This is an optimization exercise on Yosys and OpenROAD, whose aim is small area, not a production implementation.
The RTL was checked by simulation tests, not by an equivalence proof against the original design.
The series may have gaps, and a smaller design here may also do less where the tests do not look.
No activity file was given, so power comes from the tool's default toggle rates.

### design/flow/config.mk
export PLATFORM = sky130hd
export DESIGN_NAME = qcv_rv32i_core
export DESIGN_NICKNAME = qcv_rv32i_core
export VERILOG_FILES = /design/flow/design.v
export SDC_FILE = /design/flow/constraint.sdc
export NUM_CORES = 8
export LEC_CHECK = 0
export CAP_MARGIN = 20
export CORE_MARGIN = 2
export CORE_UTILIZATION = 40
export SLEW_MARGIN = 20
### design/flow/constraint.sdc
create_clock -name core_clock -period 15.0 [get_ports {clk_i}]
set_input_delay 3.0000 -clock core_clock [delete_from_list [all_inputs] [get_ports {clk_i}]]
set_output_delay 3.0000 -clock core_clock [all_outputs]
set_load 0.01 [all_outputs]
### design/flow/design.v
module qcv_alu (
    input  wire [3:0]  operator_i,     
    input  wire [31:0] operand_a_i,    
    input  wire [31:0] operand_b_i,    
    output wire [31:0] adder_result_o,       
    output wire [31:0] result_o,             
    output wire        comparison_result_o,  
    output wire        is_equal_result_o     
);
    localparam ALU_ADD  = 4'b0000;  
    localparam ALU_SUB  = 4'b1000;  
    localparam ALU_SLL  = 4'b0001;  
    localparam ALU_SLT  = 4'b0010;  
    localparam ALU_SLTU = 4'b0011;  
    localparam ALU_XOR  = 4'b0100;  
    localparam ALU_SRL  = 4'b0101;  
    localparam ALU_SRA  = 4'b1101;  
    localparam ALU_OR   = 4'b0110;  
    localparam ALU_AND  = 4'b0111;  
    localparam ALU_LUI  = 4'b1111;  
    wire [31:0] operand_b_neg;     
    wire [32:0] adder_result_ext;  
    wire [31:0] shift_result;      
    wire [31:0] logic_result;      
    wire        op_a_lt_op_b_signed;  
    wire        op_a_lt_op_b_unsigned;  
    assign operand_b_neg = ~operand_b_i;
    assign adder_result_ext = (operator_i == ALU_SUB || operator_i == ALU_SLT || operator_i == ALU_SLTU) ?
                              ({1'b0, operand_a_i} + {1'b0, operand_b_neg} + 33'd1) :  
                              ({1'b0, operand_a_i} + {1'b0, operand_b_i} + 33'd0);    
    assign adder_result_o = adder_result_ext[31:0];
    wire [4:0] shamt = operand_b_i[4:0];
    wire [31:0] sll_result = operand_a_i << shamt;
    wire [31:0] srl_result = operand_a_i >> shamt;
    wire [31:0] sra_result = $signed(operand_a_i) >>> shamt;  
    assign shift_result = (operator_i == ALU_SLL) ? sll_result :
                          (operator_i == ALU_SRL) ? srl_result :
                          (operator_i == ALU_SRA) ? sra_result :
                          32'b0;  
    assign logic_result = (operator_i == ALU_AND) ? (operand_a_i & operand_b_i) :
                          (operator_i == ALU_OR)  ? (operand_a_i | operand_b_i) :
                          (operator_i == ALU_XOR) ? (operand_a_i ^ operand_b_i) :
                          32'b0;  
    assign op_a_lt_op_b_signed = $signed(operand_a_i) < $signed(operand_b_i);
    assign op_a_lt_op_b_unsigned = operand_a_i < operand_b_i;
    assign is_equal_result_o = (adder_result_o == 32'b0) & (operator_i == ALU_SUB);
    assign comparison_result_o = (operator_i == ALU_SLT)  ? op_a_lt_op_b_signed :
                                 (operator_i == ALU_SLTU) ? op_a_lt_op_b_unsigned :
                                 1'b0;  
    assign result_o = (operator_i == ALU_ADD || operator_i == ALU_SUB) ? adder_result_o :  
                      (operator_i == ALU_SLL || operator_i == ALU_SRL || operator_i == ALU_SRA) ? shift_result :  
                      (operator_i == ALU_AND || operator_i == ALU_OR || operator_i == ALU_XOR) ? logic_result :  
                      (operator_i == ALU_SLT || operator_i == ALU_SLTU) ? {31'b0, comparison_result_o} :  
                      (operator_i == ALU_LUI) ? operand_b_i :  
                      32'b0;
endmodule
module qcv_controller (
    input  wire        clk_i,
    input  wire        rst_ni,
    input  wire        illegal_insn_i,
    input  wire        ecall_insn_i,          
    input  wire        mret_insn_i,           
    input  wire        dret_insn_i,           
    input  wire        wfi_insn_i,            
    input  wire        ebrk_insn_i,           
    input  wire        csr_pipe_flush_i,      
    input  wire [1:0]  priv_mode_i,           
    input  wire        instr_valid_i,
    input  wire        instr_fetch_err_i,
    input  wire [31:0] pc_id_i,
    input  wire        load_err_i,
    input  wire        store_err_i,
    input  wire        branch_set_i,          
    input  wire        jump_set_i,            
    input  wire        stall_id_i,            
    output wire        instr_valid_clear_o,   
    output wire        id_in_ready_o,         
    output wire        instr_req_o,           
    output wire        pc_set_o,              
    output wire [1:0]  pc_mux_o,              
    output wire        exc_pc_mux_o,          
    output wire        controller_run_o,      
    output wire        flush_id_o,            
    output wire [6:0]  exc_cause_o,           
    output wire        csr_save_if_o,         
    output wire        csr_save_id_o,         
    output wire        csr_restore_mret_id_o, 
    output wire        csr_restore_dret_id_o, 
    output wire        csr_save_cause_o,      
    output wire [31:0] csr_mtval_o            
);
    localparam EXC_CAUSE_ILLEGAL_INSTRUCTION = 7'd2;
    localparam EXC_CAUSE_LOAD_ACCESS_FAULT   = 7'd5;  
    localparam EXC_CAUSE_STORE_ACCESS_FAULT  = 7'd7;  
    localparam EXC_CAUSE_INSTRUCTION_ACCESS_FAULT = 7'd1;  
    localparam PC_JUMP  = 2'b01;
    localparam PC_EXC   = 2'b10;
    localparam EXC_PC_EXC = 1'b0;
    wire exception_detected;  
    wire exception_in_id;     
    wire exception_in_lsu;    
    wire exception_in_if;     
    wire take_branch;         
    wire take_jump;           
    wire do_flush;            
    wire do_stall;            
    wire [6:0]  exc_cause_comb;
    wire [31:0] csr_mtval_comb;
    assign exception_in_id  = illegal_insn_i;  
    assign exception_in_lsu = load_err_i | store_err_i;  
    assign exception_in_if  = instr_fetch_err_i;  
    assign exception_detected = instr_valid_i & (exception_in_if | exception_in_id | exception_in_lsu);
    assign take_branch = branch_set_i;
    assign take_jump   = jump_set_i;
    assign do_stall = stall_id_i | exception_detected;
    assign do_flush = (take_branch | take_jump | exception_detected) & instr_valid_i;
    assign id_in_ready_o = ~do_stall;
    assign controller_run_o = ~do_stall;
    assign instr_valid_clear_o = do_flush;
    assign flush_id_o = do_flush;
    assign pc_set_o = do_flush;  
    assign pc_mux_o = exception_detected ? PC_EXC : PC_JUMP;  
    assign exc_pc_mux_o = EXC_PC_EXC;  
    assign exc_cause_comb = exception_in_if  ? EXC_CAUSE_INSTRUCTION_ACCESS_FAULT :
                            exception_in_id  ? EXC_CAUSE_ILLEGAL_INSTRUCTION :
                            load_err_i       ? EXC_CAUSE_LOAD_ACCESS_FAULT :
                            store_err_i      ? EXC_CAUSE_STORE_ACCESS_FAULT :
                            7'b0;  
    assign csr_mtval_comb = (exception_in_if | exception_in_id | exception_in_lsu) ? pc_id_i : 32'b0;
    assign exc_cause_o = exception_detected ? exc_cause_comb : 7'b0;
    assign csr_mtval_o = exception_detected ? csr_mtval_comb : 32'b0;
    assign csr_save_cause_o = exception_detected;
    assign csr_save_id_o = exception_detected;
    assign csr_save_if_o = 1'b0;  
    assign instr_req_o = 1'b1;
    assign csr_restore_mret_id_o = 1'b0;
    assign csr_restore_dret_id_o = 1'b0;
endmodule
module qcv_cs_registers (
    input  wire        clk_i,
    input  wire        rst_ni,
    input  wire [31:0] hart_id_i,           
    input  wire        csr_mtvec_init_i,    
    input  wire [31:0] boot_addr_i,         
    input  wire        csr_access_i,        
    input  wire [11:0] csr_addr_i,          
    input  wire [31:0] csr_wdata_i,         
    input  wire [1:0]  csr_op_i,            
    input  wire        csr_op_en_i,         
    input  wire [31:0] pc_if_i,             
    input  wire [31:0] pc_id_i,             
    input  wire        csr_save_if_i,       
    input  wire        csr_save_id_i,       
    input  wire        csr_save_cause_i,    
    input  wire [6:0]  csr_mcause_i,        
    input  wire [31:0] csr_mtval_i,         
    output wire [1:0]  priv_mode_id_o,      
    output wire [1:0]  priv_mode_lsu_o,     
    output wire [31:0] csr_mtvec_o,         
    output wire [31:0] csr_rdata_o,         
    output wire [31:0] csr_mepc_o,          
    output wire        illegal_csr_insn_o   
);
    localparam CSR_MSTATUS  = 12'h300;
    localparam CSR_MISA     = 12'h301;
    localparam CSR_MIE      = 12'h304;  
    localparam CSR_MTVEC    = 12'h305;
    localparam CSR_MSCRATCH = 12'h340;
    localparam CSR_MEPC     = 12'h341;
    localparam CSR_MCAUSE   = 12'h342;
    localparam CSR_MTVAL    = 12'h343;
    localparam CSR_MIP      = 12'h344;  
    localparam CSR_MHARTID  = 12'hF14;  
    localparam CSR_OP_READ  = 2'b00;  
    localparam CSR_OP_WRITE = 2'b01;
    localparam CSR_OP_SET   = 2'b10;
    localparam CSR_OP_CLEAR = 2'b11;
    localparam PRIV_LVL_M = 2'b11;
    localparam MISA_VALUE = 32'h40000100;  
    reg [31:0] mstatus_q;
    reg [31:0] mie_q;      
    reg [31:0] mip_q;      
    reg [31:0] mtvec_q;
    reg [31:0] mscratch_q;
    reg [31:0] mepc_q;
    reg [31:0] mcause_q;
    reg [31:0] mtval_q;
    reg [1:0]  priv_lvl_q;  
    wire [31:0] csr_read_data;     
    wire [31:0] csr_write_data;    
    wire        csr_write_enable;  
    wire        illegal_csr_addr;  
    wire        illegal_csr_write; 
    wire        illegal_csr_priv;  
    assign csr_read_data =
        (csr_addr_i == CSR_MSTATUS)  ? mstatus_q  :
        (csr_addr_i == CSR_MISA)     ? MISA_VALUE :
        (csr_addr_i == CSR_MIE)      ? mie_q      :  
        (csr_addr_i == CSR_MTVEC)    ? mtvec_q    :
        (csr_addr_i == CSR_MSCRATCH) ? mscratch_q :
        (csr_addr_i == CSR_MEPC)     ? mepc_q     :
        (csr_addr_i == CSR_MCAUSE)   ? mcause_q   :
        (csr_addr_i == CSR_MTVAL)    ? mtval_q    :
        (csr_addr_i == CSR_MIP)      ? mip_q      :  
        (csr_addr_i == CSR_MHARTID)  ? hart_id_i  :
        32'b0;  
    assign csr_write_data =
        (csr_op_i == CSR_OP_WRITE) ? csr_wdata_i :
        (csr_op_i == CSR_OP_SET)   ? (csr_read_data | csr_wdata_i) :
        (csr_op_i == CSR_OP_CLEAR) ? (csr_read_data & ~csr_wdata_i) :
        csr_read_data;  
    assign illegal_csr_addr = ~((csr_addr_i == CSR_MSTATUS)  ||
                                (csr_addr_i == CSR_MISA)     ||  
                                (csr_addr_i == CSR_MIE)      ||  
                                (csr_addr_i == CSR_MTVEC)    ||
                                (csr_addr_i == CSR_MSCRATCH) ||
                                (csr_addr_i == CSR_MEPC)     ||
                                (csr_addr_i == CSR_MCAUSE)   ||
                                (csr_addr_i == CSR_MTVAL)    ||
                                (csr_addr_i == CSR_MIP)      ||  
                                (csr_addr_i == CSR_MHARTID));     
    assign illegal_csr_write = (csr_op_i != CSR_OP_READ) &
                               ((csr_addr_i == CSR_MISA) || (csr_addr_i == CSR_MHARTID));
    assign illegal_csr_priv = 1'b0;  
    assign illegal_csr_insn_o = csr_access_i & (illegal_csr_addr | illegal_csr_write | illegal_csr_priv);
    assign csr_write_enable = csr_access_i & csr_op_en_i & (csr_op_i != CSR_OP_READ) & ~illegal_csr_insn_o;
    wire mstatus_en = csr_write_enable & (csr_addr_i == CSR_MSTATUS);
    wire mie_en     = csr_write_enable & (csr_addr_i == CSR_MIE);
    wire mip_en     = csr_write_enable & (csr_addr_i == CSR_MIP);
    wire mtvec_en   = csr_write_enable & (csr_addr_i == CSR_MTVEC);
    wire mscratch_en= csr_write_enable & (csr_addr_i == CSR_MSCRATCH);
    wire mepc_en    = csr_write_enable & (csr_addr_i == CSR_MEPC);
    wire mcause_en  = csr_write_enable & (csr_addr_i == CSR_MCAUSE);
    wire mtval_en   = csr_write_enable & (csr_addr_i == CSR_MTVAL);
    wire save_on_exception = csr_save_cause_i;  
    wire [31:0] pc_to_save = csr_save_id_i ? pc_id_i : pc_if_i;  
    localparam MSTATUS_MIE_BIT = 3;
    localparam MSTATUS_MPIE_BIT = 7;
    localparam MSTATUS_MPP_BIT_HI = 12;
    localparam MSTATUS_MPP_BIT_LO = 11;
    wire mstatus_mie = mstatus_q[MSTATUS_MIE_BIT];
    wire [1:0] mstatus_mpp = mstatus_q[MSTATUS_MPP_BIT_HI:MSTATUS_MPP_BIT_LO];
    wire [31:0] mstatus_next_write = csr_write_data;  
    wire [31:0] mstatus_next_exception;
    assign mstatus_next_exception = {mstatus_q[31:MSTATUS_MPP_BIT_HI+1],
                                     priv_lvl_q,  
                                     mstatus_q[MSTATUS_MPP_BIT_LO-1:MSTATUS_MPIE_BIT+1],
                                     mstatus_mie,  
                                     mstatus_q[MSTATUS_MPIE_BIT-1:MSTATUS_MIE_BIT+1],
                                     1'b0,  
                                     mstatus_q[MSTATUS_MIE_BIT-1:0]};
    always @(posedge clk_i or negedge rst_ni) begin
        if (!rst_ni) begin
            mstatus_q <= 32'b0;  
            priv_lvl_q <= PRIV_LVL_M;  
        end else begin
            if (save_on_exception) begin
                mstatus_q <= mstatus_next_exception;
                priv_lvl_q <= PRIV_LVL_M;  
            end else if (mstatus_en) begin
                mstatus_q <= mstatus_next_write;
            end
        end
    end
    always @(posedge clk_i or negedge rst_ni) begin
        if (!rst_ni) begin
            mie_q <= 32'b0;
        end else if (mie_en) begin
            mie_q <= csr_write_data;  
        end
    end
    always @(posedge clk_i or negedge rst_ni) begin
        if (!rst_ni) begin
            mip_q <= 32'b0;
        end else if (mip_en) begin
            mip_q <= csr_write_data;
        end
    end
    always @(posedge clk_i or negedge rst_ni) begin
        if (!rst_ni) begin
            mtvec_q <= 32'b0;  
        end else if (csr_mtvec_init_i) begin
             mtvec_q <= {boot_addr_i[31:2], 2'b00};  
        end else if (mtvec_en) begin
            mtvec_q <= {csr_write_data[31:2], csr_write_data[1:0] & 2'b01};
        end
    end
    always @(posedge clk_i or negedge rst_ni) begin
        if (!rst_ni) begin
            mscratch_q <= 32'b0;
        end else if (mscratch_en) begin
            mscratch_q <= csr_write_data;
        end
    end
    always @(posedge clk_i or negedge rst_ni) begin
        if (!rst_ni) begin
            mepc_q <= 32'b0;
        end else if (save_on_exception) begin
            mepc_q <= {pc_to_save[31:1], 1'b0};  
        end else if (mepc_en) begin
            mepc_q <= {csr_write_data[31:1], 1'b0};  
        end
    end
    always @(posedge clk_i or negedge rst_ni) begin
        if (!rst_ni) begin
            mcause_q <= 32'b0;
        end else if (save_on_exception) begin
            mcause_q <= {1'b0, 24'b0, csr_mcause_i};
        end else if (mcause_en) begin
            mcause_q <= csr_write_data;
        end
    end
    always @(posedge clk_i or negedge rst_ni) begin
        if (!rst_ni) begin
            mtval_q <= 32'b0;
        end else if (save_on_exception) begin
            mtval_q <= csr_mtval_i;  
        end else if (mtval_en) begin
            mtval_q <= csr_write_data;
        end
    end
    assign priv_mode_id_o  = priv_lvl_q;
    assign priv_mode_lsu_o = priv_lvl_q;
    assign csr_mtvec_o     = mtvec_q;
    assign csr_mepc_o      = mepc_q;
    assign csr_rdata_o     = csr_read_data;
endmodule
module qcv_decoder (
    input  wire [31:0] instr_rdata_i,
    output wire        illegal_insn_o,
    output wire        ebrk_insn_o,           
    output wire        mret_insn_o,           
    output wire        dret_insn_o,           
    output wire        ecall_insn_o,          
    output wire        wfi_insn_o,            
    output wire        jump_set_o,            
    output wire        imm_a_mux_sel_o,       
    output wire [2:0]  imm_b_mux_sel_o,       
    output wire [31:0] imm_i_type_o,
    output wire [31:0] imm_s_type_o,
    output wire [31:0] imm_b_type_o,
    output wire [31:0] imm_u_type_o,
    output wire [31:0] imm_j_type_o,
    output wire [31:0] zimm_rs1_type_o,       
    output wire        rf_wdata_sel_o,        
    output wire        rf_we_o,               
    output wire [4:0]  rf_raddr_a_o,          
    output wire [4:0]  rf_raddr_b_o,          
    output wire [4:0]  rf_waddr_o,            
    output wire        rf_ren_a_o,            
    output wire        rf_ren_b_o,            
    output wire [3:0]  alu_operator_o,        
    output wire [1:0]  alu_op_a_mux_sel_o,    
    output wire        alu_op_b_mux_sel_o,    
    output wire        csr_access_o,          
    output wire [1:0]  csr_op_o,              
    output wire        data_req_o,            
    output wire        data_we_o,             
    output wire [1:0]  data_type_o,           
    output wire        data_sign_extension_o, 
    output wire        jump_in_dec_o,         
    output wire        branch_in_dec_o        
);
    wire [6:0] opcode = instr_rdata_i[6:0];
    wire [4:0] rd     = instr_rdata_i[11:7];
    wire [2:0] funct3 = instr_rdata_i[14:12];
    wire [4:0] rs1    = instr_rdata_i[19:15];
    wire [4:0] rs2    = instr_rdata_i[24:20];
    wire [6:0] funct7 = instr_rdata_i[31:25];
    wire [11:0] imm_i_raw = instr_rdata_i[31:20];
    wire [11:0] imm_s_raw = {instr_rdata_i[31:25], instr_rdata_i[11:7]};
    wire [12:0] imm_b_raw = {instr_rdata_i[31], instr_rdata_i[7], instr_rdata_i[30:25], instr_rdata_i[11:8], 1'b0};
    wire [31:12] imm_u_raw = instr_rdata_i[31:12];
    wire [20:0] imm_j_raw = {instr_rdata_i[31], instr_rdata_i[19:12], instr_rdata_i[20], instr_rdata_i[30:21], 1'b0};
    assign imm_i_type_o = {{20{imm_i_raw[11]}}, imm_i_raw};
    assign imm_s_type_o = {{20{imm_s_raw[11]}}, imm_s_raw};
    assign imm_b_type_o = {{19{imm_b_raw[12]}}, imm_b_raw};
    assign imm_u_type_o = {imm_u_raw, 12'b0};
    assign imm_j_type_o = {{11{imm_j_raw[20]}}, imm_j_raw};
    assign zimm_rs1_type_o = {27'b0, rs1};
    localparam ALU_ADD  = 4'b0000;
    localparam ALU_SUB  = 4'b1000;
    localparam ALU_SLL  = 4'b0001;
    localparam ALU_SLT  = 4'b0010;
    localparam ALU_SLTU = 4'b0011;
    localparam ALU_XOR  = 4'b0100;
    localparam ALU_SRL  = 4'b0101;
    localparam ALU_SRA  = 4'b1101;
    localparam ALU_OR   = 4'b0110;
    localparam ALU_AND  = 4'b0111;
    localparam ALU_LUI  = 4'b1111;  
    localparam CSR_OP_READ  = 2'b00;  
    localparam CSR_OP_WRITE = 2'b01;
    localparam CSR_OP_SET   = 2'b10;
    localparam CSR_OP_CLEAR = 2'b11;
    reg        illegal_insn_int;
    reg        ebrk_insn_int;
    reg        mret_insn_int;
    reg        dret_insn_int;
    reg        ecall_insn_int;
    reg        wfi_insn_int;
    reg        jump_set_int;
    reg        imm_a_mux_sel_int;
    reg [2:0]  imm_b_mux_sel_int;
    reg        rf_wdata_sel_int;
    reg        rf_we_int;
    reg [4:0]  rf_raddr_a_int;
    reg [4:0]  rf_raddr_b_int;
    reg [4:0]  rf_waddr_int;
    reg        rf_ren_a_int;
    reg        rf_ren_b_int;
    reg [3:0]  alu_operator_int;
    reg [1:0]  alu_op_a_mux_sel_int;
    reg        alu_op_b_mux_sel_int;
    reg        csr_access_int;
    reg [1:0]  csr_op_int;
    reg        data_req_int;
    reg        data_we_int;
    reg [1:0]  data_type_int;
    reg        data_sign_extension_int;
    reg        jump_in_dec_int;
    reg        branch_in_dec_int;
    always @(*) begin
        illegal_insn_int        = 1'b0;
        ebrk_insn_int           = 1'b0;
        mret_insn_int           = 1'b0;
        dret_insn_int           = 1'b0;
        ecall_insn_int          = 1'b0;
        wfi_insn_int            = 1'b0;
        jump_set_int            = 1'b0;
        imm_a_mux_sel_int       = 1'b0;  
        imm_b_mux_sel_int       = 3'b000;  
        rf_wdata_sel_int        = 1'b0;  
        rf_we_int               = 1'b0;
        rf_raddr_a_int          = 5'b0;
        rf_raddr_b_int          = 5'b0;
        rf_waddr_int            = 5'b0;
        rf_ren_a_int            = 1'b0;
        rf_ren_b_int            = 1'b0;
        alu_operator_int        = ALU_ADD;  
        alu_op_a_mux_sel_int    = 2'b00;  
        alu_op_b_mux_sel_int    = 1'b0;  
        csr_access_int          = 1'b0;
        csr_op_int              = CSR_OP_READ;  
        data_req_int            = 1'b0;
        data_we_int             = 1'b0;
        data_type_int           = 2'b00;  
        data_sign_extension_int = 1'b0;
        jump_in_dec_int         = 1'b0;
        branch_in_dec_int       = 1'b0;
        case (opcode)
            7'b0110111: begin  
                rf_we_int            = 1'b1;
                rf_waddr_int         = rd;
                alu_operator_int     = ALU_LUI;  
                alu_op_b_mux_sel_int = 1'b1;  
                imm_b_mux_sel_int    = 3'b011;  
            end
            7'b0010111: begin  
                rf_we_int            = 1'b1;
                rf_waddr_int         = rd;
                alu_operator_int     = ALU_ADD;
                alu_op_a_mux_sel_int = 2'b01;  
                alu_op_b_mux_sel_int = 1'b1;  
                imm_b_mux_sel_int    = 3'b011;  
            end
            7'b1101111: begin  
                rf_we_int            = 1'b1;
                rf_waddr_int         = rd;
                alu_operator_int     = ALU_ADD;  
                alu_op_a_mux_sel_int = 2'b01;  
                alu_op_b_mux_sel_int = 1'b1;  
                imm_b_mux_sel_int    = 3'b100;  
                jump_in_dec_int      = 1'b1;
                jump_set_int         = 1'b1;  
            end
            7'b1100111: begin  
                rf_we_int            = 1'b1;
                rf_waddr_int         = rd;
                rf_ren_a_int         = 1'b1;  
                rf_raddr_a_int       = rs1;
                alu_operator_int     = ALU_ADD;  
                alu_op_a_mux_sel_int = 2'b01;  
                alu_op_b_mux_sel_int = 1'b1;  
                imm_b_mux_sel_int    = 3'b000;  
                jump_in_dec_int      = 1'b1;
                jump_set_int         = 1'b1;  
            end
            7'b1100011: begin  
                rf_ren_a_int         = 1'b1;  
                rf_raddr_a_int       = rs1;
                rf_ren_b_int         = 1'b1;  
                rf_raddr_b_int       = rs2;
                alu_operator_int     = ALU_SUB;  
                alu_op_a_mux_sel_int = 2'b00;  
                alu_op_b_mux_sel_int = 1'b0;  
                imm_b_mux_sel_int    = 3'b010;  
                branch_in_dec_int    = 1'b1;
            end
            7'b0000011: begin  
                rf_we_int            = 1'b1;
                rf_waddr_int         = rd;
                rf_ren_a_int         = 1'b1;  
                rf_raddr_a_int       = rs1;
                alu_operator_int     = ALU_ADD;  
                alu_op_a_mux_sel_int = 2'b00;  
                alu_op_b_mux_sel_int = 1'b1;  
                imm_b_mux_sel_int    = 3'b000;  
                data_req_int         = 1'b1;
                data_we_int          = 1'b0;  
                rf_wdata_sel_int     = 1'b1;  
                case (funct3)
                    3'b000: begin  
                        data_type_int           = 2'b01;  
                        data_sign_extension_int = 1'b1;
                    end
                    3'b001: begin  
                        data_type_int           = 2'b10;  
                        data_sign_extension_int = 1'b1;
                    end
                    3'b010: begin  
                        data_type_int           = 2'b11;  
                        data_sign_extension_int = 1'b0;  
                    end
                    3'b100: begin  
                        data_type_int           = 2'b01;  
                        data_sign_extension_int = 1'b0;
                    end
                    3'b101: begin  
                        data_type_int           = 2'b10;  
                        data_sign_extension_int = 1'b0;
                    end
                    default: illegal_insn_int = 1'b1;
                endcase
            end
            7'b0100011: begin  
                rf_ren_a_int         = 1'b1;  
                rf_raddr_a_int       = rs1;
                rf_ren_b_int         = 1'b1;  
                rf_raddr_b_int       = rs2;
                alu_operator_int     = ALU_ADD;  
                alu_op_a_mux_sel_int = 2'b00;  
                alu_op_b_mux_sel_int = 1'b1;  
                imm_b_mux_sel_int    = 3'b001;  
                data_req_int         = 1'b1;
                data_we_int          = 1'b1;  
                case (funct3)
                    3'b000: data_type_int = 2'b01;  
                    3'b001: data_type_int = 2'b10;  
                    3'b010: data_type_int = 2'b11;  
                    default: illegal_insn_int = 1'b1;
                endcase
            end
            7'b0010011: begin  
                rf_we_int            = 1'b1;
                rf_waddr_int         = rd;
                rf_ren_a_int         = 1'b1;  
                rf_raddr_a_int       = rs1;
                alu_op_a_mux_sel_int = 2'b00;  
                alu_op_b_mux_sel_int = 1'b1;  
                imm_b_mux_sel_int    = 3'b000;  
                case (funct3)
                    3'b000: alu_operator_int = ALU_ADD;   
                    3'b010: alu_operator_int = ALU_SLT;   
                    3'b011: alu_operator_int = ALU_SLTU;  
                    3'b100: alu_operator_int = ALU_XOR;   
                    3'b110: alu_operator_int = ALU_OR;    
                    3'b111: alu_operator_int = ALU_AND;   
                    3'b001: begin  
                        alu_operator_int = ALU_SLL;
                        if (funct7 != 7'b0000000) illegal_insn_int = 1'b1;
                    end
                    3'b101: begin  
                        if (funct7 == 7'b0000000) alu_operator_int = ALU_SRL;  
                        else if (funct7 == 7'b0100000) alu_operator_int = ALU_SRA;  
                        else illegal_insn_int = 1'b1;
                    end
                    default: illegal_insn_int = 1'b1;
                endcase
            end
            7'b0110011: begin  
                rf_we_int            = 1'b1;
                rf_waddr_int         = rd;
                rf_ren_a_int         = 1'b1;  
                rf_raddr_a_int       = rs1;
                rf_ren_b_int         = 1'b1;  
                rf_raddr_b_int       = rs2;
                alu_op_a_mux_sel_int = 2'b00;  
                alu_op_b_mux_sel_int = 1'b0;  
                case (funct3)
                    3'b000: begin  
                        if (funct7 == 7'b0000000) alu_operator_int = ALU_ADD;  
                        else if (funct7 == 7'b0100000) alu_operator_int = ALU_SUB;  
                        else illegal_insn_int = 1'b1;
                    end
                    3'b001: begin  
                        alu_operator_int = ALU_SLL;
                        if (funct7 != 7'b0000000) illegal_insn_int = 1'b1;
                    end
                    3'b010: begin  
                        alu_operator_int = ALU_SLT;
                        if (funct7 != 7'b0000000) illegal_insn_int = 1'b1;
                    end
                    3'b011: begin  
                        alu_operator_int = ALU_SLTU;
                        if (funct7 != 7'b0000000) illegal_insn_int = 1'b1;
                    end
                    3'b100: begin  
                        alu_operator_int = ALU_XOR;
                        if (funct7 != 7'b0000000) illegal_insn_int = 1'b1;
                    end
                    3'b101: begin  
                        if (funct7 == 7'b0000000) alu_operator_int = ALU_SRL;  
                        else if (funct7 == 7'b0100000) alu_operator_int = ALU_SRA;  
                        else illegal_insn_int = 1'b1;
                    end
                    3'b110: begin  
                        alu_operator_int = ALU_OR;
                        if (funct7 != 7'b0000000) illegal_insn_int = 1'b1;
                    end
                    3'b111: begin  
                        alu_operator_int = ALU_AND;
                        if (funct7 != 7'b0000000) illegal_insn_int = 1'b1;
                    end
                    default: illegal_insn_int = 1'b1;
                endcase
            end
            7'b0001111: begin  
                jump_in_dec_int = (funct3 == 3'b001);  
                jump_set_int    = (funct3 == 3'b001);  
            end
            7'b1110011: begin  
                csr_access_int = 1'b1;
                case (funct3)
                    3'b000: begin  
                        casex (instr_rdata_i[31:20])
                            12'b000000000000: ecall_insn_int = 1'b1;  
                            12'b000000000001: ebrk_insn_int  = 1'b1;  
                            12'b001100000010: mret_insn_int  = 1'b1;  
                            12'b011110110010: dret_insn_int  = 1'b1;  
                            12'b000100000101: wfi_insn_int   = 1'b1;  
                            default: illegal_insn_int = 1'b1;
                        endcase
                    end
                    3'b001: begin  
                        rf_we_int            = (rd != 5'b0);  
                        rf_waddr_int         = rd;
                        rf_ren_a_int         = 1'b1;  
                        rf_raddr_a_int       = rs1;
                        alu_op_a_mux_sel_int = 2'b00;  
                        csr_op_int           = CSR_OP_WRITE;
                        rf_wdata_sel_int     = 1'b1;  
                    end
                    3'b010: begin  
                        rf_we_int            = (rd != 5'b0);
                        rf_waddr_int         = rd;
                        rf_ren_a_int         = (rs1 != 5'b0);  
                        rf_raddr_a_int       = rs1;
                        alu_op_a_mux_sel_int = 2'b00;  
                        csr_op_int           = (rs1 == 5'b0) ? CSR_OP_READ : CSR_OP_SET;  
                        rf_wdata_sel_int     = 1'b1;  
                    end
                    3'b011: begin  
                        rf_we_int            = (rd != 5'b0);
                        rf_waddr_int         = rd;
                        rf_ren_a_int         = (rs1 != 5'b0);  
                        rf_raddr_a_int       = rs1;
                        alu_op_a_mux_sel_int = 2'b00;  
                        csr_op_int           = (rs1 == 5'b0) ? CSR_OP_READ : CSR_OP_CLEAR;  
                        rf_wdata_sel_int     = 1'b1;  
                    end
                    3'b101: begin  
                        rf_we_int            = (rd != 5'b0);
                        rf_waddr_int         = rd;
                        alu_op_a_mux_sel_int = 2'b10;  
                        imm_a_mux_sel_int    = 1'b1;  
                        csr_op_int           = CSR_OP_WRITE;
                        rf_wdata_sel_int     = 1'b1;  
                    end
                    3'b110: begin  
                        rf_we_int            = (rd != 5'b0);
                        rf_waddr_int         = rd;
                        alu_op_a_mux_sel_int = 2'b10;  
                        imm_a_mux_sel_int    = 1'b1;  
                        csr_op_int           = (rs1 == 5'b0) ? CSR_OP_READ : CSR_OP_SET;  
                        rf_wdata_sel_int     = 1'b1;  
                    end
                    3'b111: begin  
                        rf_we_int            = (rd != 5'b0);
                        rf_waddr_int         = rd;
                        alu_op_a_mux_sel_int = 2'b10;  
                        imm_a_mux_sel_int    = 1'b1;  
                        csr_op_int           = (rs1 == 5'b0) ? CSR_OP_READ : CSR_OP_CLEAR;  
                        rf_wdata_sel_int     = 1'b1;  
                    end
                    default: illegal_insn_int = 1'b1;
                endcase
            end
            default: illegal_insn_int = 1'b1;  
        endcase
        if (rf_waddr_int == 5'b0) begin
            rf_we_int = 1'b0;
        end
    end  
    assign illegal_insn_o        = illegal_insn_int;
    assign ebrk_insn_o           = ebrk_insn_int;
    assign mret_insn_o           = mret_insn_int;
    assign dret_insn_o           = dret_insn_int;
    assign ecall_insn_o          = ecall_insn_int;
    assign wfi_insn_o            = wfi_insn_int;
    assign jump_set_o            = jump_set_int;
    assign imm_a_mux_sel_o       = imm_a_mux_sel_int;
    assign imm_b_mux_sel_o       = imm_b_mux_sel_int;
    assign rf_wdata_sel_o        = rf_wdata_sel_int;
    assign rf_we_o               = rf_we_int;
    assign rf_raddr_a_o          = rf_raddr_a_int;
    assign rf_raddr_b_o          = rf_raddr_b_int;
    assign rf_waddr_o            = rf_waddr_int;
    assign rf_ren_a_o            = rf_ren_a_int;
    assign rf_ren_b_o            = rf_ren_b_int;
    assign alu_operator_o        = alu_operator_int;
    assign alu_op_a_mux_sel_o    = alu_op_a_mux_sel_int;
    assign alu_op_b_mux_sel_o    = alu_op_b_mux_sel_int;
    assign csr_access_o          = csr_access_int;
    assign csr_op_o              = csr_op_int;
    assign data_req_o            = data_req_int;
    assign data_we_o             = data_we_int;
    assign data_type_o           = data_type_int;
    assign data_sign_extension_o = data_sign_extension_int;
    assign jump_in_dec_o         = jump_in_dec_int;
    assign branch_in_dec_o       = branch_in_dec_int;
endmodule
module qcv_ex_block (
    input  wire        clk_i,
    input  wire        rst_ni,
    input  wire [3:0]  alu_operator_i,
    input  wire [31:0] alu_operand_a_i,
    input  wire [31:0] alu_operand_b_i,
    input  wire        alu_instr_first_cycle_i,  
    output wire [31:0] result_ex_o,            
    output wire [31:0] branch_target_o,        
    output wire        branch_decision_o,      
    output wire        ex_valid_o,             
    output wire [31:0] alu_adder_result_ex_o   
);
    wire [31:0] alu_result;
    wire [31:0] alu_adder_result;
    wire        alu_comparison_result;
    wire        alu_is_equal_result;  
    qcv_alu u_alu (
        .operator_i   (alu_operator_i),
        .operand_a_i  (alu_operand_a_i),
        .operand_b_i  (alu_operand_b_i),
        .adder_result_o      (alu_adder_result),
        .result_o            (alu_result),
        .comparison_result_o (alu_comparison_result),
        .is_equal_result_o   (alu_is_equal_result)
    );
    assign result_ex_o = alu_result;
    assign alu_adder_result_ex_o = alu_adder_result;
    assign branch_target_o = alu_adder_result;
    assign branch_decision_o = alu_comparison_result;
    assign ex_valid_o = 1'b1;
endmodule
module qcv_id_stage (
    input  wire        clk_i,
    input  wire        rst_ni,
    input  wire        instr_valid_i,
    input  wire [31:0] instr_rdata_i,
    input  wire        instr_fetch_err_i,
    input  wire [31:0] pc_id_i,
    output wire        instr_req_o,           
    output wire        instr_valid_clear_o,   
    output wire        id_in_ready_o,         
    output wire        pc_set_o,              
    output wire [1:0]  pc_mux_o,              
    output wire        exc_pc_mux_o,          
    input  wire        branch_decision_i,
    input  wire        ex_valid_i,
    input  wire [31:0] result_ex_i,
    output wire [3:0]  alu_operator_ex_o,
    output wire [31:0] alu_operand_a_ex_o,
    output wire [31:0] alu_operand_b_ex_o,
    output wire        instr_first_cycle_id_o,  
    input  wire        lsu_resp_valid_i,
    input  wire        lsu_load_err_i,
    input  wire        lsu_store_err_i,
    output wire        lsu_req_o,
    output wire        lsu_we_o,
    output wire [1:0]  lsu_type_o,
    output wire        lsu_sign_ext_o,
    output wire [31:0] lsu_wdata_o,
    input  wire [31:0] rf_rdata_a_i,
    input  wire [31:0] rf_rdata_b_i,
    output wire [4:0]  rf_raddr_a_o,
    output wire [4:0]  rf_raddr_b_o,
    output wire        rf_ren_a_o,
    output wire        rf_ren_b_o,
    input  wire [1:0]  priv_mode_i,
    input  wire        illegal_csr_insn_i,
    input  wire [31:0] csr_rdata_i,
    output wire        csr_access_o,
    output wire [1:0]  csr_op_o,
    output wire        csr_op_en_o,           
    output wire        csr_save_if_o,         
    output wire        csr_save_id_o,         
    output wire        csr_save_cause_o,      
    output wire [31:0] csr_mtval_o,           
    output wire [6:0]  exc_cause_o,           
    output wire [4:0]  rf_waddr_id_o,
    output wire [31:0] rf_wdata_id_o,
    output wire        rf_we_id_o,
    output wire        en_wb_o,               
    output wire        instr_id_done_o        
);
    wire        illegal_insn_dec;
    wire        ebrk_insn_dec;
    wire        mret_insn_dec;
    wire        dret_insn_dec;
    wire        ecall_insn_dec;
    wire        wfi_insn_dec;
    wire        jump_set_dec;
    wire        imm_a_mux_sel_dec;
    wire [2:0]  imm_b_mux_sel_dec;
    wire [31:0] imm_i_type_dec;
    wire [31:0] imm_s_type_dec;
    wire [31:0] imm_b_type_dec;
    wire [31:0] imm_u_type_dec;
    wire [31:0] imm_j_type_dec;
    wire [31:0] zimm_rs1_type_dec;
    wire        rf_wdata_sel_dec;
    wire        rf_we_dec;
    wire [4:0]  rf_raddr_a_dec;
    wire [4:0]  rf_raddr_b_dec;
    wire [4:0]  rf_waddr_dec;
    wire        rf_ren_a_dec;
    wire        rf_ren_b_dec;
    wire [3:0]  alu_operator_dec;
    wire [1:0]  alu_op_a_mux_sel_dec;
    wire        alu_op_b_mux_sel_dec;
    wire        csr_access_dec;
    wire [1:0]  csr_op_dec;
    wire        data_req_dec;
    wire        data_we_dec;
    wire [1:0]  data_type_dec;
    wire        data_sign_extension_dec;
    wire        jump_in_dec;
    wire        branch_in_dec;
    wire        controller_run;
    wire        flush_id;
    wire [31:0] alu_operand_a;
    wire [31:0] alu_operand_b;
    wire [31:0] immediate;  
    reg         id_fsm_q;  
    wire        id_fsm_next;
    wire        stall_id;  
    wire        branch_set;  
    wire        jump_set;    
    wire        instr_executing;  
    wire        instr_done;       
    wire [31:0] wb_rf_wdata;
    wire        wb_rf_we;
    qcv_decoder u_decoder (
        .instr_rdata_i          (instr_rdata_i),
        .illegal_insn_o         (illegal_insn_dec),
        .ebrk_insn_o            (ebrk_insn_dec),
        .mret_insn_o            (mret_insn_dec),
        .dret_insn_o            (dret_insn_dec),
        .ecall_insn_o           (ecall_insn_dec),
        .wfi_insn_o             (wfi_insn_dec),
        .jump_set_o             (jump_set_dec),
        .imm_a_mux_sel_o        (imm_a_mux_sel_dec),  
        .imm_b_mux_sel_o        (imm_b_mux_sel_dec),
        .imm_i_type_o           (imm_i_type_dec),
        .imm_s_type_o           (imm_s_type_dec),
        .imm_b_type_o           (imm_b_type_dec),
        .imm_u_type_o           (imm_u_type_dec),
        .imm_j_type_o           (imm_j_type_dec),
        .zimm_rs1_type_o        (zimm_rs1_type_dec),
        .rf_wdata_sel_o         (rf_wdata_sel_dec),
        .rf_we_o                (rf_we_dec),
        .rf_raddr_a_o           (rf_raddr_a_dec),
        .rf_raddr_b_o           (rf_raddr_b_dec),
        .rf_waddr_o             (rf_waddr_dec),
        .rf_ren_a_o             (rf_ren_a_dec),
        .rf_ren_b_o             (rf_ren_b_dec),
        .alu_operator_o         (alu_operator_dec),
        .alu_op_a_mux_sel_o     (alu_op_a_mux_sel_dec),
        .alu_op_b_mux_sel_o     (alu_op_b_mux_sel_dec),
        .csr_access_o           (csr_access_dec),
        .csr_op_o               (csr_op_dec),
        .data_req_o             (data_req_dec),
        .data_we_o              (data_we_dec),
        .data_type_o            (data_type_dec),
        .data_sign_extension_o  (data_sign_extension_dec),
        .jump_in_dec_o          (jump_in_dec),
        .branch_in_dec_o        (branch_in_dec)
    );
    qcv_controller u_controller (
        .clk_i                  (clk_i),
        .rst_ni                 (rst_ni),
        .illegal_insn_i         (illegal_insn_dec),
        .ecall_insn_i           (ecall_insn_dec),
        .mret_insn_i            (mret_insn_dec),
        .dret_insn_i            (dret_insn_dec),
        .wfi_insn_i             (wfi_insn_dec),
        .ebrk_insn_i            (ebrk_insn_dec),
        .csr_pipe_flush_i       (1'b0),  
        .priv_mode_i            (priv_mode_i),
        .instr_valid_i          (instr_valid_i),
        .instr_fetch_err_i      (instr_fetch_err_i),
        .pc_id_i                (pc_id_i),
        .load_err_i             (lsu_load_err_i),
        .store_err_i            (lsu_store_err_i),
        .branch_set_i           (branch_set),
        .jump_set_i             (jump_set),
        .stall_id_i             (stall_id),
        .instr_valid_clear_o    (instr_valid_clear_o),
        .id_in_ready_o          (id_in_ready_o),
        .controller_run_o       (controller_run),
        .instr_req_o            (instr_req_o),
        .pc_set_o               (pc_set_o),
        .pc_mux_o               (pc_mux_o),
        .exc_pc_mux_o           (exc_pc_mux_o),
        .exc_cause_o            (exc_cause_o),
        .csr_save_if_o          (csr_save_if_o),
        .csr_save_id_o          (csr_save_id_o),
        .csr_restore_mret_id_o  (),  
        .csr_restore_dret_id_o  (),  
        .csr_save_cause_o       (csr_save_cause_o),
        .csr_mtval_o            (csr_mtval_o),
        .flush_id_o             (flush_id)
    );
    assign immediate = (imm_b_mux_sel_dec == 3'b000) ? imm_i_type_dec :
                       (imm_b_mux_sel_dec == 3'b001) ? imm_s_type_dec :
                       (imm_b_mux_sel_dec == 3'b010) ? imm_b_type_dec :
                       (imm_b_mux_sel_dec == 3'b011) ? imm_u_type_dec :
                       (imm_b_mux_sel_dec == 3'b100) ? imm_j_type_dec :
                       32'b0;  
    assign alu_operand_a = (alu_op_a_mux_sel_dec == 2'b00) ? rf_rdata_a_i :
                           (alu_op_a_mux_sel_dec == 2'b01) ? pc_id_i :
                           (alu_op_a_mux_sel_dec == 2'b10) ? zimm_rs1_type_dec :
                           32'b0;  
    assign alu_operand_b = alu_op_b_mux_sel_dec ? immediate : rf_rdata_b_i;
    assign stall_id = id_fsm_q & ~lsu_resp_valid_i;
    assign id_fsm_next = ~id_fsm_q ? (instr_valid_i & controller_run & data_req_dec) :  
                         id_fsm_q  ? (lsu_resp_valid_i | flush_id) :  
                         1'b0;  
    always @(posedge clk_i or negedge rst_ni) begin
        if (!rst_ni) begin
            id_fsm_q <= 1'b0;
        end else begin
            if (flush_id) begin  
                id_fsm_q <= 1'b0;
            end else begin
                id_fsm_q <= id_fsm_next;
            end
        end
    end
    assign instr_executing = instr_valid_i & controller_run;
    assign instr_done = instr_executing & (~data_req_dec | lsu_resp_valid_i);
    wire [2:0] funct3 = instr_rdata_i[14:12];
    wire branch_cond_met;
    assign branch_cond_met = (branch_in_dec &
                             ((funct3 == 3'b000 & (result_ex_i == 32'b0)) |  
                              (funct3 == 3'b001 & (result_ex_i != 32'b0)) |  
                              (funct3 == 3'b100 & branch_decision_i) |  
                              (funct3 == 3'b101 & ~branch_decision_i)|  
                              (funct3 == 3'b110 & branch_decision_i) |  
                              (funct3 == 3'b111 & ~branch_decision_i)   
                             ));
    assign branch_set = instr_executing & branch_cond_met;
    assign jump_set   = instr_executing & jump_in_dec;  
    assign alu_operator_ex_o    = alu_operator_dec;
    assign alu_operand_a_ex_o   = alu_operand_a;
    assign alu_operand_b_ex_o   = alu_operand_b;
    assign instr_first_cycle_id_o = ~id_fsm_q;  
    assign lsu_req_o      = instr_executing & data_req_dec & ~id_fsm_q;  
    assign lsu_we_o       = data_we_dec;
    assign lsu_type_o     = data_type_dec;
    assign lsu_sign_ext_o = data_sign_extension_dec;
    assign lsu_wdata_o    = rf_rdata_b_i;  
    assign rf_raddr_a_o = rf_raddr_a_dec;
    assign rf_raddr_b_o = rf_raddr_b_dec;
    assign rf_ren_a_o   = instr_valid_i & controller_run & rf_ren_a_dec;  
    assign rf_ren_b_o   = instr_valid_i & controller_run & rf_ren_b_dec;
    assign csr_access_o = instr_executing & csr_access_dec;
    assign csr_op_o     = csr_op_dec;
    assign csr_op_en_o  = instr_executing;  
    assign wb_rf_wdata = rf_wdata_sel_dec ? csr_rdata_i : result_ex_i;
    assign rf_wdata_id_o = wb_rf_wdata;  
    assign rf_waddr_id_o = rf_waddr_dec;
    assign rf_we_id_o    = instr_done & rf_we_dec & ~data_req_dec;
    assign en_wb_o       = instr_done;  
    assign instr_id_done_o = instr_done;
endmodule
module qcv_if_stage (
    input  wire        clk_i,
    input  wire        rst_ni,
    input  wire [31:0] boot_addr_i,
    input  wire        req_i,            
    output wire        instr_req_o,
    output wire [31:0] instr_addr_o,
    input  wire        instr_gnt_i,
    input  wire        instr_rvalid_i,
    input  wire [31:0] instr_rdata_i,
    input  wire        instr_err_i,
    output wire        instr_valid_id_o,
    output wire        instr_new_id_o,      
    output wire [31:0] instr_rdata_id_o,
    output wire        instr_fetch_err_o,
    output wire [31:0] pc_id_o,
    input  wire        instr_valid_clear_i,  
    input  wire        pc_set_i,             
    input  wire [1:0]  pc_mux_i,             
    input  wire [0:0]  exc_pc_mux_i,         
    input  wire [6:0]  exc_cause,            
    input  wire [31:0] branch_target_ex_i,   
    input  wire        id_in_ready_i,        
    input  wire [31:0] csr_mepc_i,           
    input  wire [31:0] csr_depc_i,           
    input  wire [31:0] csr_mtvec_i,          
    output wire        csr_mtvec_init_o,     
    output wire        if_busy_o             
);
    localparam PC_BOOT  = 2'b00;  
    localparam PC_JUMP  = 2'b01;  
    localparam PC_EXC   = 2'b10;  
    localparam EXC_PC_EXC = 1'b0;  
    reg  [31:0] pc_q;              
    wire [31:0] pc_next;           
    wire [31:0] pc_plus4;          
    wire [31:0] exc_pc;            
    wire        pc_set;            
    wire        fetch_valid;
    wire [31:0] fetch_rdata;
    wire [31:0] fetch_addr;
    wire        fetch_err;
    wire        prefetch_busy;
    wire [31:0] fetch_addr_n;      
    reg         instr_valid_id_q;
    reg  [31:0] pc_id_q;
    reg  [31:0] instr_rdata_id_q;
    reg         instr_fetch_err_q;
    wire        if_id_pipe_valid;  
    wire        if_id_pipe_ready;  
    wire        if_id_pipe_flush;  
    assign pc_plus4 = pc_q + 32'd4;
    assign exc_pc = csr_mtvec_i;  
    assign pc_next = pc_set_i ?
                     (pc_mux_i == PC_JUMP ? branch_target_ex_i :
                      pc_mux_i == PC_EXC  ? exc_pc :
                      pc_plus4  
                     ) :
                     pc_plus4;  
    always @(posedge clk_i or negedge rst_ni) begin
        if (!rst_ni) begin
            pc_q <= 32'b0;
        end else begin
             pc_q <= pc_next;
        end
    end
    assign fetch_addr_n = pc_next;  
    qcv_prefetch_buffer u_prefetch_buffer (
        .clk_i            (clk_i),
        .rst_ni           (rst_ni),
        .req_i            (req_i),           
        .branch_i         (pc_set_i),        
        .addr_i           (pc_next),         
        .ready_i          (if_id_pipe_ready), 
        .valid_o          (fetch_valid),
        .rdata_o          (fetch_rdata),
        .addr_o           (fetch_addr),
        .err_o            (fetch_err),
        .instr_req_o      (instr_req_o),
        .instr_gnt_i      (instr_gnt_i),
        .instr_addr_o     (instr_addr_o),
        .instr_rdata_i    (instr_rdata_i),
        .instr_err_i      (instr_err_i),
        .instr_rvalid_i   (instr_rvalid_i),
        .busy_o           (prefetch_busy)
    );
    assign if_busy_o = prefetch_busy;
    assign if_id_pipe_ready = id_in_ready_i;  
    assign if_id_pipe_flush = instr_valid_clear_i | pc_set_i;  
    always @(posedge clk_i or negedge rst_ni) begin
        if (!rst_ni) begin
            instr_valid_id_q  <= 1'b0;
            pc_id_q           <= 32'b0;
            instr_rdata_id_q  <= 32'b0;
            instr_fetch_err_q <= 1'b0;
        end else begin
            if (if_id_pipe_flush) begin  
                instr_valid_id_q <= 1'b0;
                pc_id_q           <= 32'b0;
                instr_rdata_id_q  <= 32'b0;
                instr_fetch_err_q <= 1'b0;
            end else if (if_id_pipe_ready) begin  
                instr_valid_id_q  <= fetch_valid;
                if (fetch_valid) begin
                    pc_id_q           <= fetch_addr;
                    instr_rdata_id_q  <= fetch_rdata;
                    instr_fetch_err_q <= fetch_err;
                end else begin
                    instr_valid_id_q <= 1'b0;
                end
            end
        end
    end
    assign instr_valid_id_o  = instr_valid_id_q;
    assign pc_id_o           = pc_id_q;
    assign instr_rdata_id_o  = instr_rdata_id_q;
    assign instr_fetch_err_o = instr_fetch_err_q;
    assign instr_new_id_o    = instr_valid_id_q;  
    reg rst_req_q;
    always @(posedge clk_i or negedge rst_ni) begin
        if (!rst_ni) begin
            rst_req_q <= 1'b1;
        end else begin
            rst_req_q <= 1'b0;
        end
    end
    assign csr_mtvec_init_o = rst_req_q;
endmodule
module qcv_load_store_unit (
    input  wire        clk_i,
    input  wire        rst_ni,
    output wire        data_req_o,
    input  wire        data_gnt_i,
    input  wire        data_rvalid_i,
    input  wire        data_err_i,
    output wire [31:0] data_addr_o,
    output wire        data_we_o,
    output wire [3:0]  data_be_o,
    output wire [31:0] data_wdata_o,
    input  wire [31:0] data_rdata_i,
    input  wire        lsu_we_i,              
    input  wire [1:0]  lsu_type_i,            
    input  wire [31:0] lsu_wdata_i,           
    input  wire        lsu_sign_ext_i,        
    input  wire        lsu_req_i,             
    input  wire [31:0] adder_result_ex_i,     
    output wire [31:0] lsu_rdata_o,           
    output wire        lsu_rdata_valid_o,     
    output wire        addr_incr_req_o,       
    output wire [31:0] addr_last_o,           
    output wire        lsu_resp_valid_o,      
    output wire        load_err_o,            
    output wire        store_err_o,           
    output wire        busy_o                 
);
    localparam [1:0] FSM_IDLE      = 2'b00;
    localparam [1:0] FSM_WAIT_GNT  = 2'b01;
    localparam [1:0] FSM_WAIT_RVALID = 2'b10;
    reg [1:0]  ls_fsm_cs;  
    reg [1:0]  ls_fsm_ns;  
    reg [31:0] data_addr_q;       
    reg [3:0]  data_be_q;         
    reg [31:0] data_wdata_q;      
    reg        data_we_q;         
    reg        data_req_q;        
    reg [1:0]  data_type_q;       
    reg        data_sign_ext_q;   
    reg [1:0]  rdata_offset_q;    
    reg [31:0] lsu_rdata_q;       
    reg        lsu_rdata_valid_int;  
    reg        lsu_err_q;         
    reg [31:0] addr_last_q;       
    wire [1:0] addr_offset;       
    wire [31:0] data_addr_w_aligned;  
    wire [3:0]  data_be_calc;      
    wire [31:0] data_wdata_aligned;  
    wire        is_load;
    wire        is_store;
    wire        req_valid_and_ready;  
    assign addr_offset = adder_result_ex_i[1:0];
    assign data_addr_w_aligned = {adder_result_ex_i[31:2], 2'b00};
    assign data_be_calc = (lsu_type_i == 2'b01) ? (4'b1 << addr_offset) :  
                          (lsu_type_i == 2'b10) ? (4'b11 << addr_offset) :  
                          (lsu_type_i == 2'b11) ? 4'b1111 :  
                          4'b0000;  
    assign data_wdata_aligned = lsu_wdata_i << (addr_offset * 8);
    assign req_valid_and_ready = lsu_req_i & (ls_fsm_cs == FSM_IDLE);
    assign is_load = req_valid_and_ready & ~lsu_we_i;
    assign is_store = req_valid_and_ready & lsu_we_i;
    always @(*) begin
        ls_fsm_ns = ls_fsm_cs;  
        lsu_rdata_valid_int = 1'b0;  
        lsu_err_q = 1'b0;          
        case (ls_fsm_cs)
            FSM_IDLE: begin
                if (lsu_req_i) begin
                    ls_fsm_ns = FSM_WAIT_GNT;
                end
            end
            FSM_WAIT_GNT: begin
                if (data_gnt_i) begin
                    if (data_we_q) begin  
                        ls_fsm_ns = FSM_IDLE;  
                        lsu_err_q = data_err_i;  
                    end else begin  
                        ls_fsm_ns = FSM_WAIT_RVALID;
                    end
                end
            end
            FSM_WAIT_RVALID: begin  
                if (data_rvalid_i) begin
                    ls_fsm_ns = FSM_IDLE;
                    lsu_rdata_valid_int = 1'b1;  
                    lsu_err_q = data_err_i;    
                end
            end
            default: ls_fsm_ns = FSM_IDLE;
        endcase
    end
    always @(posedge clk_i or negedge rst_ni) begin
        if (!rst_ni) begin
            ls_fsm_cs <= FSM_IDLE;
        end else begin
            ls_fsm_cs <= ls_fsm_ns;
        end
    end
    always @(posedge clk_i or negedge rst_ni) begin
        if (!rst_ni) begin
            data_req_q <= 1'b0;
            data_addr_q <= 32'b0;
            data_be_q <= 4'b0;
            data_wdata_q <= 32'b0;
            data_we_q <= 1'b0;
            addr_last_q <= 32'b0;
        end else begin
            if (req_valid_and_ready) begin
                data_req_q <= 1'b1;  
                data_addr_q <= data_addr_w_aligned;
                data_be_q <= data_be_calc;
                data_wdata_q <= data_wdata_aligned;
                data_we_q <= lsu_we_i;
                addr_last_q <= adder_result_ex_i;  
            end else if (ls_fsm_cs == FSM_WAIT_GNT && data_gnt_i) begin
                data_req_q <= 1'b0;
            end else if (ls_fsm_cs == FSM_IDLE) begin
                 data_req_q <= 1'b0;  
            end
        end
    end
    assign data_req_o   = data_req_q;
    assign data_addr_o  = data_addr_q;
    assign data_be_o    = data_be_q;
    assign data_wdata_o = data_wdata_q;
    assign data_we_o    = data_we_q;
    always @(posedge clk_i or negedge rst_ni) begin
        if (!rst_ni) begin
            data_type_q <= 2'b0;
            data_sign_ext_q <= 1'b0;
            rdata_offset_q <= 2'b0;
        end else begin
            if (req_valid_and_ready) begin
                data_type_q <= lsu_type_i;
                data_sign_ext_q <= lsu_sign_ext_i;
                rdata_offset_q <= addr_offset;
            end
        end
    end
    wire [31:0] rdata_shifted = data_rdata_i >> (rdata_offset_q * 8);
    wire [15:0] rdata_half = rdata_shifted[15:0];
    wire [7:0]  rdata_byte = rdata_shifted[7:0];
    reg [31:0]  lsu_rdata_comb;  
    always @(*) begin
        case (data_type_q)
            2'b01: begin  
                lsu_rdata_comb = data_sign_ext_q ? {{24{rdata_byte[7]}}, rdata_byte} : {24'b0, rdata_byte};
            end
            2'b10: begin  
                lsu_rdata_comb = data_sign_ext_q ? {{16{rdata_half[15]}}, rdata_half} : {16'b0, rdata_half};
            end
            2'b11: begin  
                lsu_rdata_comb = data_rdata_i;
            end
            default: lsu_rdata_comb = 32'b0;  
        endcase
    end
    always @(posedge clk_i or negedge rst_ni) begin
        if (!rst_ni) begin
            lsu_rdata_q <= 32'b0;
        end else begin
            if (lsu_rdata_valid_int) begin
                lsu_rdata_q <= lsu_rdata_comb;
            end
        end
    end
    assign lsu_rdata_o = lsu_rdata_q;
    assign lsu_rdata_valid_o = lsu_rdata_valid_int;  
    assign lsu_resp_valid_o = lsu_rdata_valid_int | (ls_fsm_cs == FSM_WAIT_GNT && data_gnt_i && data_we_q);
    assign load_err_o  = lsu_err_q & lsu_rdata_valid_int;  
    assign store_err_o = lsu_err_q & (ls_fsm_cs == FSM_WAIT_GNT && data_gnt_i && data_we_q);   
    assign busy_o = (ls_fsm_cs != FSM_IDLE);
    assign addr_last_o = addr_last_q;
    assign addr_incr_req_o = 1'b0;  
endmodule
module qcv_prefetch_buffer (
    input  wire        clk_i,
    input  wire        rst_ni,
    input  wire        req_i,        
    input  wire        branch_i,     
    input  wire [31:0] addr_i,       
    input  wire        ready_i,      
    output wire        valid_o,      
    output wire [31:0] rdata_o,      
    output wire [31:0] addr_o,       
    output wire        err_o,        
    output wire        instr_req_o,    
    input  wire        instr_gnt_i,    
    output wire [31:0] instr_addr_o,   
    input  wire [31:0] instr_rdata_i,  
    input  wire        instr_err_i,    
    input  wire        instr_rvalid_i, 
    output wire        busy_o        
);
    localparam NUM_REQS = 2;  
    reg [31:0] fifo_rdata_q [NUM_REQS-1:0];
    reg [31:0] fifo_addr_q  [NUM_REQS-1:0];
    reg [NUM_REQS-1:0]       fifo_err_q   ;
    reg [NUM_REQS-1:0]       fifo_valid_q ;
    reg [0:0] fifo_wptr_q;  
    reg [0:0] fifo_rptr_q;  
    reg [1:0]  fifo_cnt_q;  
    reg [31:0] fetch_addr_q;         
    reg [31:0] stored_addr_q [NUM_REQS-1:0];  
    reg [NUM_REQS-1:0]       rdata_outstanding_q;  
    reg [NUM_REQS-1:0]       branch_discard_q;     
    wire fifo_full;
    wire fifo_empty;
    wire fifo_push;
    wire fifo_pop;
    wire [0:0] fifo_wptr_next;  
    wire [0:0] fifo_rptr_next;  
    reg  [1:0] fifo_cnt_next;
    wire [31:0] fetch_addr_next;
    wire        do_fetch;
    wire        mem_req_ok;
    wire        accept_branch;
    wire        clear_outstanding;
    wire [31:0] fifo_rdata_out;
    wire [31:0] fifo_addr_out;
    wire        fifo_err_out;
    assign fifo_empty = (fifo_cnt_q == 2'b00);
    assign fifo_full  = (fifo_cnt_q == NUM_REQS);  
    assign fifo_pop = ~fifo_empty & ready_i;
    assign fifo_push = instr_rvalid_i & ~branch_discard_q[0];  
    assign fifo_wptr_next = fifo_push ? ~fifo_wptr_q : fifo_wptr_q;
    assign fifo_rptr_next = fifo_pop  ? ~fifo_rptr_q : fifo_rptr_q;
    always @(*) begin
        case ({fifo_push, fifo_pop})
            2'b00: fifo_cnt_next = fifo_cnt_q;
            2'b01: fifo_cnt_next = fifo_cnt_q - 1;  
            2'b10: fifo_cnt_next = fifo_cnt_q + 1;  
            2'b11: fifo_cnt_next = fifo_cnt_q;      
            default: fifo_cnt_next = fifo_cnt_q;
        endcase
    end
    always @(posedge clk_i or negedge rst_ni) begin
        if (!rst_ni) begin
            fifo_valid_q[0] <= 1'b0;
            fifo_valid_q[1] <= 1'b0;
            fifo_wptr_q <= 1'b0;
            fifo_rptr_q <= 1'b0;
            fifo_cnt_q  <= 2'b00;
        end else begin
            fifo_wptr_q <= fifo_wptr_next;
            fifo_rptr_q <= fifo_rptr_next;
            fifo_cnt_q  <= fifo_cnt_next;
            if (fifo_push) begin
                fifo_rdata_q[fifo_wptr_q] <= instr_rdata_i;
                fifo_addr_q[fifo_wptr_q]  <= stored_addr_q[0];  
                fifo_err_q[fifo_wptr_q]   <= instr_err_i;
                fifo_valid_q[fifo_wptr_q] <= 1'b1;
            end
            if (fifo_pop) begin
                fifo_valid_q[fifo_rptr_q] <= 1'b0;
            end
            if (branch_i) begin
                fifo_valid_q[0] <= 1'b0;
                fifo_valid_q[1] <= 1'b0;
                fifo_wptr_q <= 1'b0;
                fifo_rptr_q <= 1'b0;
                fifo_cnt_q  <= 2'b00;
            end
        end
    end
    assign fifo_rdata_out = fifo_rdata_q[fifo_rptr_q];
    assign fifo_addr_out  = fifo_addr_q[fifo_rptr_q];
    assign fifo_err_out   = fifo_err_q[fifo_rptr_q];
    assign valid_o        = fifo_valid_q[fifo_rptr_q] & ~fifo_empty;  
    assign rdata_o        = fifo_rdata_out;
    assign addr_o         = fifo_addr_out;
    assign err_o          = fifo_err_out;
    assign fetch_addr_next = branch_i ? addr_i : fetch_addr_q + 32'd4;
    always @(posedge clk_i or negedge rst_ni) begin
        if (!rst_ni) begin
            fetch_addr_q <= 32'b0;  
        end else begin
            if (do_fetch || branch_i) begin
                 fetch_addr_q <= fetch_addr_next;
            end
        end
    end
    assign mem_req_ok = req_i & ~fifo_full & (rdata_outstanding_q[NUM_REQS-1] == 1'b0);  
    assign do_fetch = mem_req_ok & instr_gnt_i;  
    assign instr_req_o = mem_req_ok;
    assign instr_addr_o = fetch_addr_q;  
    assign accept_branch = branch_i;
    assign clear_outstanding = ~rst_ni | accept_branch;
    always @(posedge clk_i or negedge rst_ni) begin
        if (!rst_ni) begin
            rdata_outstanding_q[0] <= 1'b0;
            rdata_outstanding_q[1] <= 1'b0;
            branch_discard_q[0]    <= 1'b0;
            branch_discard_q[1]    <= 1'b0;
            stored_addr_q[0]       <= 32'b0;
            stored_addr_q[1]       <= 32'b0;
        end else begin
            if (instr_rvalid_i) begin  
                rdata_outstanding_q[0] <= rdata_outstanding_q[1];
                branch_discard_q[0]    <= branch_discard_q[1];
                stored_addr_q[0]       <= stored_addr_q[1];
            end else begin  
                if (do_fetch) begin  
                     rdata_outstanding_q[0] <= rdata_outstanding_q[1];
                     branch_discard_q[0]    <= branch_discard_q[1];
                     stored_addr_q[0]       <= stored_addr_q[1];
                end
            end
            if (do_fetch) begin
                rdata_outstanding_q[1] <= 1'b1;  
                branch_discard_q[1]    <= accept_branch;  
                stored_addr_q[1]       <= fetch_addr_q;  
            end else begin
                 if (~instr_rvalid_i) begin  
                     rdata_outstanding_q[1] <= rdata_outstanding_q[0] ? rdata_outstanding_q[1] : 1'b0;  
                 end else begin  
                     rdata_outstanding_q[1] <= 1'b0;
                 end
            end
            if (accept_branch) begin
                rdata_outstanding_q[0] <= 1'b0;  
                rdata_outstanding_q[1] <= 1'b0;
                branch_discard_q[0]    <= 1'b1;  
                branch_discard_q[1]    <= 1'b1;
            end
        end
    end
    assign busy_o = |rdata_outstanding_q | instr_req_o;  
endmodule
module qcv_register_file_ff (
    input  wire        clk_i,
    input  wire        rst_ni,
    input  wire [4:0]  raddr_a_i,
    output wire [31:0] rdata_a_o,
    input  wire [4:0]  raddr_b_i,
    output wire [31:0] rdata_b_o,
    input  wire [4:0]  waddr_a_i,
    input  wire [31:0] wdata_a_i,
    input  wire        we_a_i
);
    reg [31:0] rf_reg_q [31:1];
    integer i;
    always @(posedge clk_i or negedge rst_ni) begin
        if (!rst_ni) begin
            for (i = 1; i <= 31; i = i + 1) begin
                rf_reg_q[i] <= 32'b0;
            end
        end else begin
            if (we_a_i && (waddr_a_i != 5'b0)) begin
                rf_reg_q[waddr_a_i] <= wdata_a_i;
            end
        end
    end
    assign rdata_a_o = (raddr_a_i == 5'b0) ? 32'b0 : rf_reg_q[raddr_a_i];
    assign rdata_b_o = (raddr_b_i == 5'b0) ? 32'b0 : rf_reg_q[raddr_b_i];
endmodule
module qcv_wb (
    input  wire        clk_i,               
    input  wire        rst_ni,              
    input  wire        en_wb_i,             
    input  wire [4:0]  rf_waddr_id_i,       
    input  wire [31:0] rf_wdata_id_i,       
    input  wire        rf_we_id_i,          
    input  wire [31:0] rf_wdata_lsu_i,      
    input  wire        rf_we_lsu_i,         
    input  wire        lsu_resp_valid_i,    
    input  wire        lsu_resp_err_i,      
    output wire [4:0]  rf_waddr_wb_o,       
    output wire [31:0] rf_wdata_wb_o,       
    output wire        rf_we_wb_o           
);
    assign rf_waddr_wb_o = rf_waddr_id_i;
    assign rf_wdata_wb_o = rf_we_lsu_i ? rf_wdata_lsu_i : rf_wdata_id_i;
    assign rf_we_wb_o = rf_we_id_i | rf_we_lsu_i;
endmodule
module qcv_rv32i_core (
    input  wire        clk_i,
    input  wire        rst_ni,
    input  wire [31:0] hart_id_i,
    input  wire [31:0] boot_addr_i,
    output wire        instr_req_o,
    input  wire        instr_gnt_i,
    input  wire        instr_rvalid_i,
    output wire [31:0] instr_addr_o,
    input  wire [31:0] instr_rdata_i,
    input  wire        instr_err_i,
    output wire        data_req_o,
    input  wire        data_gnt_i,
    input  wire        data_rvalid_i,
    output wire        data_we_o,
    output wire [3:0]  data_be_o,
    output wire [31:0] data_addr_o,
    output wire [31:0] data_wdata_o,
    input  wire [31:0] data_rdata_i,
    input  wire        data_err_i,
    output wire        irq_pending_o,
    output wire        core_busy_o
);
    wire        if_instr_valid_id;
    wire        if_instr_new_id;
    wire [31:0] if_instr_rdata_id;
    wire        if_instr_fetch_err;
    wire [31:0] if_pc_id;
    wire        id_instr_req;           
    wire        id_instr_valid_clear;   
    wire        id_ready_if;            
    wire        id_pc_set;              
    wire [1:0]  id_pc_mux;              
    wire        id_exc_pc_mux;          
    wire [3:0]  id_alu_operator_ex;
    wire [31:0] id_alu_operand_a_ex;
    wire [31:0] id_alu_operand_b_ex;
    wire        id_instr_first_cycle;
    wire        ex_branch_decision;
    wire        ex_valid;
    wire [31:0] ex_result;
    wire [31:0] ex_branch_target;       
    wire        id_lsu_req;
    wire        id_lsu_we;
    wire [1:0]  id_lsu_type;
    wire        id_lsu_sign_ext;
    wire [31:0] id_lsu_wdata;
    wire        lsu_resp_valid;
    wire        lsu_load_err;
    wire        lsu_store_err;
    wire [31:0] lsu_rdata;              
    wire        lsu_rdata_valid;        
    wire        lsu_addr_incr_req;      
    wire [31:0] lsu_addr_last;          
    wire        lsu_busy;
    wire [31:0] ex_alu_adder_result;    
    wire [4:0]  id_rf_raddr_a;
    wire [4:0]  id_rf_raddr_b;
    wire        id_rf_ren_a;
    wire        id_rf_ren_b;
    wire [31:0] rf_rdata_a;
    wire [31:0] rf_rdata_b;
    wire [4:0]  id_rf_waddr;
    wire [31:0] id_rf_wdata;            
    wire        id_rf_we;               
    wire        id_en_wb;
    wire        id_instr_done;
    wire [4:0]  wb_rf_waddr;
    wire [31:0] wb_rf_wdata;
    wire        wb_rf_we;
    wire        id_csr_access;
    wire [1:0]  id_csr_op;
    wire        id_csr_op_en;
    wire        id_csr_save_if;
    wire        id_csr_save_id;
    wire        id_csr_save_cause;
    wire [31:0] id_csr_mtval;
    wire [6:0]  id_exc_cause;
    wire [1:0]  csr_priv_mode_id;
    wire        csr_illegal_insn;
    wire [31:0] csr_rdata;
    wire [31:0] csr_mepc;
    wire [31:0] csr_mtvec;
    wire        if_csr_mtvec_init;
    wire [1:0]  csr_priv_mode_lsu;  
    wire        if_busy;
    qcv_if_stage u_if_stage (
        .clk_i                (clk_i),
        .rst_ni               (rst_ni),
        .boot_addr_i          (boot_addr_i),
        .req_i                (1'b1),  
        .instr_req_o          (instr_req_o),
        .instr_addr_o         (instr_addr_o),
        .instr_gnt_i          (instr_gnt_i),
        .instr_rvalid_i       (instr_rvalid_i),
        .instr_rdata_i        (instr_rdata_i),
        .instr_err_i          (instr_err_i),
        .instr_valid_id_o     (if_instr_valid_id),
        .instr_new_id_o       (if_instr_new_id),  
        .instr_rdata_id_o     (if_instr_rdata_id),
        .instr_fetch_err_o    (if_instr_fetch_err),
        .pc_id_o              (if_pc_id),
        .instr_valid_clear_i  (id_instr_valid_clear),
        .pc_set_i             (id_pc_set),
        .pc_mux_i             (id_pc_mux),
        .exc_pc_mux_i         (id_exc_pc_mux),
        .exc_cause            (),  
        .branch_target_ex_i   (ex_branch_target),  
        .id_in_ready_i        (id_ready_if),
        .csr_mepc_i           (csr_mepc),
        .csr_depc_i           (32'b0),  
        .csr_mtvec_i          (csr_mtvec),
        .csr_mtvec_init_o     (if_csr_mtvec_init),
        .if_busy_o            (if_busy)
    );
    qcv_id_stage u_id_stage (
        .clk_i                (clk_i),
        .rst_ni               (rst_ni),
        .instr_valid_i        (if_instr_valid_id),
        .instr_rdata_i        (if_instr_rdata_id),
        .instr_fetch_err_i    (if_instr_fetch_err),
        .pc_id_i              (if_pc_id),
        .instr_req_o          (id_instr_req),
        .instr_valid_clear_o  (id_instr_valid_clear),
        .id_in_ready_o        (id_ready_if),
        .pc_set_o             (id_pc_set),
        .pc_mux_o             (id_pc_mux),
        .exc_pc_mux_o         (id_exc_pc_mux),
        .branch_decision_i    (ex_branch_decision),
        .ex_valid_i           (ex_valid),
        .result_ex_i          (ex_result),
        .alu_operator_ex_o    (id_alu_operator_ex),
        .alu_operand_a_ex_o   (id_alu_operand_a_ex),
        .alu_operand_b_ex_o   (id_alu_operand_b_ex),
        .instr_first_cycle_id_o(id_instr_first_cycle),
        .lsu_resp_valid_i     (lsu_resp_valid),
        .lsu_load_err_i       (lsu_load_err),
        .lsu_store_err_i      (lsu_store_err),
        .lsu_req_o            (id_lsu_req),
        .lsu_we_o             (id_lsu_we),
        .lsu_type_o           (id_lsu_type),
        .lsu_sign_ext_o       (id_lsu_sign_ext),
        .lsu_wdata_o          (id_lsu_wdata),
        .rf_rdata_a_i         (rf_rdata_a),
        .rf_rdata_b_i         (rf_rdata_b),
        .rf_raddr_a_o         (id_rf_raddr_a),
        .rf_raddr_b_o         (id_rf_raddr_b),
        .rf_ren_a_o           (id_rf_ren_a),
        .rf_ren_b_o           (id_rf_ren_b),
        .priv_mode_i          (csr_priv_mode_id),
        .illegal_csr_insn_i   (csr_illegal_insn),
        .csr_rdata_i          (csr_rdata),
        .csr_access_o         (id_csr_access),
        .csr_op_o             (id_csr_op),
        .csr_op_en_o          (id_csr_op_en),
        .csr_save_if_o        (id_csr_save_if),
        .csr_save_id_o        (id_csr_save_id),
        .csr_save_cause_o     (id_csr_save_cause),
        .csr_mtval_o          (id_csr_mtval),  
        .exc_cause_o          (id_exc_cause),  
        .rf_waddr_id_o        (id_rf_waddr),
        .rf_wdata_id_o        (id_rf_wdata),
        .rf_we_id_o           (id_rf_we),
        .en_wb_o              (id_en_wb),
        .instr_id_done_o      (id_instr_done)
    );
    qcv_ex_block u_ex_block (
        .clk_i                  (clk_i),
        .rst_ni                 (rst_ni),
        .alu_operator_i         (id_alu_operator_ex),
        .alu_operand_a_i        (id_alu_operand_a_ex),
        .alu_operand_b_i        (id_alu_operand_b_ex),
        .alu_instr_first_cycle_i(id_instr_first_cycle),
        .result_ex_o            (ex_result),
        .branch_target_o        (ex_branch_target),
        .branch_decision_o      (ex_branch_decision),
        .ex_valid_o             (ex_valid),
        .alu_adder_result_ex_o  (ex_alu_adder_result)
    );
    qcv_load_store_unit u_lsu (
        .clk_i                (clk_i),
        .rst_ni               (rst_ni),
        .data_req_o           (data_req_o),
        .data_gnt_i           (data_gnt_i),
        .data_rvalid_i        (data_rvalid_i),
        .data_err_i           (data_err_i),
        .data_addr_o          (data_addr_o),
        .data_we_o            (data_we_o),
        .data_be_o            (data_be_o),
        .data_wdata_o         (data_wdata_o),
        .data_rdata_i         (data_rdata_i),
        .lsu_we_i             (id_lsu_we),
        .lsu_type_i           (id_lsu_type),
        .lsu_wdata_i          (rf_rdata_b),  
        .lsu_sign_ext_i       (id_lsu_sign_ext),
        .lsu_req_i            (id_lsu_req),
        .adder_result_ex_i    (ex_alu_adder_result),  
        .lsu_rdata_o          (lsu_rdata),
        .lsu_rdata_valid_o    (lsu_rdata_valid),
        .addr_incr_req_o      (lsu_addr_incr_req),  
        .addr_last_o          (lsu_addr_last),      
        .lsu_resp_valid_o     (lsu_resp_valid),
        .load_err_o           (lsu_load_err),
        .store_err_o          (lsu_store_err),
        .busy_o               (lsu_busy)
    );
    qcv_wb u_wb_stage (
        .clk_i              (clk_i),  
        .rst_ni             (rst_ni),  
        .en_wb_i            (id_en_wb),
        .rf_waddr_id_i      (id_rf_waddr),
        .rf_wdata_id_i      (id_rf_wdata),  
        .rf_we_id_i         (id_rf_we),     
        .rf_wdata_lsu_i     (lsu_rdata),
        .rf_we_lsu_i        (lsu_rdata_valid & ~lsu_load_err),  
        .lsu_resp_valid_i   (lsu_resp_valid),  
        .lsu_resp_err_i     (lsu_load_err | lsu_store_err),  
        .rf_waddr_wb_o      (wb_rf_waddr),
        .rf_wdata_wb_o      (wb_rf_wdata),
        .rf_we_wb_o         (wb_rf_we)
    );
    qcv_register_file_ff u_register_file (
        .clk_i        (clk_i),
        .rst_ni       (rst_ni),
        .raddr_a_i    (id_rf_raddr_a),
        .rdata_a_o    (rf_rdata_a),
        .raddr_b_i    (id_rf_raddr_b),
        .rdata_b_o    (rf_rdata_b),
        .waddr_a_i    (wb_rf_waddr),
        .wdata_a_i    (wb_rf_wdata),
        .we_a_i       (wb_rf_we)
    );
    qcv_cs_registers u_cs_registers (
        .clk_i                (clk_i),
        .rst_ni               (rst_ni),
        .hart_id_i            (hart_id_i),
        .csr_mtvec_init_i     (if_csr_mtvec_init),
        .boot_addr_i          (boot_addr_i),
        .csr_access_i         (id_csr_access),
        .csr_addr_i           (if_instr_rdata_id[31:20]),  
        .csr_wdata_i          (id_alu_operand_a_ex),  
        .csr_op_i             (id_csr_op),
        .csr_op_en_i          (id_csr_op_en),
        .pc_if_i              (if_pc_id),  
        .pc_id_i              (if_pc_id),
        .csr_save_if_i        (id_csr_save_if),
        .csr_save_id_i        (id_csr_save_id),
        .csr_save_cause_i     (id_csr_save_cause),
        .csr_mcause_i         (id_exc_cause),  
        .csr_mtval_i          (id_csr_mtval),  
        .priv_mode_id_o       (csr_priv_mode_id),
        .priv_mode_lsu_o      (csr_priv_mode_lsu),  
        .csr_rdata_o          (csr_rdata),
        .illegal_csr_insn_o   (csr_illegal_insn),
        .csr_mtvec_o          (csr_mtvec),
        .csr_mepc_o           (csr_mepc)
    );
    assign core_busy_o = if_busy | lsu_busy;
    assign irq_pending_o = 1'b0;  
endmodule
### design/flow/run.sh
#!/bin/bash
# synth_recipe.tcl (not shown) runs the flow's synth.tcl, then flattens the netlist and writes it again
# the make line also repeats each setting of config.mk as NAME=value (left out here)
make -C /OpenROAD-flow-scripts/flow DESIGN_CONFIG=/design/flow/config.mk WORK_HOME=/design/flow/orfs CLKGATE_MAP_FILE= SYNTH_SCRIPT=/design/flow/synth_recipe.tcl finish
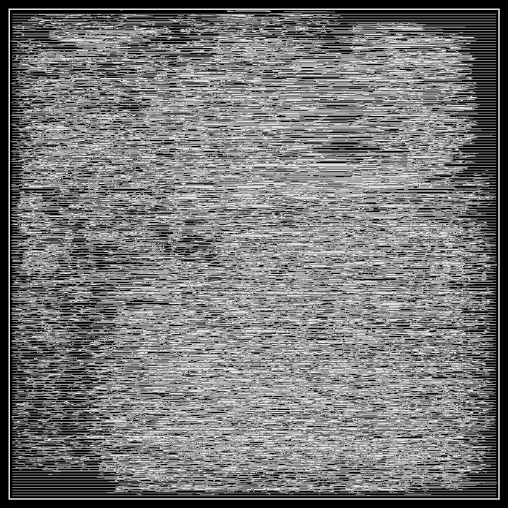
run_1/m1.png
Drawn at 1 px/um. Supply wires on this layer in gray.
10321 nets have wire on it. The wires run mostly horizontal.
routed vias: 103.2k
GR Layer Usage met1: 62.52%
final wirelength: 619600 um

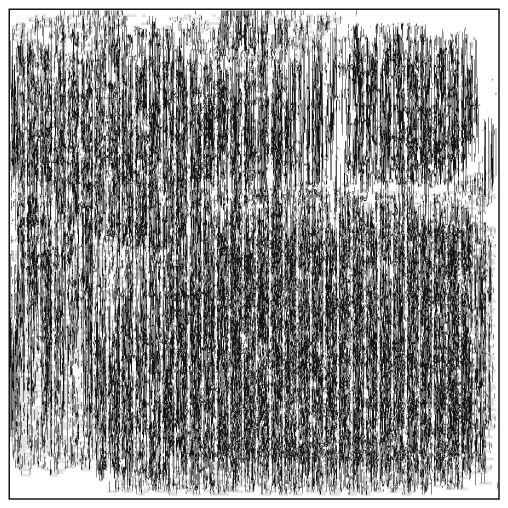
run_1/m2.png
Drawn at 1 px/um.
The layer holds 38% of the routed length. The layer carries 233 mm of wire. The longest straight run is 173 um.
met2 Usage GRT: 65.59%

==> run summary, run 1 <==
wire length per cell=44.01 um; Crit path top cell by count=buf_4; Worst Setup End Kind=flip-flop; family with the most delay on the worst path=compound AO/OA/AOI/OAI gates; R2R depth=32; post-route ant nets=0; Placed Cells=13.64k; io pins=241; hold buffer count at cts=0; crit path kind=flip-flop to flip-flop; Buf+Inv Stages, Crit Path=5; initial antenna violation count=87; Fmax=80.38 MHz; Leak=0.04441 uW; setup violators final=0; distinct cell type count after synthesis=114; Main synth FF type=dfrtp_1; drt drc=0; post-synthesis register bit count=1657; peak supply drop=0.1847 mV; max_slew headroom=6.719%; outcome=timing/DRC/antenna clean; clk root buf=clkbuf_16; layout cells sized above 1=12.10%; total of warnings raised by yosys=11; Net count, final=10.95k; TritonCTS Buffers=186; Fillers=22.76k; DRT iter0 DRCs=20.11k; crit share post-route=82.94%; reg-to-reg setup timing slack=2560 ps; CTS tree=built; global-route wire length before repair=820800 um; # rows=177; Max FO, Critical Path=24; H-tree depth reported by CTS=4; pins over their slew limit=0; vias in the first global route=92.70k; critical path startpoint=u_if_stage.instr_rdata_id_q[6]; WHS Endpoint=u_if_stage.u_prefetch_buffer.fifo_addr_q[0][17]; Post-synth EDFFs=130; commonest non-fill, non-tap cell in the layout=dfrtp_1; Max clock buf depth=3; Post-Syn Instances=10.73k; slowest cell on the critical path=a211oi_1; final non-filler cell total=14.08k; reg2reg end=u_if_stage.u_prefetch_buffer.fetch_addr_q[24]; GPL Wtd Cong=1.098; total track usage=50.41%; Setup TNS=0 ps; register area share after synthesis=44.88%; most frequent cells in the layout=dfrtp_1, nand2_1, o21ai_0; Starting Density=40.28%; Sink Count=1657; Fin. Hold Viols=0; cell count of the worst hold path=0; fin crit period=12440 ps; HPWL after detailed placement=429800 um; Cell Area, Synth=93850 sq um; R2R Path Start=u_if_stage.instr_rdata_id_q[6]; GRT overflow=0; Worst EP arrival=13230 ps; clk latency of the worst-skew pair=950 ps; CP max stage delay=1130 ps; height of the die=488.4 um; Pre-Repair DR Iteration Count=13; Hold WC Path Type=flip-flop to flip-flop; largest net degree at the start of global routing=165; Worst EP required=15790 ps; DR vias/cell=7.333; PwrDens=159.8 nW/um^2; clk_skew=113.0 ps; async set or reset register ratio after synthesis=92.15%; Avg Cell Area, Syn=8.744 sq um; MaxCap Viol Count=0; die area=238500 sq um; Post-CTS Setup Bufs=0; Slew @ Worst Pin=1399 ps; RSZ-0062 raised after global routing=no; Core Area=233000 sq um; die extent in x=488.4 um; PostCTS Resize Cnt=0; Worst-path clk slew=70 ps; Area growth syn-to-layout=15.83%; Critical Path Start Type=flip-flop; port bufs=235
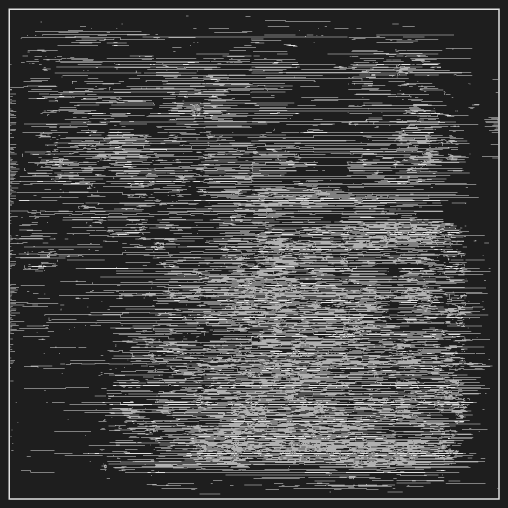
run_1/m3.png
Drawn at 1 px/um.
2081 nets have wire on it. The wires run mostly horizontal. The layer carries 99.1 mm of wire. The layer holds 16% of the routed length.
met3 usage: 25.96%

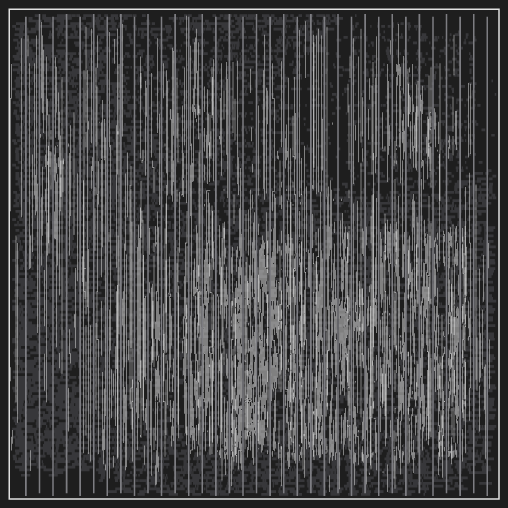
run_1/m4.png
Drawn at 1 px/um. Supply wires on this layer in gray.
The layer holds 9.4% of the routed length. The wires run mostly vertical. 712 nets have wire on it. The layer carries 58.2 mm of wire.

-- run 1: Yosys cell counts, drive strengths merged (48+ instances only) --
cell / n / area share [%]
a211oi: 236 / 1.9
a21oi: 980 / 5.2
a221oi: 190 / 1.8
a222oi: 64 / 0.68
a22o: 186 / 1.7
a22oi: 308 / 2.5
a31oi: 78 / 0.52
and3: 72 / 0.48
buf: 220 / 1.2
clkbuf: 773 / 3.1
dfrtp: 1526 / 41
edfxtp: 130 / 4.2
ha: 106 / 1.4
inv: 143 / 0.57
mux2: 146 / 1.8
mux2i: 333 / 3.6
nand2: 1477 / 5.9
nand3: 182 / 0.97
nand3b: 48 / 0.39
nand4: 96 / 0.64
nor2: 1009 / 4.0
nor3: 203 / 1.1
nor4: 82 / 0.57
o2111ai: 49 / 0.46
o211ai: 54 / 0.43
o21ai: 1114 / 5.9
o22ai: 112 / 0.75
-- run 1: cell families after synthesis --
logic type,after synthesis,synth area share (%)
compound gates,3825,26.23
mux,500,5.821
simple gates,3464,16.41
fa+ha+maj,108,1.456
buf+inv,1139,4.848
flops,1657,44.88
other cells,1,0.003996
xor+xnor,38,0.3546
-- run 1: final cells by class --
class	count	area [sq um]	area share [%]
antenna	92	230.2	0.2118
inverter	146	549.3	0.5053
timing repair buffer	775	6735	6.196
clock buffer	263	5338	4.910
clock inverter	75	1348	1.240
sequential	1657	42150	38.77
multi-input combinational	7939	48430	44.56
tap	3132	3919	3.605
-- run 1: routing by layer --
layer	vias up	global-route usage, %	share of wire [%]
met5	-	4.001	0.30
met3	2875	25.96	16
li1	39570	-	-
met1	50600	62.52	37
met2	10120	65.59	38
met4	79	36.82	9.4
-- run 1: power by group --
group          internal [uW]  leakage (uW)  switching (uW)
Sequential              4930        0.0220             800
Clock                   2940       0.00323            2150
Combinational           1600        0.0192            4960
Total                   9470        0.0444            7900
-- run 1: per-stage QoR --
stage | setup slack, ps | util (%) | total power [uW] | hold slack (ps) | instance area, sq um
6_report | 2560 | 46.66 | 17370 | 462.2 | 108700
5_1_grt | 2795 | 46.57 | 17410 | 473.4 | 108500
4_1_cts | 3495 | 46.49 | 16760 | 462.3 | 108300
3_5_place_dp | 3511 | 43.63 | 11760 | 448.1 | 101600
3_3_place_gp | 3495 | 43.54 | 11740 | 441.8 | 101400
2_1_floorplan | 6759 | - | 8340 | 436.6 | 93860
-- run 1: registers in the layout (all words and copies together) (netlist names), 64 cells and up, named ones only --
register	flops
u_if_stage.u_prefetch_buffer.fifo_addr_q	64
u_if_stage.u_prefetch_buffer.stored_addr_q	64
u_register_file.rf_reg_q	992
u_if_stage.u_prefetch_buffer.fifo_rdata_q	64
-- run 1: worst max path at each step --
stage / slack [ps] / end / depth (start not counted)
4_1_cts: 3500 / u_if_stage.u_prefetch_buffer.fetch_addr_q[16] / 29
6_report: 2560 / u_if_stage.u_prefetch_buffer.fetch_addr_q[24] / 32
3_5_place_dp: 3510 / u_if_stage.u_prefetch_buffer.fetch_addr_q[16] / 29
3_3_place_gp: 3490 / u_if_stage.u_prefetch_buffer.fetch_addr_q[22] / 31
5_1_grt: 2800 / u_if_stage.u_prefetch_buffer.fetch_addr_q[29] / 32
2_1_floorplan: 6760 / u_if_stage.pc_id_q[1] / 38
--- run 2 (changed files replaced; the others as in run 1) ---
==> design/flow/design.v <==
module qcv_rv32i_core (
    input  wire        clk_i,
    input  wire        rst_ni,
    input  wire [31:0] hart_id_i,
    input  wire [31:0] boot_addr_i,
    output wire        instr_req_o,
    input  wire        instr_gnt_i,
    input  wire        instr_rvalid_i,
    output wire [31:0] instr_addr_o,
    input  wire [31:0] instr_rdata_i,
    input  wire        instr_err_i,
    output wire        data_req_o,
    input  wire        data_gnt_i,
    input  wire        data_rvalid_i,
    output wire        data_we_o,
    output wire [3:0]  data_be_o,
    output wire [31:0] data_addr_o,
    output wire [31:0] data_wdata_o,
    input  wire [31:0] data_rdata_i,
    input  wire        data_err_i,
    output wire        irq_pending_o,
    output wire        core_busy_o
);
    reg  [31:0] fifo_rdata0, fifo_rdata1;
    reg  [31:0] fifo_addr0, fifo_addr1;
    reg         fifo_err0, fifo_err1;
    reg         fifo_valid0, fifo_valid1;
    reg         fifo_wptr_q, fifo_rptr_q;
    reg  [1:0]  fifo_cnt_q;
    reg  [31:0] fetch_addr_q;
    reg  [31:0] stored_addr0, stored_addr1;
    reg         outst0, outst1;
    reg         disc0, disc1;
    reg         id_valid_q;
    reg         id_clr_q;       
    reg  [31:0] id_instr_q;
    reg  [31:0] id_pc_q;
    reg         id_ferr_q;
    reg         rst_req_q;
    reg         id_fsm_q;
    reg         ls_gnt_q;       
    reg         ls_rv_q;        
    reg  [29:0] ls_addr_q;
    reg  [3:0]  ls_be_q;
    reg  [31:0] ls_wdata_q;
    reg         ls_we_q;
    reg  [1:0]  ls_type_q;
    reg         ls_sign_q;
    reg  [1:0]  ls_off_q;
    reg  [31:0] ls_rdata_q;
    reg  [31:0] mstatus_q;
    reg  [31:0] mie_q, mip_q, mscratch_q, mcause_q, mtval_q;
    reg  [30:0] mepc_q;
    reg         mie_v, mip_v, mscratch_v, mcause_v, mtval_v, mepc_v;
    reg  [31:0] mtvec_q;
    wire [31:0] ins = id_instr_q;
    wire [6:0]  opcode = ins[6:0];
    wire [4:0]  rd     = ins[11:7];
    wire [2:0]  f3     = ins[14:12];
    wire [4:0]  rs1    = ins[19:15];
    wire [4:0]  rs2    = ins[24:20];
    wire [6:0]  f7     = ins[31:25];
    wire op_lui    = (opcode == 7'b0110111);
    wire op_auipc  = (opcode == 7'b0010111);
    wire op_jal    = (opcode == 7'b1101111);
    wire op_jalr   = (opcode == 7'b1100111);
    wire op_branch = (opcode == 7'b1100011);
    wire op_load   = (opcode == 7'b0000011);
    wire op_store  = (opcode == 7'b0100011);
    wire op_imm    = (opcode == 7'b0010011);
    wire op_reg    = (opcode == 7'b0110011);
    wire op_misc   = (opcode == 7'b0001111);
    wire op_system = (opcode == 7'b1110011);
    wire f7_zero = (f7 == 7'b0000000);
    wire f7_alt  = (f7 == 7'b0100000);
    wire sys_f3_csr = op_system & (f3[1:0] != 2'b00);    
    reg illegal_dec;
    always @(*) begin
        illegal_dec = 1'b0;
        if (op_load)  illegal_dec = (f3 == 3'b011) | (f3[2] & f3[1]);
        else if (op_store) illegal_dec = f3[2] | (f3[1] & f3[0]);
        else if (op_imm) begin
            if (f3 == 3'b001) illegal_dec = ~f7_zero;
            else if (f3 == 3'b101) illegal_dec = ~(f7_zero | f7_alt);
        end
        else if (op_reg) begin
            if (f3 == 3'b000 || f3 == 3'b101) illegal_dec = ~(f7_zero | f7_alt);
            else illegal_dec = ~f7_zero;
        end
        else if (op_system) begin
            if (f3 == 3'b100) illegal_dec = 1'b1;
            else if (f3 == 3'b000)
                illegal_dec = ~((ins[31:20] == 12'h000) | (ins[31:20] == 12'h001) |
                                (ins[31:20] == 12'h302) | (ins[31:20] == 12'h7b2) |
                                (ins[31:20] == 12'h105));
        end
        else if (!(op_lui | op_auipc | op_jal | op_jalr | op_branch | op_misc))
            illegal_dec = 1'b1;
    end
    wire data_req_dec = op_load | op_store;
    wire jump_dec     = op_jal | op_jalr | (op_misc & (f3 == 3'b001));
    wire use_rs1 = op_jalr | op_branch | op_load | op_store | op_imm | op_reg |
                   (op_system & ~f3[2] & (f3[1:0] != 2'b00));
    wire use_rs2 = op_branch | op_store | op_reg;
    wire [4:0] raddr_a = use_rs1 ? rs1 : 5'd0;
    wire [4:0] raddr_b = use_rs2 ? rs2 : 5'd0;
    wire wr_class = op_lui | op_auipc | op_jal | op_jalr | op_load | op_imm | op_reg | sys_f3_csr;
    wire [4:0] waddr = (wr_class & ~id_clr_q) ? rd : 5'd0;
    reg  [991:0] rf_q;
    reg  [31:1]  rf_v;
    wire [31:0]  rf_wdata;
    wire         rf_we;
    wire [31:0] rf_rdata_a, rf_rdata_b;
    wire [31:0] dec_a, dec_b, dec_w;
    genvar gi;
    generate
        for (gi = 0; gi < 32; gi = gi + 1) begin : g_dec
            assign dec_a[gi] = (raddr_a == gi);
            assign dec_b[gi] = (raddr_b == gi);
            assign dec_w[gi] = (waddr == gi);
        end
    endgenerate
    wire [31:1] sel_a = dec_a[31:1] & rf_v;
    wire [31:1] sel_b = dec_b[31:1] & rf_v;
    generate
        for (gi = 1; gi < 32; gi = gi + 1) begin : g_rf
            always @(posedge clk_i) begin
                if (rf_we & dec_w[gi]) rf_q[gi*32-32 +: 32] <= rf_wdata;
            end
            always @(posedge clk_i or negedge rst_ni) begin
                if (!rst_ni) rf_v[gi] <= 1'b0;
                else if (rf_we & dec_w[gi]) rf_v[gi] <= 1'b1;
            end
        end
    endgenerate
    integer ri;
    reg [31:0] ra_acc, rb_acc;
    always @(*) begin
        ra_acc = 32'b0;
        rb_acc = 32'b0;
        for (ri = 1; ri < 32; ri = ri + 1) begin
            ra_acc = ra_acc | ({32{sel_a[ri]}} & rf_q[ri*32-32 +: 32]);
            rb_acc = rb_acc | ({32{sel_b[ri]}} & rf_q[ri*32-32 +: 32]);
        end
    end
    assign rf_rdata_a = ra_acc;
    assign rf_rdata_b = rb_acc;
    wire ls_store_done = ls_gnt_q & data_gnt_i & ls_we_q;
    wire lsu_rvalid    = ls_rv_q & data_rvalid_i;
    wire lsu_resp_valid = lsu_rvalid | ls_store_done;
    wire load_err  = lsu_rvalid & data_err_i;
    wire store_err = ls_store_done & data_err_i;
    wire exc_any  = id_ferr_q | illegal_dec | load_err | store_err;
    wire exc_det  = id_valid_q & exc_any;
    wire stall_id = id_fsm_q & ~lsu_resp_valid;
    wire do_stall = stall_id | exc_det;
    wire executing = id_valid_q & ~do_stall;
    wire [31:0] imm_i = {{20{ins[31]}}, ins[31:20]};
    wire [31:0] imm_s = {{20{ins[31]}}, ins[31:25], ins[11:7]};
    wire [31:0] imm_u = {ins[31:12], 12'b0};
    wire [31:0] imm_j = {{12{ins[31]}}, ins[19:12], ins[20], ins[30:21], 1'b0};
    wire use_imm_i = op_jalr | op_load | op_imm;
    reg  [31:0] imm;
    always @(*) begin
        imm = 32'b0;
        if (use_imm_i) imm = imm_i;
        else if (op_store) imm = imm_s;
        else if (op_lui | op_auipc) imm = imm_u;
        else if (op_jal) imm = imm_j;
    end
    wire sel_pc  = op_auipc | op_jal | op_jalr;
    wire op_b_imm = op_lui | op_auipc | op_jal | op_jalr | op_load | op_store | op_imm;
    wire [31:0] opa = sel_pc ? id_pc_q : rf_rdata_a;    
    wire [31:0] opb = op_b_imm ? imm : rf_rdata_b;
    wire alu_regimm = op_imm | op_reg;
    wire is_sub  = op_branch | (op_reg & (f3 == 3'b000) & ins[30]) |
                   (alu_regimm & (f3[2:1] == 2'b01));
    wire [32:0] add_res = {1'b0, opa} + {1'b0, is_sub ? ~opb : opb} + {32'b0, is_sub};
    wire [31:0] adder = add_res[31:0];
    wire sltu = ~add_res[32];
    wire slt  = (opa[31] ^ opb[31]) ? opa[31] : adder[31];
    wire [4:0]  shamt = opb[4:0];
    wire        sh_left = (f3 == 3'b001);
    wire        sh_fill = ins[30] & opa[31];
    wire [31:0] opa_rev;
    generate
        for (gi = 0; gi < 32; gi = gi + 1) begin : g_rev
            assign opa_rev[gi] = opa[31-gi];
        end
    endgenerate
    wire [31:0] sh_in = sh_left ? opa_rev : opa;
    wire [63:0] sh_ext = {{32{sh_fill & ~sh_left}}, sh_in};
    wire [63:0] sh_full = sh_ext >> shamt;
    wire [31:0] sh_r = sh_full[31:0];
    wire [31:0] sh_l;
    generate
        for (gi = 0; gi < 32; gi = gi + 1) begin : g_rev2
            assign sh_l[gi] = sh_r[31-gi];
        end
    endgenerate
    reg [31:0] alu_res;
    always @(*) begin
        alu_res = adder;
        if (alu_regimm) begin
            case (f3)
                3'b001: alu_res = sh_l;
                3'b010: alu_res = {31'b0, slt};
                3'b011: alu_res = {31'b0, sltu};
                3'b100: alu_res = opa ^ opb;
                3'b101: alu_res = sh_r;
                3'b110: alu_res = opa | opb;
                3'b111: alu_res = opa & opb;
                default: alu_res = adder;
            endcase
        end
    end
    wire diff_zero = (adder == 32'b0);
    wire br_cond = (f3 == 3'b000) ? diff_zero :
                   (f3 == 3'b001) ? ~diff_zero :
                   (f3 == 3'b101) | (f3 == 3'b111);
    wire take = (op_branch & br_cond) | jump_dec;
    wire do_flush = id_valid_q & (exc_any | (~do_stall & take));
    wire [11:0] caddr = ins[31:20];
    wire a_mstatus  = (caddr == 12'h300);
    wire a_misa     = (caddr == 12'h301);
    wire a_mie      = (caddr == 12'h304);
    wire a_mtvec    = (caddr == 12'h305);
    wire a_mscratch = (caddr == 12'h340);
    wire a_mepc     = (caddr == 12'h341);
    wire a_mcause   = (caddr == 12'h342);
    wire a_mtval    = (caddr == 12'h343);
    wire a_mip      = (caddr == 12'h344);
    wire a_mhartid  = (caddr == 12'hF14);
    wire [31:0] csr_rdata =
        ({32{a_mstatus}}           & mstatus_q) |
        ({32{a_misa}}              & 32'h40000100) |
        ({32{a_mie & mie_v}}       & mie_q) |
        ({32{a_mtvec}}             & mtvec_q) |
        ({32{a_mscratch & mscratch_v}} & mscratch_q) |
        ({32{a_mepc & mepc_v}}     & {mepc_q, 1'b0}) |
        ({32{a_mcause & mcause_v}} & mcause_q) |
        ({32{a_mtval & mtval_v}}   & mtval_q) |
        ({32{a_mip & mip_v}}       & mip_q) |
        ({32{a_mhartid}}           & hart_id_i);
    wire [31:0] csr_wsrc = f3[2] ? {27'b0, rs1} : rf_rdata_a;
    wire csr_wr_op  = (f3[1:0] == 2'b01) | ((f3[1:0] != 2'b00) & (rs1 != 5'd0));
    wire csr_rw_ok  = a_mstatus | a_mie | a_mtvec | a_mscratch | a_mepc | a_mcause | a_mtval | a_mip;
    wire csr_we     = executing & op_system & csr_wr_op & csr_rw_ok;
    wire [31:0] csr_wdata = (f3[1:0] == 2'b01) ? csr_wsrc :
                            (f3[1:0] == 2'b10) ? (csr_rdata | csr_wsrc) :
                                                 (csr_rdata & ~csr_wsrc);
    wire [2:0] exc_cause = id_ferr_q ? 3'd1 : illegal_dec ? 3'd2 : load_err ? 3'd5 : 3'd7;
    always @(posedge clk_i or negedge rst_ni) begin
        if (!rst_ni) begin
            mstatus_q <= 32'b0;
        end else if (exc_det) begin
            mstatus_q[12:11] <= 2'b11;
            mstatus_q[7]     <= mstatus_q[3];
            mstatus_q[3]     <= 1'b0;
        end else if (csr_we & a_mstatus) begin
            mstatus_q <= csr_wdata;
        end
    end
    always @(posedge clk_i) begin
        if (rst_req_q) mtvec_q <= {boot_addr_i[31:2], 2'b00};
        else if (csr_we & a_mtvec) mtvec_q <= {csr_wdata[31:2], 1'b0, csr_wdata[0]};
        if (csr_we & a_mie) mie_q <= csr_wdata;
        if (csr_we & a_mip) mip_q <= csr_wdata;
        if (csr_we & a_mscratch) mscratch_q <= csr_wdata;
        if (exc_det) begin
            mepc_q   <= id_pc_q[31:1];
            mcause_q <= {29'b0, exc_cause};
            mtval_q  <= id_pc_q;
        end else begin
            if (csr_we & a_mepc)   mepc_q   <= csr_wdata[31:1];
            if (csr_we & a_mcause) mcause_q <= csr_wdata;
            if (csr_we & a_mtval)  mtval_q  <= csr_wdata;
        end
    end
    always @(posedge clk_i or negedge rst_ni) begin
        if (!rst_ni) begin
            mie_v <= 1'b0; mip_v <= 1'b0; mscratch_v <= 1'b0;
            mepc_v <= 1'b0; mcause_v <= 1'b0; mtval_v <= 1'b0;
        end else begin
            if (csr_we & a_mie) mie_v <= 1'b1;
            if (csr_we & a_mip) mip_v <= 1'b1;
            if (csr_we & a_mscratch) mscratch_v <= 1'b1;
            if (exc_det | (csr_we & a_mepc))   mepc_v   <= 1'b1;
            if (exc_det | (csr_we & a_mcause)) mcause_v <= 1'b1;
            if (exc_det | (csr_we & a_mtval))  mtval_v  <= 1'b1;
        end
    end
    wire rf_we_lsu = lsu_rvalid & ~data_err_i;
    wire rf_we_id  = executing & wr_class & ~op_load;
    assign rf_we    = rf_we_id | rf_we_lsu;
    assign rf_wdata = rf_we_lsu ? ls_rdata_q : (op_system ? csr_rdata : alu_res);
    always @(posedge clk_i or negedge rst_ni) begin
        if (!rst_ni) id_fsm_q <= 1'b0;
        else if (do_flush) id_fsm_q <= 1'b0;
        else id_fsm_q <= id_fsm_q ? lsu_resp_valid : (executing & data_req_dec);
    end
    wire lsu_req = executing & data_req_dec & ~id_fsm_q;
    wire ls_idle = ~ls_gnt_q & ~ls_rv_q;
    wire ls_start = lsu_req & ls_idle;
    wire [1:0] ls_type = (f3[1:0] == 2'b00) ? 2'b01 : (f3[1:0] == 2'b01) ? 2'b10 : 2'b11;
    wire [1:0] aoff = adder[1:0];
    wire [3:0] be_calc = (ls_type == 2'b01) ? (4'b0001 << aoff) :
                         (ls_type == 2'b10) ? (4'b0011 << aoff) : 4'b1111;
    always @(posedge clk_i or negedge rst_ni) begin
        if (!rst_ni) begin
            ls_gnt_q <= 1'b0;
            ls_rv_q  <= 1'b0;
        end else begin
            if (ls_idle) ls_gnt_q <= lsu_req;
            else if (ls_gnt_q & data_gnt_i) begin
                ls_gnt_q <= 1'b0;
                ls_rv_q  <= ~ls_we_q;
            end else if (ls_rv_q & data_rvalid_i) ls_rv_q <= 1'b0;
        end
    end
    always @(posedge clk_i) begin
        if (ls_start) begin
            ls_addr_q  <= adder[31:2];
            ls_be_q    <= be_calc;
            ls_wdata_q <= rf_rdata_b << {aoff, 3'b000};
            ls_we_q    <= op_store;
            ls_type_q  <= ls_type;
            ls_sign_q  <= ~f3[2];
            ls_off_q   <= aoff;
        end
    end
    wire [31:0] rsh = data_rdata_i >> {ls_off_q, 3'b000};
    wire [31:0] ld_val = (ls_type_q == 2'b01) ? {{24{ls_sign_q & rsh[7]}}, rsh[7:0]} :
                         (ls_type_q == 2'b10) ? {{16{ls_sign_q & rsh[15]}}, rsh[15:0]} :
                         data_rdata_i;
    always @(posedge clk_i or negedge rst_ni) begin
        if (!rst_ni) ls_rdata_q <= 32'b0;
        else if (lsu_rvalid) ls_rdata_q <= ld_val;
    end
    assign data_req_o   = ls_gnt_q;
    assign data_addr_o  = {ls_addr_q, 2'b00};
    assign data_be_o    = ls_be_q;
    assign data_wdata_o = ls_wdata_q;
    assign data_we_o    = ls_we_q;
    wire branch = do_flush;
    wire [31:0] br_target = exc_det ? mtvec_q : adder;
    wire id_ready = ~do_stall;
    wire fifo_empty = (fifo_cnt_q == 2'b00);
    wire fifo_full  = (fifo_cnt_q == 2'b10);
    wire fifo_pop   = ~fifo_empty & id_ready;
    wire fifo_push  = instr_rvalid_i & ~disc0;
    wire mem_req_ok = ~fifo_full & ~outst1;
    wire do_fetch   = mem_req_ok & instr_gnt_i;
    assign instr_req_o  = mem_req_ok;
    assign instr_addr_o = fetch_addr_q;
    always @(posedge clk_i or negedge rst_ni) begin
        if (!rst_ni) begin
            fifo_valid0 <= 1'b0;
            fifo_valid1 <= 1'b0;
            fifo_wptr_q <= 1'b0;
            fifo_rptr_q <= 1'b0;
            fifo_cnt_q  <= 2'b00;
        end else if (branch) begin
            fifo_valid0 <= 1'b0;
            fifo_valid1 <= 1'b0;
            fifo_wptr_q <= 1'b0;
            fifo_rptr_q <= 1'b0;
            fifo_cnt_q  <= 2'b00;
        end else begin
            fifo_wptr_q <= fifo_wptr_q ^ fifo_push;
            fifo_rptr_q <= fifo_rptr_q ^ fifo_pop;
            if (fifo_push & ~fifo_pop) fifo_cnt_q <= fifo_cnt_q + 2'd1;
            else if (~fifo_push & fifo_pop) fifo_cnt_q <= fifo_cnt_q - 2'd1;
            if (fifo_pop & ~fifo_rptr_q) fifo_valid0 <= 1'b0;
            else if (fifo_push & ~fifo_wptr_q) fifo_valid0 <= 1'b1;
            if (fifo_pop & fifo_rptr_q) fifo_valid1 <= 1'b0;
            else if (fifo_push & fifo_wptr_q) fifo_valid1 <= 1'b1;
        end
    end
    always @(posedge clk_i) begin
        if (fifo_push & ~fifo_wptr_q) begin
            fifo_rdata0 <= instr_rdata_i;
            fifo_addr0  <= stored_addr0;
            fifo_err0   <= instr_err_i;
        end
        if (fifo_push & fifo_wptr_q) begin
            fifo_rdata1 <= instr_rdata_i;
            fifo_addr1  <= stored_addr0;
            fifo_err1   <= instr_err_i;
        end
    end
    wire        f_valid = (fifo_rptr_q ? fifo_valid1 : fifo_valid0) & ~fifo_empty;
    wire [31:0] f_rdata = fifo_rptr_q ? fifo_rdata1 : fifo_rdata0;
    wire [31:0] f_addr  = fifo_rptr_q ? fifo_addr1  : fifo_addr0;
    wire        f_err   = fifo_rptr_q ? fifo_err1   : fifo_err0;
    always @(posedge clk_i or negedge rst_ni) begin
        if (!rst_ni) fetch_addr_q <= 32'b0;
        else if (branch) fetch_addr_q <= br_target;
        else if (do_fetch) fetch_addr_q <= fetch_addr_q + 32'd4;
    end
    always @(posedge clk_i or negedge rst_ni) begin
        if (!rst_ni) begin
            outst0 <= 1'b0; outst1 <= 1'b0;
            disc0  <= 1'b0; disc1  <= 1'b0;
            stored_addr0 <= 32'b0;
            stored_addr1 <= 32'b0;
        end else begin
            if (instr_rvalid_i | do_fetch) begin
                stored_addr0 <= stored_addr1;
            end
            if (do_fetch) stored_addr1 <= fetch_addr_q;
            if (branch) begin
                outst0 <= 1'b0; outst1 <= 1'b0;
                disc0  <= 1'b1; disc1  <= 1'b1;
            end else begin
                if (instr_rvalid_i | do_fetch) begin
                    outst0 <= outst1;
                    disc0  <= disc1;
                end
                if (do_fetch) begin
                    outst1 <= 1'b1;
                    disc1  <= 1'b0;
                end else if (~instr_rvalid_i) begin
                    outst1 <= outst0 & outst1;
                end else begin
                    outst1 <= 1'b0;
                end
            end
        end
    end
    wire id_load = ~branch & id_ready & f_valid;
    always @(posedge clk_i or negedge rst_ni) begin
        if (!rst_ni) begin
            id_valid_q <= 1'b0;
            id_clr_q   <= 1'b1;
            rst_req_q  <= 1'b1;
        end else begin
            rst_req_q <= 1'b0;
            if (branch) begin
                id_valid_q <= 1'b0;
                id_clr_q   <= 1'b1;
            end else if (id_ready) begin
                id_valid_q <= f_valid;
                if (f_valid) id_clr_q <= 1'b0;
            end
        end
    end
    always @(posedge clk_i) begin
        if (id_load) begin
            id_instr_q <= f_rdata;
            id_pc_q    <= f_addr;
            id_ferr_q  <= f_err;
        end
    end
    assign core_busy_o   = outst0 | outst1 | mem_req_ok | ls_gnt_q | ls_rv_q;
    assign irq_pending_o = 1'b0;
endmodule
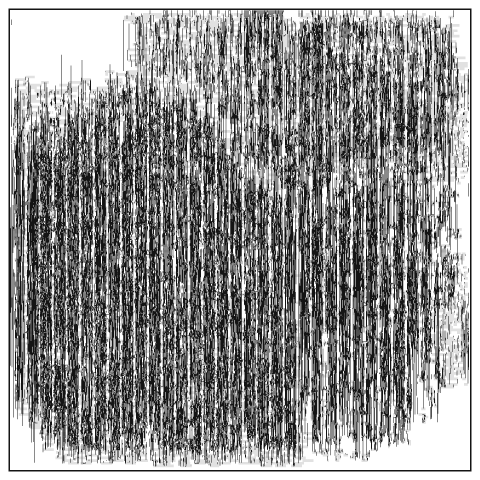
run_2/m2.png
Drawn at 1 px/um.
routed vias: 79.39k
met2 Usage GRT: 64.49%
final wirelength: 521500 um

==> run 2 against run 1 <==
  * Cell count is 27% lower
  * Critical path type unchanged
  * Count of clock-buffer cells in the layout is 42 lower
  * Global-route usage is 2.4 points lower
  * Final area is 10% lower
  * Wire length is 16% lower
  * Critical endpoint is now fetch_addr_q[10]
  * Critical path depth is 4 lower
  * Die area is 11% lower
  * Worst hold slack worse by 13 ps
  * Sequential share of layout area is 12 points higher
  * Setup slack worse by 210 ps
  * Utilization is 0.60 points higher
  * Total power is 19% lower
==> run summary, run 2 <==
HPWL after detailed placement=341400 um; Post-CTS Setup Bufs=0; combinational share of power=22.2%; PwrDens=143.7 nW/um^2; largest cells by area after synthesis=edfxtp_1, dfrtp_1, a22oi_1; most frequent cell after synthesis=edfxtp_1; height of the die=460.0 um; layout cells sized above 1=14.74%; GPL Wtd Cong=1.069; top cell type by total area after synthesis=edfxtp_1; Worst-path clk slew=60 ps; Core Area=206900 sq um; mux cell area share after synthesis=3.088%; pins over their slew limit=0; Worst EP arrival=13420 ps; multi-input logic area=32050 sq um; vias in the first global route=71.03k; Setup TNS=0 ps; Post-Syn Instances=7036; GRT overflow=0; Largest Register=rf_q; H-tree depth reported by CTS=4; crit path to=fetch_addr_q[10]; Sw Ratio=34.08%; total of warnings raised by yosys=1; Worst Min Path Start=stored_addr0[30]; hold buffer count at cts=0; R2R Path Start=id_instr_q[13]; Hold WC Path Type=flip-flop to flip-flop; RSZ-0062 raised after global routing=no; global-route wire length before repair=673800 um; wire length per cell=50.69 um; Fin. Hold Viols=0; Crit path top cell by count=buf_4; clock network fraction of design power=34.2%; TritonCTS Buffers=182; largest net degree at the start of global routing=135; # rows=167; port bufs=235; sequential share of power=43.5%; CTS tree=built; Post-Synth Simple-Gate Area=13.98%; Slew @ Worst Pin=1375 ps; fin crit period=12650 ps; io pins=241; reg2reg end=fetch_addr_q[10]; final non-filler cell total=10.29k; post-synth top area share=52.38%; critical path startpoint=id_instr_q[13]; area occupied by registers=49510 sq um; Sw Pwr=4787 uW; distinct cell type count after synthesis=98; commonest non-fill, non-tap cell in the layout=edfxtp_1; Cell Area, Synth=83190 sq um; DR vias/cell=7.716; commonest cells in the netlist=edfxtp_1, nand2_1, clkbuf_1, a22oi_1, nor2_1; fraction of the mapped netlist area in adder cells=1.573%; Sink Count=1694; die extent in x=460.0 um; Critical Path Start Type=flip-flop; Starting Density=40.21%; clk_skew=78.29 ps; async set or reset register ratio after synthesis=12.57%; max_slew headroom=8.111%; Max clock buf depth=3; Power Internal=9261 uW; initial antenna violation count=93; outcome=timing/DRC/antenna clean; Fillers=18.60k; most frequent cells in the layout=edfxtp_1, nand2_1, buf_4; peak supply drop=0.1377 mV; Final Core Density=47.25%; main combinational cell family by area after synthesis=compound AO/OA/AOI/OAI gates; Synth Area in Compound Gates=17.46%; DP Worst Slack=3189 ps; Pre-Repair DR Iteration Count=12; MaxCap Viol Count=0; R2R depth=28; hold_ws=449.2 ps; Leak=0.03441 uW; Max FO, Critical Path=54; Main synth FF type=edfxtp_1; Net count, final=7582; Worst EP required=15780 ps; post-layout worst setup margin=2353 ps; DRT iter0 DRCs=18.09k; post-synthesis register bit count=1694; Placed Cells=9857; reg-to-reg setup timing slack=2350 ps; CP max stage delay=1000 ps; setup violators final=0; total track usage=47.99%; die area=211600 sq um; crit path kind=flip-flop to flip-flop; Avg Cell Area, Syn=11.82 sq um; clk latency of the worst-skew pair=920 ps; crit share post-route=84.31%; clk root buf=clkbuf_16; Synth Area in XOR/XNOR=1.179%; Worst Setup End Kind=flip-flop; slowest cell on the critical path=nand3_1; PostCTS Resize Cnt=0; Largest register FFs=992; register area share after synthesis=59.51%; Area growth syn-to-layout=17.50%; Fmax=79.07 MHz; Post-synth EDFFs=1451; drt drc=0; post-route ant nets=0
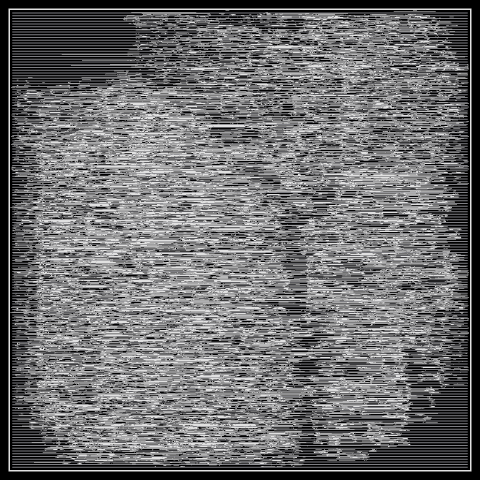
run_2/m1.png
Drawn at 1 px/um. Supply wires on this layer in gray.
GR Layer Usage met1: 56.75%

-- run 2: cell count changes after synthesis, sizes merged, moves of 188 or more --
cell,change
a211oi,-188
edfxtp,+1321
nand2,-862
nor2,-640
o21ai,-870
nand4,+242
mux2i,-226
dfrtp,-1315
clkbuf,-304
a21oi,-761
-- run 2: layout make-up --
type	instances	area share, %
multi-input combinational	4642	32.79
tap	2704	3.461
sequential	1694	50.65
clock inverter	119	1.431
inverter	156	0.5990
timing repair buffer	666	5.866
clock buffer	221	4.987
antenna	86	0.2202
-- run 2: stage by stage --
| stage | area, sq um | total power, uW |
|---|---|---|
| after global placement | 91090 | 9101 |
| after global routing | 97560 | 14240 |
| final | 97750 | 14050 |
| after floorplan | 83200 | 7455 |
| after detailed placement | 91150 | 9133 |
| after CTS | 97430 | 13840 |
-- run 2: power by group through the flow --
stage          Clock [uW]  Combinational [uW]  Sequential [uW]
2_1_floorplan           0                1440             6020
3_3_place_gp            0                2920             6180
3_5_place_dp            0                2940             6190
4_1_cts              4790                2950             6100
5_1_grt              4970                3140             6130
6_report             4810                3120             6120
-- run 2: cell families after synthesis --
kind of cell / count (synthesis)
mux: 237
buf+inv: 703
flops: 1694
other cells: 1
xor+xnor: 112
fa+ha+maj: 104
simple gates: 2258
compound gates: 1927
-- run 2: critical path: cells and delay by family (launching register included) --
family | cells | cell delay, ps
AO/OA/AOI/OAI | 11 | 4160
buffers and inverters | 6 | 2170
XOR/XNOR | 1 | 400
adder cells (fa/ha/maj) | 1 | 450
AND/OR/NAND/NOR | 8 | 3820
flip-flops | 1 | 360
multiplexers | 1 | 990
-- run 2: worst min path at each step --
stage	to	slack (ps)	depth (start not counted)
floorplan	mcause_q[3]	430	2
global placement	mcause_q[31]	440	2
detailed placement	mcause_q[30]	440	2
CTS	mcause_q[9]	450	2
global route	mcause_q[21]	470	2
finish	fifo_addr0[30]	450	0
-- run 2: metal layers --
layer / up-vias / global-route usage, % / wire length [um]
met5: - / 1.263 / 669
met4: 44 / 40.89 / 56390
met3: 2674 / 23.40 / 84190
met2: 8700 / 64.49 / 203500
met1: 39080 / 56.75 / 176700
li1: 28890 / - / -
==> run 3: a larger rewrite; changed files in full <==
==> design/flow/design.v <==
module qcv_fa (input a, input b, input c, output s, output co);
    assign {co, s} = a + b + c;
endmodule
module qcv_addsub (
    input  wire [31:0] a,
    input  wire [31:0] b,
    input  wire        sub,
    output wire [31:0] y,
    output wire        co
);
    localparam LO = 16;
    wire [31:0] bx = b ^ {32{sub}};
    wire [LO:0] cl;
    wire [32:LO] c0, c1;
    wire [31:LO] s0, s1;
    wire cn = ~cl[LO];
    assign cl[0] = sub;
    genvar i;
    generate
        for (i = 0; i < LO; i = i + 1) begin : g_lo
            qcv_fa u (.a(a[i]), .b(bx[i]), .c(cl[i]), .s(y[i]), .co(cl[i+1]));
        end
        assign c0[LO] = 1'b0;
        assign c1[LO] = 1'b1;
        for (i = LO; i < 32; i = i + 1) begin : g_hi
            qcv_fa u0 (.a(a[i]), .b(bx[i]), .c(c0[i]), .s(s0[i]), .co(c0[i+1]));
            qcv_fa u1 (.a(a[i]), .b(bx[i]), .c(c1[i]), .s(s1[i]), .co(c1[i+1]));
            qcv_ao22 um (.a1(cn), .b1(s0[i]), .a2(cl[LO]), .b2(s1[i]), .y(y[i]));
        end
    endgenerate
    qcv_ao22 umc (.a1(cn), .b1(c0[32]), .a2(cl[LO]), .b2(c1[32]), .y(co));
endmodule
module qcv_alu (
    input  wire [31:0] opa,
    input  wire [31:0] opb,
    input  wire        is_sub,
    input  wire [2:0]  f3,
    input  wire        ins30,
    input  wire        regimm,      
    output wire [31:0] adder,
    output reg  [31:0] res,
    output wire        eq           
);
    wire co;
    qcv_addsub u_add (.a(opa), .b(opb), .sub(is_sub), .y(adder), .co(co));
    wire sltu = ~co;
    wire slt  = (opa[31] ^ opb[31]) ? opa[31] : adder[31];
    wire [31:0] x = opa ^ opb;
    assign eq = ~|x;
    wire [4:0]  shamt = opb[4:0];
    wire        sh_left = (f3 == 3'b001);
    wire        sh_fill = ins30 & opa[31] & ~sh_left;
    wire [31:0] opa_rev, sh_l;
    genvar gi;
    generate
        for (gi = 0; gi < 32; gi = gi + 1) begin : g_rev
            assign opa_rev[gi] = opa[31-gi];
        end
    endgenerate
    wire [31:0] sh_in = sh_left ? opa_rev : opa;
    wire [63:0] sh_full = {{32{sh_fill}}, sh_in} >> shamt;
    wire [31:0] sh_r = sh_full[31:0];
    generate
        for (gi = 0; gi < 32; gi = gi + 1) begin : g_rev2
            assign sh_l[gi] = sh_r[31-gi];
        end
    endgenerate
    always @(*) begin
        res = adder;
        if (regimm) begin
            case (f3)
                3'b001: res = sh_l;
                3'b010: res = {31'b0, slt};
                3'b011: res = {31'b0, sltu};
                3'b100: res = x;
                3'b101: res = sh_r;
                3'b110: res = opa | opb;
                3'b111: res = opa & opb;
                default: res = adder;
            endcase
        end
    end
endmodule
module qcv_aoi222 (input a1, input b1, input a2, input b2, input a3, input b3, output y);
    assign y = ~((a1 & b1) | (a2 & b2) | (a3 & b3));
endmodule
module qcv_ao222 (input a1, input b1, input a2, input b2, input a3, input b3, output y);
    assign y = (a1 & b1) | (a2 & b2) | (a3 & b3);
endmodule
module qcv_ao22 (input a1, input b1, input a2, input b2, output y);
    assign y = (a1 & b1) | (a2 & b2);
endmodule
module qcv_nand2 (input a, input b, output y);
    assign y = ~(a & b);
endmodule
module qcv_or_nand4x2_nand3 (input [3:0] a, input [3:0] b, input [2:0] c, output y);
    assign y = ~(&a) | ~(&b) | ~(&c);
endmodule
module qcv_ld32 (input [31:0] d, input [31:0] q, input ld, input hold, output [31:0] y);
    genvar i;
    generate
        for (i = 0; i < 32; i = i + 1) begin : g
            qcv_ao22 u (.a1(ld), .b1(d[i]), .a2(hold), .b2(q[i]), .y(y[i]));
        end
    endgenerate
endmodule
module qcv_sel3x32 (input [31:0] a, input [31:0] b, input [31:0] c,
                    input sa, input sb, input sc, output [31:0] y);
    genvar i;
    generate
        for (i = 0; i < 32; i = i + 1) begin : g
            qcv_ao222 u (.a1(sa), .b1(a[i]), .a2(sb), .b2(b[i]), .a3(sc), .b3(c[i]), .y(y[i]));
        end
    endgenerate
endmodule
module qcv_rf_rdport (
    input  wire [991:0] rf,
    input  wire [31:1]  sel,
    output wire [31:0]  rdata
);
    genvar b, k;
    generate
        for (b = 0; b < 32; b = b + 1) begin : g_bit
            wire [10:0] n;
            for (k = 0; k < 10; k = k + 1) begin : g_grp
                qcv_aoi222 u_aoi (
                    .a1(sel[3*k+1]), .b1(rf[(3*k+0)*32+b]),
                    .a2(sel[3*k+2]), .b2(rf[(3*k+1)*32+b]),
                    .a3(sel[3*k+3]), .b3(rf[(3*k+2)*32+b]),
                    .y(n[k]));
            end
            qcv_nand2 u_last (.a(sel[31]), .b(rf[30*32+b]), .y(n[10]));
            qcv_or_nand4x2_nand3 u_or (.a(n[3:0]), .b(n[7:4]), .c(n[10:8]), .y(rdata[b]));
        end
    endgenerate
endmodule
module qcv_csr_rdmux (
    input  wire [9*32-1:0] d,
    input  wire [8:0]      s,
    input  wire            s_misa,
    output wire [31:0]     y
);
    genvar b;
    generate
        for (b = 0; b < 32; b = b + 1) begin : g_bit
            wire [2:0] n;
            qcv_aoi222 u0 (.a1(s[0]), .b1(d[0*32+b]), .a2(s[1]), .b2(d[1*32+b]), .a3(s[2]), .b3(d[2*32+b]), .y(n[0]));
            qcv_aoi222 u1 (.a1(s[3]), .b1(d[3*32+b]), .a2(s[4]), .b2(d[4*32+b]), .a3(s[5]), .b3(d[5*32+b]), .y(n[1]));
            qcv_aoi222 u2 (.a1(s[6]), .b1(d[6*32+b]), .a2(s[7]), .b2(d[7*32+b]), .a3(s[8]), .b3(d[8*32+b]), .y(n[2]));
            if (b == 30 || b == 8) begin : g_misa
                assign y[b] = ~(n[0] & n[1] & n[2]) | s_misa;
            end else begin : g_plain
                assign y[b] = ~(n[0] & n[1] & n[2]);
            end
        end
    endgenerate
endmodule
module qcv_rv32i_core (
    input  wire        clk_i,
    input  wire        rst_ni,
    input  wire [31:0] hart_id_i,
    input  wire [31:0] boot_addr_i,
    output wire        instr_req_o,
    input  wire        instr_gnt_i,
    input  wire        instr_rvalid_i,
    output wire [31:0] instr_addr_o,
    input  wire [31:0] instr_rdata_i,
    input  wire        instr_err_i,
    output wire        data_req_o,
    input  wire        data_gnt_i,
    input  wire        data_rvalid_i,
    output wire        data_we_o,
    output wire [3:0]  data_be_o,
    output wire [31:0] data_addr_o,
    output wire [31:0] data_wdata_o,
    input  wire [31:0] data_rdata_i,
    input  wire        data_err_i,
    output wire        irq_pending_o,
    output wire        core_busy_o
);
    reg  [31:0] fifo_rdata0, fifo_rdata1;
    reg  [31:0] fifo_addr0, fifo_addr1;
    reg         fifo_err0, fifo_err1;
    reg         fifo_valid0, fifo_valid1;
    reg         fifo_wptr_q, fifo_rptr_q;
    reg  [1:0]  fifo_cnt_q;
    reg  [31:0] fetch_addr_q;
    reg  [1:0]  sd0;
    reg         sd1;
    reg         outst0, outst1;
    reg         disc0, disc1;
    reg         id_valid_q;
    reg         id_clr_q;       
    reg  [31:0] id_instr_q;
    reg  [31:0] id_pc_q;
    reg         id_ferr_q;
    reg         rst_req_q;
    reg         id_fsm_q;
    reg         ls_gnt_q;       
    reg         ls_rv_q;        
    reg  [29:0] ls_addr_q;
    reg  [3:0]  ls_be_q;
    reg  [31:0] ls_wdata_q;
    reg         ls_we_q;
    reg  [1:0]  ls_type_q;
    reg         ls_sign_q;
    reg  [1:0]  ls_off_q;
    reg  [31:0] ls_rdata_q;
    reg  [31:0] mstatus_q;
    reg  [31:0] mie_q, mip_q, mscratch_q, mcause_q, mtval_q;
    reg  [31:1] mepc_q;
    reg  [31:2] mtvec_hi_q;
    reg         mtvec_lo_q;
    reg         mie_v, mip_v, mscratch_v, mcause_v, mtval_v, mepc_v;
    reg  [991:0] rf_q;
    reg  [31:1]  rf_v;
    wire [31:0] ins = id_instr_q;
    wire [6:0]  opcode = ins[6:0];
    wire [4:0]  rd     = ins[11:7];
    wire [2:0]  f3     = ins[14:12];
    wire [4:0]  rs1    = ins[19:15];
    wire [4:0]  rs2    = ins[24:20];
    wire [6:0]  f7     = ins[31:25];
    wire op_lui    = (opcode == 7'b0110111);
    wire op_auipc  = (opcode == 7'b0010111);
    wire op_jal    = (opcode == 7'b1101111);
    wire op_jalr   = (opcode == 7'b1100111);
    wire op_branch = (opcode == 7'b1100011);
    wire op_load   = (opcode == 7'b0000011);
    wire op_store  = (opcode == 7'b0100011);
    wire op_imm    = (opcode == 7'b0010011);
    wire op_reg    = (opcode == 7'b0110011);
    wire op_misc   = (opcode == 7'b0001111);
    wire op_system = (opcode == 7'b1110011);
    wire f7_zero = (f7 == 7'b0000000);
    wire f7_alt  = (f7 == 7'b0100000);
    wire sys_f3_csr = op_system & (f3[1:0] != 2'b00);    
    reg illegal_dec;
    always @(*) begin
        illegal_dec = 1'b0;
        if (op_load)  illegal_dec = (f3 == 3'b011) | (f3[2] & f3[1]);
        else if (op_store) illegal_dec = f3[2] | (f3[1] & f3[0]);
        else if (op_imm) begin
            if (f3 == 3'b001) illegal_dec = ~f7_zero;
            else if (f3 == 3'b101) illegal_dec = ~(f7_zero | f7_alt);
        end
        else if (op_reg) begin
            if (f3 == 3'b000 || f3 == 3'b101) illegal_dec = ~(f7_zero | f7_alt);
            else illegal_dec = ~f7_zero;
        end
        else if (op_system) begin
            if (f3 == 3'b100) illegal_dec = 1'b1;
            else if (f3 == 3'b000)
                illegal_dec = ~((ins[31:20] == 12'h000) | (ins[31:20] == 12'h001) |
                                (ins[31:20] == 12'h302) | (ins[31:20] == 12'h7b2) |
                                (ins[31:20] == 12'h105));
        end
        else if (!(op_lui | op_auipc | op_jal | op_jalr | op_branch | op_misc))
            illegal_dec = 1'b1;
    end
    wire data_req_dec = op_load | op_store;
    wire jump_dec     = op_jal | op_jalr | (op_misc & (f3 == 3'b001));
    wire use_rs1 = op_jalr | op_branch | op_load | op_store | op_imm | op_reg |
                   (op_system & ~f3[2] & (f3[1:0] != 2'b00));
    wire use_rs2 = op_branch | op_store | op_reg;
    wire [4:0] raddr_a = use_rs1 ? rs1 : 5'd0;
    wire [4:0] raddr_b = use_rs2 ? rs2 : 5'd0;
    wire wr_class = op_lui | op_auipc | op_jal | op_jalr | op_load | op_imm | op_reg | sys_f3_csr;
    wire [4:0] waddr = (wr_class & ~id_clr_q) ? rd : 5'd0;
    wire [31:0] rf_wdata;
    wire        rf_we;
    wire [31:0] rf_rdata_a, rf_rdata_b;
    wire [31:1] sel_a, sel_b, rf_wen;
    genvar gi;
    generate
        for (gi = 1; gi < 32; gi = gi + 1) begin : g_rf
            assign sel_a[gi]  = (raddr_a == gi) & rf_v[gi];
            assign sel_b[gi]  = (raddr_b == gi) & rf_v[gi];
            assign rf_wen[gi] = rf_we & (waddr == gi);
            wire [31:0] d;
            qcv_ld32 u_ld (.d(rf_wdata), .q(rf_q[gi*32-32 +: 32]), .ld(rf_wen[gi]), .hold(~rf_wen[gi]), .y(d));
            always @(posedge clk_i) rf_q[gi*32-32 +: 32] <= d;
            always @(posedge clk_i or negedge rst_ni) begin
                if (!rst_ni) rf_v[gi] <= 1'b0;
                else if (rf_wen[gi]) rf_v[gi] <= 1'b1;
            end
        end
    endgenerate
    qcv_rf_rdport u_rd_a (.rf(rf_q), .sel(sel_a), .rdata(rf_rdata_a));
    qcv_rf_rdport u_rd_b (.rf(rf_q), .sel(sel_b), .rdata(rf_rdata_b));
    wire ls_store_done  = ls_gnt_q & data_gnt_i & ls_we_q;
    wire lsu_rvalid     = ls_rv_q & data_rvalid_i;
    wire lsu_resp_valid = lsu_rvalid | ls_store_done;
    wire load_err  = lsu_rvalid & data_err_i;
    wire store_err = ls_store_done & data_err_i;
    wire exc_any   = id_ferr_q | illegal_dec | load_err | store_err;
    wire exc_det   = id_valid_q & exc_any;
    wire stall_id  = id_fsm_q & ~lsu_resp_valid;
    wire do_stall  = stall_id | exc_det;
    wire executing = id_valid_q & ~do_stall;
    wire [31:0] imm_i = {{20{ins[31]}}, ins[31:20]};
    wire [31:0] imm_s = {{20{ins[31]}}, ins[31:25], ins[11:7]};
    wire [31:0] imm_u = {ins[31:12], 12'b0};
    wire [31:0] imm_j = {{12{ins[31]}}, ins[19:12], ins[20], ins[30:21], 1'b0};
    wire use_imm_i = op_jalr | op_load | op_imm;
    reg  [31:0] imm;
    always @(*) begin
        imm = 32'b0;
        if (use_imm_i) imm = imm_i;
        else if (op_store) imm = imm_s;
        else if (op_lui | op_auipc) imm = imm_u;
        else if (op_jal) imm = imm_j;
    end
    wire sel_pc   = op_auipc | op_jal | op_jalr;
    wire op_b_imm = op_lui | op_auipc | op_jal | op_jalr | op_load | op_store | op_imm;
    wire [31:0] opa;
    qcv_ld32 u_opa (.d(id_pc_q), .q(rf_rdata_a), .ld(sel_pc), .hold(~sel_pc), .y(opa));
    wire [31:0] opb = op_b_imm ? imm : rf_rdata_b;
    wire alu_regimm = op_imm | op_reg;
    wire is_sub = op_branch | (op_reg & (f3 == 3'b000) & ins[30]) |
                  (alu_regimm & (f3[2:1] == 2'b01));
    wire [31:0] adder, alu_res;
    wire        ops_eq;
    qcv_alu u_alu (.opa(opa), .opb(opb), .is_sub(is_sub), .f3(f3), .ins30(ins[30]),
                   .regimm(alu_regimm), .adder(adder), .res(alu_res), .eq(ops_eq));
    wire br_cond = (f3 == 3'b000) ? ops_eq :
                   (f3 == 3'b001) ? ~ops_eq :
                   (f3 == 3'b101) | (f3 == 3'b111);
    wire take     = (op_branch & br_cond) | jump_dec;
    wire do_flush = id_valid_q & (exc_any | (~do_stall & take));
    wire [11:0] caddr = ins[31:20];
    wire a_mstatus  = (caddr == 12'h300);
    wire a_misa     = (caddr == 12'h301);
    wire a_mie      = (caddr == 12'h304);
    wire a_mtvec    = (caddr == 12'h305);
    wire a_mscratch = (caddr == 12'h340);
    wire a_mepc     = (caddr == 12'h341);
    wire a_mcause   = (caddr == 12'h342);
    wire a_mtval    = (caddr == 12'h343);
    wire a_mip      = (caddr == 12'h344);
    wire a_mhartid  = (caddr == 12'hF14);
    wire [31:0] mtvec_q = {mtvec_hi_q, 1'b0, mtvec_lo_q};
    wire [31:0] csr_rdata;
    qcv_csr_rdmux u_csr_rd (
        .d({hart_id_i, mip_q, mtval_q, mcause_q, {mepc_q, 1'b0}, mscratch_q, mtvec_q, mie_q, mstatus_q}),
        .s({a_mhartid, a_mip & mip_v, a_mtval & mtval_v, a_mcause & mcause_v, a_mepc & mepc_v,
            a_mscratch & mscratch_v, a_mtvec, a_mie & mie_v, a_mstatus}),
        .s_misa(a_misa),
        .y(csr_rdata));
    wire [31:0] csr_wsrc = f3[2] ? {27'b0, rs1} : rf_rdata_a;
    wire csr_wr_op  = (f3[1:0] == 2'b01) | ((f3[1:0] != 2'b00) & (rs1 != 5'd0));
    wire csr_rw_ok  = a_mstatus | a_mie | a_mtvec | a_mscratch | a_mepc | a_mcause | a_mtval | a_mip;
    wire csr_we     = executing & op_system & csr_wr_op & csr_rw_ok;
    wire [31:0] csr_wdata = (f3[1:0] == 2'b01) ? csr_wsrc :
                            (f3[1:0] == 2'b10) ? (csr_rdata | csr_wsrc) :
                                                 (csr_rdata & ~csr_wsrc);
    wire [2:0] exc_cause = id_ferr_q ? 3'd1 : illegal_dec ? 3'd2 : load_err ? 3'd5 : 3'd7;
    wire we_mstatus  = csr_we & a_mstatus;
    wire we_mie      = csr_we & a_mie;
    wire we_mip      = csr_we & a_mip;
    wire we_mscratch = csr_we & a_mscratch;
    wire we_mtvec    = csr_we & a_mtvec;
    wire we_mepc     = csr_we & a_mepc;
    wire we_mcause   = csr_we & a_mcause;
    wire we_mtval    = csr_we & a_mtval;
    wire [31:0] mstatus_d, mstatus_t;
    qcv_ld32 u_ms (.d(csr_wdata), .q(mstatus_q), .ld(we_mstatus), .hold(~we_mstatus), .y(mstatus_t));
    assign mstatus_d = {mstatus_t[31:13], mstatus_t[12:11] | {2{exc_det}}, mstatus_t[10:8],
                        exc_det ? mstatus_q[3] : mstatus_t[7], mstatus_t[6:4],
                        mstatus_t[3] & ~exc_det, mstatus_t[2:0]};
    always @(posedge clk_i or negedge rst_ni) begin
        if (!rst_ni) mstatus_q <= 32'b0;
        else mstatus_q <= mstatus_d;
    end
    wire [31:0] mie_d, mip_d, mscratch_d, mtval_d, mcause_d, mepc_d, mtvec_d;
    qcv_ld32 u_mie (.d(csr_wdata), .q(mie_q), .ld(we_mie), .hold(~we_mie), .y(mie_d));
    qcv_ld32 u_mip (.d(csr_wdata), .q(mip_q), .ld(we_mip), .hold(~we_mip), .y(mip_d));
    qcv_ld32 u_mscr (.d(csr_wdata), .q(mscratch_q), .ld(we_mscratch), .hold(~we_mscratch), .y(mscratch_d));
    qcv_sel3x32 u_mtval (.a(id_pc_q), .b(csr_wdata), .c(mtval_q),
                         .sa(exc_det), .sb(we_mtval), .sc(~(exc_det | we_mtval)), .y(mtval_d));
    qcv_sel3x32 u_mepc (.a(id_pc_q), .b(csr_wdata), .c({mepc_q, 1'b0}),
                        .sa(exc_det), .sb(we_mepc), .sc(~(exc_det | we_mepc)), .y(mepc_d));
    wire [31:0] mcause_t;
    qcv_ld32 u_mcause (.d(csr_wdata), .q(mcause_q), .ld(we_mcause), .hold(~(exc_det | we_mcause)), .y(mcause_t));
    assign mcause_d = {mcause_t[31:3], mcause_t[2:0] | (exc_det ? exc_cause : 3'b000)};
    qcv_sel3x32 u_mtvec (.a({boot_addr_i[31:2], 2'b00}), .b(csr_wdata), .c(mtvec_q),
                         .sa(rst_req_q), .sb(we_mtvec), .sc(~(rst_req_q | we_mtvec)), .y(mtvec_d));
    always @(posedge clk_i) begin
        mie_q      <= mie_d;
        mip_q      <= mip_d;
        mscratch_q <= mscratch_d;
        mtval_q    <= mtval_d;
        mepc_q     <= mepc_d[31:1];
        mcause_q   <= mcause_d;
        mtvec_hi_q <= mtvec_d[31:2];
        mtvec_lo_q <= mtvec_d[0];
    end
    always @(posedge clk_i or negedge rst_ni) begin
        if (!rst_ni) begin
            mie_v <= 1'b0; mip_v <= 1'b0; mscratch_v <= 1'b0;
            mepc_v <= 1'b0; mcause_v <= 1'b0; mtval_v <= 1'b0;
        end else begin
            if (we_mie) mie_v <= 1'b1;
            if (we_mip) mip_v <= 1'b1;
            if (we_mscratch) mscratch_v <= 1'b1;
            if (exc_det | we_mepc)   mepc_v   <= 1'b1;
            if (exc_det | we_mcause) mcause_v <= 1'b1;
            if (exc_det | we_mtval)  mtval_v  <= 1'b1;
        end
    end
    wire rf_we_lsu = lsu_rvalid & ~data_err_i;
    wire rf_we_id  = executing & wr_class & ~op_load;
    assign rf_we   = rf_we_id | rf_we_lsu;
    qcv_sel3x32 u_wb (.a(ls_rdata_q), .b(csr_rdata), .c(alu_res),
                      .sa(rf_we_lsu), .sb(~rf_we_lsu & op_system), .sc(~rf_we_lsu & ~op_system),
                      .y(rf_wdata));
    always @(posedge clk_i or negedge rst_ni) begin
        if (!rst_ni) id_fsm_q <= 1'b0;
        else if (do_flush) id_fsm_q <= 1'b0;
        else id_fsm_q <= id_fsm_q ? lsu_resp_valid : (executing & data_req_dec);
    end
    wire lsu_req = executing & data_req_dec & ~id_fsm_q;
    wire ls_idle = ~ls_gnt_q & ~ls_rv_q;
    wire [1:0] ls_type = (f3[1:0] == 2'b00) ? 2'b01 : (f3[1:0] == 2'b01) ? 2'b10 : 2'b11;
    wire [1:0] aoff = adder[1:0];
    wire [3:0] be_calc = (ls_type == 2'b01) ? (4'b0001 << aoff) :
                         (ls_type == 2'b10) ? (4'b0011 << aoff) : 4'b1111;
    always @(posedge clk_i or negedge rst_ni) begin
        if (!rst_ni) begin
            ls_gnt_q <= 1'b0;
            ls_rv_q  <= 1'b0;
        end else begin
            if (ls_idle) ls_gnt_q <= lsu_req;
            else if (ls_gnt_q & data_gnt_i) begin
                ls_gnt_q <= 1'b0;
                ls_rv_q  <= ~ls_we_q;
            end else if (ls_rv_q & data_rvalid_i) ls_rv_q <= 1'b0;
        end
    end
    wire [31:0] ls_wd_new = rf_rdata_b << {aoff, 3'b000};
    wire [31:0] ls_wdata_d, ls_addr_d, ls_misc_d;
    qcv_ld32 u_ls_wd (.d(ls_wd_new), .q(ls_wdata_q), .ld(ls_idle), .hold(~ls_idle), .y(ls_wdata_d));
    qcv_ld32 u_ls_ad (.d({2'b00, adder[31:2]}), .q({2'b00, ls_addr_q}), .ld(ls_idle), .hold(~ls_idle), .y(ls_addr_d));
    qcv_ld32 u_ls_mi (.d({21'b0, be_calc, op_store, ls_type, ~f3[2], aoff}),
                      .q({21'b0, ls_be_q, ls_we_q, ls_type_q, ls_sign_q, ls_off_q}),
                      .ld(ls_idle), .hold(~ls_idle), .y(ls_misc_d));
    always @(posedge clk_i) begin
        ls_wdata_q <= ls_wdata_d;
        ls_addr_q  <= ls_addr_d[29:0];
        {ls_be_q, ls_we_q, ls_type_q, ls_sign_q, ls_off_q} <= ls_misc_d[10:0];
    end
    wire [31:0] rsh = data_rdata_i >> {ls_off_q, 3'b000};
    wire [31:0] ld_val = (ls_type_q == 2'b01) ? {{24{ls_sign_q & rsh[7]}}, rsh[7:0]} :
                         (ls_type_q == 2'b10) ? {{16{ls_sign_q & rsh[15]}}, rsh[15:0]} :
                         data_rdata_i;
    wire [31:0] ls_rdata_d;
    qcv_ld32 u_ls_rd (.d(ld_val), .q(ls_rdata_q), .ld(lsu_rvalid), .hold(~lsu_rvalid), .y(ls_rdata_d));
    always @(posedge clk_i or negedge rst_ni) begin
        if (!rst_ni) ls_rdata_q <= 32'b0;
        else ls_rdata_q <= ls_rdata_d;
    end
    assign data_req_o   = ls_gnt_q;
    assign data_addr_o  = {ls_addr_q, 2'b00};
    assign data_be_o    = ls_be_q;
    assign data_wdata_o = ls_wdata_q;
    assign data_we_o    = ls_we_q;
    wire branch   = do_flush;
    wire id_ready = ~do_stall;
    wire fifo_empty = (fifo_cnt_q == 2'b00);
    wire fifo_full  = (fifo_cnt_q == 2'b10);
    wire fifo_pop   = ~fifo_empty & id_ready;
    wire fifo_push  = instr_rvalid_i & ~disc0;
    wire [31:0] push_addr = {fetch_addr_q[31:2] - {28'b0, sd0}, fetch_addr_q[1:0]};
    wire mem_req_ok = ~fifo_full & ~outst1;
    wire do_fetch   = mem_req_ok & instr_gnt_i;
    assign instr_req_o  = mem_req_ok;
    assign instr_addr_o = fetch_addr_q;
    always @(posedge clk_i or negedge rst_ni) begin
        if (!rst_ni) begin
            fifo_valid0 <= 1'b0;
            fifo_valid1 <= 1'b0;
            fifo_wptr_q <= 1'b0;
            fifo_rptr_q <= 1'b0;
            fifo_cnt_q  <= 2'b00;
        end else if (branch) begin
            fifo_valid0 <= 1'b0;
            fifo_valid1 <= 1'b0;
            fifo_wptr_q <= 1'b0;
            fifo_rptr_q <= 1'b0;
            fifo_cnt_q  <= 2'b00;
        end else begin
            fifo_wptr_q <= fifo_wptr_q ^ fifo_push;
            fifo_rptr_q <= fifo_rptr_q ^ fifo_pop;
            if (fifo_push & ~fifo_pop) fifo_cnt_q <= fifo_cnt_q + 2'd1;
            else if (~fifo_push & fifo_pop) fifo_cnt_q <= fifo_cnt_q - 2'd1;
            if (fifo_pop & ~fifo_rptr_q) fifo_valid0 <= 1'b0;
            else if (fifo_push & ~fifo_wptr_q) fifo_valid0 <= 1'b1;
            if (fifo_pop & fifo_rptr_q) fifo_valid1 <= 1'b0;
            else if (fifo_push & fifo_wptr_q) fifo_valid1 <= 1'b1;
        end
    end
    wire push0 = fifo_push & ~fifo_wptr_q;
    wire push1 = fifo_push & fifo_wptr_q;
    wire [31:0] f_rdata0_d, f_rdata1_d, f_addr0_d, f_addr1_d, f_err_d;
    qcv_ld32 u_fd0 (.d(instr_rdata_i), .q(fifo_rdata0), .ld(push0), .hold(~push0), .y(f_rdata0_d));
    qcv_ld32 u_fd1 (.d(instr_rdata_i), .q(fifo_rdata1), .ld(push1), .hold(~push1), .y(f_rdata1_d));
    qcv_ld32 u_fa0 (.d(push_addr), .q(fifo_addr0), .ld(push0), .hold(~push0), .y(f_addr0_d));
    qcv_ld32 u_fa1 (.d(push_addr), .q(fifo_addr1), .ld(push1), .hold(~push1), .y(f_addr1_d));
    always @(posedge clk_i) begin
        fifo_rdata0 <= f_rdata0_d;
        fifo_rdata1 <= f_rdata1_d;
        fifo_addr0  <= f_addr0_d;
        fifo_addr1  <= f_addr1_d;
        if (push0) fifo_err0 <= instr_err_i;
        if (push1) fifo_err1 <= instr_err_i;
    end
    wire f_valid = (fifo_rptr_q ? fifo_valid1 : fifo_valid0) & ~fifo_empty;
    wire f_err   = fifo_rptr_q ? fifo_err1 : fifo_err0;
    wire [31:0] br_target, fetch_addr_d;
    wire        s_br  = branch;
    wire        s_inc = do_fetch & ~branch;
    qcv_ld32 u_tgt (.d(mtvec_q), .q(adder), .ld(exc_det), .hold(~exc_det), .y(br_target));
    qcv_sel3x32 u_fetch (.a(br_target), .b(fetch_addr_q + 32'd4), .c(fetch_addr_q),
                         .sa(s_br), .sb(s_inc), .sc(~(s_br | s_inc)), .y(fetch_addr_d));
    always @(posedge clk_i or negedge rst_ni) begin
        if (!rst_ni) fetch_addr_q <= 32'b0;
        else fetch_addr_q <= fetch_addr_d;
    end
    always @(posedge clk_i or negedge rst_ni) begin
        if (!rst_ni) begin
            outst0 <= 1'b0; outst1 <= 1'b0;
            disc0  <= 1'b0; disc1  <= 1'b0;
            sd0 <= 2'd0;
            sd1 <= 1'b0;
        end else begin
            if (do_fetch) begin
                sd0 <= {sd1, ~sd1};
                sd1 <= 1'b1;
            end else if (instr_rvalid_i) begin
                sd0 <= {1'b0, sd1};
            end
            if (branch) begin
                outst0 <= 1'b0; outst1 <= 1'b0;
                disc0  <= 1'b1; disc1  <= 1'b1;
            end else begin
                if (instr_rvalid_i | do_fetch) begin
                    outst0 <= outst1;
                    disc0  <= disc1;
                end
                if (do_fetch) begin
                    outst1 <= 1'b1;
                    disc1  <= 1'b0;
                end else if (~instr_rvalid_i) begin
                    outst1 <= outst0 & outst1;
                end else begin
                    outst1 <= 1'b0;
                end
            end
        end
    end
    wire id_load = ~branch & id_ready & f_valid;
    wire id_ld0  = id_load & ~fifo_rptr_q;
    wire id_ld1  = id_load & fifo_rptr_q;
    always @(posedge clk_i or negedge rst_ni) begin
        if (!rst_ni) begin
            id_valid_q <= 1'b0;
            id_clr_q   <= 1'b1;
            rst_req_q  <= 1'b1;
        end else begin
            rst_req_q <= 1'b0;
            if (branch) begin
                id_valid_q <= 1'b0;
                id_clr_q   <= 1'b1;
            end else if (id_ready) begin
                id_valid_q <= f_valid;
                if (f_valid) id_clr_q <= 1'b0;
            end
        end
    end
    wire [31:0] id_instr_d, id_pc_d;
    qcv_sel3x32 u_id_i (.a(fifo_rdata0), .b(fifo_rdata1), .c(id_instr_q),
                        .sa(id_ld0), .sb(id_ld1), .sc(~id_load), .y(id_instr_d));
    qcv_sel3x32 u_id_p (.a(fifo_addr0), .b(fifo_addr1), .c(id_pc_q),
                        .sa(id_ld0), .sb(id_ld1), .sc(~id_load), .y(id_pc_d));
    always @(posedge clk_i) begin
        id_instr_q <= id_instr_d;
        id_pc_q    <= id_pc_d;
        if (id_load) id_ferr_q <= f_err;
    end
    assign core_busy_o   = outst0 | outst1 | mem_req_ok | ls_gnt_q | ls_rv_q;
    assign irq_pending_o = 1'b0;
endmodule
==> design/flow/config.mk <==
export PLATFORM = sky130hd
export DESIGN_NAME = qcv_rv32i_core
export DESIGN_NICKNAME = qcv_rv32i_core
export VERILOG_FILES = /design/flow/design.v
export SDC_FILE = /design/flow/constraint.sdc
export NUM_CORES = 8
export LEC_CHECK = 0
export CAP_MARGIN = 20
export CORE_MARGIN = 2
export CORE_UTILIZATION = 40
export SLEW_MARGIN = 20
export SYNTH_HIERARCHICAL = 1
export SYNTH_MINIMUM_KEEP_SIZE = 0
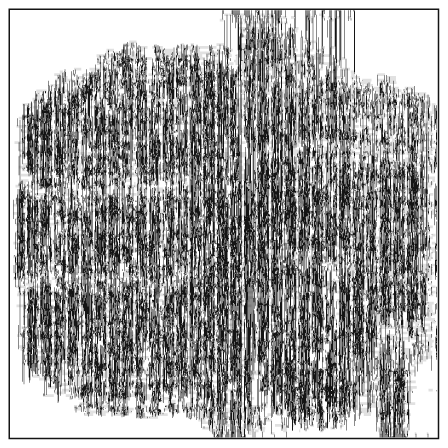
run_3/m2.png
Drawn at 1 px/um.
The longest straight run is 214 um. The layer holds 42% of the routed length. 6338 nets have wire on it.
routed vias: 71.93k
final wirelength: 361100 um
met2 Usage GRT: 55.61%

==> run 3 against run 2 <==
  * Cell count down 6.7%
  * Still clean
  * Largest power group unchanged
  * Wire length down 31%
  * Global-route usage fell by 10 points
  * Sequential power is 16% lower
==> run summary, run 3 <==
outcome=timing/DRC/antenna clean; drt drc=0; Avg Cell Area, Syn=11.05 sq um; DP Worst Slack=1360 ps; Starting Density=40.25%; vias in the first global route=66.27k; final non-filler cell total=9594; global-route wire length before repair=504900 um; clk root buf=clkbuf_16; Worst-path clk slew=60 ps; top sig layer=met5; clk latency of the worst-skew pair=840 ps; Tot Pwr=11870 uW; setup violators final=0; metal1 wirelength=127800 um; initial antenna violation count=21; routed wl met3=48730 um; HPWL after detailed placement=235900 um; DR vias/cell=7.497; Fmax=71.64 MHz; Slew @ Worst Pin=1348 ps; Fin. Hold Viols=0; GPL Wtd Cong=0.9858; most frequent cells in the layout=a22o_1, dfxtp_1, a222oi_1; Max clock buf depth=3; pins over their slew limit=0; Worst Min Path Start=mscratch_v; met2 wire length=151700 um; fin crit period=13960 ps; Worst EP arrival=14720 ps; Net count, final=7347; peak supply drop=0.1045 mV; Sink Count=1633; R2R Path Start=id_instr_q[4]; clk_skew=35.00 ps; total track usage=37.78%; CTS tree=built; total of warnings raised by yosys=10; Largest Register=rf_q; height of the die=427.7 um; post-route ant nets=0; Critical Path Start Type=flip-flop; GRT overflow=0; post-layout worst setup margin=1041 ps; crit path kind=flip-flop to flip-flop; Post-Syn Instances=6500; H-tree depth reported by CTS=4; Placed Cells=9256; Leak=0.03419 uW; commonest non-fill, non-tap cell in the layout=a22o_1; Core Area=178400 sq um; layout cells sized above 1=10.82%; Cell Area, Synth=71810 sq um; MaxCap Viol Count=0; PwrDens=139.5 nW/um^2; Final Core Density=47.66%; Setup TNS=0 ps; max_slew headroom=10.13%; die area=182900 sq um; slowest cell on the critical path=fa_1; Pre-Repair DR Iteration Count=12; Crit path top cell by count=fa_1; wire length per cell=37.64 um; Largest register FFs=992; PostCTS Resize Cnt=0; crit share post-route=93.06%; Worst EP required=15760 ps; Max FO, Critical Path=31; die extent in x=427.7 um; Worst Setup End Kind=flip-flop; critical path startpoint=id_instr_q[4]; Post-CTS Setup Bufs=0; largest net degree at the start of global routing=73; Hold WC Path Type=flip-flop to flip-flop; # rows=155; Area growth syn-to-layout=18.40%; TritonCTS Buffers=173; io pins=241; hold buffer count at cts=0; CP max stage delay=680 ps; DRT iter0 DRCs=15.67k; RSZ-0062 raised after global routing=no; port bufs=235
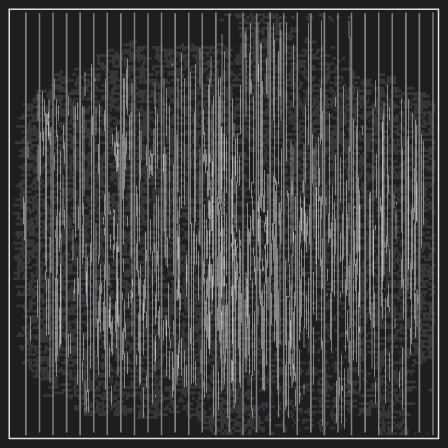
run_3/m4.png
Drawn at 1 px/um. Supply wires on this layer in gray.
431 nets have wire on it. The wires run mostly vertical.

run 3: cell types whose count changed in the layout (fill, tap and decap cells not counted), moves of 119 or more:
cell,before,now
nor2_1,323,192
nand4_1,338,145
a221oi_1,191,33
dfxtp_1,30,1475
inv_1,152,320
a22oi_1,400,22
mux2_2,127,8
o21ai_0,222,103
a22o_1,165,1479
a21oi_1,213,67
a222oi_1,129,960
nand2_1,613,196
edfxtp_1,1451,3
run 3: through the flow:
stage	area [sq um]	hold slack, ps
floorplan	71840	425.3
global placement	78970	440.3
detailed placement	79050	446.4
CTS	84900	462.1
global route	85010	476.9
finish	85030	462.3
run 3: cell type report:
class	count	area [sq um]
diodes	9	22.52
clock buffers	252	5084
clock inverters	67	760.7
fillers	16330	93390
inverters	335	1257
multi-input cells	4375	36530
flip-flops and latches	1633	33490
well taps	2355	2947
repair buffers	568	4941
run 3: routing by layer:
metal | vias up | global-route usage (%)
met5 | - | 0
met4 | 10 | 27.89
met3 | 1294 | 11.82
met2 | 5957 | 55.61
met1 | 35500 | 46.38
li1 | 29170 | -
run 3: path summary, 6_finish.rpt:
| path | slack, ps | cells after the start | end |
|---|---|---|---|
| worst min-delay path | 460 | 1 | mscratch_v |
| worst max-delay path | 1040 | 36 | rf_q[252] |
| max in group asynchronous | 10810 | 3 | fetch_addr_q[13] |
| min in group asynchronous | 2110 | 1 | ls_rdata_q[0] |
| worst max register to register | 1040 | 36 | rf_q[252] |
| worst min register to register | 460 | 1 | mscratch_v |
run 3: worst max-delay path: cells and delay by family (launching register included):
| family | cells | cell delay, ps |
|---|---|---|
| AOI/OAI and AO/OA | 9 | 3190 |
| and+or+nand+nor | 7 | 2260 |
| adders and majority gates | 15 | 6450 |
| DFF | 1 | 670 |
| buffers and inverters | 5 | 1220 |
run 3: power by group:
part / switching [uW] / total [uW] / internal (uW)
Sequential: 436 / 5160 / 4730
Clock: 1910 / 4460 / 2550
Combinational: 1450 / 2240 / 791
==> run 4, diff against run 3 <==
==> design/flow/flow/run.sh (new file) <==
#!/bin/bash
# Own layout flow: the standard ORFS flow (standard.sh) with three changes:
#  - synthesis maps logic with an area-oriented ABC script (flow/abc_area.script);
#    everything else in synthesis, including the registers, is the standard flow's own
#  - port buffers use the smallest buffer cell
#  - clock tree synthesis inserts no dummy loads and uses larger sink clusters
# Each tool's full output is in orfs/logs/; make's output is in own_flow.log.
set -uo pipefail
W=$(pwd)
F=$W/flow
sed "s|source \$::env(SCRIPTS_DIR)/synth.tcl|source $W/own_synth.tcl|" synth_recipe.tcl > own_synth_recipe.tcl
sed "s|^source \$::env(SCRIPTS_DIR)/synth_preamble.tcl\$|source \$::env(SCRIPTS_DIR)/synth_preamble.tcl\nset abc_args [lreplace \$abc_args 1 1 $F/abc_area.script]|" \
    "$FLOW_HOME/scripts/synth.tcl" > own_synth.tcl
if ! grep -q "own_synth.tcl" own_synth_recipe.tcl || ! grep -q "abc_area.script" own_synth.tcl; then
    echo "could not patch the synthesis script" > own_flow.log
    exit 1
fi
bash standard.sh \
    "SYNTH_SCRIPT=$W/own_synth_recipe.tcl" \
    "BUFFER_PORTS_ARGS=-buffer_cell sky130_fd_sc_hd__buf_1" \
    "CTS_ARGS=-sink_clustering_enable -repair_clock_nets -dont_use_dummy_load -sink_clustering_size 30 -sink_clustering_max_diameter 100" \
    finish > own_flow.log 2>&1
==> design/flow/flow/abc_area.script (new file) <==
strash
ifraig
scorr
dc2
strash
dch -f
amap
topo
==> design/flow/standard.sh (new file) <==
#!/bin/bash
# synth_recipe.tcl (not shown) runs the flow's synth.tcl, then flattens the netlist and writes it again
# the make line also repeats each setting of config.mk as NAME=value (left out here)
make -C /OpenROAD-flow-scripts/flow DESIGN_CONFIG=/design/flow/config.mk WORK_HOME=/design/flow/orfs CLKGATE_MAP_FILE= SYNTH_SCRIPT=/design/flow/synth_recipe.tcl "${@:-finish}"
removed: design/flow/run.sh
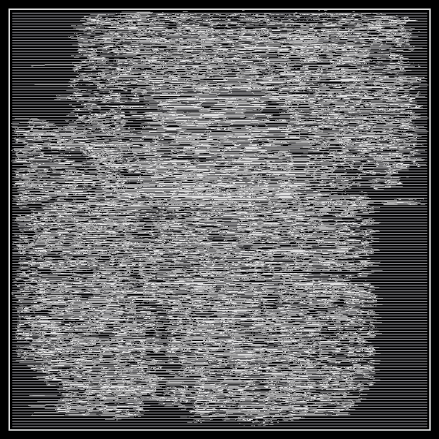
run_4/m1.png
Drawn at 1 px/um. Supply wires on this layer in gray.
routed vias: 69.91k
final wirelength: 347000 um

==> run 4 against run 3 <==
  * Final area is 8.5% lower
  * Worst hold slack worse by 10 ps
  * Cell count is 2.7% lower
  * Wire length is 3.9% lower
  * Sequential share of layout area is 3.6 points higher
  * Critical path type unchanged
  * Largest cell class unchanged
  * Largest power group unchanged
==> run summary, run 4 <==
Sw Ratio=35.57%; Area growth syn-to-layout=12.77%; DR vias/cell=7.491; io pins=241; Crit path top cell by count=fa_1; Fillers=16.25k; Largest Register=rf_q; Sink Count=1633; Fmax=69.56 MHz; H-tree depth reported by CTS=3; CP max stage delay=470 ps; Post-Syn Instances=6393; commonest non-fill, non-tap cell in the layout=dfxtp_1; PwrDens=125.0 nW/um^2; total of warnings raised by yosys=10; die extent in x=419.4 um; Fin. Hold Viols=0; reg2reg end=rf_q[736]; Worst-path clk slew=120 ps; peak supply drop=0.1201 mV; Sw Pwr=3461 uW; Worst EP required=15650 ps; Worst Setup End Kind=flip-flop; fin crit period=14380 ps; Cell Area, Synth=69010 sq um; post-layout worst setup margin=623.4 ps; DP Worst Slack=478.1 ps; max_slew headroom=16.12%; Starting Density=40.23%; Largest register FFs=992; post-route ant nets=0; Max FO, Critical Path=31; layout cells sized above 1=7.703%; combinational share of power=23.4%; WHS Endpoint=id_pc_q[4]; clk latency of the worst-skew pair=770 ps; clock network fraction of design power=23.5%; GRT overflow=0; # rows=152; Power Internal=6269 uW; Buf+Inv Stages, Crit Path=8; R2R depth=48; pins over their slew limit=0; most frequent cells in the layout=dfxtp_1, a22o_1, a222oi_1; die area=175900 sq um; Tot Pwr=9731 uW; clk root buf=clkbuf_16; wire length per cell=37.18 um; Setup TNS=0 ps; global-route wire length before repair=483600 um; DRT iter0 DRCs=15.11k; Net count, final=7286; n_diodes=0; crit path kind=flip-flop to flip-flop; cell count of the worst hold path=2; Leak=0.02794 uW; Pre-Repair DR Iteration Count=14; Slew @ Worst Pin=1254 ps; R2R Path Start=id_instr_q[3]; height of the die=419.4 um; outcome=timing/DRC/antenna clean; reg-to-reg setup timing slack=620 ps; CTS tree=built; hold_ws=452.1 ps; total track usage=37.66%; TritonCTS Buffers=70; MaxCap Viol Count=0; Worst Min Path Start=fifo_addr0[4]; clk_skew=126.3 ps; Critical Path Start Type=flip-flop; Max clock buf depth=3; Worst EP arrival=15020 ps; crit share post-route=95.84%; RSZ-0062 raised after global routing=no; slowest cell on the critical path=o21ai_1; Avg Cell Area, Syn=10.79 sq um; critical path startpoint=id_instr_q[3]; GPL Wtd Cong=1.012; port bufs=235; Hold WC Path Type=flip-flop to flip-flop; drt drc=0; vias in the first global route=63.60k; family with the most delay on the worst path=adder cells; initial antenna violation count=19; HPWL after detailed placement=232400 um; Final Core Density=45.37%; largest net degree at the start of global routing=67; Core Area=171500 sq um; sequential share of power=53.1%; setup violators final=0
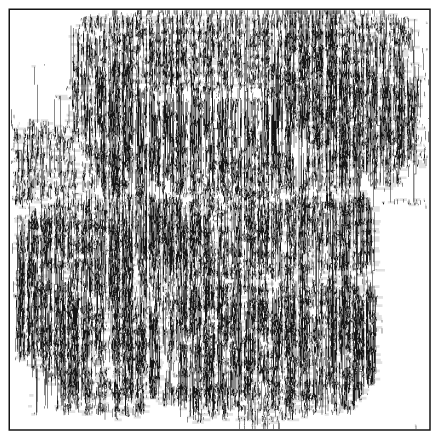
run_4/m2.png
Drawn at 1 px/um.
met2 Usage GRT: 52.20%

run 4: power groups by stage:
stage	sequential, uW	clock [uW]	combinational [uW]
final	5170	2290	2270
after floorplan	5080	0	1300
after detailed placement	5240	0	2190
after CTS	5140	2290	2190
after global placement	5220	0	2160
after global routing	5200	2430	2400
run 4: cell type report:
| cell class | count | area, sq um | share of cell area, % |
|---|---|---|---|
| Tap cell | 2310 | 2890 | 3.714 |
| Inverter | 549 | 2067 | 2.656 |
| Timing Repair Buffer | 558 | 3331 | 4.280 |
| Multi-Input combinational cell | 4213 | 34300 | 44.07 |
| Sequential cell | 1633 | 33480 | 43.03 |
| Clock buffer | 70 | 1752 | 2.251 |
run 4: layer usage:
layer / track usage, % / vias up / wire, um
li1: - / 28690 / -
met1: 50.72 / 34330 / 132600
met2: 52.20 / 5816 / 137900
met3: 13.42 / 1052 / 53540
met4: 20.13 / 20 / 22790
met5: 0.1945 / - / 166
run 4: metrics by stage:
| step | area (sq um) | cells |
|---|---|---|
| after floorplan | 69260 | 6400 |
| after global placement | 76020 | 9260 |
| after detailed placement | 76020 | 9260 |
| after CTS | 77770 | 9330 |
| after global routing | 77820 | 9333 |
| final | 77820 | 9333 |
run 4: what timing repair did:
action | in CTS | in global routing
buffers inserted | 0 | 2
setup endpoints to repair | 0 | 97
hold buffers | 0 | 0
gates resized for setup | 0 | 3
run 4: worst reg2reg max path, delay by kind of cell, from the launching register on:
| kind | cells | cell delay (ps) |
|---|---|---|
| simple gates | 14 | 2610 |
| fa+ha+maj | 16 | 6750 |
| compound gates | 10 | 2750 |
| flops | 1 | 390 |
| buf+inv | 8 | 1810 |
run 4: worst max-delay path by stage:
stage,endpoint,cells after the start
final,rf_q[736],48
after global routing,rf_q[736],48
after CTS,rf_q[736],46
after detailed placement,rf_q[800],46
after global placement,rf_q[800],46
after floorplan,rf_q[480],41
==> run 5, diff against run 4 <==
--- a/design/flow/design.v
+++ b/design/flow/design.v
@@ -199,7 +199,6 @@
     reg         ls_gnt_q;       
     reg         ls_rv_q;        
     reg  [29:0] ls_addr_q;
-    reg  [3:0]  ls_be_q;
     reg  [31:0] ls_wdata_q;
     reg         ls_we_q;
     reg  [1:0]  ls_type_q;
@@ -211,7 +210,7 @@
     reg  [31:1] mepc_q;
     reg  [31:2] mtvec_hi_q;
     reg         mtvec_lo_q;
-    reg         mie_v, mip_v, mscratch_v, mcause_v, mtval_v, mepc_v;
+    reg         mstatus_v, mie_v, mip_v, mscratch_v, mcause_v, mtval_v, mepc_v;
     reg  [991:0] rf_q;
     reg  [31:1]  rf_v;
     wire [31:0] ins = id_instr_q;
@@ -344,7 +343,7 @@
     qcv_csr_rdmux u_csr_rd (
         .d({hart_id_i, mip_q, mtval_q, mcause_q, {mepc_q, 1'b0}, mscratch_q, mtvec_q, mie_q, mstatus_q}),
         .s({a_mhartid, a_mip & mip_v, a_mtval & mtval_v, a_mcause & mcause_v, a_mepc & mepc_v,
-            a_mscratch & mscratch_v, a_mtvec, a_mie & mie_v, a_mstatus}),
+            a_mscratch & mscratch_v, a_mtvec, a_mie & mie_v, a_mstatus & mstatus_v}),
         .s_misa(a_misa),
         .y(csr_rdata));
     wire [31:0] csr_wsrc = f3[2] ? {27'b0, rs1} : rf_rdata_a;
@@ -364,14 +363,12 @@
     wire we_mcause   = csr_we & a_mcause;
     wire we_mtval    = csr_we & a_mtval;
     wire [31:0] mstatus_d, mstatus_t;
-    qcv_ld32 u_ms (.d(csr_wdata), .q(mstatus_q), .ld(we_mstatus), .hold(~we_mstatus), .y(mstatus_t));
+    qcv_ld32 u_ms (.d(csr_wdata), .q(mstatus_q), .ld(we_mstatus),
+                   .hold(~we_mstatus & ~(exc_det & ~mstatus_v)), .y(mstatus_t));
     assign mstatus_d = {mstatus_t[31:13], mstatus_t[12:11] | {2{exc_det}}, mstatus_t[10:8],
-                        exc_det ? mstatus_q[3] : mstatus_t[7], mstatus_t[6:4],
+                        exc_det ? (mstatus_v & mstatus_q[3]) : mstatus_t[7], mstatus_t[6:4],
                         mstatus_t[3] & ~exc_det, mstatus_t[2:0]};
-    always @(posedge clk_i or negedge rst_ni) begin
-        if (!rst_ni) mstatus_q <= 32'b0;
-        else mstatus_q <= mstatus_d;
-    end
+    always @(posedge clk_i) mstatus_q <= mstatus_d;
     wire [31:0] mie_d, mip_d, mscratch_d, mtval_d, mcause_d, mepc_d, mtvec_d;
     qcv_ld32 u_mie (.d(csr_wdata), .q(mie_q), .ld(we_mie), .hold(~we_mie), .y(mie_d));
     qcv_ld32 u_mip (.d(csr_wdata), .q(mip_q), .ld(we_mip), .hold(~we_mip), .y(mip_d));
@@ -397,9 +394,11 @@
     end
     always @(posedge clk_i or negedge rst_ni) begin
         if (!rst_ni) begin
+            mstatus_v <= 1'b0;
             mie_v <= 1'b0; mip_v <= 1'b0; mscratch_v <= 1'b0;
             mepc_v <= 1'b0; mcause_v <= 1'b0; mtval_v <= 1'b0;
         end else begin
+            if (exc_det | we_mstatus) mstatus_v <= 1'b1;
             if (we_mie) mie_v <= 1'b1;
             if (we_mip) mip_v <= 1'b1;
             if (we_mscratch) mscratch_v <= 1'b1;
@@ -423,8 +422,6 @@
     wire ls_idle = ~ls_gnt_q & ~ls_rv_q;
     wire [1:0] ls_type = (f3[1:0] == 2'b00) ? 2'b01 : (f3[1:0] == 2'b01) ? 2'b10 : 2'b11;
     wire [1:0] aoff = adder[1:0];
-    wire [3:0] be_calc = (ls_type == 2'b01) ? (4'b0001 << aoff) :
-                         (ls_type == 2'b10) ? (4'b0011 << aoff) : 4'b1111;
     always @(posedge clk_i or negedge rst_ni) begin
         if (!rst_ni) begin
             ls_gnt_q <= 1'b0;
@@ -441,13 +438,13 @@
     wire [31:0] ls_wdata_d, ls_addr_d, ls_misc_d;
     qcv_ld32 u_ls_wd (.d(ls_wd_new), .q(ls_wdata_q), .ld(ls_idle), .hold(~ls_idle), .y(ls_wdata_d));
     qcv_ld32 u_ls_ad (.d({2'b00, adder[31:2]}), .q({2'b00, ls_addr_q}), .ld(ls_idle), .hold(~ls_idle), .y(ls_addr_d));
-    qcv_ld32 u_ls_mi (.d({21'b0, be_calc, op_store, ls_type, ~f3[2], aoff}),
-                      .q({21'b0, ls_be_q, ls_we_q, ls_type_q, ls_sign_q, ls_off_q}),
+    qcv_ld32 u_ls_mi (.d({25'b0, op_store, ls_type, ~f3[2], aoff}),
+                      .q({25'b0, ls_we_q, ls_type_q, ls_sign_q, ls_off_q}),
                       .ld(ls_idle), .hold(~ls_idle), .y(ls_misc_d));
     always @(posedge clk_i) begin
         ls_wdata_q <= ls_wdata_d;
         ls_addr_q  <= ls_addr_d[29:0];
-        {ls_be_q, ls_we_q, ls_type_q, ls_sign_q, ls_off_q} <= ls_misc_d[10:0];
+        {ls_we_q, ls_type_q, ls_sign_q, ls_off_q} <= ls_misc_d[6:0];
     end
     wire [31:0] rsh = data_rdata_i >> {ls_off_q, 3'b000};
     wire [31:0] ld_val = (ls_type_q == 2'b01) ? {{24{ls_sign_q & rsh[7]}}, rsh[7:0]} :
@@ -461,7 +458,8 @@
     end
     assign data_req_o   = ls_gnt_q;
     assign data_addr_o  = {ls_addr_q, 2'b00};
-    assign data_be_o    = ls_be_q;
+    assign data_be_o    = (ls_type_q == 2'b01) ? (4'b0001 << ls_off_q) :
+                          (ls_type_q == 2'b10) ? (4'b0011 << ls_off_q) : 4'b1111;
     assign data_wdata_o = ls_wdata_q;
     assign data_we_o    = ls_we_q;
     wire branch   = do_flush;
--- a/design/flow/flow/run.sh
+++ b/design/flow/flow/run.sh
@@ -18,5 +18,5 @@
 bash standard.sh \
     "SYNTH_SCRIPT=$W/own_synth_recipe.tcl" \
     "BUFFER_PORTS_ARGS=-buffer_cell sky130_fd_sc_hd__buf_1" \
-    "CTS_ARGS=-sink_clustering_enable -repair_clock_nets -dont_use_dummy_load -sink_clustering_size 30 -sink_clustering_max_diameter 100" \
+    "CTS_ARGS=-sink_clustering_enable -repair_clock_nets -dont_use_dummy_load -sink_clustering_size 25 -sink_clustering_max_diameter 90" \
     finish > own_flow.log 2>&1
--- a/design/flow/config.mk
+++ b/design/flow/config.mk
@@ -5,9 +5,10 @@
 export SDC_FILE = /design/flow/constraint.sdc
 export NUM_CORES = 8
 export LEC_CHECK = 0
-export CAP_MARGIN = 20
+export CAP_MARGIN = 10
 export CORE_MARGIN = 2
 export CORE_UTILIZATION = 40
-export SLEW_MARGIN = 20
+export PLACE_DENSITY = 0.72
+export SLEW_MARGIN = 10
 export SYNTH_HIERARCHICAL = 1
 export SYNTH_MINIMUM_KEEP_SIZE = 0
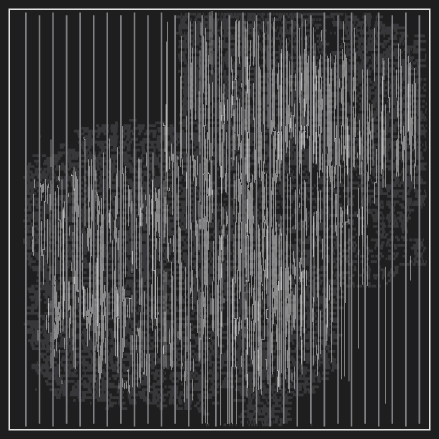
run_5/m4.png
Drawn at 1 px/um. Supply wires on this layer in gray.
The wires run mostly vertical. The longest straight run is 209 um. The layer carries 34.1 mm of wire. 474 nets have wire on it.
final wirelength: 338700 um
routed vias: 71.09k

==> run 5 against run 4 <==
  * Final area barely moved
  * Sequential power fell by 0.8%
  * Clock skew shrank 8.3 ps
  * Wire length down 2.4%
  * Register-to-register slack worse by 320 ps
  * Total power grew 2.7%
  * Still clean on timing, DRC and antenna
  * Via count increased by 1.7%
  * Die area shrank 0.18%
  * Critical path depth fell by 8
  * Highest routed layer unchanged
  * Synthesized cell count grew 0.41%
  * Worst hold slack improved by 6.7 ps
==> run summary, run 5 <==
outcome=timing/DRC/antenna clean; cell count of the worst hold path=2; total of warnings raised by yosys=10; Leak=0.02773 uW; layout cells sized above 1=7.426%; die area=175500 sq um; WHS Endpoint=id_pc_q[7]; RSZ-0062 raised after global routing=no; MaxCap Viol Count=0; Max clock buf depth=3; clk latency of the worst-skew pair=800 ps; Largest register FFs=992; Worst EP arrival=15370 ps; GRT overflow=0; Avg Cell Area, Syn=10.73 sq um; Cell Area, Synth=68880 sq um; peak supply drop=0.1743 mV; Worst Min Path Start=fifo_addr0[7]; commonest non-fill, non-tap cell in the layout=dfxtp_1; io pins=241; slowest cell on the critical path=clkinvlp_4; Post-Syn Instances=6419; Starting Density=40.20%; HPWL after detailed placement=216600 um; Slew @ Worst Pin=1369 ps; DRT iter0 DRCs=16.66k; DR vias/cell=7.620; Max FO, Critical Path=20; Worst EP required=15670 ps; R2R Path Start=id_instr_q[2]; fin crit period=14700 ps; Fin. Hold Viols=0; height of the die=419.0 um; Fmax=68.03 MHz; setup violators final=0; most frequent cells in the layout=dfxtp_1, a22o_1, a222oi_1; clk root buf=clkbuf_16; initial antenna violation count=11; Setup TNS=0 ps; CP max stage delay=780 ps; post-route ant nets=0; drt drc=0; Worst Setup End Kind=flip-flop; R2R depth=40; hold_ws=458.7 ps; Final Core Density=45.40%; max_slew headroom=8.269%; PwrDens=128.4 nW/um^2; global-route wire length before repair=475100 um; vias in the first global route=65.33k; Crit path top cell by count=fa_1; Core Area=171400 sq um; Area growth syn-to-layout=12.94%; Fillers=16.03k; wire length per cell=36.31 um; clk_skew=117.9 ps; Critical Path Start Type=flip-flop; Largest Register=rf_q; CTS tree=built; Pre-Repair DR Iteration Count=14; pins over their slew limit=0; Worst-path clk slew=100 ps; crit share post-route=98.00%; die extent in x=419.0 um; H-tree depth reported by CTS=3; critical path startpoint=id_instr_q[2]; Placed Cells=9239; Sink Count=1630; TritonCTS Buffers=83; Layout Cell Area excl Fill=77800 sq um; reg2reg end=rf_q[93]; total track usage=36.63%; GPL Wtd Cong=1.029; dpl cell area=75680 sq um; Net count, final=7279; Hold WC Path Type=flip-flop to flip-flop; reg-to-reg setup timing slack=300 ps; crit path kind=flip-flop to flip-flop; largest net degree at the start of global routing=109; final non-filler cell total=9329; port bufs=235; # rows=152
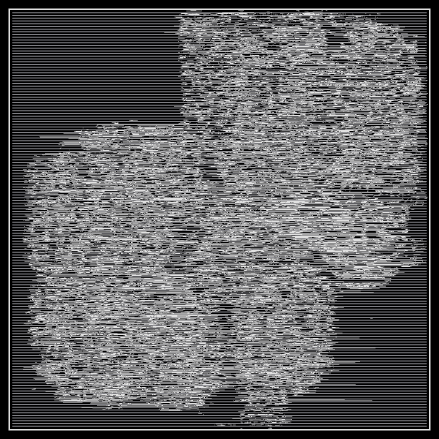
run_5/m1.png
Drawn at 1 px/um. Supply wires on this layer in gray.
GR Layer Usage met1: 44.75%

-- run 5: per-stage QoR --
stage	worst slack [ps]	total power, uW
final	299.9	9989
after global placement	217.4	7457
after global routing	56.76	10270
after floorplan	158.1	6434
after CTS	115.8	9842
after detailed placement	165.6	7513
-- run 5: worst max-delay path, delay by kind of cell, from the launching register on --
kind	cells	cell delay, ps
and+or+nand+nor	11	2870
adders and majority gates	15	6190
AOI/OAI and AO/OA	7	2790
DFF	1	360
buffers and inverters	7	2430
-- run 5: worst max path at each step --
stage / endpoint / cells after the start
2_1_floorplan: rf_q[480] / 44
3_3_place_gp: rf_q[477] / 43
3_5_place_dp: rf_q[413] / 43
4_1_cts: rf_q[29] / 43
5_1_grt: rf_q[672] / 44
6_report: rf_q[93] / 40
-- run 5: power by group --
group / leakage [uW] / internal [uW] / switching (uW)
clock network: 0.00102 / 988 / 1440
registers: 0.0137 / 4740 / 395
logic: 0.0130 / 699 / 1720
-- run 5: timing repair --
item / 4_1_cts / 5_1_grt
gates resized for setup: 0 / 3
setup endpoints to repair: 0 / 527
setup buffers: 0 / 3
hold buffers: 0 / 0
endpoints found under the hold margin: 0 / 0
-- run 5: final cells by class --
type                       count  area [sq um]  area share, %
antenna                        3         7.507       0.009650
clock buffer                  83          2077          2.670
timing repair buffer         512          3057          3.929
sequential                  1630         33270          42.76
multi-input combinational   4225         34370          44.17
inverter                     566          2131          2.739
tap                         2310          2890          3.715
-- run 5: layer usage --
layer  part of all wire [%]  track usage (%)  wire length [um]
met2                     40            52.01            136700
met3                     15            12.45             52290
met5                  0.072            1.195               245
met4                     10            29.63             34130
met1                     34            44.75            115400
==> run 6, diff against run 5 <==
==> design/flow/config.mk (replaced) <==
export PLATFORM = sky130hd
export DESIGN_NAME = qcv_rv32i_core
export DESIGN_NICKNAME = qcv_rv32i_core
export VERILOG_FILES = /design/flow/design.v
export SDC_FILE = /design/flow/constraint.sdc
export NUM_CORES = 8
export LEC_CHECK = 0
export CAP_MARGIN = 20
export CORE_MARGIN = 2
export CORE_UTILIZATION = 40
export SLEW_MARGIN = 20
export SYNTH_HIERARCHICAL = 1
export SYNTH_MINIMUM_KEEP_SIZE = 0
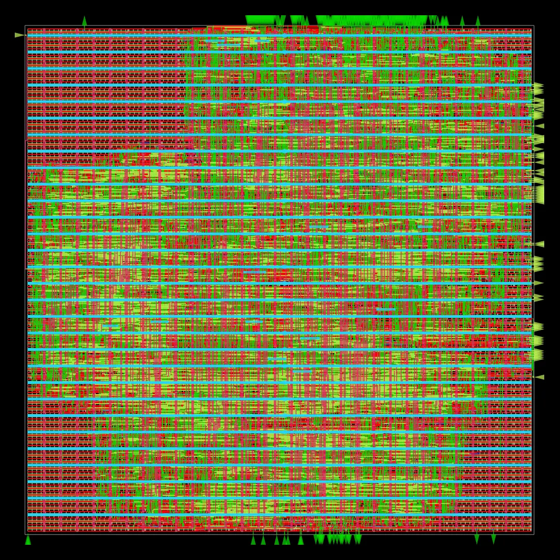
run_6/chip.png
Layout Cell Area excl Fill: 77980 sq um
die area: 175500 sq um
final wirelength: 345900 um
io pins: 241
# rows: 152

==> run 6 against run 5 <==
  * Wire length rose by 2.1%
  * Total power rose by 0.31%
  * First-iteration DRC count shrank 6.8%
  * Via count is 1.9% lower
  * Setup slack lost 25 ps
  * Die area is the same
  * Register-to-register slack got worse by 20 ps
  * Combinational power is essentially flat
  * Synthesized cell count unchanged
  * Final area grew 0.23%
  * Largest cell class unchanged
  * Highest routed layer unchanged
==> run summary, run 6 <==
RSZ-0062 raised after global routing=no; R2R Path Start=id_instr_q[2]; port bufs=235; Tot Pwr=10020 uW; Worst Setup End Kind=flip-flop; clk_skew=105.7 ps; Core Area=171400 sq um; GPL Wtd Cong=1.007; Sw Pwr=3565 uW; TritonCTS Buffers=85; setup violators final=0; Avg Cell Area, Syn=10.73 sq um; drt drc=0; Fin. Hold Viols=0; Crit path top cell by count=fa_1; Worst EP required=15670 ps; clk root buf=clkbuf_16; commonest non-fill, non-tap cell in the layout=dfxtp_1; crit path kind=flip-flop to flip-flop; Worst Min Path Start=fifo_addr1[13]; Fmax=67.91 MHz; MaxCap Viol Count=0; Worst-path clk slew=100 ps; post-route ant nets=0; total track usage=37.63%; Hold WC Path Type=flip-flop to flip-flop; gr busiest metal=met2; dpl cell area=75750 sq um; combinational share of power=24.0%; Max FO, Critical Path=20; GRT overflow=0; Sw Ratio=35.58%; Post-Syn Instances=6419; critical path startpoint=id_instr_q[2]; Max clock buf depth=3; Placed Cells=9258; DRT iter0 DRCs=15.52k; die extent in x=419.0 um; Largest register FFs=992; total of warnings raised by yosys=10; DR vias/cell=7.455; layout cells sized above 1=7.587%; Critical Path Start Type=flip-flop; Cell Area, Synth=68880 sq um; outcome=timing/DRC/antenna clean; fin crit period=14720 ps; clock network fraction of design power=24.8%; final non-filler cell total=9354; PwrDens=128.5 nW/um^2; most frequent cells in the layout=dfxtp_1, a22o_1, a222oi_1; wire length per cell=36.97 um; initial antenna violation count=21; met3 usage=11.05%; Area growth syn-to-layout=13.20%; Power Internal=6455 uW; Worst EP arrival=15390 ps; max_slew headroom=16.45%; Sink Count=1630; crit share post-route=98.17%; slowest cell on the critical path=a222oi_1; peak supply drop=0.1455 mV; Setup TNS=0 ps; Slew @ Worst Pin=1240 ps; Final Core Density=45.51%; CTS tree=built; pins over their slew limit=0; clk latency of the worst-skew pair=790 ps; Largest Register=rf_q; hold buffer count at cts=0; sequential share of power=51.2%; largest net degree at the start of global routing=70; HPWL after detailed placement=230500 um; H-tree depth reported by CTS=3; GR Layer Usage met1=49.49%; Starting Density=40.20%; global-route wire length before repair=484400 um; CP max stage delay=810 ps; Leak=0.02783 uW; Pre-Repair DR Iteration Count=14; Net count, final=7301; vias in the first global route=63.58k; height of the die=419.0 um
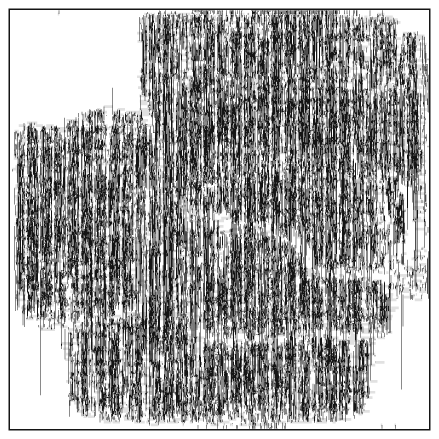
run_6/m2.png
Drawn at 1 px/um.
The longest straight run is 156 um. The wires run mostly vertical.
met2 Usage GRT: 54.09%
routed vias: 69.73k

==> run 6: routing by layer <==
| metal | wire length (um) | part of all wire (%) | vias up |
|---|---|---|---|
| li1 | - | - | 28720 |
| met1 | 129700 | 38 | 34270 |
| met2 | 141900 | 41 | 5686 |
| met3 | 47940 | 14 | 1036 |
| met4 | 26120 | 7.6 | 26 |
| met5 | 172 | 0.050 | - |
==> run 6: metrics by stage <==
step / hold WS [ps] / setup slack [ps]
after floorplan: 423.9 / 158.1
after global placement: 441.8 / 20.21
after detailed placement: 444.3 / -10.77
after CTS: 445.6 / 243.7
after global routing: 467.3 / 45.22
final: 449.5 / 275.0
==> run 6: worst paths after layout <==
check / depth (start not counted) / slack, ps / end
setup / recovery: 37 / 280 / rf_q[914]
hold / removal: 2 / 450 / id_pc_q[13]
setup reg to reg: 37 / 280 / rf_q[914]
min in group asynchronous: 2 / 2230 / fetch_addr_q[21]
max in group asynchronous: 4 / 11160 / ls_rdata_q[14]
hold reg to reg: 2 / 450 / id_pc_q[13]
==> run 6: final cells by class <==
cell class / instances / area (sq um)
fill: 16230 / 93380
multi-input combinational: 4225 / 34350
sequential: 1630 / 33270
timing repair buffer: 532 / 3193
tap: 2310 / 2890
inverter: 566 / 2132
clock buffer: 85 / 2127
antenna: 6 / 15.01
==> run 6: power groups by stage <==
stage          Combinational [uW]  Clock (uW)  Sequential, uW
4_1_cts                      2330        2490            5110
6_report                     2400        2490            5130
3_5_place_dp                 2320           0            5210
3_3_place_gp                 2290           0            5190
5_1_grt                      2540        2640            5160
2_1_floorplan                1370           0            5060
==> run 6: what timing repair did <==
item                       CTS  global route
gates resized for setup      1             4
setup endpoints to repair   12           131
buffers inserted             0             3
==> run 6: critical path, delay by kind of cell (launching register included) <==
family                     cells  cell delay (ps)
and+or+nand+nor               12             3680
DFF                            1              370
adders and majority gates     14             6090
AOI/OAI and AO/OA              7             2940
buffers and inverters          4             1550
==> run 7, diff against run 6 <==
--- a/design/flow/design.v
+++ b/design/flow/design.v
@@ -93,6 +93,12 @@
 module qcv_nand2 (input a, input b, output y);
     assign y = ~(a & b);
 endmodule
+module qcv_nand3 (input a, input b, input c, output y);
+    assign y = ~(a & b & c);
+endmodule
+module qcv_inv (input a, output y);
+    assign y = ~a;
+endmodule
 module qcv_or_nand4x2_nand3 (input [3:0] a, input [3:0] b, input [2:0] c, output y);
     assign y = ~(&a) | ~(&b) | ~(&c);
 endmodule
@@ -259,25 +265,44 @@
     end
     wire data_req_dec = op_load | op_store;
     wire jump_dec     = op_jal | op_jalr | (op_misc & (f3 == 3'b001));
-    wire use_rs1 = op_jalr | op_branch | op_load | op_store | op_imm | op_reg |
-                   (op_system & ~f3[2] & (f3[1:0] != 2'b00));
-    wire use_rs2 = op_branch | op_store | op_reg;
-    wire [4:0] raddr_a = use_rs1 ? rs1 : 5'd0;
-    wire [4:0] raddr_b = use_rs2 ? rs2 : 5'd0;
+    function f_use_rs1(input [31:0] i);
+        f_use_rs1 = (i[6:0] == 7'b1100111) | (i[6:0] == 7'b1100011) | (i[6:0] == 7'b0000011) |
+                    (i[6:0] == 7'b0100011) | (i[6:0] == 7'b0010011) | (i[6:0] == 7'b0110011) |
+                    ((i[6:0] == 7'b1110011) & ~i[14] & (i[13:12] != 2'b00));
+    endfunction
+    function f_use_rs2(input [31:0] i);
+        f_use_rs2 = (i[6:0] == 7'b1100011) | (i[6:0] == 7'b0100011) | (i[6:0] == 7'b0110011);
+    endfunction
+    reg use_rs1, use_rs2;
     wire wr_class = op_lui | op_auipc | op_jal | op_jalr | op_load | op_imm | op_reg | sys_f3_csr;
-    wire [4:0] waddr = (wr_class & ~id_clr_q) ? rd : 5'd0;
     wire [31:0] rf_wdata;
     wire        rf_we;
     wire [31:0] rf_rdata_a, rf_rdata_b;
-    wire [31:1] sel_a, sel_b, rf_wen;
+    wire [31:1] sel_a, sel_b, sel_an, sel_bn, rf_wen, rf_wn, rf_hold;
+    wire [3:0] ra_h, rb_h, w_h;
+    wire [7:0] ra_l, rb_l, w_l;
     genvar gi;
     generate
+        for (gi = 0; gi < 4; gi = gi + 1) begin : g_pdh
+            assign ra_h[gi] = use_rs1 & (rs1[4:3] == gi);
+            assign rb_h[gi] = use_rs2 & (rs2[4:3] == gi);
+            assign w_h[gi]  = rf_we & wr_class & ~id_clr_q & (rd[4:3] == gi);
+        end
+        for (gi = 0; gi < 8; gi = gi + 1) begin : g_pdl
+            assign ra_l[gi] = (rs1[2:0] == gi);
+            assign rb_l[gi] = (rs2[2:0] == gi);
+            assign w_l[gi]  = (rd[2:0] == gi);
+        end
         for (gi = 1; gi < 32; gi = gi + 1) begin : g_rf
-            assign sel_a[gi]  = (raddr_a == gi) & rf_v[gi];
-            assign sel_b[gi]  = (raddr_b == gi) & rf_v[gi];
-            assign rf_wen[gi] = rf_we & (waddr == gi);
+            qcv_nand3 u_san (.a(ra_h[gi/8]), .b(ra_l[gi%8]), .c(rf_v[gi]), .y(sel_an[gi]));
+            qcv_inv   u_sa  (.a(sel_an[gi]), .y(sel_a[gi]));
+            qcv_nand3 u_sbn (.a(rb_h[gi/8]), .b(rb_l[gi%8]), .c(rf_v[gi]), .y(sel_bn[gi]));
+            qcv_inv   u_sb  (.a(sel_bn[gi]), .y(sel_b[gi]));
+            qcv_nand2 u_wn  (.a(w_h[gi/8]), .b(w_l[gi%8]), .y(rf_wn[gi]));
+            qcv_inv   u_we  (.a(rf_wn[gi]), .y(rf_wen[gi]));
+            qcv_inv   u_wh  (.a(rf_wen[gi]), .y(rf_hold[gi]));
             wire [31:0] d;
-            qcv_ld32 u_ld (.d(rf_wdata), .q(rf_q[gi*32-32 +: 32]), .ld(rf_wen[gi]), .hold(~rf_wen[gi]), .y(d));
+            qcv_ld32 u_ld (.d(rf_wdata), .q(rf_q[gi*32-32 +: 32]), .ld(rf_wen[gi]), .hold(rf_hold[gi]), .y(d));
             always @(posedge clk_i) rf_q[gi*32-32 +: 32] <= d;
             always @(posedge clk_i or negedge rst_ni) begin
                 if (!rst_ni) rf_v[gi] <= 1'b0;
@@ -582,6 +607,8 @@
                         .sa(id_ld0), .sb(id_ld1), .sc(~id_load), .y(id_pc_d));
     always @(posedge clk_i) begin
         id_instr_q <= id_instr_d;
+        use_rs1    <= f_use_rs1(id_instr_d);
+        use_rs2    <= f_use_rs2(id_instr_d);
         id_pc_q    <= id_pc_d;
         if (id_load) id_ferr_q <= f_err;
     end
==> design/flow/flow/run.sh (replaced) <==
#!/bin/bash
# Own layout flow: the standard ORFS flow (standard.sh) with these changes:
#  - port buffers use the smallest buffer cell
#  - clock tree synthesis inserts no dummy loads and uses larger sink clusters
# Each tool's full output is in orfs/logs/; make's output is in own_flow.log.
set -uo pipefail
W=$(pwd)
F=$W/flow
sed "s|source \$::env(SCRIPTS_DIR)/synth.tcl|source $W/own_synth.tcl|" synth_recipe.tcl > own_synth_recipe.tcl
sed "s|^source \$::env(SCRIPTS_DIR)/synth_preamble.tcl\$|source \$::env(SCRIPTS_DIR)/synth_preamble.tcl\nset abc_args [lreplace \$abc_args 1 1 $F/abc_area.script]\nlappend abc_args -dont_use sky130_fd_sc_hd__clkinv_1 -dont_use sky130_fd_sc_hd__clkinv_2 -dont_use sky130_fd_sc_hd__clkinvlp_2|" \
    "$FLOW_HOME/scripts/synth.tcl" > own_synth.tcl
if ! grep -q "own_synth.tcl" own_synth_recipe.tcl || ! grep -q "abc_area.script" own_synth.tcl; then
    echo "could not patch the synthesis script" > own_flow.log
    exit 1
fi
bash standard.sh \
    "SYNTH_SCRIPT=$W/own_synth_recipe.tcl" \
    "BUFFER_PORTS_ARGS=-buffer_cell sky130_fd_sc_hd__buf_1" \
    "CTS_ARGS=-sink_clustering_enable -repair_clock_nets -dont_use_dummy_load -sink_clustering_size 25 -sink_clustering_max_diameter 90" \
    finish > own_flow.log 2>&1
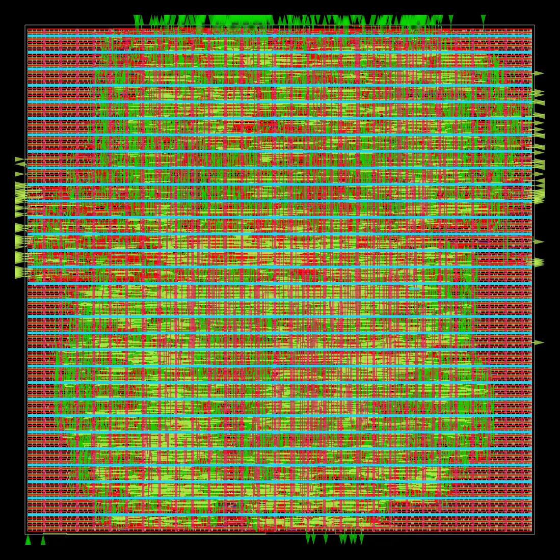
run_7/chip.png
final non-filler cell total: 9386
die extent in x: 419.6 um

==> run 7 against run 6 <==
  * Die area grew 0.29%
  * Setup slack gained 1100 ps
  * Worst hold slack lost 2.2 ps
  * Sequential share of layout area grew 0.42 points
  * Global-route usage shrank 0.65 points
  * Register-to-register slack gained 1100 ps
  * First-iteration DRC count grew 4.4%
  * Sequential power is essentially flat
  * Combinational power shrank 5%
  * Wire length shrank 1.2%
  * Critical path type unchanged
==> run summary, run 7 <==
outcome=timing/DRC/antenna clean; family with the most delay on the worst path=adder cells; initial antenna violation count=14; GPL Wtd Cong=1.062; Final Core Density=45.07%; fin crit period=13630 ps; Avg Cell Area, Syn=10.68 sq um; HPWL after detailed placement=226700 um; wire length per cell=36.41 um; pins over their slew limit=0; Post-CTS Setup Bufs=0; Worst Setup End Kind=flip-flop; n_diodes=0; Post-Syn Instances=6467; GRT overflow=0; post-route ant nets=0; total track usage=36.98%; Crit path top cell by count=fa_1; Sink Count=1632; crit share post-route=90.89%; Buf+Inv Stages, Crit Path=10; Worst EP required=15650 ps; DR vias/cell=7.466; TritonCTS Buffers=82; Worst-path clk slew=100 ps; RSZ-0062 raised after global routing=no; global-route wire length before repair=479100 um; clk_skew=103.7 ps; hold_ws=447.3 ps; CTS tree=built; Hold WC Path Type=flip-flop to flip-flop; hold buffer count at cts=0; Layout Cell Area excl Fill=77310 sq um; crit path kind=flip-flop to flip-flop; Fmax=73.35 MHz; io pins=241; clk root buf=clkbuf_16; Max FO, Critical Path=32; Net count, final=7339; die area=176100 sq um; Core Area=171500 sq um; slowest cell on the critical path=fa_1; setup violators final=0; CP max stage delay=690 ps; vias in the first global route=63.33k; H-tree depth reported by CTS=3; PwrDens=127.5 nW/um^2; clk latency of the worst-skew pair=760 ps; total of warnings raised by yosys=10; Fin. Hold Viols=0; # rows=152; MaxCap Viol Count=0; drt drc=0; peak supply drop=0.1633 mV; Largest Register=rf_q; max_slew headroom=19.97%; Critical Path Start Type=flip-flop; most frequent cells in the layout=dfxtp_1, a22o_1, a222oi_1; Largest register FFs=992; DRT iter0 DRCs=16.20k; commonest non-fill, non-tap cell in the layout=dfxtp_1; PostCTS Resize Cnt=0; dpl cell area=75230 sq um; Starting Density=40.27%; port bufs=235; Area growth syn-to-layout=11.91%; largest net degree at the start of global routing=69; Max clock buf depth=3; Worst EP arrival=14280 ps; Placed Cells=9303; layout cells sized above 1=6.049%; Slew @ Worst Pin=1201 ps; Setup TNS=0 ps; Cell Area, Synth=69090 sq um; Fillers=16.27k; Leak=0.03037 uW; Pre-Repair DR Iteration Count=15
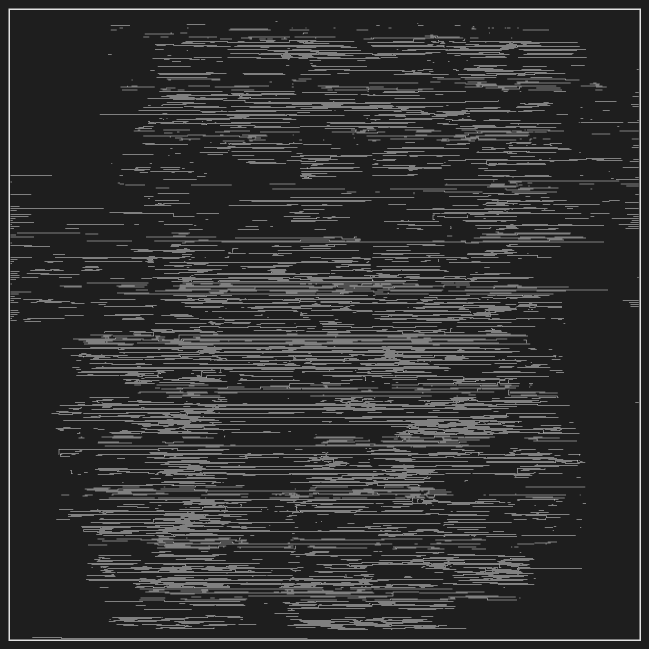
run_7/m3.png
Drawn at 1.5 px/um.
The longest straight run is 262 um. The wires run mostly horizontal. 1317 nets have wire on it. The layer holds 15% of the routed length.
met3 usage: 10.74%
routed vias: 70.08k
final wirelength: 341800 um

-- run 7: changes by cell type in the layout (fill, tap and decap cells not counted), moves of 16 or more --
cell / before / now
clkinv_1: 559 / 7
inv_1: 0 / 611
nand3_1: 64 / 124
nor2_4: 27 / 6
nor3_1: 37 / 53
nor3_2: 41 / 7
nor3_4: 21 / 2
o21ai_0: 120 / 141
or2_0: 31 / 50
or3_1: 42 / 7
-- run 7: area by class of cell --
type                    count  area [sq um]  area share (%)
repair buffers            525          3080           3.984
multi-input cells        4212         33630           43.50
well taps                2310          2890           3.738
inverters                 625          2347           3.036
clock buffers              82          2052           2.654
flip-flops and latches   1632         33310           43.08
-- run 7: report_power, final --
part	switching [uW]	internal [uW]	total (uW)
clock network	1450	979	2430
registers	412	4740	5160
logic	1590	673	2270
total	3460	6400	9860
-- run 7: stage by stage --
| step | worst slack, ps | power, uW |
|---|---|---|
| final | 1367 | 9857 |
| after global routing | 1245 | 10180 |
| after CTS | 1931 | 9765 |
| after detailed placement | 1990 | 7408 |
| after global placement | 2024 | 7361 |
| after floorplan | 688.9 | 6369 |
-- run 7: worst paths after layout --
path                       slack [ps]                to           start  depth (start not counted)
hold / removal                    450        id_pc_q[2]   fifo_addr1[2]                          2
setup reg to reg                 1370         rf_q[319]  id_instr_q[20]                         39
setup / recovery                 1370         rf_q[319]  id_instr_q[20]                         39
max in group asynchronous       10860          mcause_v          rst_ni                          3
hold reg to reg                   450        id_pc_q[2]   fifo_addr1[2]                          2
min in group asynchronous        2160  fetch_addr_q[22]          rst_ni                          1
-- run 7: worst reg2reg max path, delay by kind of cell (launching register included) --
kind	cells	cell delay [ps]
compound gates	7	1810
fa+ha+maj	15	6560
buf+inv	10	2630
flops	1	580
simple gates	7	2000
-- run 7: metal layers --
layer / up-vias / wire (um) / GRT usage, %
met5: - / 7 / 0
met4: 2 / 20990 / 18.53
met3: 878 / 51480 / 10.74
met2: 5750 / 137100 / 51.69
met1: 34760 / 132200 / 51.47
li1: 28690 / - / -
==> run 8, diff against run 7 <==
--- a/design/flow/design.v
+++ b/design/flow/design.v
@@ -119,9 +119,26 @@
         end
     endgenerate
 endmodule
-module qcv_rf_rdport (
+module qcv_aoi22 (input a1, input b1, input a2, input b2, output y);
+    assign y = ~((a1 & b1) | (a2 & b2));
+endmodule
+module qcv_sel4x32 (input [31:0] a, input [31:0] b, input [31:0] c, input [31:0] d,
+                    input sa, input sb, input sc, input sd, output [31:0] y);
+    genvar i;
+    generate
+        for (i = 0; i < 32; i = i + 1) begin : g
+            wire n0, n1;
+            qcv_aoi22 u0 (.a1(sa), .b1(a[i]), .a2(sb), .b2(b[i]), .y(n0));
+            qcv_aoi22 u1 (.a1(sc), .b1(c[i]), .a2(sd), .b2(d[i]), .y(n1));
+            qcv_nand2 u2 (.a(n0), .b(n1), .y(y[i]));
+        end
+    endgenerate
+endmodule
+module qcv_rf_rdport #(parameter HAS_X = 1) (
     input  wire [991:0] rf,
     input  wire [31:1]  sel,
+    input  wire [31:0]  x,
+    input  wire         sel_x,
     output wire [31:0]  rdata
 );
     genvar b, k;
@@ -135,7 +152,11 @@
                     .a3(sel[3*k+3]), .b3(rf[(3*k+2)*32+b]),
                     .y(n[k]));
             end
-            qcv_nand2 u_last (.a(sel[31]), .b(rf[30*32+b]), .y(n[10]));
+            if (HAS_X) begin : g_x
+                qcv_aoi22 u_last (.a1(sel[31]), .b1(rf[30*32+b]), .a2(sel_x), .b2(x[b]), .y(n[10]));
+            end else begin : g_nx
+                qcv_nand2 u_last (.a(sel[31]), .b(rf[30*32+b]), .y(n[10]));
+            end
             qcv_or_nand4x2_nand3 u_or (.a(n[3:0]), .b(n[7:4]), .c(n[10:8]), .y(rdata[b]));
         end
     endgenerate
@@ -266,14 +287,17 @@
     wire data_req_dec = op_load | op_store;
     wire jump_dec     = op_jal | op_jalr | (op_misc & (f3 == 3'b001));
     function f_use_rs1(input [31:0] i);
-        f_use_rs1 = (i[6:0] == 7'b1100111) | (i[6:0] == 7'b1100011) | (i[6:0] == 7'b0000011) |
+        f_use_rs1 = (i[6:0] == 7'b1100011) | (i[6:0] == 7'b0000011) |
                     (i[6:0] == 7'b0100011) | (i[6:0] == 7'b0010011) | (i[6:0] == 7'b0110011) |
                     ((i[6:0] == 7'b1110011) & ~i[14] & (i[13:12] != 2'b00));
     endfunction
     function f_use_rs2(input [31:0] i);
         f_use_rs2 = (i[6:0] == 7'b1100011) | (i[6:0] == 7'b0100011) | (i[6:0] == 7'b0110011);
     endfunction
-    reg use_rs1, use_rs2;
+    function f_sel_pc(input [31:0] i);
+        f_sel_pc = (i[6:0] == 7'b0010111) | (i[6:0] == 7'b1101111) | (i[6:0] == 7'b1100111);
+    endfunction
+    reg use_rs1, use_rs2, sel_pc;
     wire wr_class = op_lui | op_auipc | op_jal | op_jalr | op_load | op_imm | op_reg | sys_f3_csr;
     wire [31:0] rf_wdata;
     wire        rf_we;
@@ -310,8 +334,8 @@
             end
         end
     endgenerate
-    qcv_rf_rdport u_rd_a (.rf(rf_q), .sel(sel_a), .rdata(rf_rdata_a));
-    qcv_rf_rdport u_rd_b (.rf(rf_q), .sel(sel_b), .rdata(rf_rdata_b));
+    qcv_rf_rdport #(.HAS_X(1)) u_rd_a (.rf(rf_q), .sel(sel_a), .x(id_pc_q), .sel_x(sel_pc), .rdata(rf_rdata_a));
+    qcv_rf_rdport #(.HAS_X(0)) u_rd_b (.rf(rf_q), .sel(sel_b), .x(32'b0), .sel_x(1'b0), .rdata(rf_rdata_b));
     wire ls_store_done  = ls_gnt_q & data_gnt_i & ls_we_q;
     wire lsu_rvalid     = ls_rv_q & data_rvalid_i;
     wire lsu_resp_valid = lsu_rvalid | ls_store_done;
@@ -335,10 +359,8 @@
         else if (op_lui | op_auipc) imm = imm_u;
         else if (op_jal) imm = imm_j;
     end
-    wire sel_pc   = op_auipc | op_jal | op_jalr;
     wire op_b_imm = op_lui | op_auipc | op_jal | op_jalr | op_load | op_store | op_imm;
-    wire [31:0] opa;
-    qcv_ld32 u_opa (.d(id_pc_q), .q(rf_rdata_a), .ld(sel_pc), .hold(~sel_pc), .y(opa));
+    wire [31:0] opa = rf_rdata_a;
     wire [31:0] opb = op_b_imm ? imm : rf_rdata_b;
     wire alu_regimm = op_imm | op_reg;
     wire is_sub = op_branch | (op_reg & (f3 == 3'b000) & ins[30]) |
@@ -539,12 +561,12 @@
     end
     wire f_valid = (fifo_rptr_q ? fifo_valid1 : fifo_valid0) & ~fifo_empty;
     wire f_err   = fifo_rptr_q ? fifo_err1 : fifo_err0;
-    wire [31:0] br_target, fetch_addr_d;
-    wire        s_br  = branch;
+    wire [31:0] fetch_addr_d;
+    wire        s_exc = exc_det;
+    wire        s_br  = branch & ~exc_det;
     wire        s_inc = do_fetch & ~branch;
-    qcv_ld32 u_tgt (.d(mtvec_q), .q(adder), .ld(exc_det), .hold(~exc_det), .y(br_target));
-    qcv_sel3x32 u_fetch (.a(br_target), .b(fetch_addr_q + 32'd4), .c(fetch_addr_q),
-                         .sa(s_br), .sb(s_inc), .sc(~(s_br | s_inc)), .y(fetch_addr_d));
+    qcv_sel4x32 u_fetch (.a(mtvec_q), .b(adder), .c(fetch_addr_q + 32'd4), .d(fetch_addr_q),
+                         .sa(s_exc), .sb(s_br), .sc(s_inc), .sd(~(branch | s_inc)), .y(fetch_addr_d));
     always @(posedge clk_i or negedge rst_ni) begin
         if (!rst_ni) fetch_addr_q <= 32'b0;
         else fetch_addr_q <= fetch_addr_d;
@@ -608,6 +630,7 @@
     always @(posedge clk_i) begin
         id_instr_q <= id_instr_d;
         use_rs1    <= f_use_rs1(id_instr_d);
+        sel_pc     <= f_sel_pc(id_instr_d);
         use_rs2    <= f_use_rs2(id_instr_d);
         id_pc_q    <= id_pc_d;
         if (id_load) id_ferr_q <= f_err;
--- a/design/flow/flow/run.sh
+++ b/design/flow/flow/run.sh
@@ -1,7 +1,8 @@
 #!/bin/bash
 # Own layout flow: the standard ORFS flow (standard.sh) with these changes:
 #  - port buffers use the smallest buffer cell
-#  - clock tree synthesis inserts no dummy loads and uses larger sink clusters
+#  - clock tree synthesis builds the tree from clkbuf_8 cells with sink clusters
+#    sized to keep flip-flop clock-pin slew well under the limit, and inserts no dummy loads
 # Each tool's full output is in orfs/logs/; make's output is in own_flow.log.
 set -uo pipefail
 W=$(pwd)
@@ -16,5 +17,5 @@
 bash standard.sh \
     "SYNTH_SCRIPT=$W/own_synth_recipe.tcl" \
     "BUFFER_PORTS_ARGS=-buffer_cell sky130_fd_sc_hd__buf_1" \
-    "CTS_ARGS=-sink_clustering_enable -repair_clock_nets -dont_use_dummy_load -sink_clustering_size 25 -sink_clustering_max_diameter 90" \
+    "CTS_ARGS=-sink_clustering_enable -repair_clock_nets -dont_use_dummy_load -buf_list sky130_fd_sc_hd__clkbuf_8 -sink_clustering_size 16 -sink_clustering_max_diameter 65" \
     finish > own_flow.log 2>&1
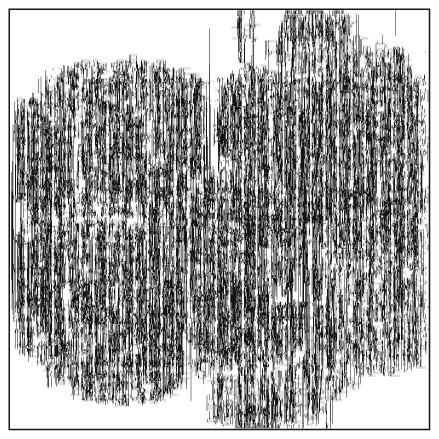
run_8/m2.png
Drawn at 1 px/um.
The wires run mostly vertical. The layer carries 142 mm of wire. 6376 nets have wire on it. The longest straight run is 201 um. The layer holds 41% of the routed length.
met2 Usage GRT: 54.53%
final wirelength: 342800 um
routed vias: 69.28k

==> run 8 against run 7 <==
  * Count of clock-buffer cells in the layout increased by 39
  * Final area decreased by 0.72%
  * Via count decreased by 1.1%
  * Sequential power increased by 2%
  * Global-route usage increased by 0.30 points
  * Cell count increased by 0.22%
  * Worst hold slack got worse by 52 ps
==> run summary, run 8 <==
Leak=0.02998 uW; final non-filler cell total=9407; area occupied by registers=33330 sq um; Fillers=16.32k; Largest Register=rf_q; Post-Syn Instances=6429; die area=175400 sq um; H-tree depth reported by CTS=3; clk root buf=clkbuf_8; pins over their slew limit=0; clk latency of the worst-skew pair=980 ps; Worst-path clk slew=100 ps; setup violators final=0; Setup TNS=0 ps; clk_skew=148.7 ps; drt drc=0; Critical Path Start Type=flip-flop; Post-CTS Setup Bufs=0; post-route ant nets=0; vias in the first global route=64.23k; TritonCTS Buffers=121; multi-input logic area=33470 sq um; Fmax=72.45 MHz; R2R depth=39; DR vias/cell=7.364; Cell Area, Synth=68820 sq um; # rows=152; PwrDens=124.7 nW/um^2; Net count, final=7352; io pins=241; Core Area=171400 sq um; Sink Count=1633; crit path kind=flip-flop to flip-flop; Slew @ Worst Pin=1183 ps; height of the die=418.8 um; Largest register FFs=992; Starting Density=40.16%; Worst EP required=15790 ps; total of warnings raised by yosys=10; outcome=timing/DRC/antenna clean; RSZ-0062 raised after global routing=no; crit path to=rf_q[352]; fin crit period=13800 ps; total track usage=37.28%; commonest non-fill, non-tap cell in the layout=dfxtp_1; peak supply drop=0.08922 mV; MaxCap Viol Count=0; max_slew headroom=20.32%; wire length per cell=36.44 um; reg-to-reg setup timing slack=1200 ps; Tot Pwr=9575 uW; HPWL after detailed placement=226200 um; Worst EP arrival=14590 ps; most frequent cells in the layout=dfxtp_1, a22o_1, a222oi_1; slowest cell on the critical path=a222oi_1; hold buffer count at cts=0; GPL Wtd Cong=1.051; DRT iter0 DRCs=15.11k; R2R Path Start=id_instr_q[20]; Pre-Repair DR Iteration Count=15; Max FO, Critical Path=31; Final Core Density=44.79%; die extent in x=418.8 um; Avg Cell Area, Syn=10.70 sq um; layout cells sized above 1=7.110%; largest net degree at the start of global routing=69; CTS tree=built; port bufs=235; CP max stage delay=800 ps; Crit path top cell by count=fa_1; critical path startpoint=id_instr_q[20]; Placed Cells=9276; Area growth syn-to-layout=11.53%; Fin. Hold Viols=0; Max clock buf depth=3; crit share post-route=92.01%; global-route wire length before repair=478600 um; Worst Setup End Kind=flip-flop; initial antenna violation count=11; Hold WC Path Type=flip-flop to flip-flop; reg2reg end=rf_q[352]; GRT overflow=0; PostCTS Resize Cnt=0; hold_ws=395.2 ps
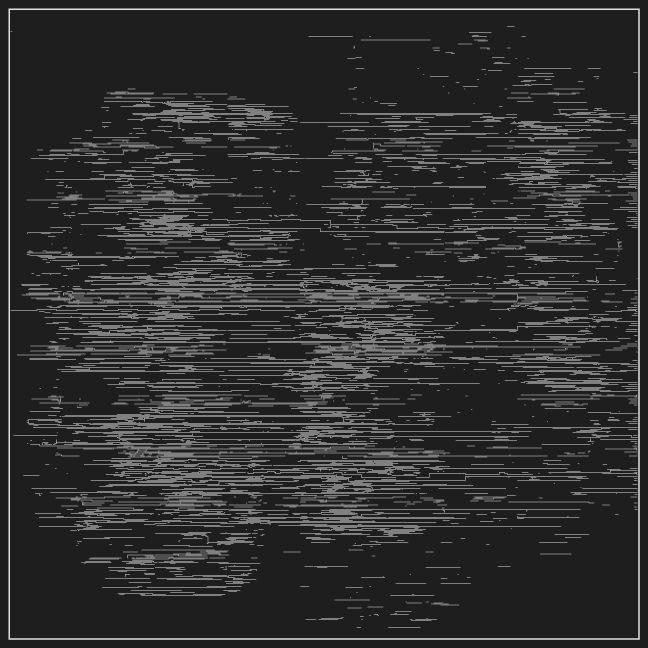
run_8/m3.png
Drawn at 1.5 px/um.
The longest straight run is 244 um. The wires run mostly horizontal. The layer holds 13% of the routed length.
met3 usage: 10.13%

==> run 8: final cells by class <==
cell class / count / share of cell area, %
Tap cell: 2310 / 3.766
Timing Repair Buffer: 537 / 4.105
Antenna cell: 8 / 0.02608
Inverter: 594 / 2.905
Multi-Input combinational cell: 4204 / 43.60
Clock buffer: 121 / 2.170
Sequential cell: 1633 / 43.42
==> run 8: worst min path at each step <==
stage                  startpoint  slack (ps)         end  depth (start not counted)
finish              fifo_addr0[6]         400  id_pc_q[6]                          2
global route        fifo_addr0[6]         430  id_pc_q[6]                          2
CTS                 fifo_addr0[6]         390  id_pc_q[6]                          2
detailed placement        mtval_v         450     mtval_v                          1
global placement          mtval_v         440     mtval_v                          1
floorplan                mcause_v         420    mcause_v                          1
==> run 8: metal layers <==
metal | wire length, um | GRT usage (%)
met5 | 7 | 0
met4 | 33100 | 29.34
met3 | 44270 | 10.13
met1 | 123600 | 46.28
met2 | 141800 | 54.53
==> run 8: through the flow <==
| step | cell area, sq um | worst slack (ps) |
|---|---|---|
| finish | 76750 | 1198 |
| global route | 76740 | 1301 |
| CTS | 76720 | 1798 |
| detailed placement | 75060 | 1881 |
| global placement | 75040 | 1965 |
| floorplan | 68840 | 668.6 |
==> run 8: power breakdown <==
part | leakage, uW | internal, uW | switching, uW
clock network | 0.000870 | 715 | 1460
registers | 0.0138 | 4760 | 519
logic | 0.0153 | 660 | 1470
==> run 8: worst max-delay path: cells and delay by family (launching register included) <==
| family | cells | cell delay, ps |
|---|---|---|
| flops | 1 | 640 |
| simple gates | 10 | 2290 |
| fa+ha+maj | 16 | 6620 |
| compound gates | 9 | 3010 |
| buf+inv | 4 | 1060 |
==> run 9, diff against run 8 <==
--- a/design/flow/design.v
+++ b/design/flow/design.v
@@ -485,8 +485,8 @@
     wire [31:0] ls_wdata_d, ls_addr_d, ls_misc_d;
     qcv_ld32 u_ls_wd (.d(ls_wd_new), .q(ls_wdata_q), .ld(ls_idle), .hold(~ls_idle), .y(ls_wdata_d));
     qcv_ld32 u_ls_ad (.d({2'b00, adder[31:2]}), .q({2'b00, ls_addr_q}), .ld(ls_idle), .hold(~ls_idle), .y(ls_addr_d));
-    qcv_ld32 u_ls_mi (.d({25'b0, op_store, ls_type, ~f3[2], aoff}),
-                      .q({25'b0, ls_we_q, ls_type_q, ls_sign_q, ls_off_q}),
+    qcv_ld32 u_ls_mi (.d({26'b0, op_store, ls_type, ~f3[2], aoff}),
+                      .q({26'b0, ls_we_q, ls_type_q, ls_sign_q, ls_off_q}),
                       .ld(ls_idle), .hold(~ls_idle), .y(ls_misc_d));
     always @(posedge clk_i) begin
         ls_wdata_q <= ls_wdata_d;
--- a/design/flow/flow/run.sh
+++ b/design/flow/flow/run.sh
@@ -1,6 +1,7 @@
 #!/bin/bash
 # Own layout flow: the standard ORFS flow (standard.sh) with these changes:
 #  - port buffers use the smallest buffer cell
+#  - timing-driven global placement keeps its repairs only from overflow 0.3 on
 #  - clock tree synthesis builds the tree from clkbuf_8 cells with sink clusters
 #    sized to keep flip-flop clock-pin slew well under the limit, and inserts no dummy loads
 # Each tool's full output is in orfs/logs/; make's output is in own_flow.log.
@@ -17,5 +18,6 @@
 bash standard.sh \
     "SYNTH_SCRIPT=$W/own_synth_recipe.tcl" \
     "BUFFER_PORTS_ARGS=-buffer_cell sky130_fd_sc_hd__buf_1" \
+    "GPL_KEEP_OVERFLOW=0.3" \
     "CTS_ARGS=-sink_clustering_enable -repair_clock_nets -dont_use_dummy_load -buf_list sky130_fd_sc_hd__clkbuf_8 -sink_clustering_size 16 -sink_clustering_max_diameter 65" \
     finish > own_flow.log 2>&1
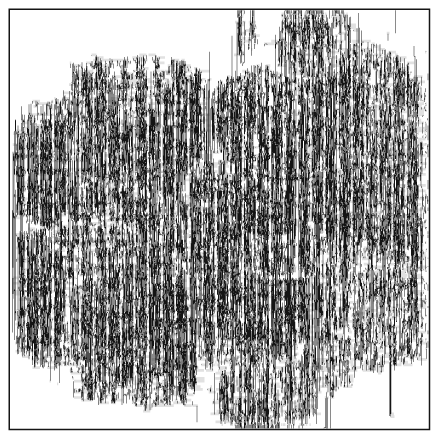
run_9/m2.png
Drawn at 1 px/um.
met2 Usage GRT: 54.40%
final wirelength: 347600 um
routed vias: 69.78k

==> run 9 against run 8 <==
  * Critical endpoint is now rf_q[607]
  * Non-clock buffer count down 57
  * Global-route usage up 0.46 points
  * Still clean
  * Register-to-register slack better by 80 ps
==> run summary, run 9 <==
outcome=timing/DRC/antenna clean; hold buffer count at cts=0; reg-to-reg setup timing slack=1280 ps; Worst Setup End Kind=flip-flop; vias in the first global route=64.14k; drt drc=0; Crit path top cell by count=fa_1; Fin. Hold Viols=0; Max clock buf depth=3; reg2reg end=rf_q[607]; post-route ant nets=0; max_slew headroom=19.19%; RSZ-0062 raised after global routing=no; setup violators final=0; Buf+Inv Stages, Crit Path=7; critical path startpoint=id_instr_q[20]; crit path kind=flip-flop to flip-flop; Worst path depth=36; HPWL after detailed placement=222500 um; Sink Count=1633; height of the die=418.8 um; commonest non-fill, non-tap cell in the layout=dfxtp_1; TritonCTS Buffers=120; Worst EP arrival=14570 ps; clk_skew=165.4 ps; clk latency of the worst-skew pair=1000 ps; GPL Wtd Cong=1.048; total of warnings raised by yosys=8; die area=175400 sq um; PostCTS Resize Cnt=0; total track usage=37.75%; CP max stage delay=820 ps; hold_ws=417.7 ps; Slew @ Worst Pin=1209 ps; DR vias/cell=7.465; Setup TNS=0 ps; largest net degree at the start of global routing=70; Critical Path Start Type=flip-flop; wire length per cell=37.19 um; PwrDens=125.3 nW/um^2; DP Worst Slack=2204 ps; Leak=0.02948 uW; die extent in x=418.8 um; fin crit period=13720 ps; GRT overflow=0; Post-CTS Setup Bufs=0; Starting Density=40.16%; CTS tree=built; # rows=152; Pre-Repair DR Iteration Count=13; Fmax=72.88 MHz; MaxCap Viol Count=0; Cell Area, Synth=68820 sq um; Core Area=171400 sq um; R2R Path Start=id_instr_q[20]; DRT iter0 DRCs=15.20k; slowest cell on the critical path=a222oi_1; crit path to=rf_q[607]; layout cells sized above 1=7.623%; family with the most delay on the worst path=adder cells; Tot Pwr=9585 uW; Worst-path clk slew=100 ps; Area growth syn-to-layout=11.18%; Post-Syn Instances=6429; most frequent cells in the layout=dfxtp_1, a22o_1, a222oi_1; peak supply drop=0.1251 mV; initial antenna violation count=10; pins over their slew limit=0; post-layout worst setup margin=1280 ps; Largest register FFs=992; Net count, final=7294; crit share post-route=91.47%; io pins=241; Final Core Density=44.65%; H-tree depth reported by CTS=3; Worst EP required=15850 ps; R2R depth=36; clk root buf=clkbuf_8; Largest Register=rf_q; global-route wire length before repair=482000 um; Avg Cell Area, Syn=10.70 sq um; Max FO, Critical Path=31; Hold WC Path Type=flip-flop to flip-flop; port bufs=235
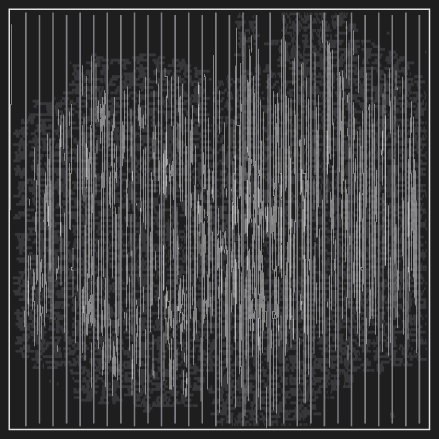
run_9/m4.png
Drawn at 1 px/um. Supply wires on this layer in gray.
The wires run mostly vertical. The layer carries 33.6 mm of wire.

## run 9: worst register-to-register path: cells and delay by family (launching register included)
kind	cells	cell delay, ps
adders and majority gates	15	6340
AOI/OAI and AO/OA	7	2380
buffers and inverters	7	2220
and+or+nand+nor	7	2170
DFF	1	500
## run 9: worst min-delay path by stage
| stage | from | end | slack (ps) | cells after the start |
|---|---|---|---|---|
| 2_1_floorplan | mcause_v | mcause_v | 420 | 1 |
| 3_3_place_gp | mepc_q[13] | mepc_q[13] | 440 | 2 |
| 3_5_place_dp | mtval_q[25] | mtval_q[25] | 450 | 2 |
| 4_1_cts | fifo_addr0[6] | id_pc_q[6] | 420 | 2 |
| 5_1_grt | fifo_addr0[6] | id_pc_q[6] | 470 | 2 |
| 6_report | fifo_addr0[6] | id_pc_q[6] | 420 | 2 |
## run 9: stage by stage
| stage | std cells | instance area (sq um) |
|---|---|---|
| finish | 9347 | 76510 |
| global placement | 9220 | 74780 |
| detailed placement | 9221 | 74830 |
| CTS | 9341 | 76480 |
| global route | 9345 | 76500 |
| floorplan | 6436 | 68840 |
## run 9: layer usage
layer	vias to the layer above	part of all wire [%]	track usage, %
met5	-	0.058	0.02779
met4	10	9.7	30.20
met3	1248	14	12.36
li1	28530	-	-
met2	5753	41	54.40
met1	34240	35	46.00
## run 9: layout make-up
type	count	area, sq um
fillers	16340	94840
inverters	594	2232
multi-input cells	4204	33620
well taps	2310	2890
diodes	6	15.01
clock buffers	120	1652
repair buffers	480	2770
flip-flops and latches	1633	33330
## run 9: report_power, final
group	switching, uW	internal [uW]
Clock	1470	709
Sequential	526	4760
Combinational	1460	657
==> run 10, diff against run 9 <==
--- a/design/flow/design.v
+++ b/design/flow/design.v
@@ -37,9 +37,12 @@
     input  wire [2:0]  f3,
     input  wire        ins30,
     input  wire        regimm,      
+    input  wire        st,          
+    input  wire [31:0] st_data,
     output wire [31:0] adder,
     output reg  [31:0] res,
-    output wire        eq           
+    output wire        eq,          
+    output wire [31:0] st_aligned   
 );
     wire co;
     qcv_addsub u_add (.a(opa), .b(opb), .sub(is_sub), .y(adder), .co(co));
@@ -47,17 +50,18 @@
     wire slt  = (opa[31] ^ opb[31]) ? opa[31] : adder[31];
     wire [31:0] x = opa ^ opb;
     assign eq = ~|x;
-    wire [4:0]  shamt = opb[4:0];
-    wire        sh_left = (f3 == 3'b001);
+    wire [4:0]  shamt = st ? {adder[1:0], 3'b000} : opb[4:0];
+    wire        sh_left = st | (f3 == 3'b001);
     wire        sh_fill = ins30 & opa[31] & ~sh_left;
-    wire [31:0] opa_rev, sh_l;
+    wire [31:0] lsrc = st ? st_data : opa;
+    wire [31:0] lsrc_rev, sh_l;
     genvar gi;
     generate
         for (gi = 0; gi < 32; gi = gi + 1) begin : g_rev
-            assign opa_rev[gi] = opa[31-gi];
+            assign lsrc_rev[gi] = lsrc[31-gi];
         end
     endgenerate
-    wire [31:0] sh_in = sh_left ? opa_rev : opa;
+    wire [31:0] sh_in = sh_left ? lsrc_rev : opa;
     wire [63:0] sh_full = {{32{sh_fill}}, sh_in} >> shamt;
     wire [31:0] sh_r = sh_full[31:0];
     generate
@@ -65,6 +69,7 @@
             assign sh_l[gi] = sh_r[31-gi];
         end
     endgenerate
+    assign st_aligned = sh_l;
     always @(*) begin
         res = adder;
         if (regimm) begin
@@ -365,10 +370,11 @@
     wire alu_regimm = op_imm | op_reg;
     wire is_sub = op_branch | (op_reg & (f3 == 3'b000) & ins[30]) |
                   (alu_regimm & (f3[2:1] == 2'b01));
-    wire [31:0] adder, alu_res;
+    wire [31:0] adder, alu_res, st_aligned;
     wire        ops_eq;
     qcv_alu u_alu (.opa(opa), .opb(opb), .is_sub(is_sub), .f3(f3), .ins30(ins[30]),
-                   .regimm(alu_regimm), .adder(adder), .res(alu_res), .eq(ops_eq));
+                   .regimm(alu_regimm), .st(op_store), .st_data(rf_rdata_b),
+                   .adder(adder), .res(alu_res), .eq(ops_eq), .st_aligned(st_aligned));
     wire br_cond = (f3 == 3'b000) ? ops_eq :
                    (f3 == 3'b001) ? ~ops_eq :
                    (f3 == 3'b101) | (f3 == 3'b111);
@@ -481,7 +487,7 @@
             end else if (ls_rv_q & data_rvalid_i) ls_rv_q <= 1'b0;
         end
     end
-    wire [31:0] ls_wd_new = rf_rdata_b << {aoff, 3'b000};
+    wire [31:0] ls_wd_new = st_aligned;    
     wire [31:0] ls_wdata_d, ls_addr_d, ls_misc_d;
     qcv_ld32 u_ls_wd (.d(ls_wd_new), .q(ls_wdata_q), .ld(ls_idle), .hold(~ls_idle), .y(ls_wdata_d));
     qcv_ld32 u_ls_ad (.d({2'b00, adder[31:2]}), .q({2'b00, ls_addr_q}), .ld(ls_idle), .hold(~ls_idle), .y(ls_addr_d));
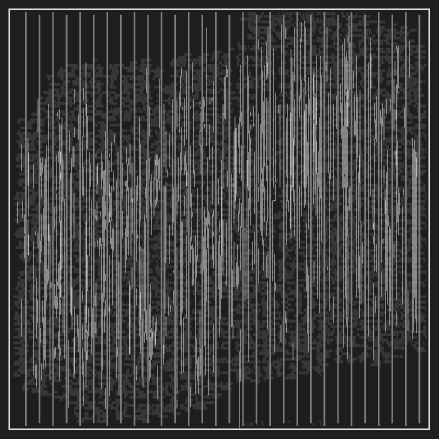
run_10/m4.png
Drawn at 1 px/um. Supply wires on this layer in gray.
The longest straight run is 273 um. The wires run mostly vertical. The layer carries 27.7 mm of wire.
routed vias: 69.80k
final wirelength: 346100 um

==> run 10 against run 9 <==
  * Still clean
  * Flip-flop and latch count unchanged
  * Count of clock-buffer cells in the layout up 11
  * Clock skew down 49 ps
  * Clock power up 4%
  * Wire length down 0.45%
  * Die area down 0.13%
  * First-iteration DRC count up 1.8%
  * Sequential power about the same
  * Sequential share of layout area about the same
  * Largest cell class unchanged
  * Highest routed layer unchanged
==> run summary, run 10 <==
crit share post-route=91.30%; commonest non-fill, non-tap cell in the layout=dfxtp_1; Critical Path Start Type=flip-flop; Avg Cell Area, Syn=10.66 sq um; Worst Min Path Start=fifo_addr0[14]; post-route ant nets=0; peak supply drop=0.1059 mV; GRT overflow=0; cell count of the worst hold path=2; die extent in x=418.5 um; clk_skew=116.6 ps; Hold WC Path Type=flip-flop to flip-flop; Crit path top cell by count=fa_1; Core Area=171200 sq um; family with the most delay on the worst path=adder cells; Pre-Repair DR Iteration Count=13; crit path kind=flip-flop to flip-flop; Fmax=73.02 MHz; global-route wire length before repair=481500 um; total of warnings raised by yosys=8; Worst-path clk slew=100 ps; CP max stage delay=680 ps; hold buffer count at cts=0; reg-to-reg setup timing slack=1310 ps; Worst EP arrival=14540 ps; RSZ-0062 raised after global routing=no; total track usage=37.60%; reg2reg end=rf_q[477]; post-layout worst setup margin=1305 ps; layout cells sized above 1=7.626%; Setup TNS=0 ps; R2R Path Start=id_instr_q[20]; Fin. Hold Viols=0; Slew @ Worst Pin=1295 ps; Starting Density=40.15%; wire length per cell=37.06 um; clk latency of the worst-skew pair=1010 ps; CTS tree=built; MaxCap Viol Count=0; Max clock buf depth=3; DR vias/cell=7.475; most frequent cells in the layout=dfxtp_1, a22o_1, a222oi_1; Post-CTS Setup Bufs=0; GPL Wtd Cong=1.050; Largest Register=rf_q; PostCTS Resize Cnt=0; setup violators final=0; initial antenna violation count=23; dpl cell area=74720 sq um; R2R depth=36; Fillers=16.35k; port bufs=235; DRT iter0 DRCs=15.47k; outcome=timing/DRC/antenna clean; PwrDens=128.9 nW/um^2; Tot Pwr=9868 uW; Largest register FFs=992; Net count, final=7344; Area growth syn-to-layout=11.43%; max_slew headroom=13.65%; H-tree depth reported by CTS=4; fin crit period=13690 ps; clk root buf=clkbuf_8; pins over their slew limit=0; Post-Syn Instances=6450; # rows=152; drt drc=0; Worst EP required=15850 ps; DP Worst Slack=2012 ps; vias in the first global route=63.63k; Worst Setup End Kind=flip-flop; largest net degree at the start of global routing=68; WHS Endpoint=id_pc_q[14]; slowest cell on the critical path=fa_1; Sink Count=1633; Buf+Inv Stages, Crit Path=6; Cell Area, Synth=68730 sq um
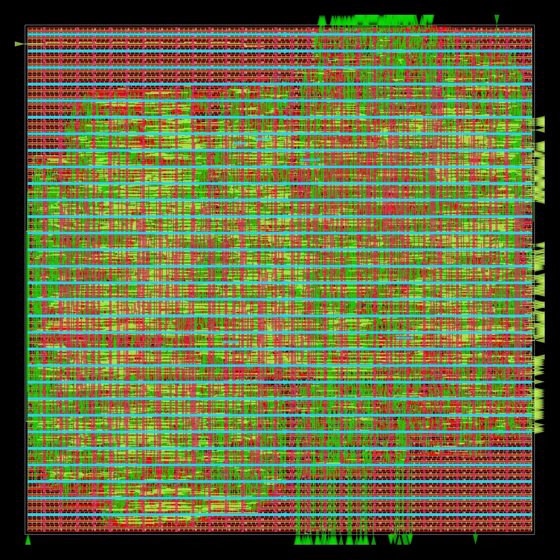
run_10/chip.png
height of the die: 418.5 um
die area: 175100 sq um
Layout Cell Area excl Fill: 76580 sq um
Final Core Density: 44.74%

## run 10: worst max path at each step
stage	from	to	slack (ps)	cells past startpoint
after global placement	id_instr_q[20]	rf_q[792]	1980	35
after detailed placement	id_instr_q[20]	rf_q[608]	2010	41
after CTS	id_instr_q[20]	rf_q[160]	1940	41
final	id_instr_q[20]	rf_q[477]	1310	36
after global routing	id_instr_q[20]	rf_q[160]	1300	41
after floorplan	id_instr_q[3]	rf_q[0]	840	35
## run 10: per-stage QoR
step,hold slack [ps],std cells
floorplan,423.9,6457
global placement,444.0,9182
detailed placement,449.4,9182
finish,440.9,9338
CTS,433.0,9313
global route,449.8,9318
## run 10: where the power goes
| part | switching (uW) | internal, uW |
|---|---|---|
| registers | 525 | 4770 |
| clock network | 1480 | 784 |
| logic | 1610 | 707 |
| total | 3610 | 6260 |
## run 10: layout make-up
class / count / area (sq um) / share of cell area (%)
inverters: 611 / 2296 / 2.998
multi-input cells: 4208 / 33440 / 43.67
well taps: 2233 / 2794 / 3.648
repair buffers: 498 / 2858 / 3.732
diodes: 24 / 60.06 / 0.07842
clock buffers: 131 / 1803 / 2.354
flip-flops and latches: 1633 / 33330 / 43.52
## run 10: tightest hold or removal path, cell delays in order (launching register included)
cell	delay, ps
dfxtp_1	330
a222oi_1	80
inv_1	50
## run 10: metal layers
layer  share of wire [%]  GRT usage (%)  vias to the layer above
li1                    -              -                    28580
met1                  36          46.89                    34370
met2                  43          56.22                     5679
met3                  13          10.72                     1160
met4                 8.0          25.47                       10
met5               0.016              0                        -

## separate check: timing with driven ports
The flow's constraints put no driver on any port. The routed layouts listed below were extracted and timed again, unchanged, in two steps. Step 1 (the two cells are an assumption about what drives the block):
set clk [get_ports {clk_i}]
set_driving_cell -lib_cell sky130_fd_sc_hd__clkbuf_16 $clk
set_driving_cell -lib_cell sky130_fd_sc_hd__buf_2 [delete_from_list [all_inputs] $clk]
Step 2 also shifts input and output timing later by t, the mid clock arrival at the registers, as if the neighbouring blocks saw the same clock. Slacks: no drivers / after step 1 / after step 2; pairs: no drivers / after step 1.
run	t (ns)	slack for setup (ns)	worst setup path after step 2	latest minus earliest clock arrival (ns)
run 1	0.988	2.560 / 2.560 / 2.560	register to register	0.113 / 0.113
run 2	0.978	2.353 / 2.353 / 2.353	register to register	0.079 / 0.079
run 3	0.917	1.041 / 1.041 / 1.041	register to register	0.035 / 0.035
run 4	0.790	0.623 / 0.623 / 0.623	register to register	0.127 / 0.127
run 5	0.827	0.300 / 0.300 / 0.300	register to register	0.118 / 0.118
run 6	0.819	0.275 / 0.275 / 0.275	register to register	0.105 / 0.105
run 7	0.789	1.367 / 1.367 / 1.367	register to register	0.104 / 0.104
run 8	0.986	1.198 / 1.198 / 1.198	register to register	0.151 / 0.150
run 9	1.003	1.280 / 1.280 / 1.280	register to register	0.165 / 0.166
run 10	1.035	1.305 / 1.305 / 1.305	register to register	0.117 / 0.116
After both steps every run listed still meets setup and hold.
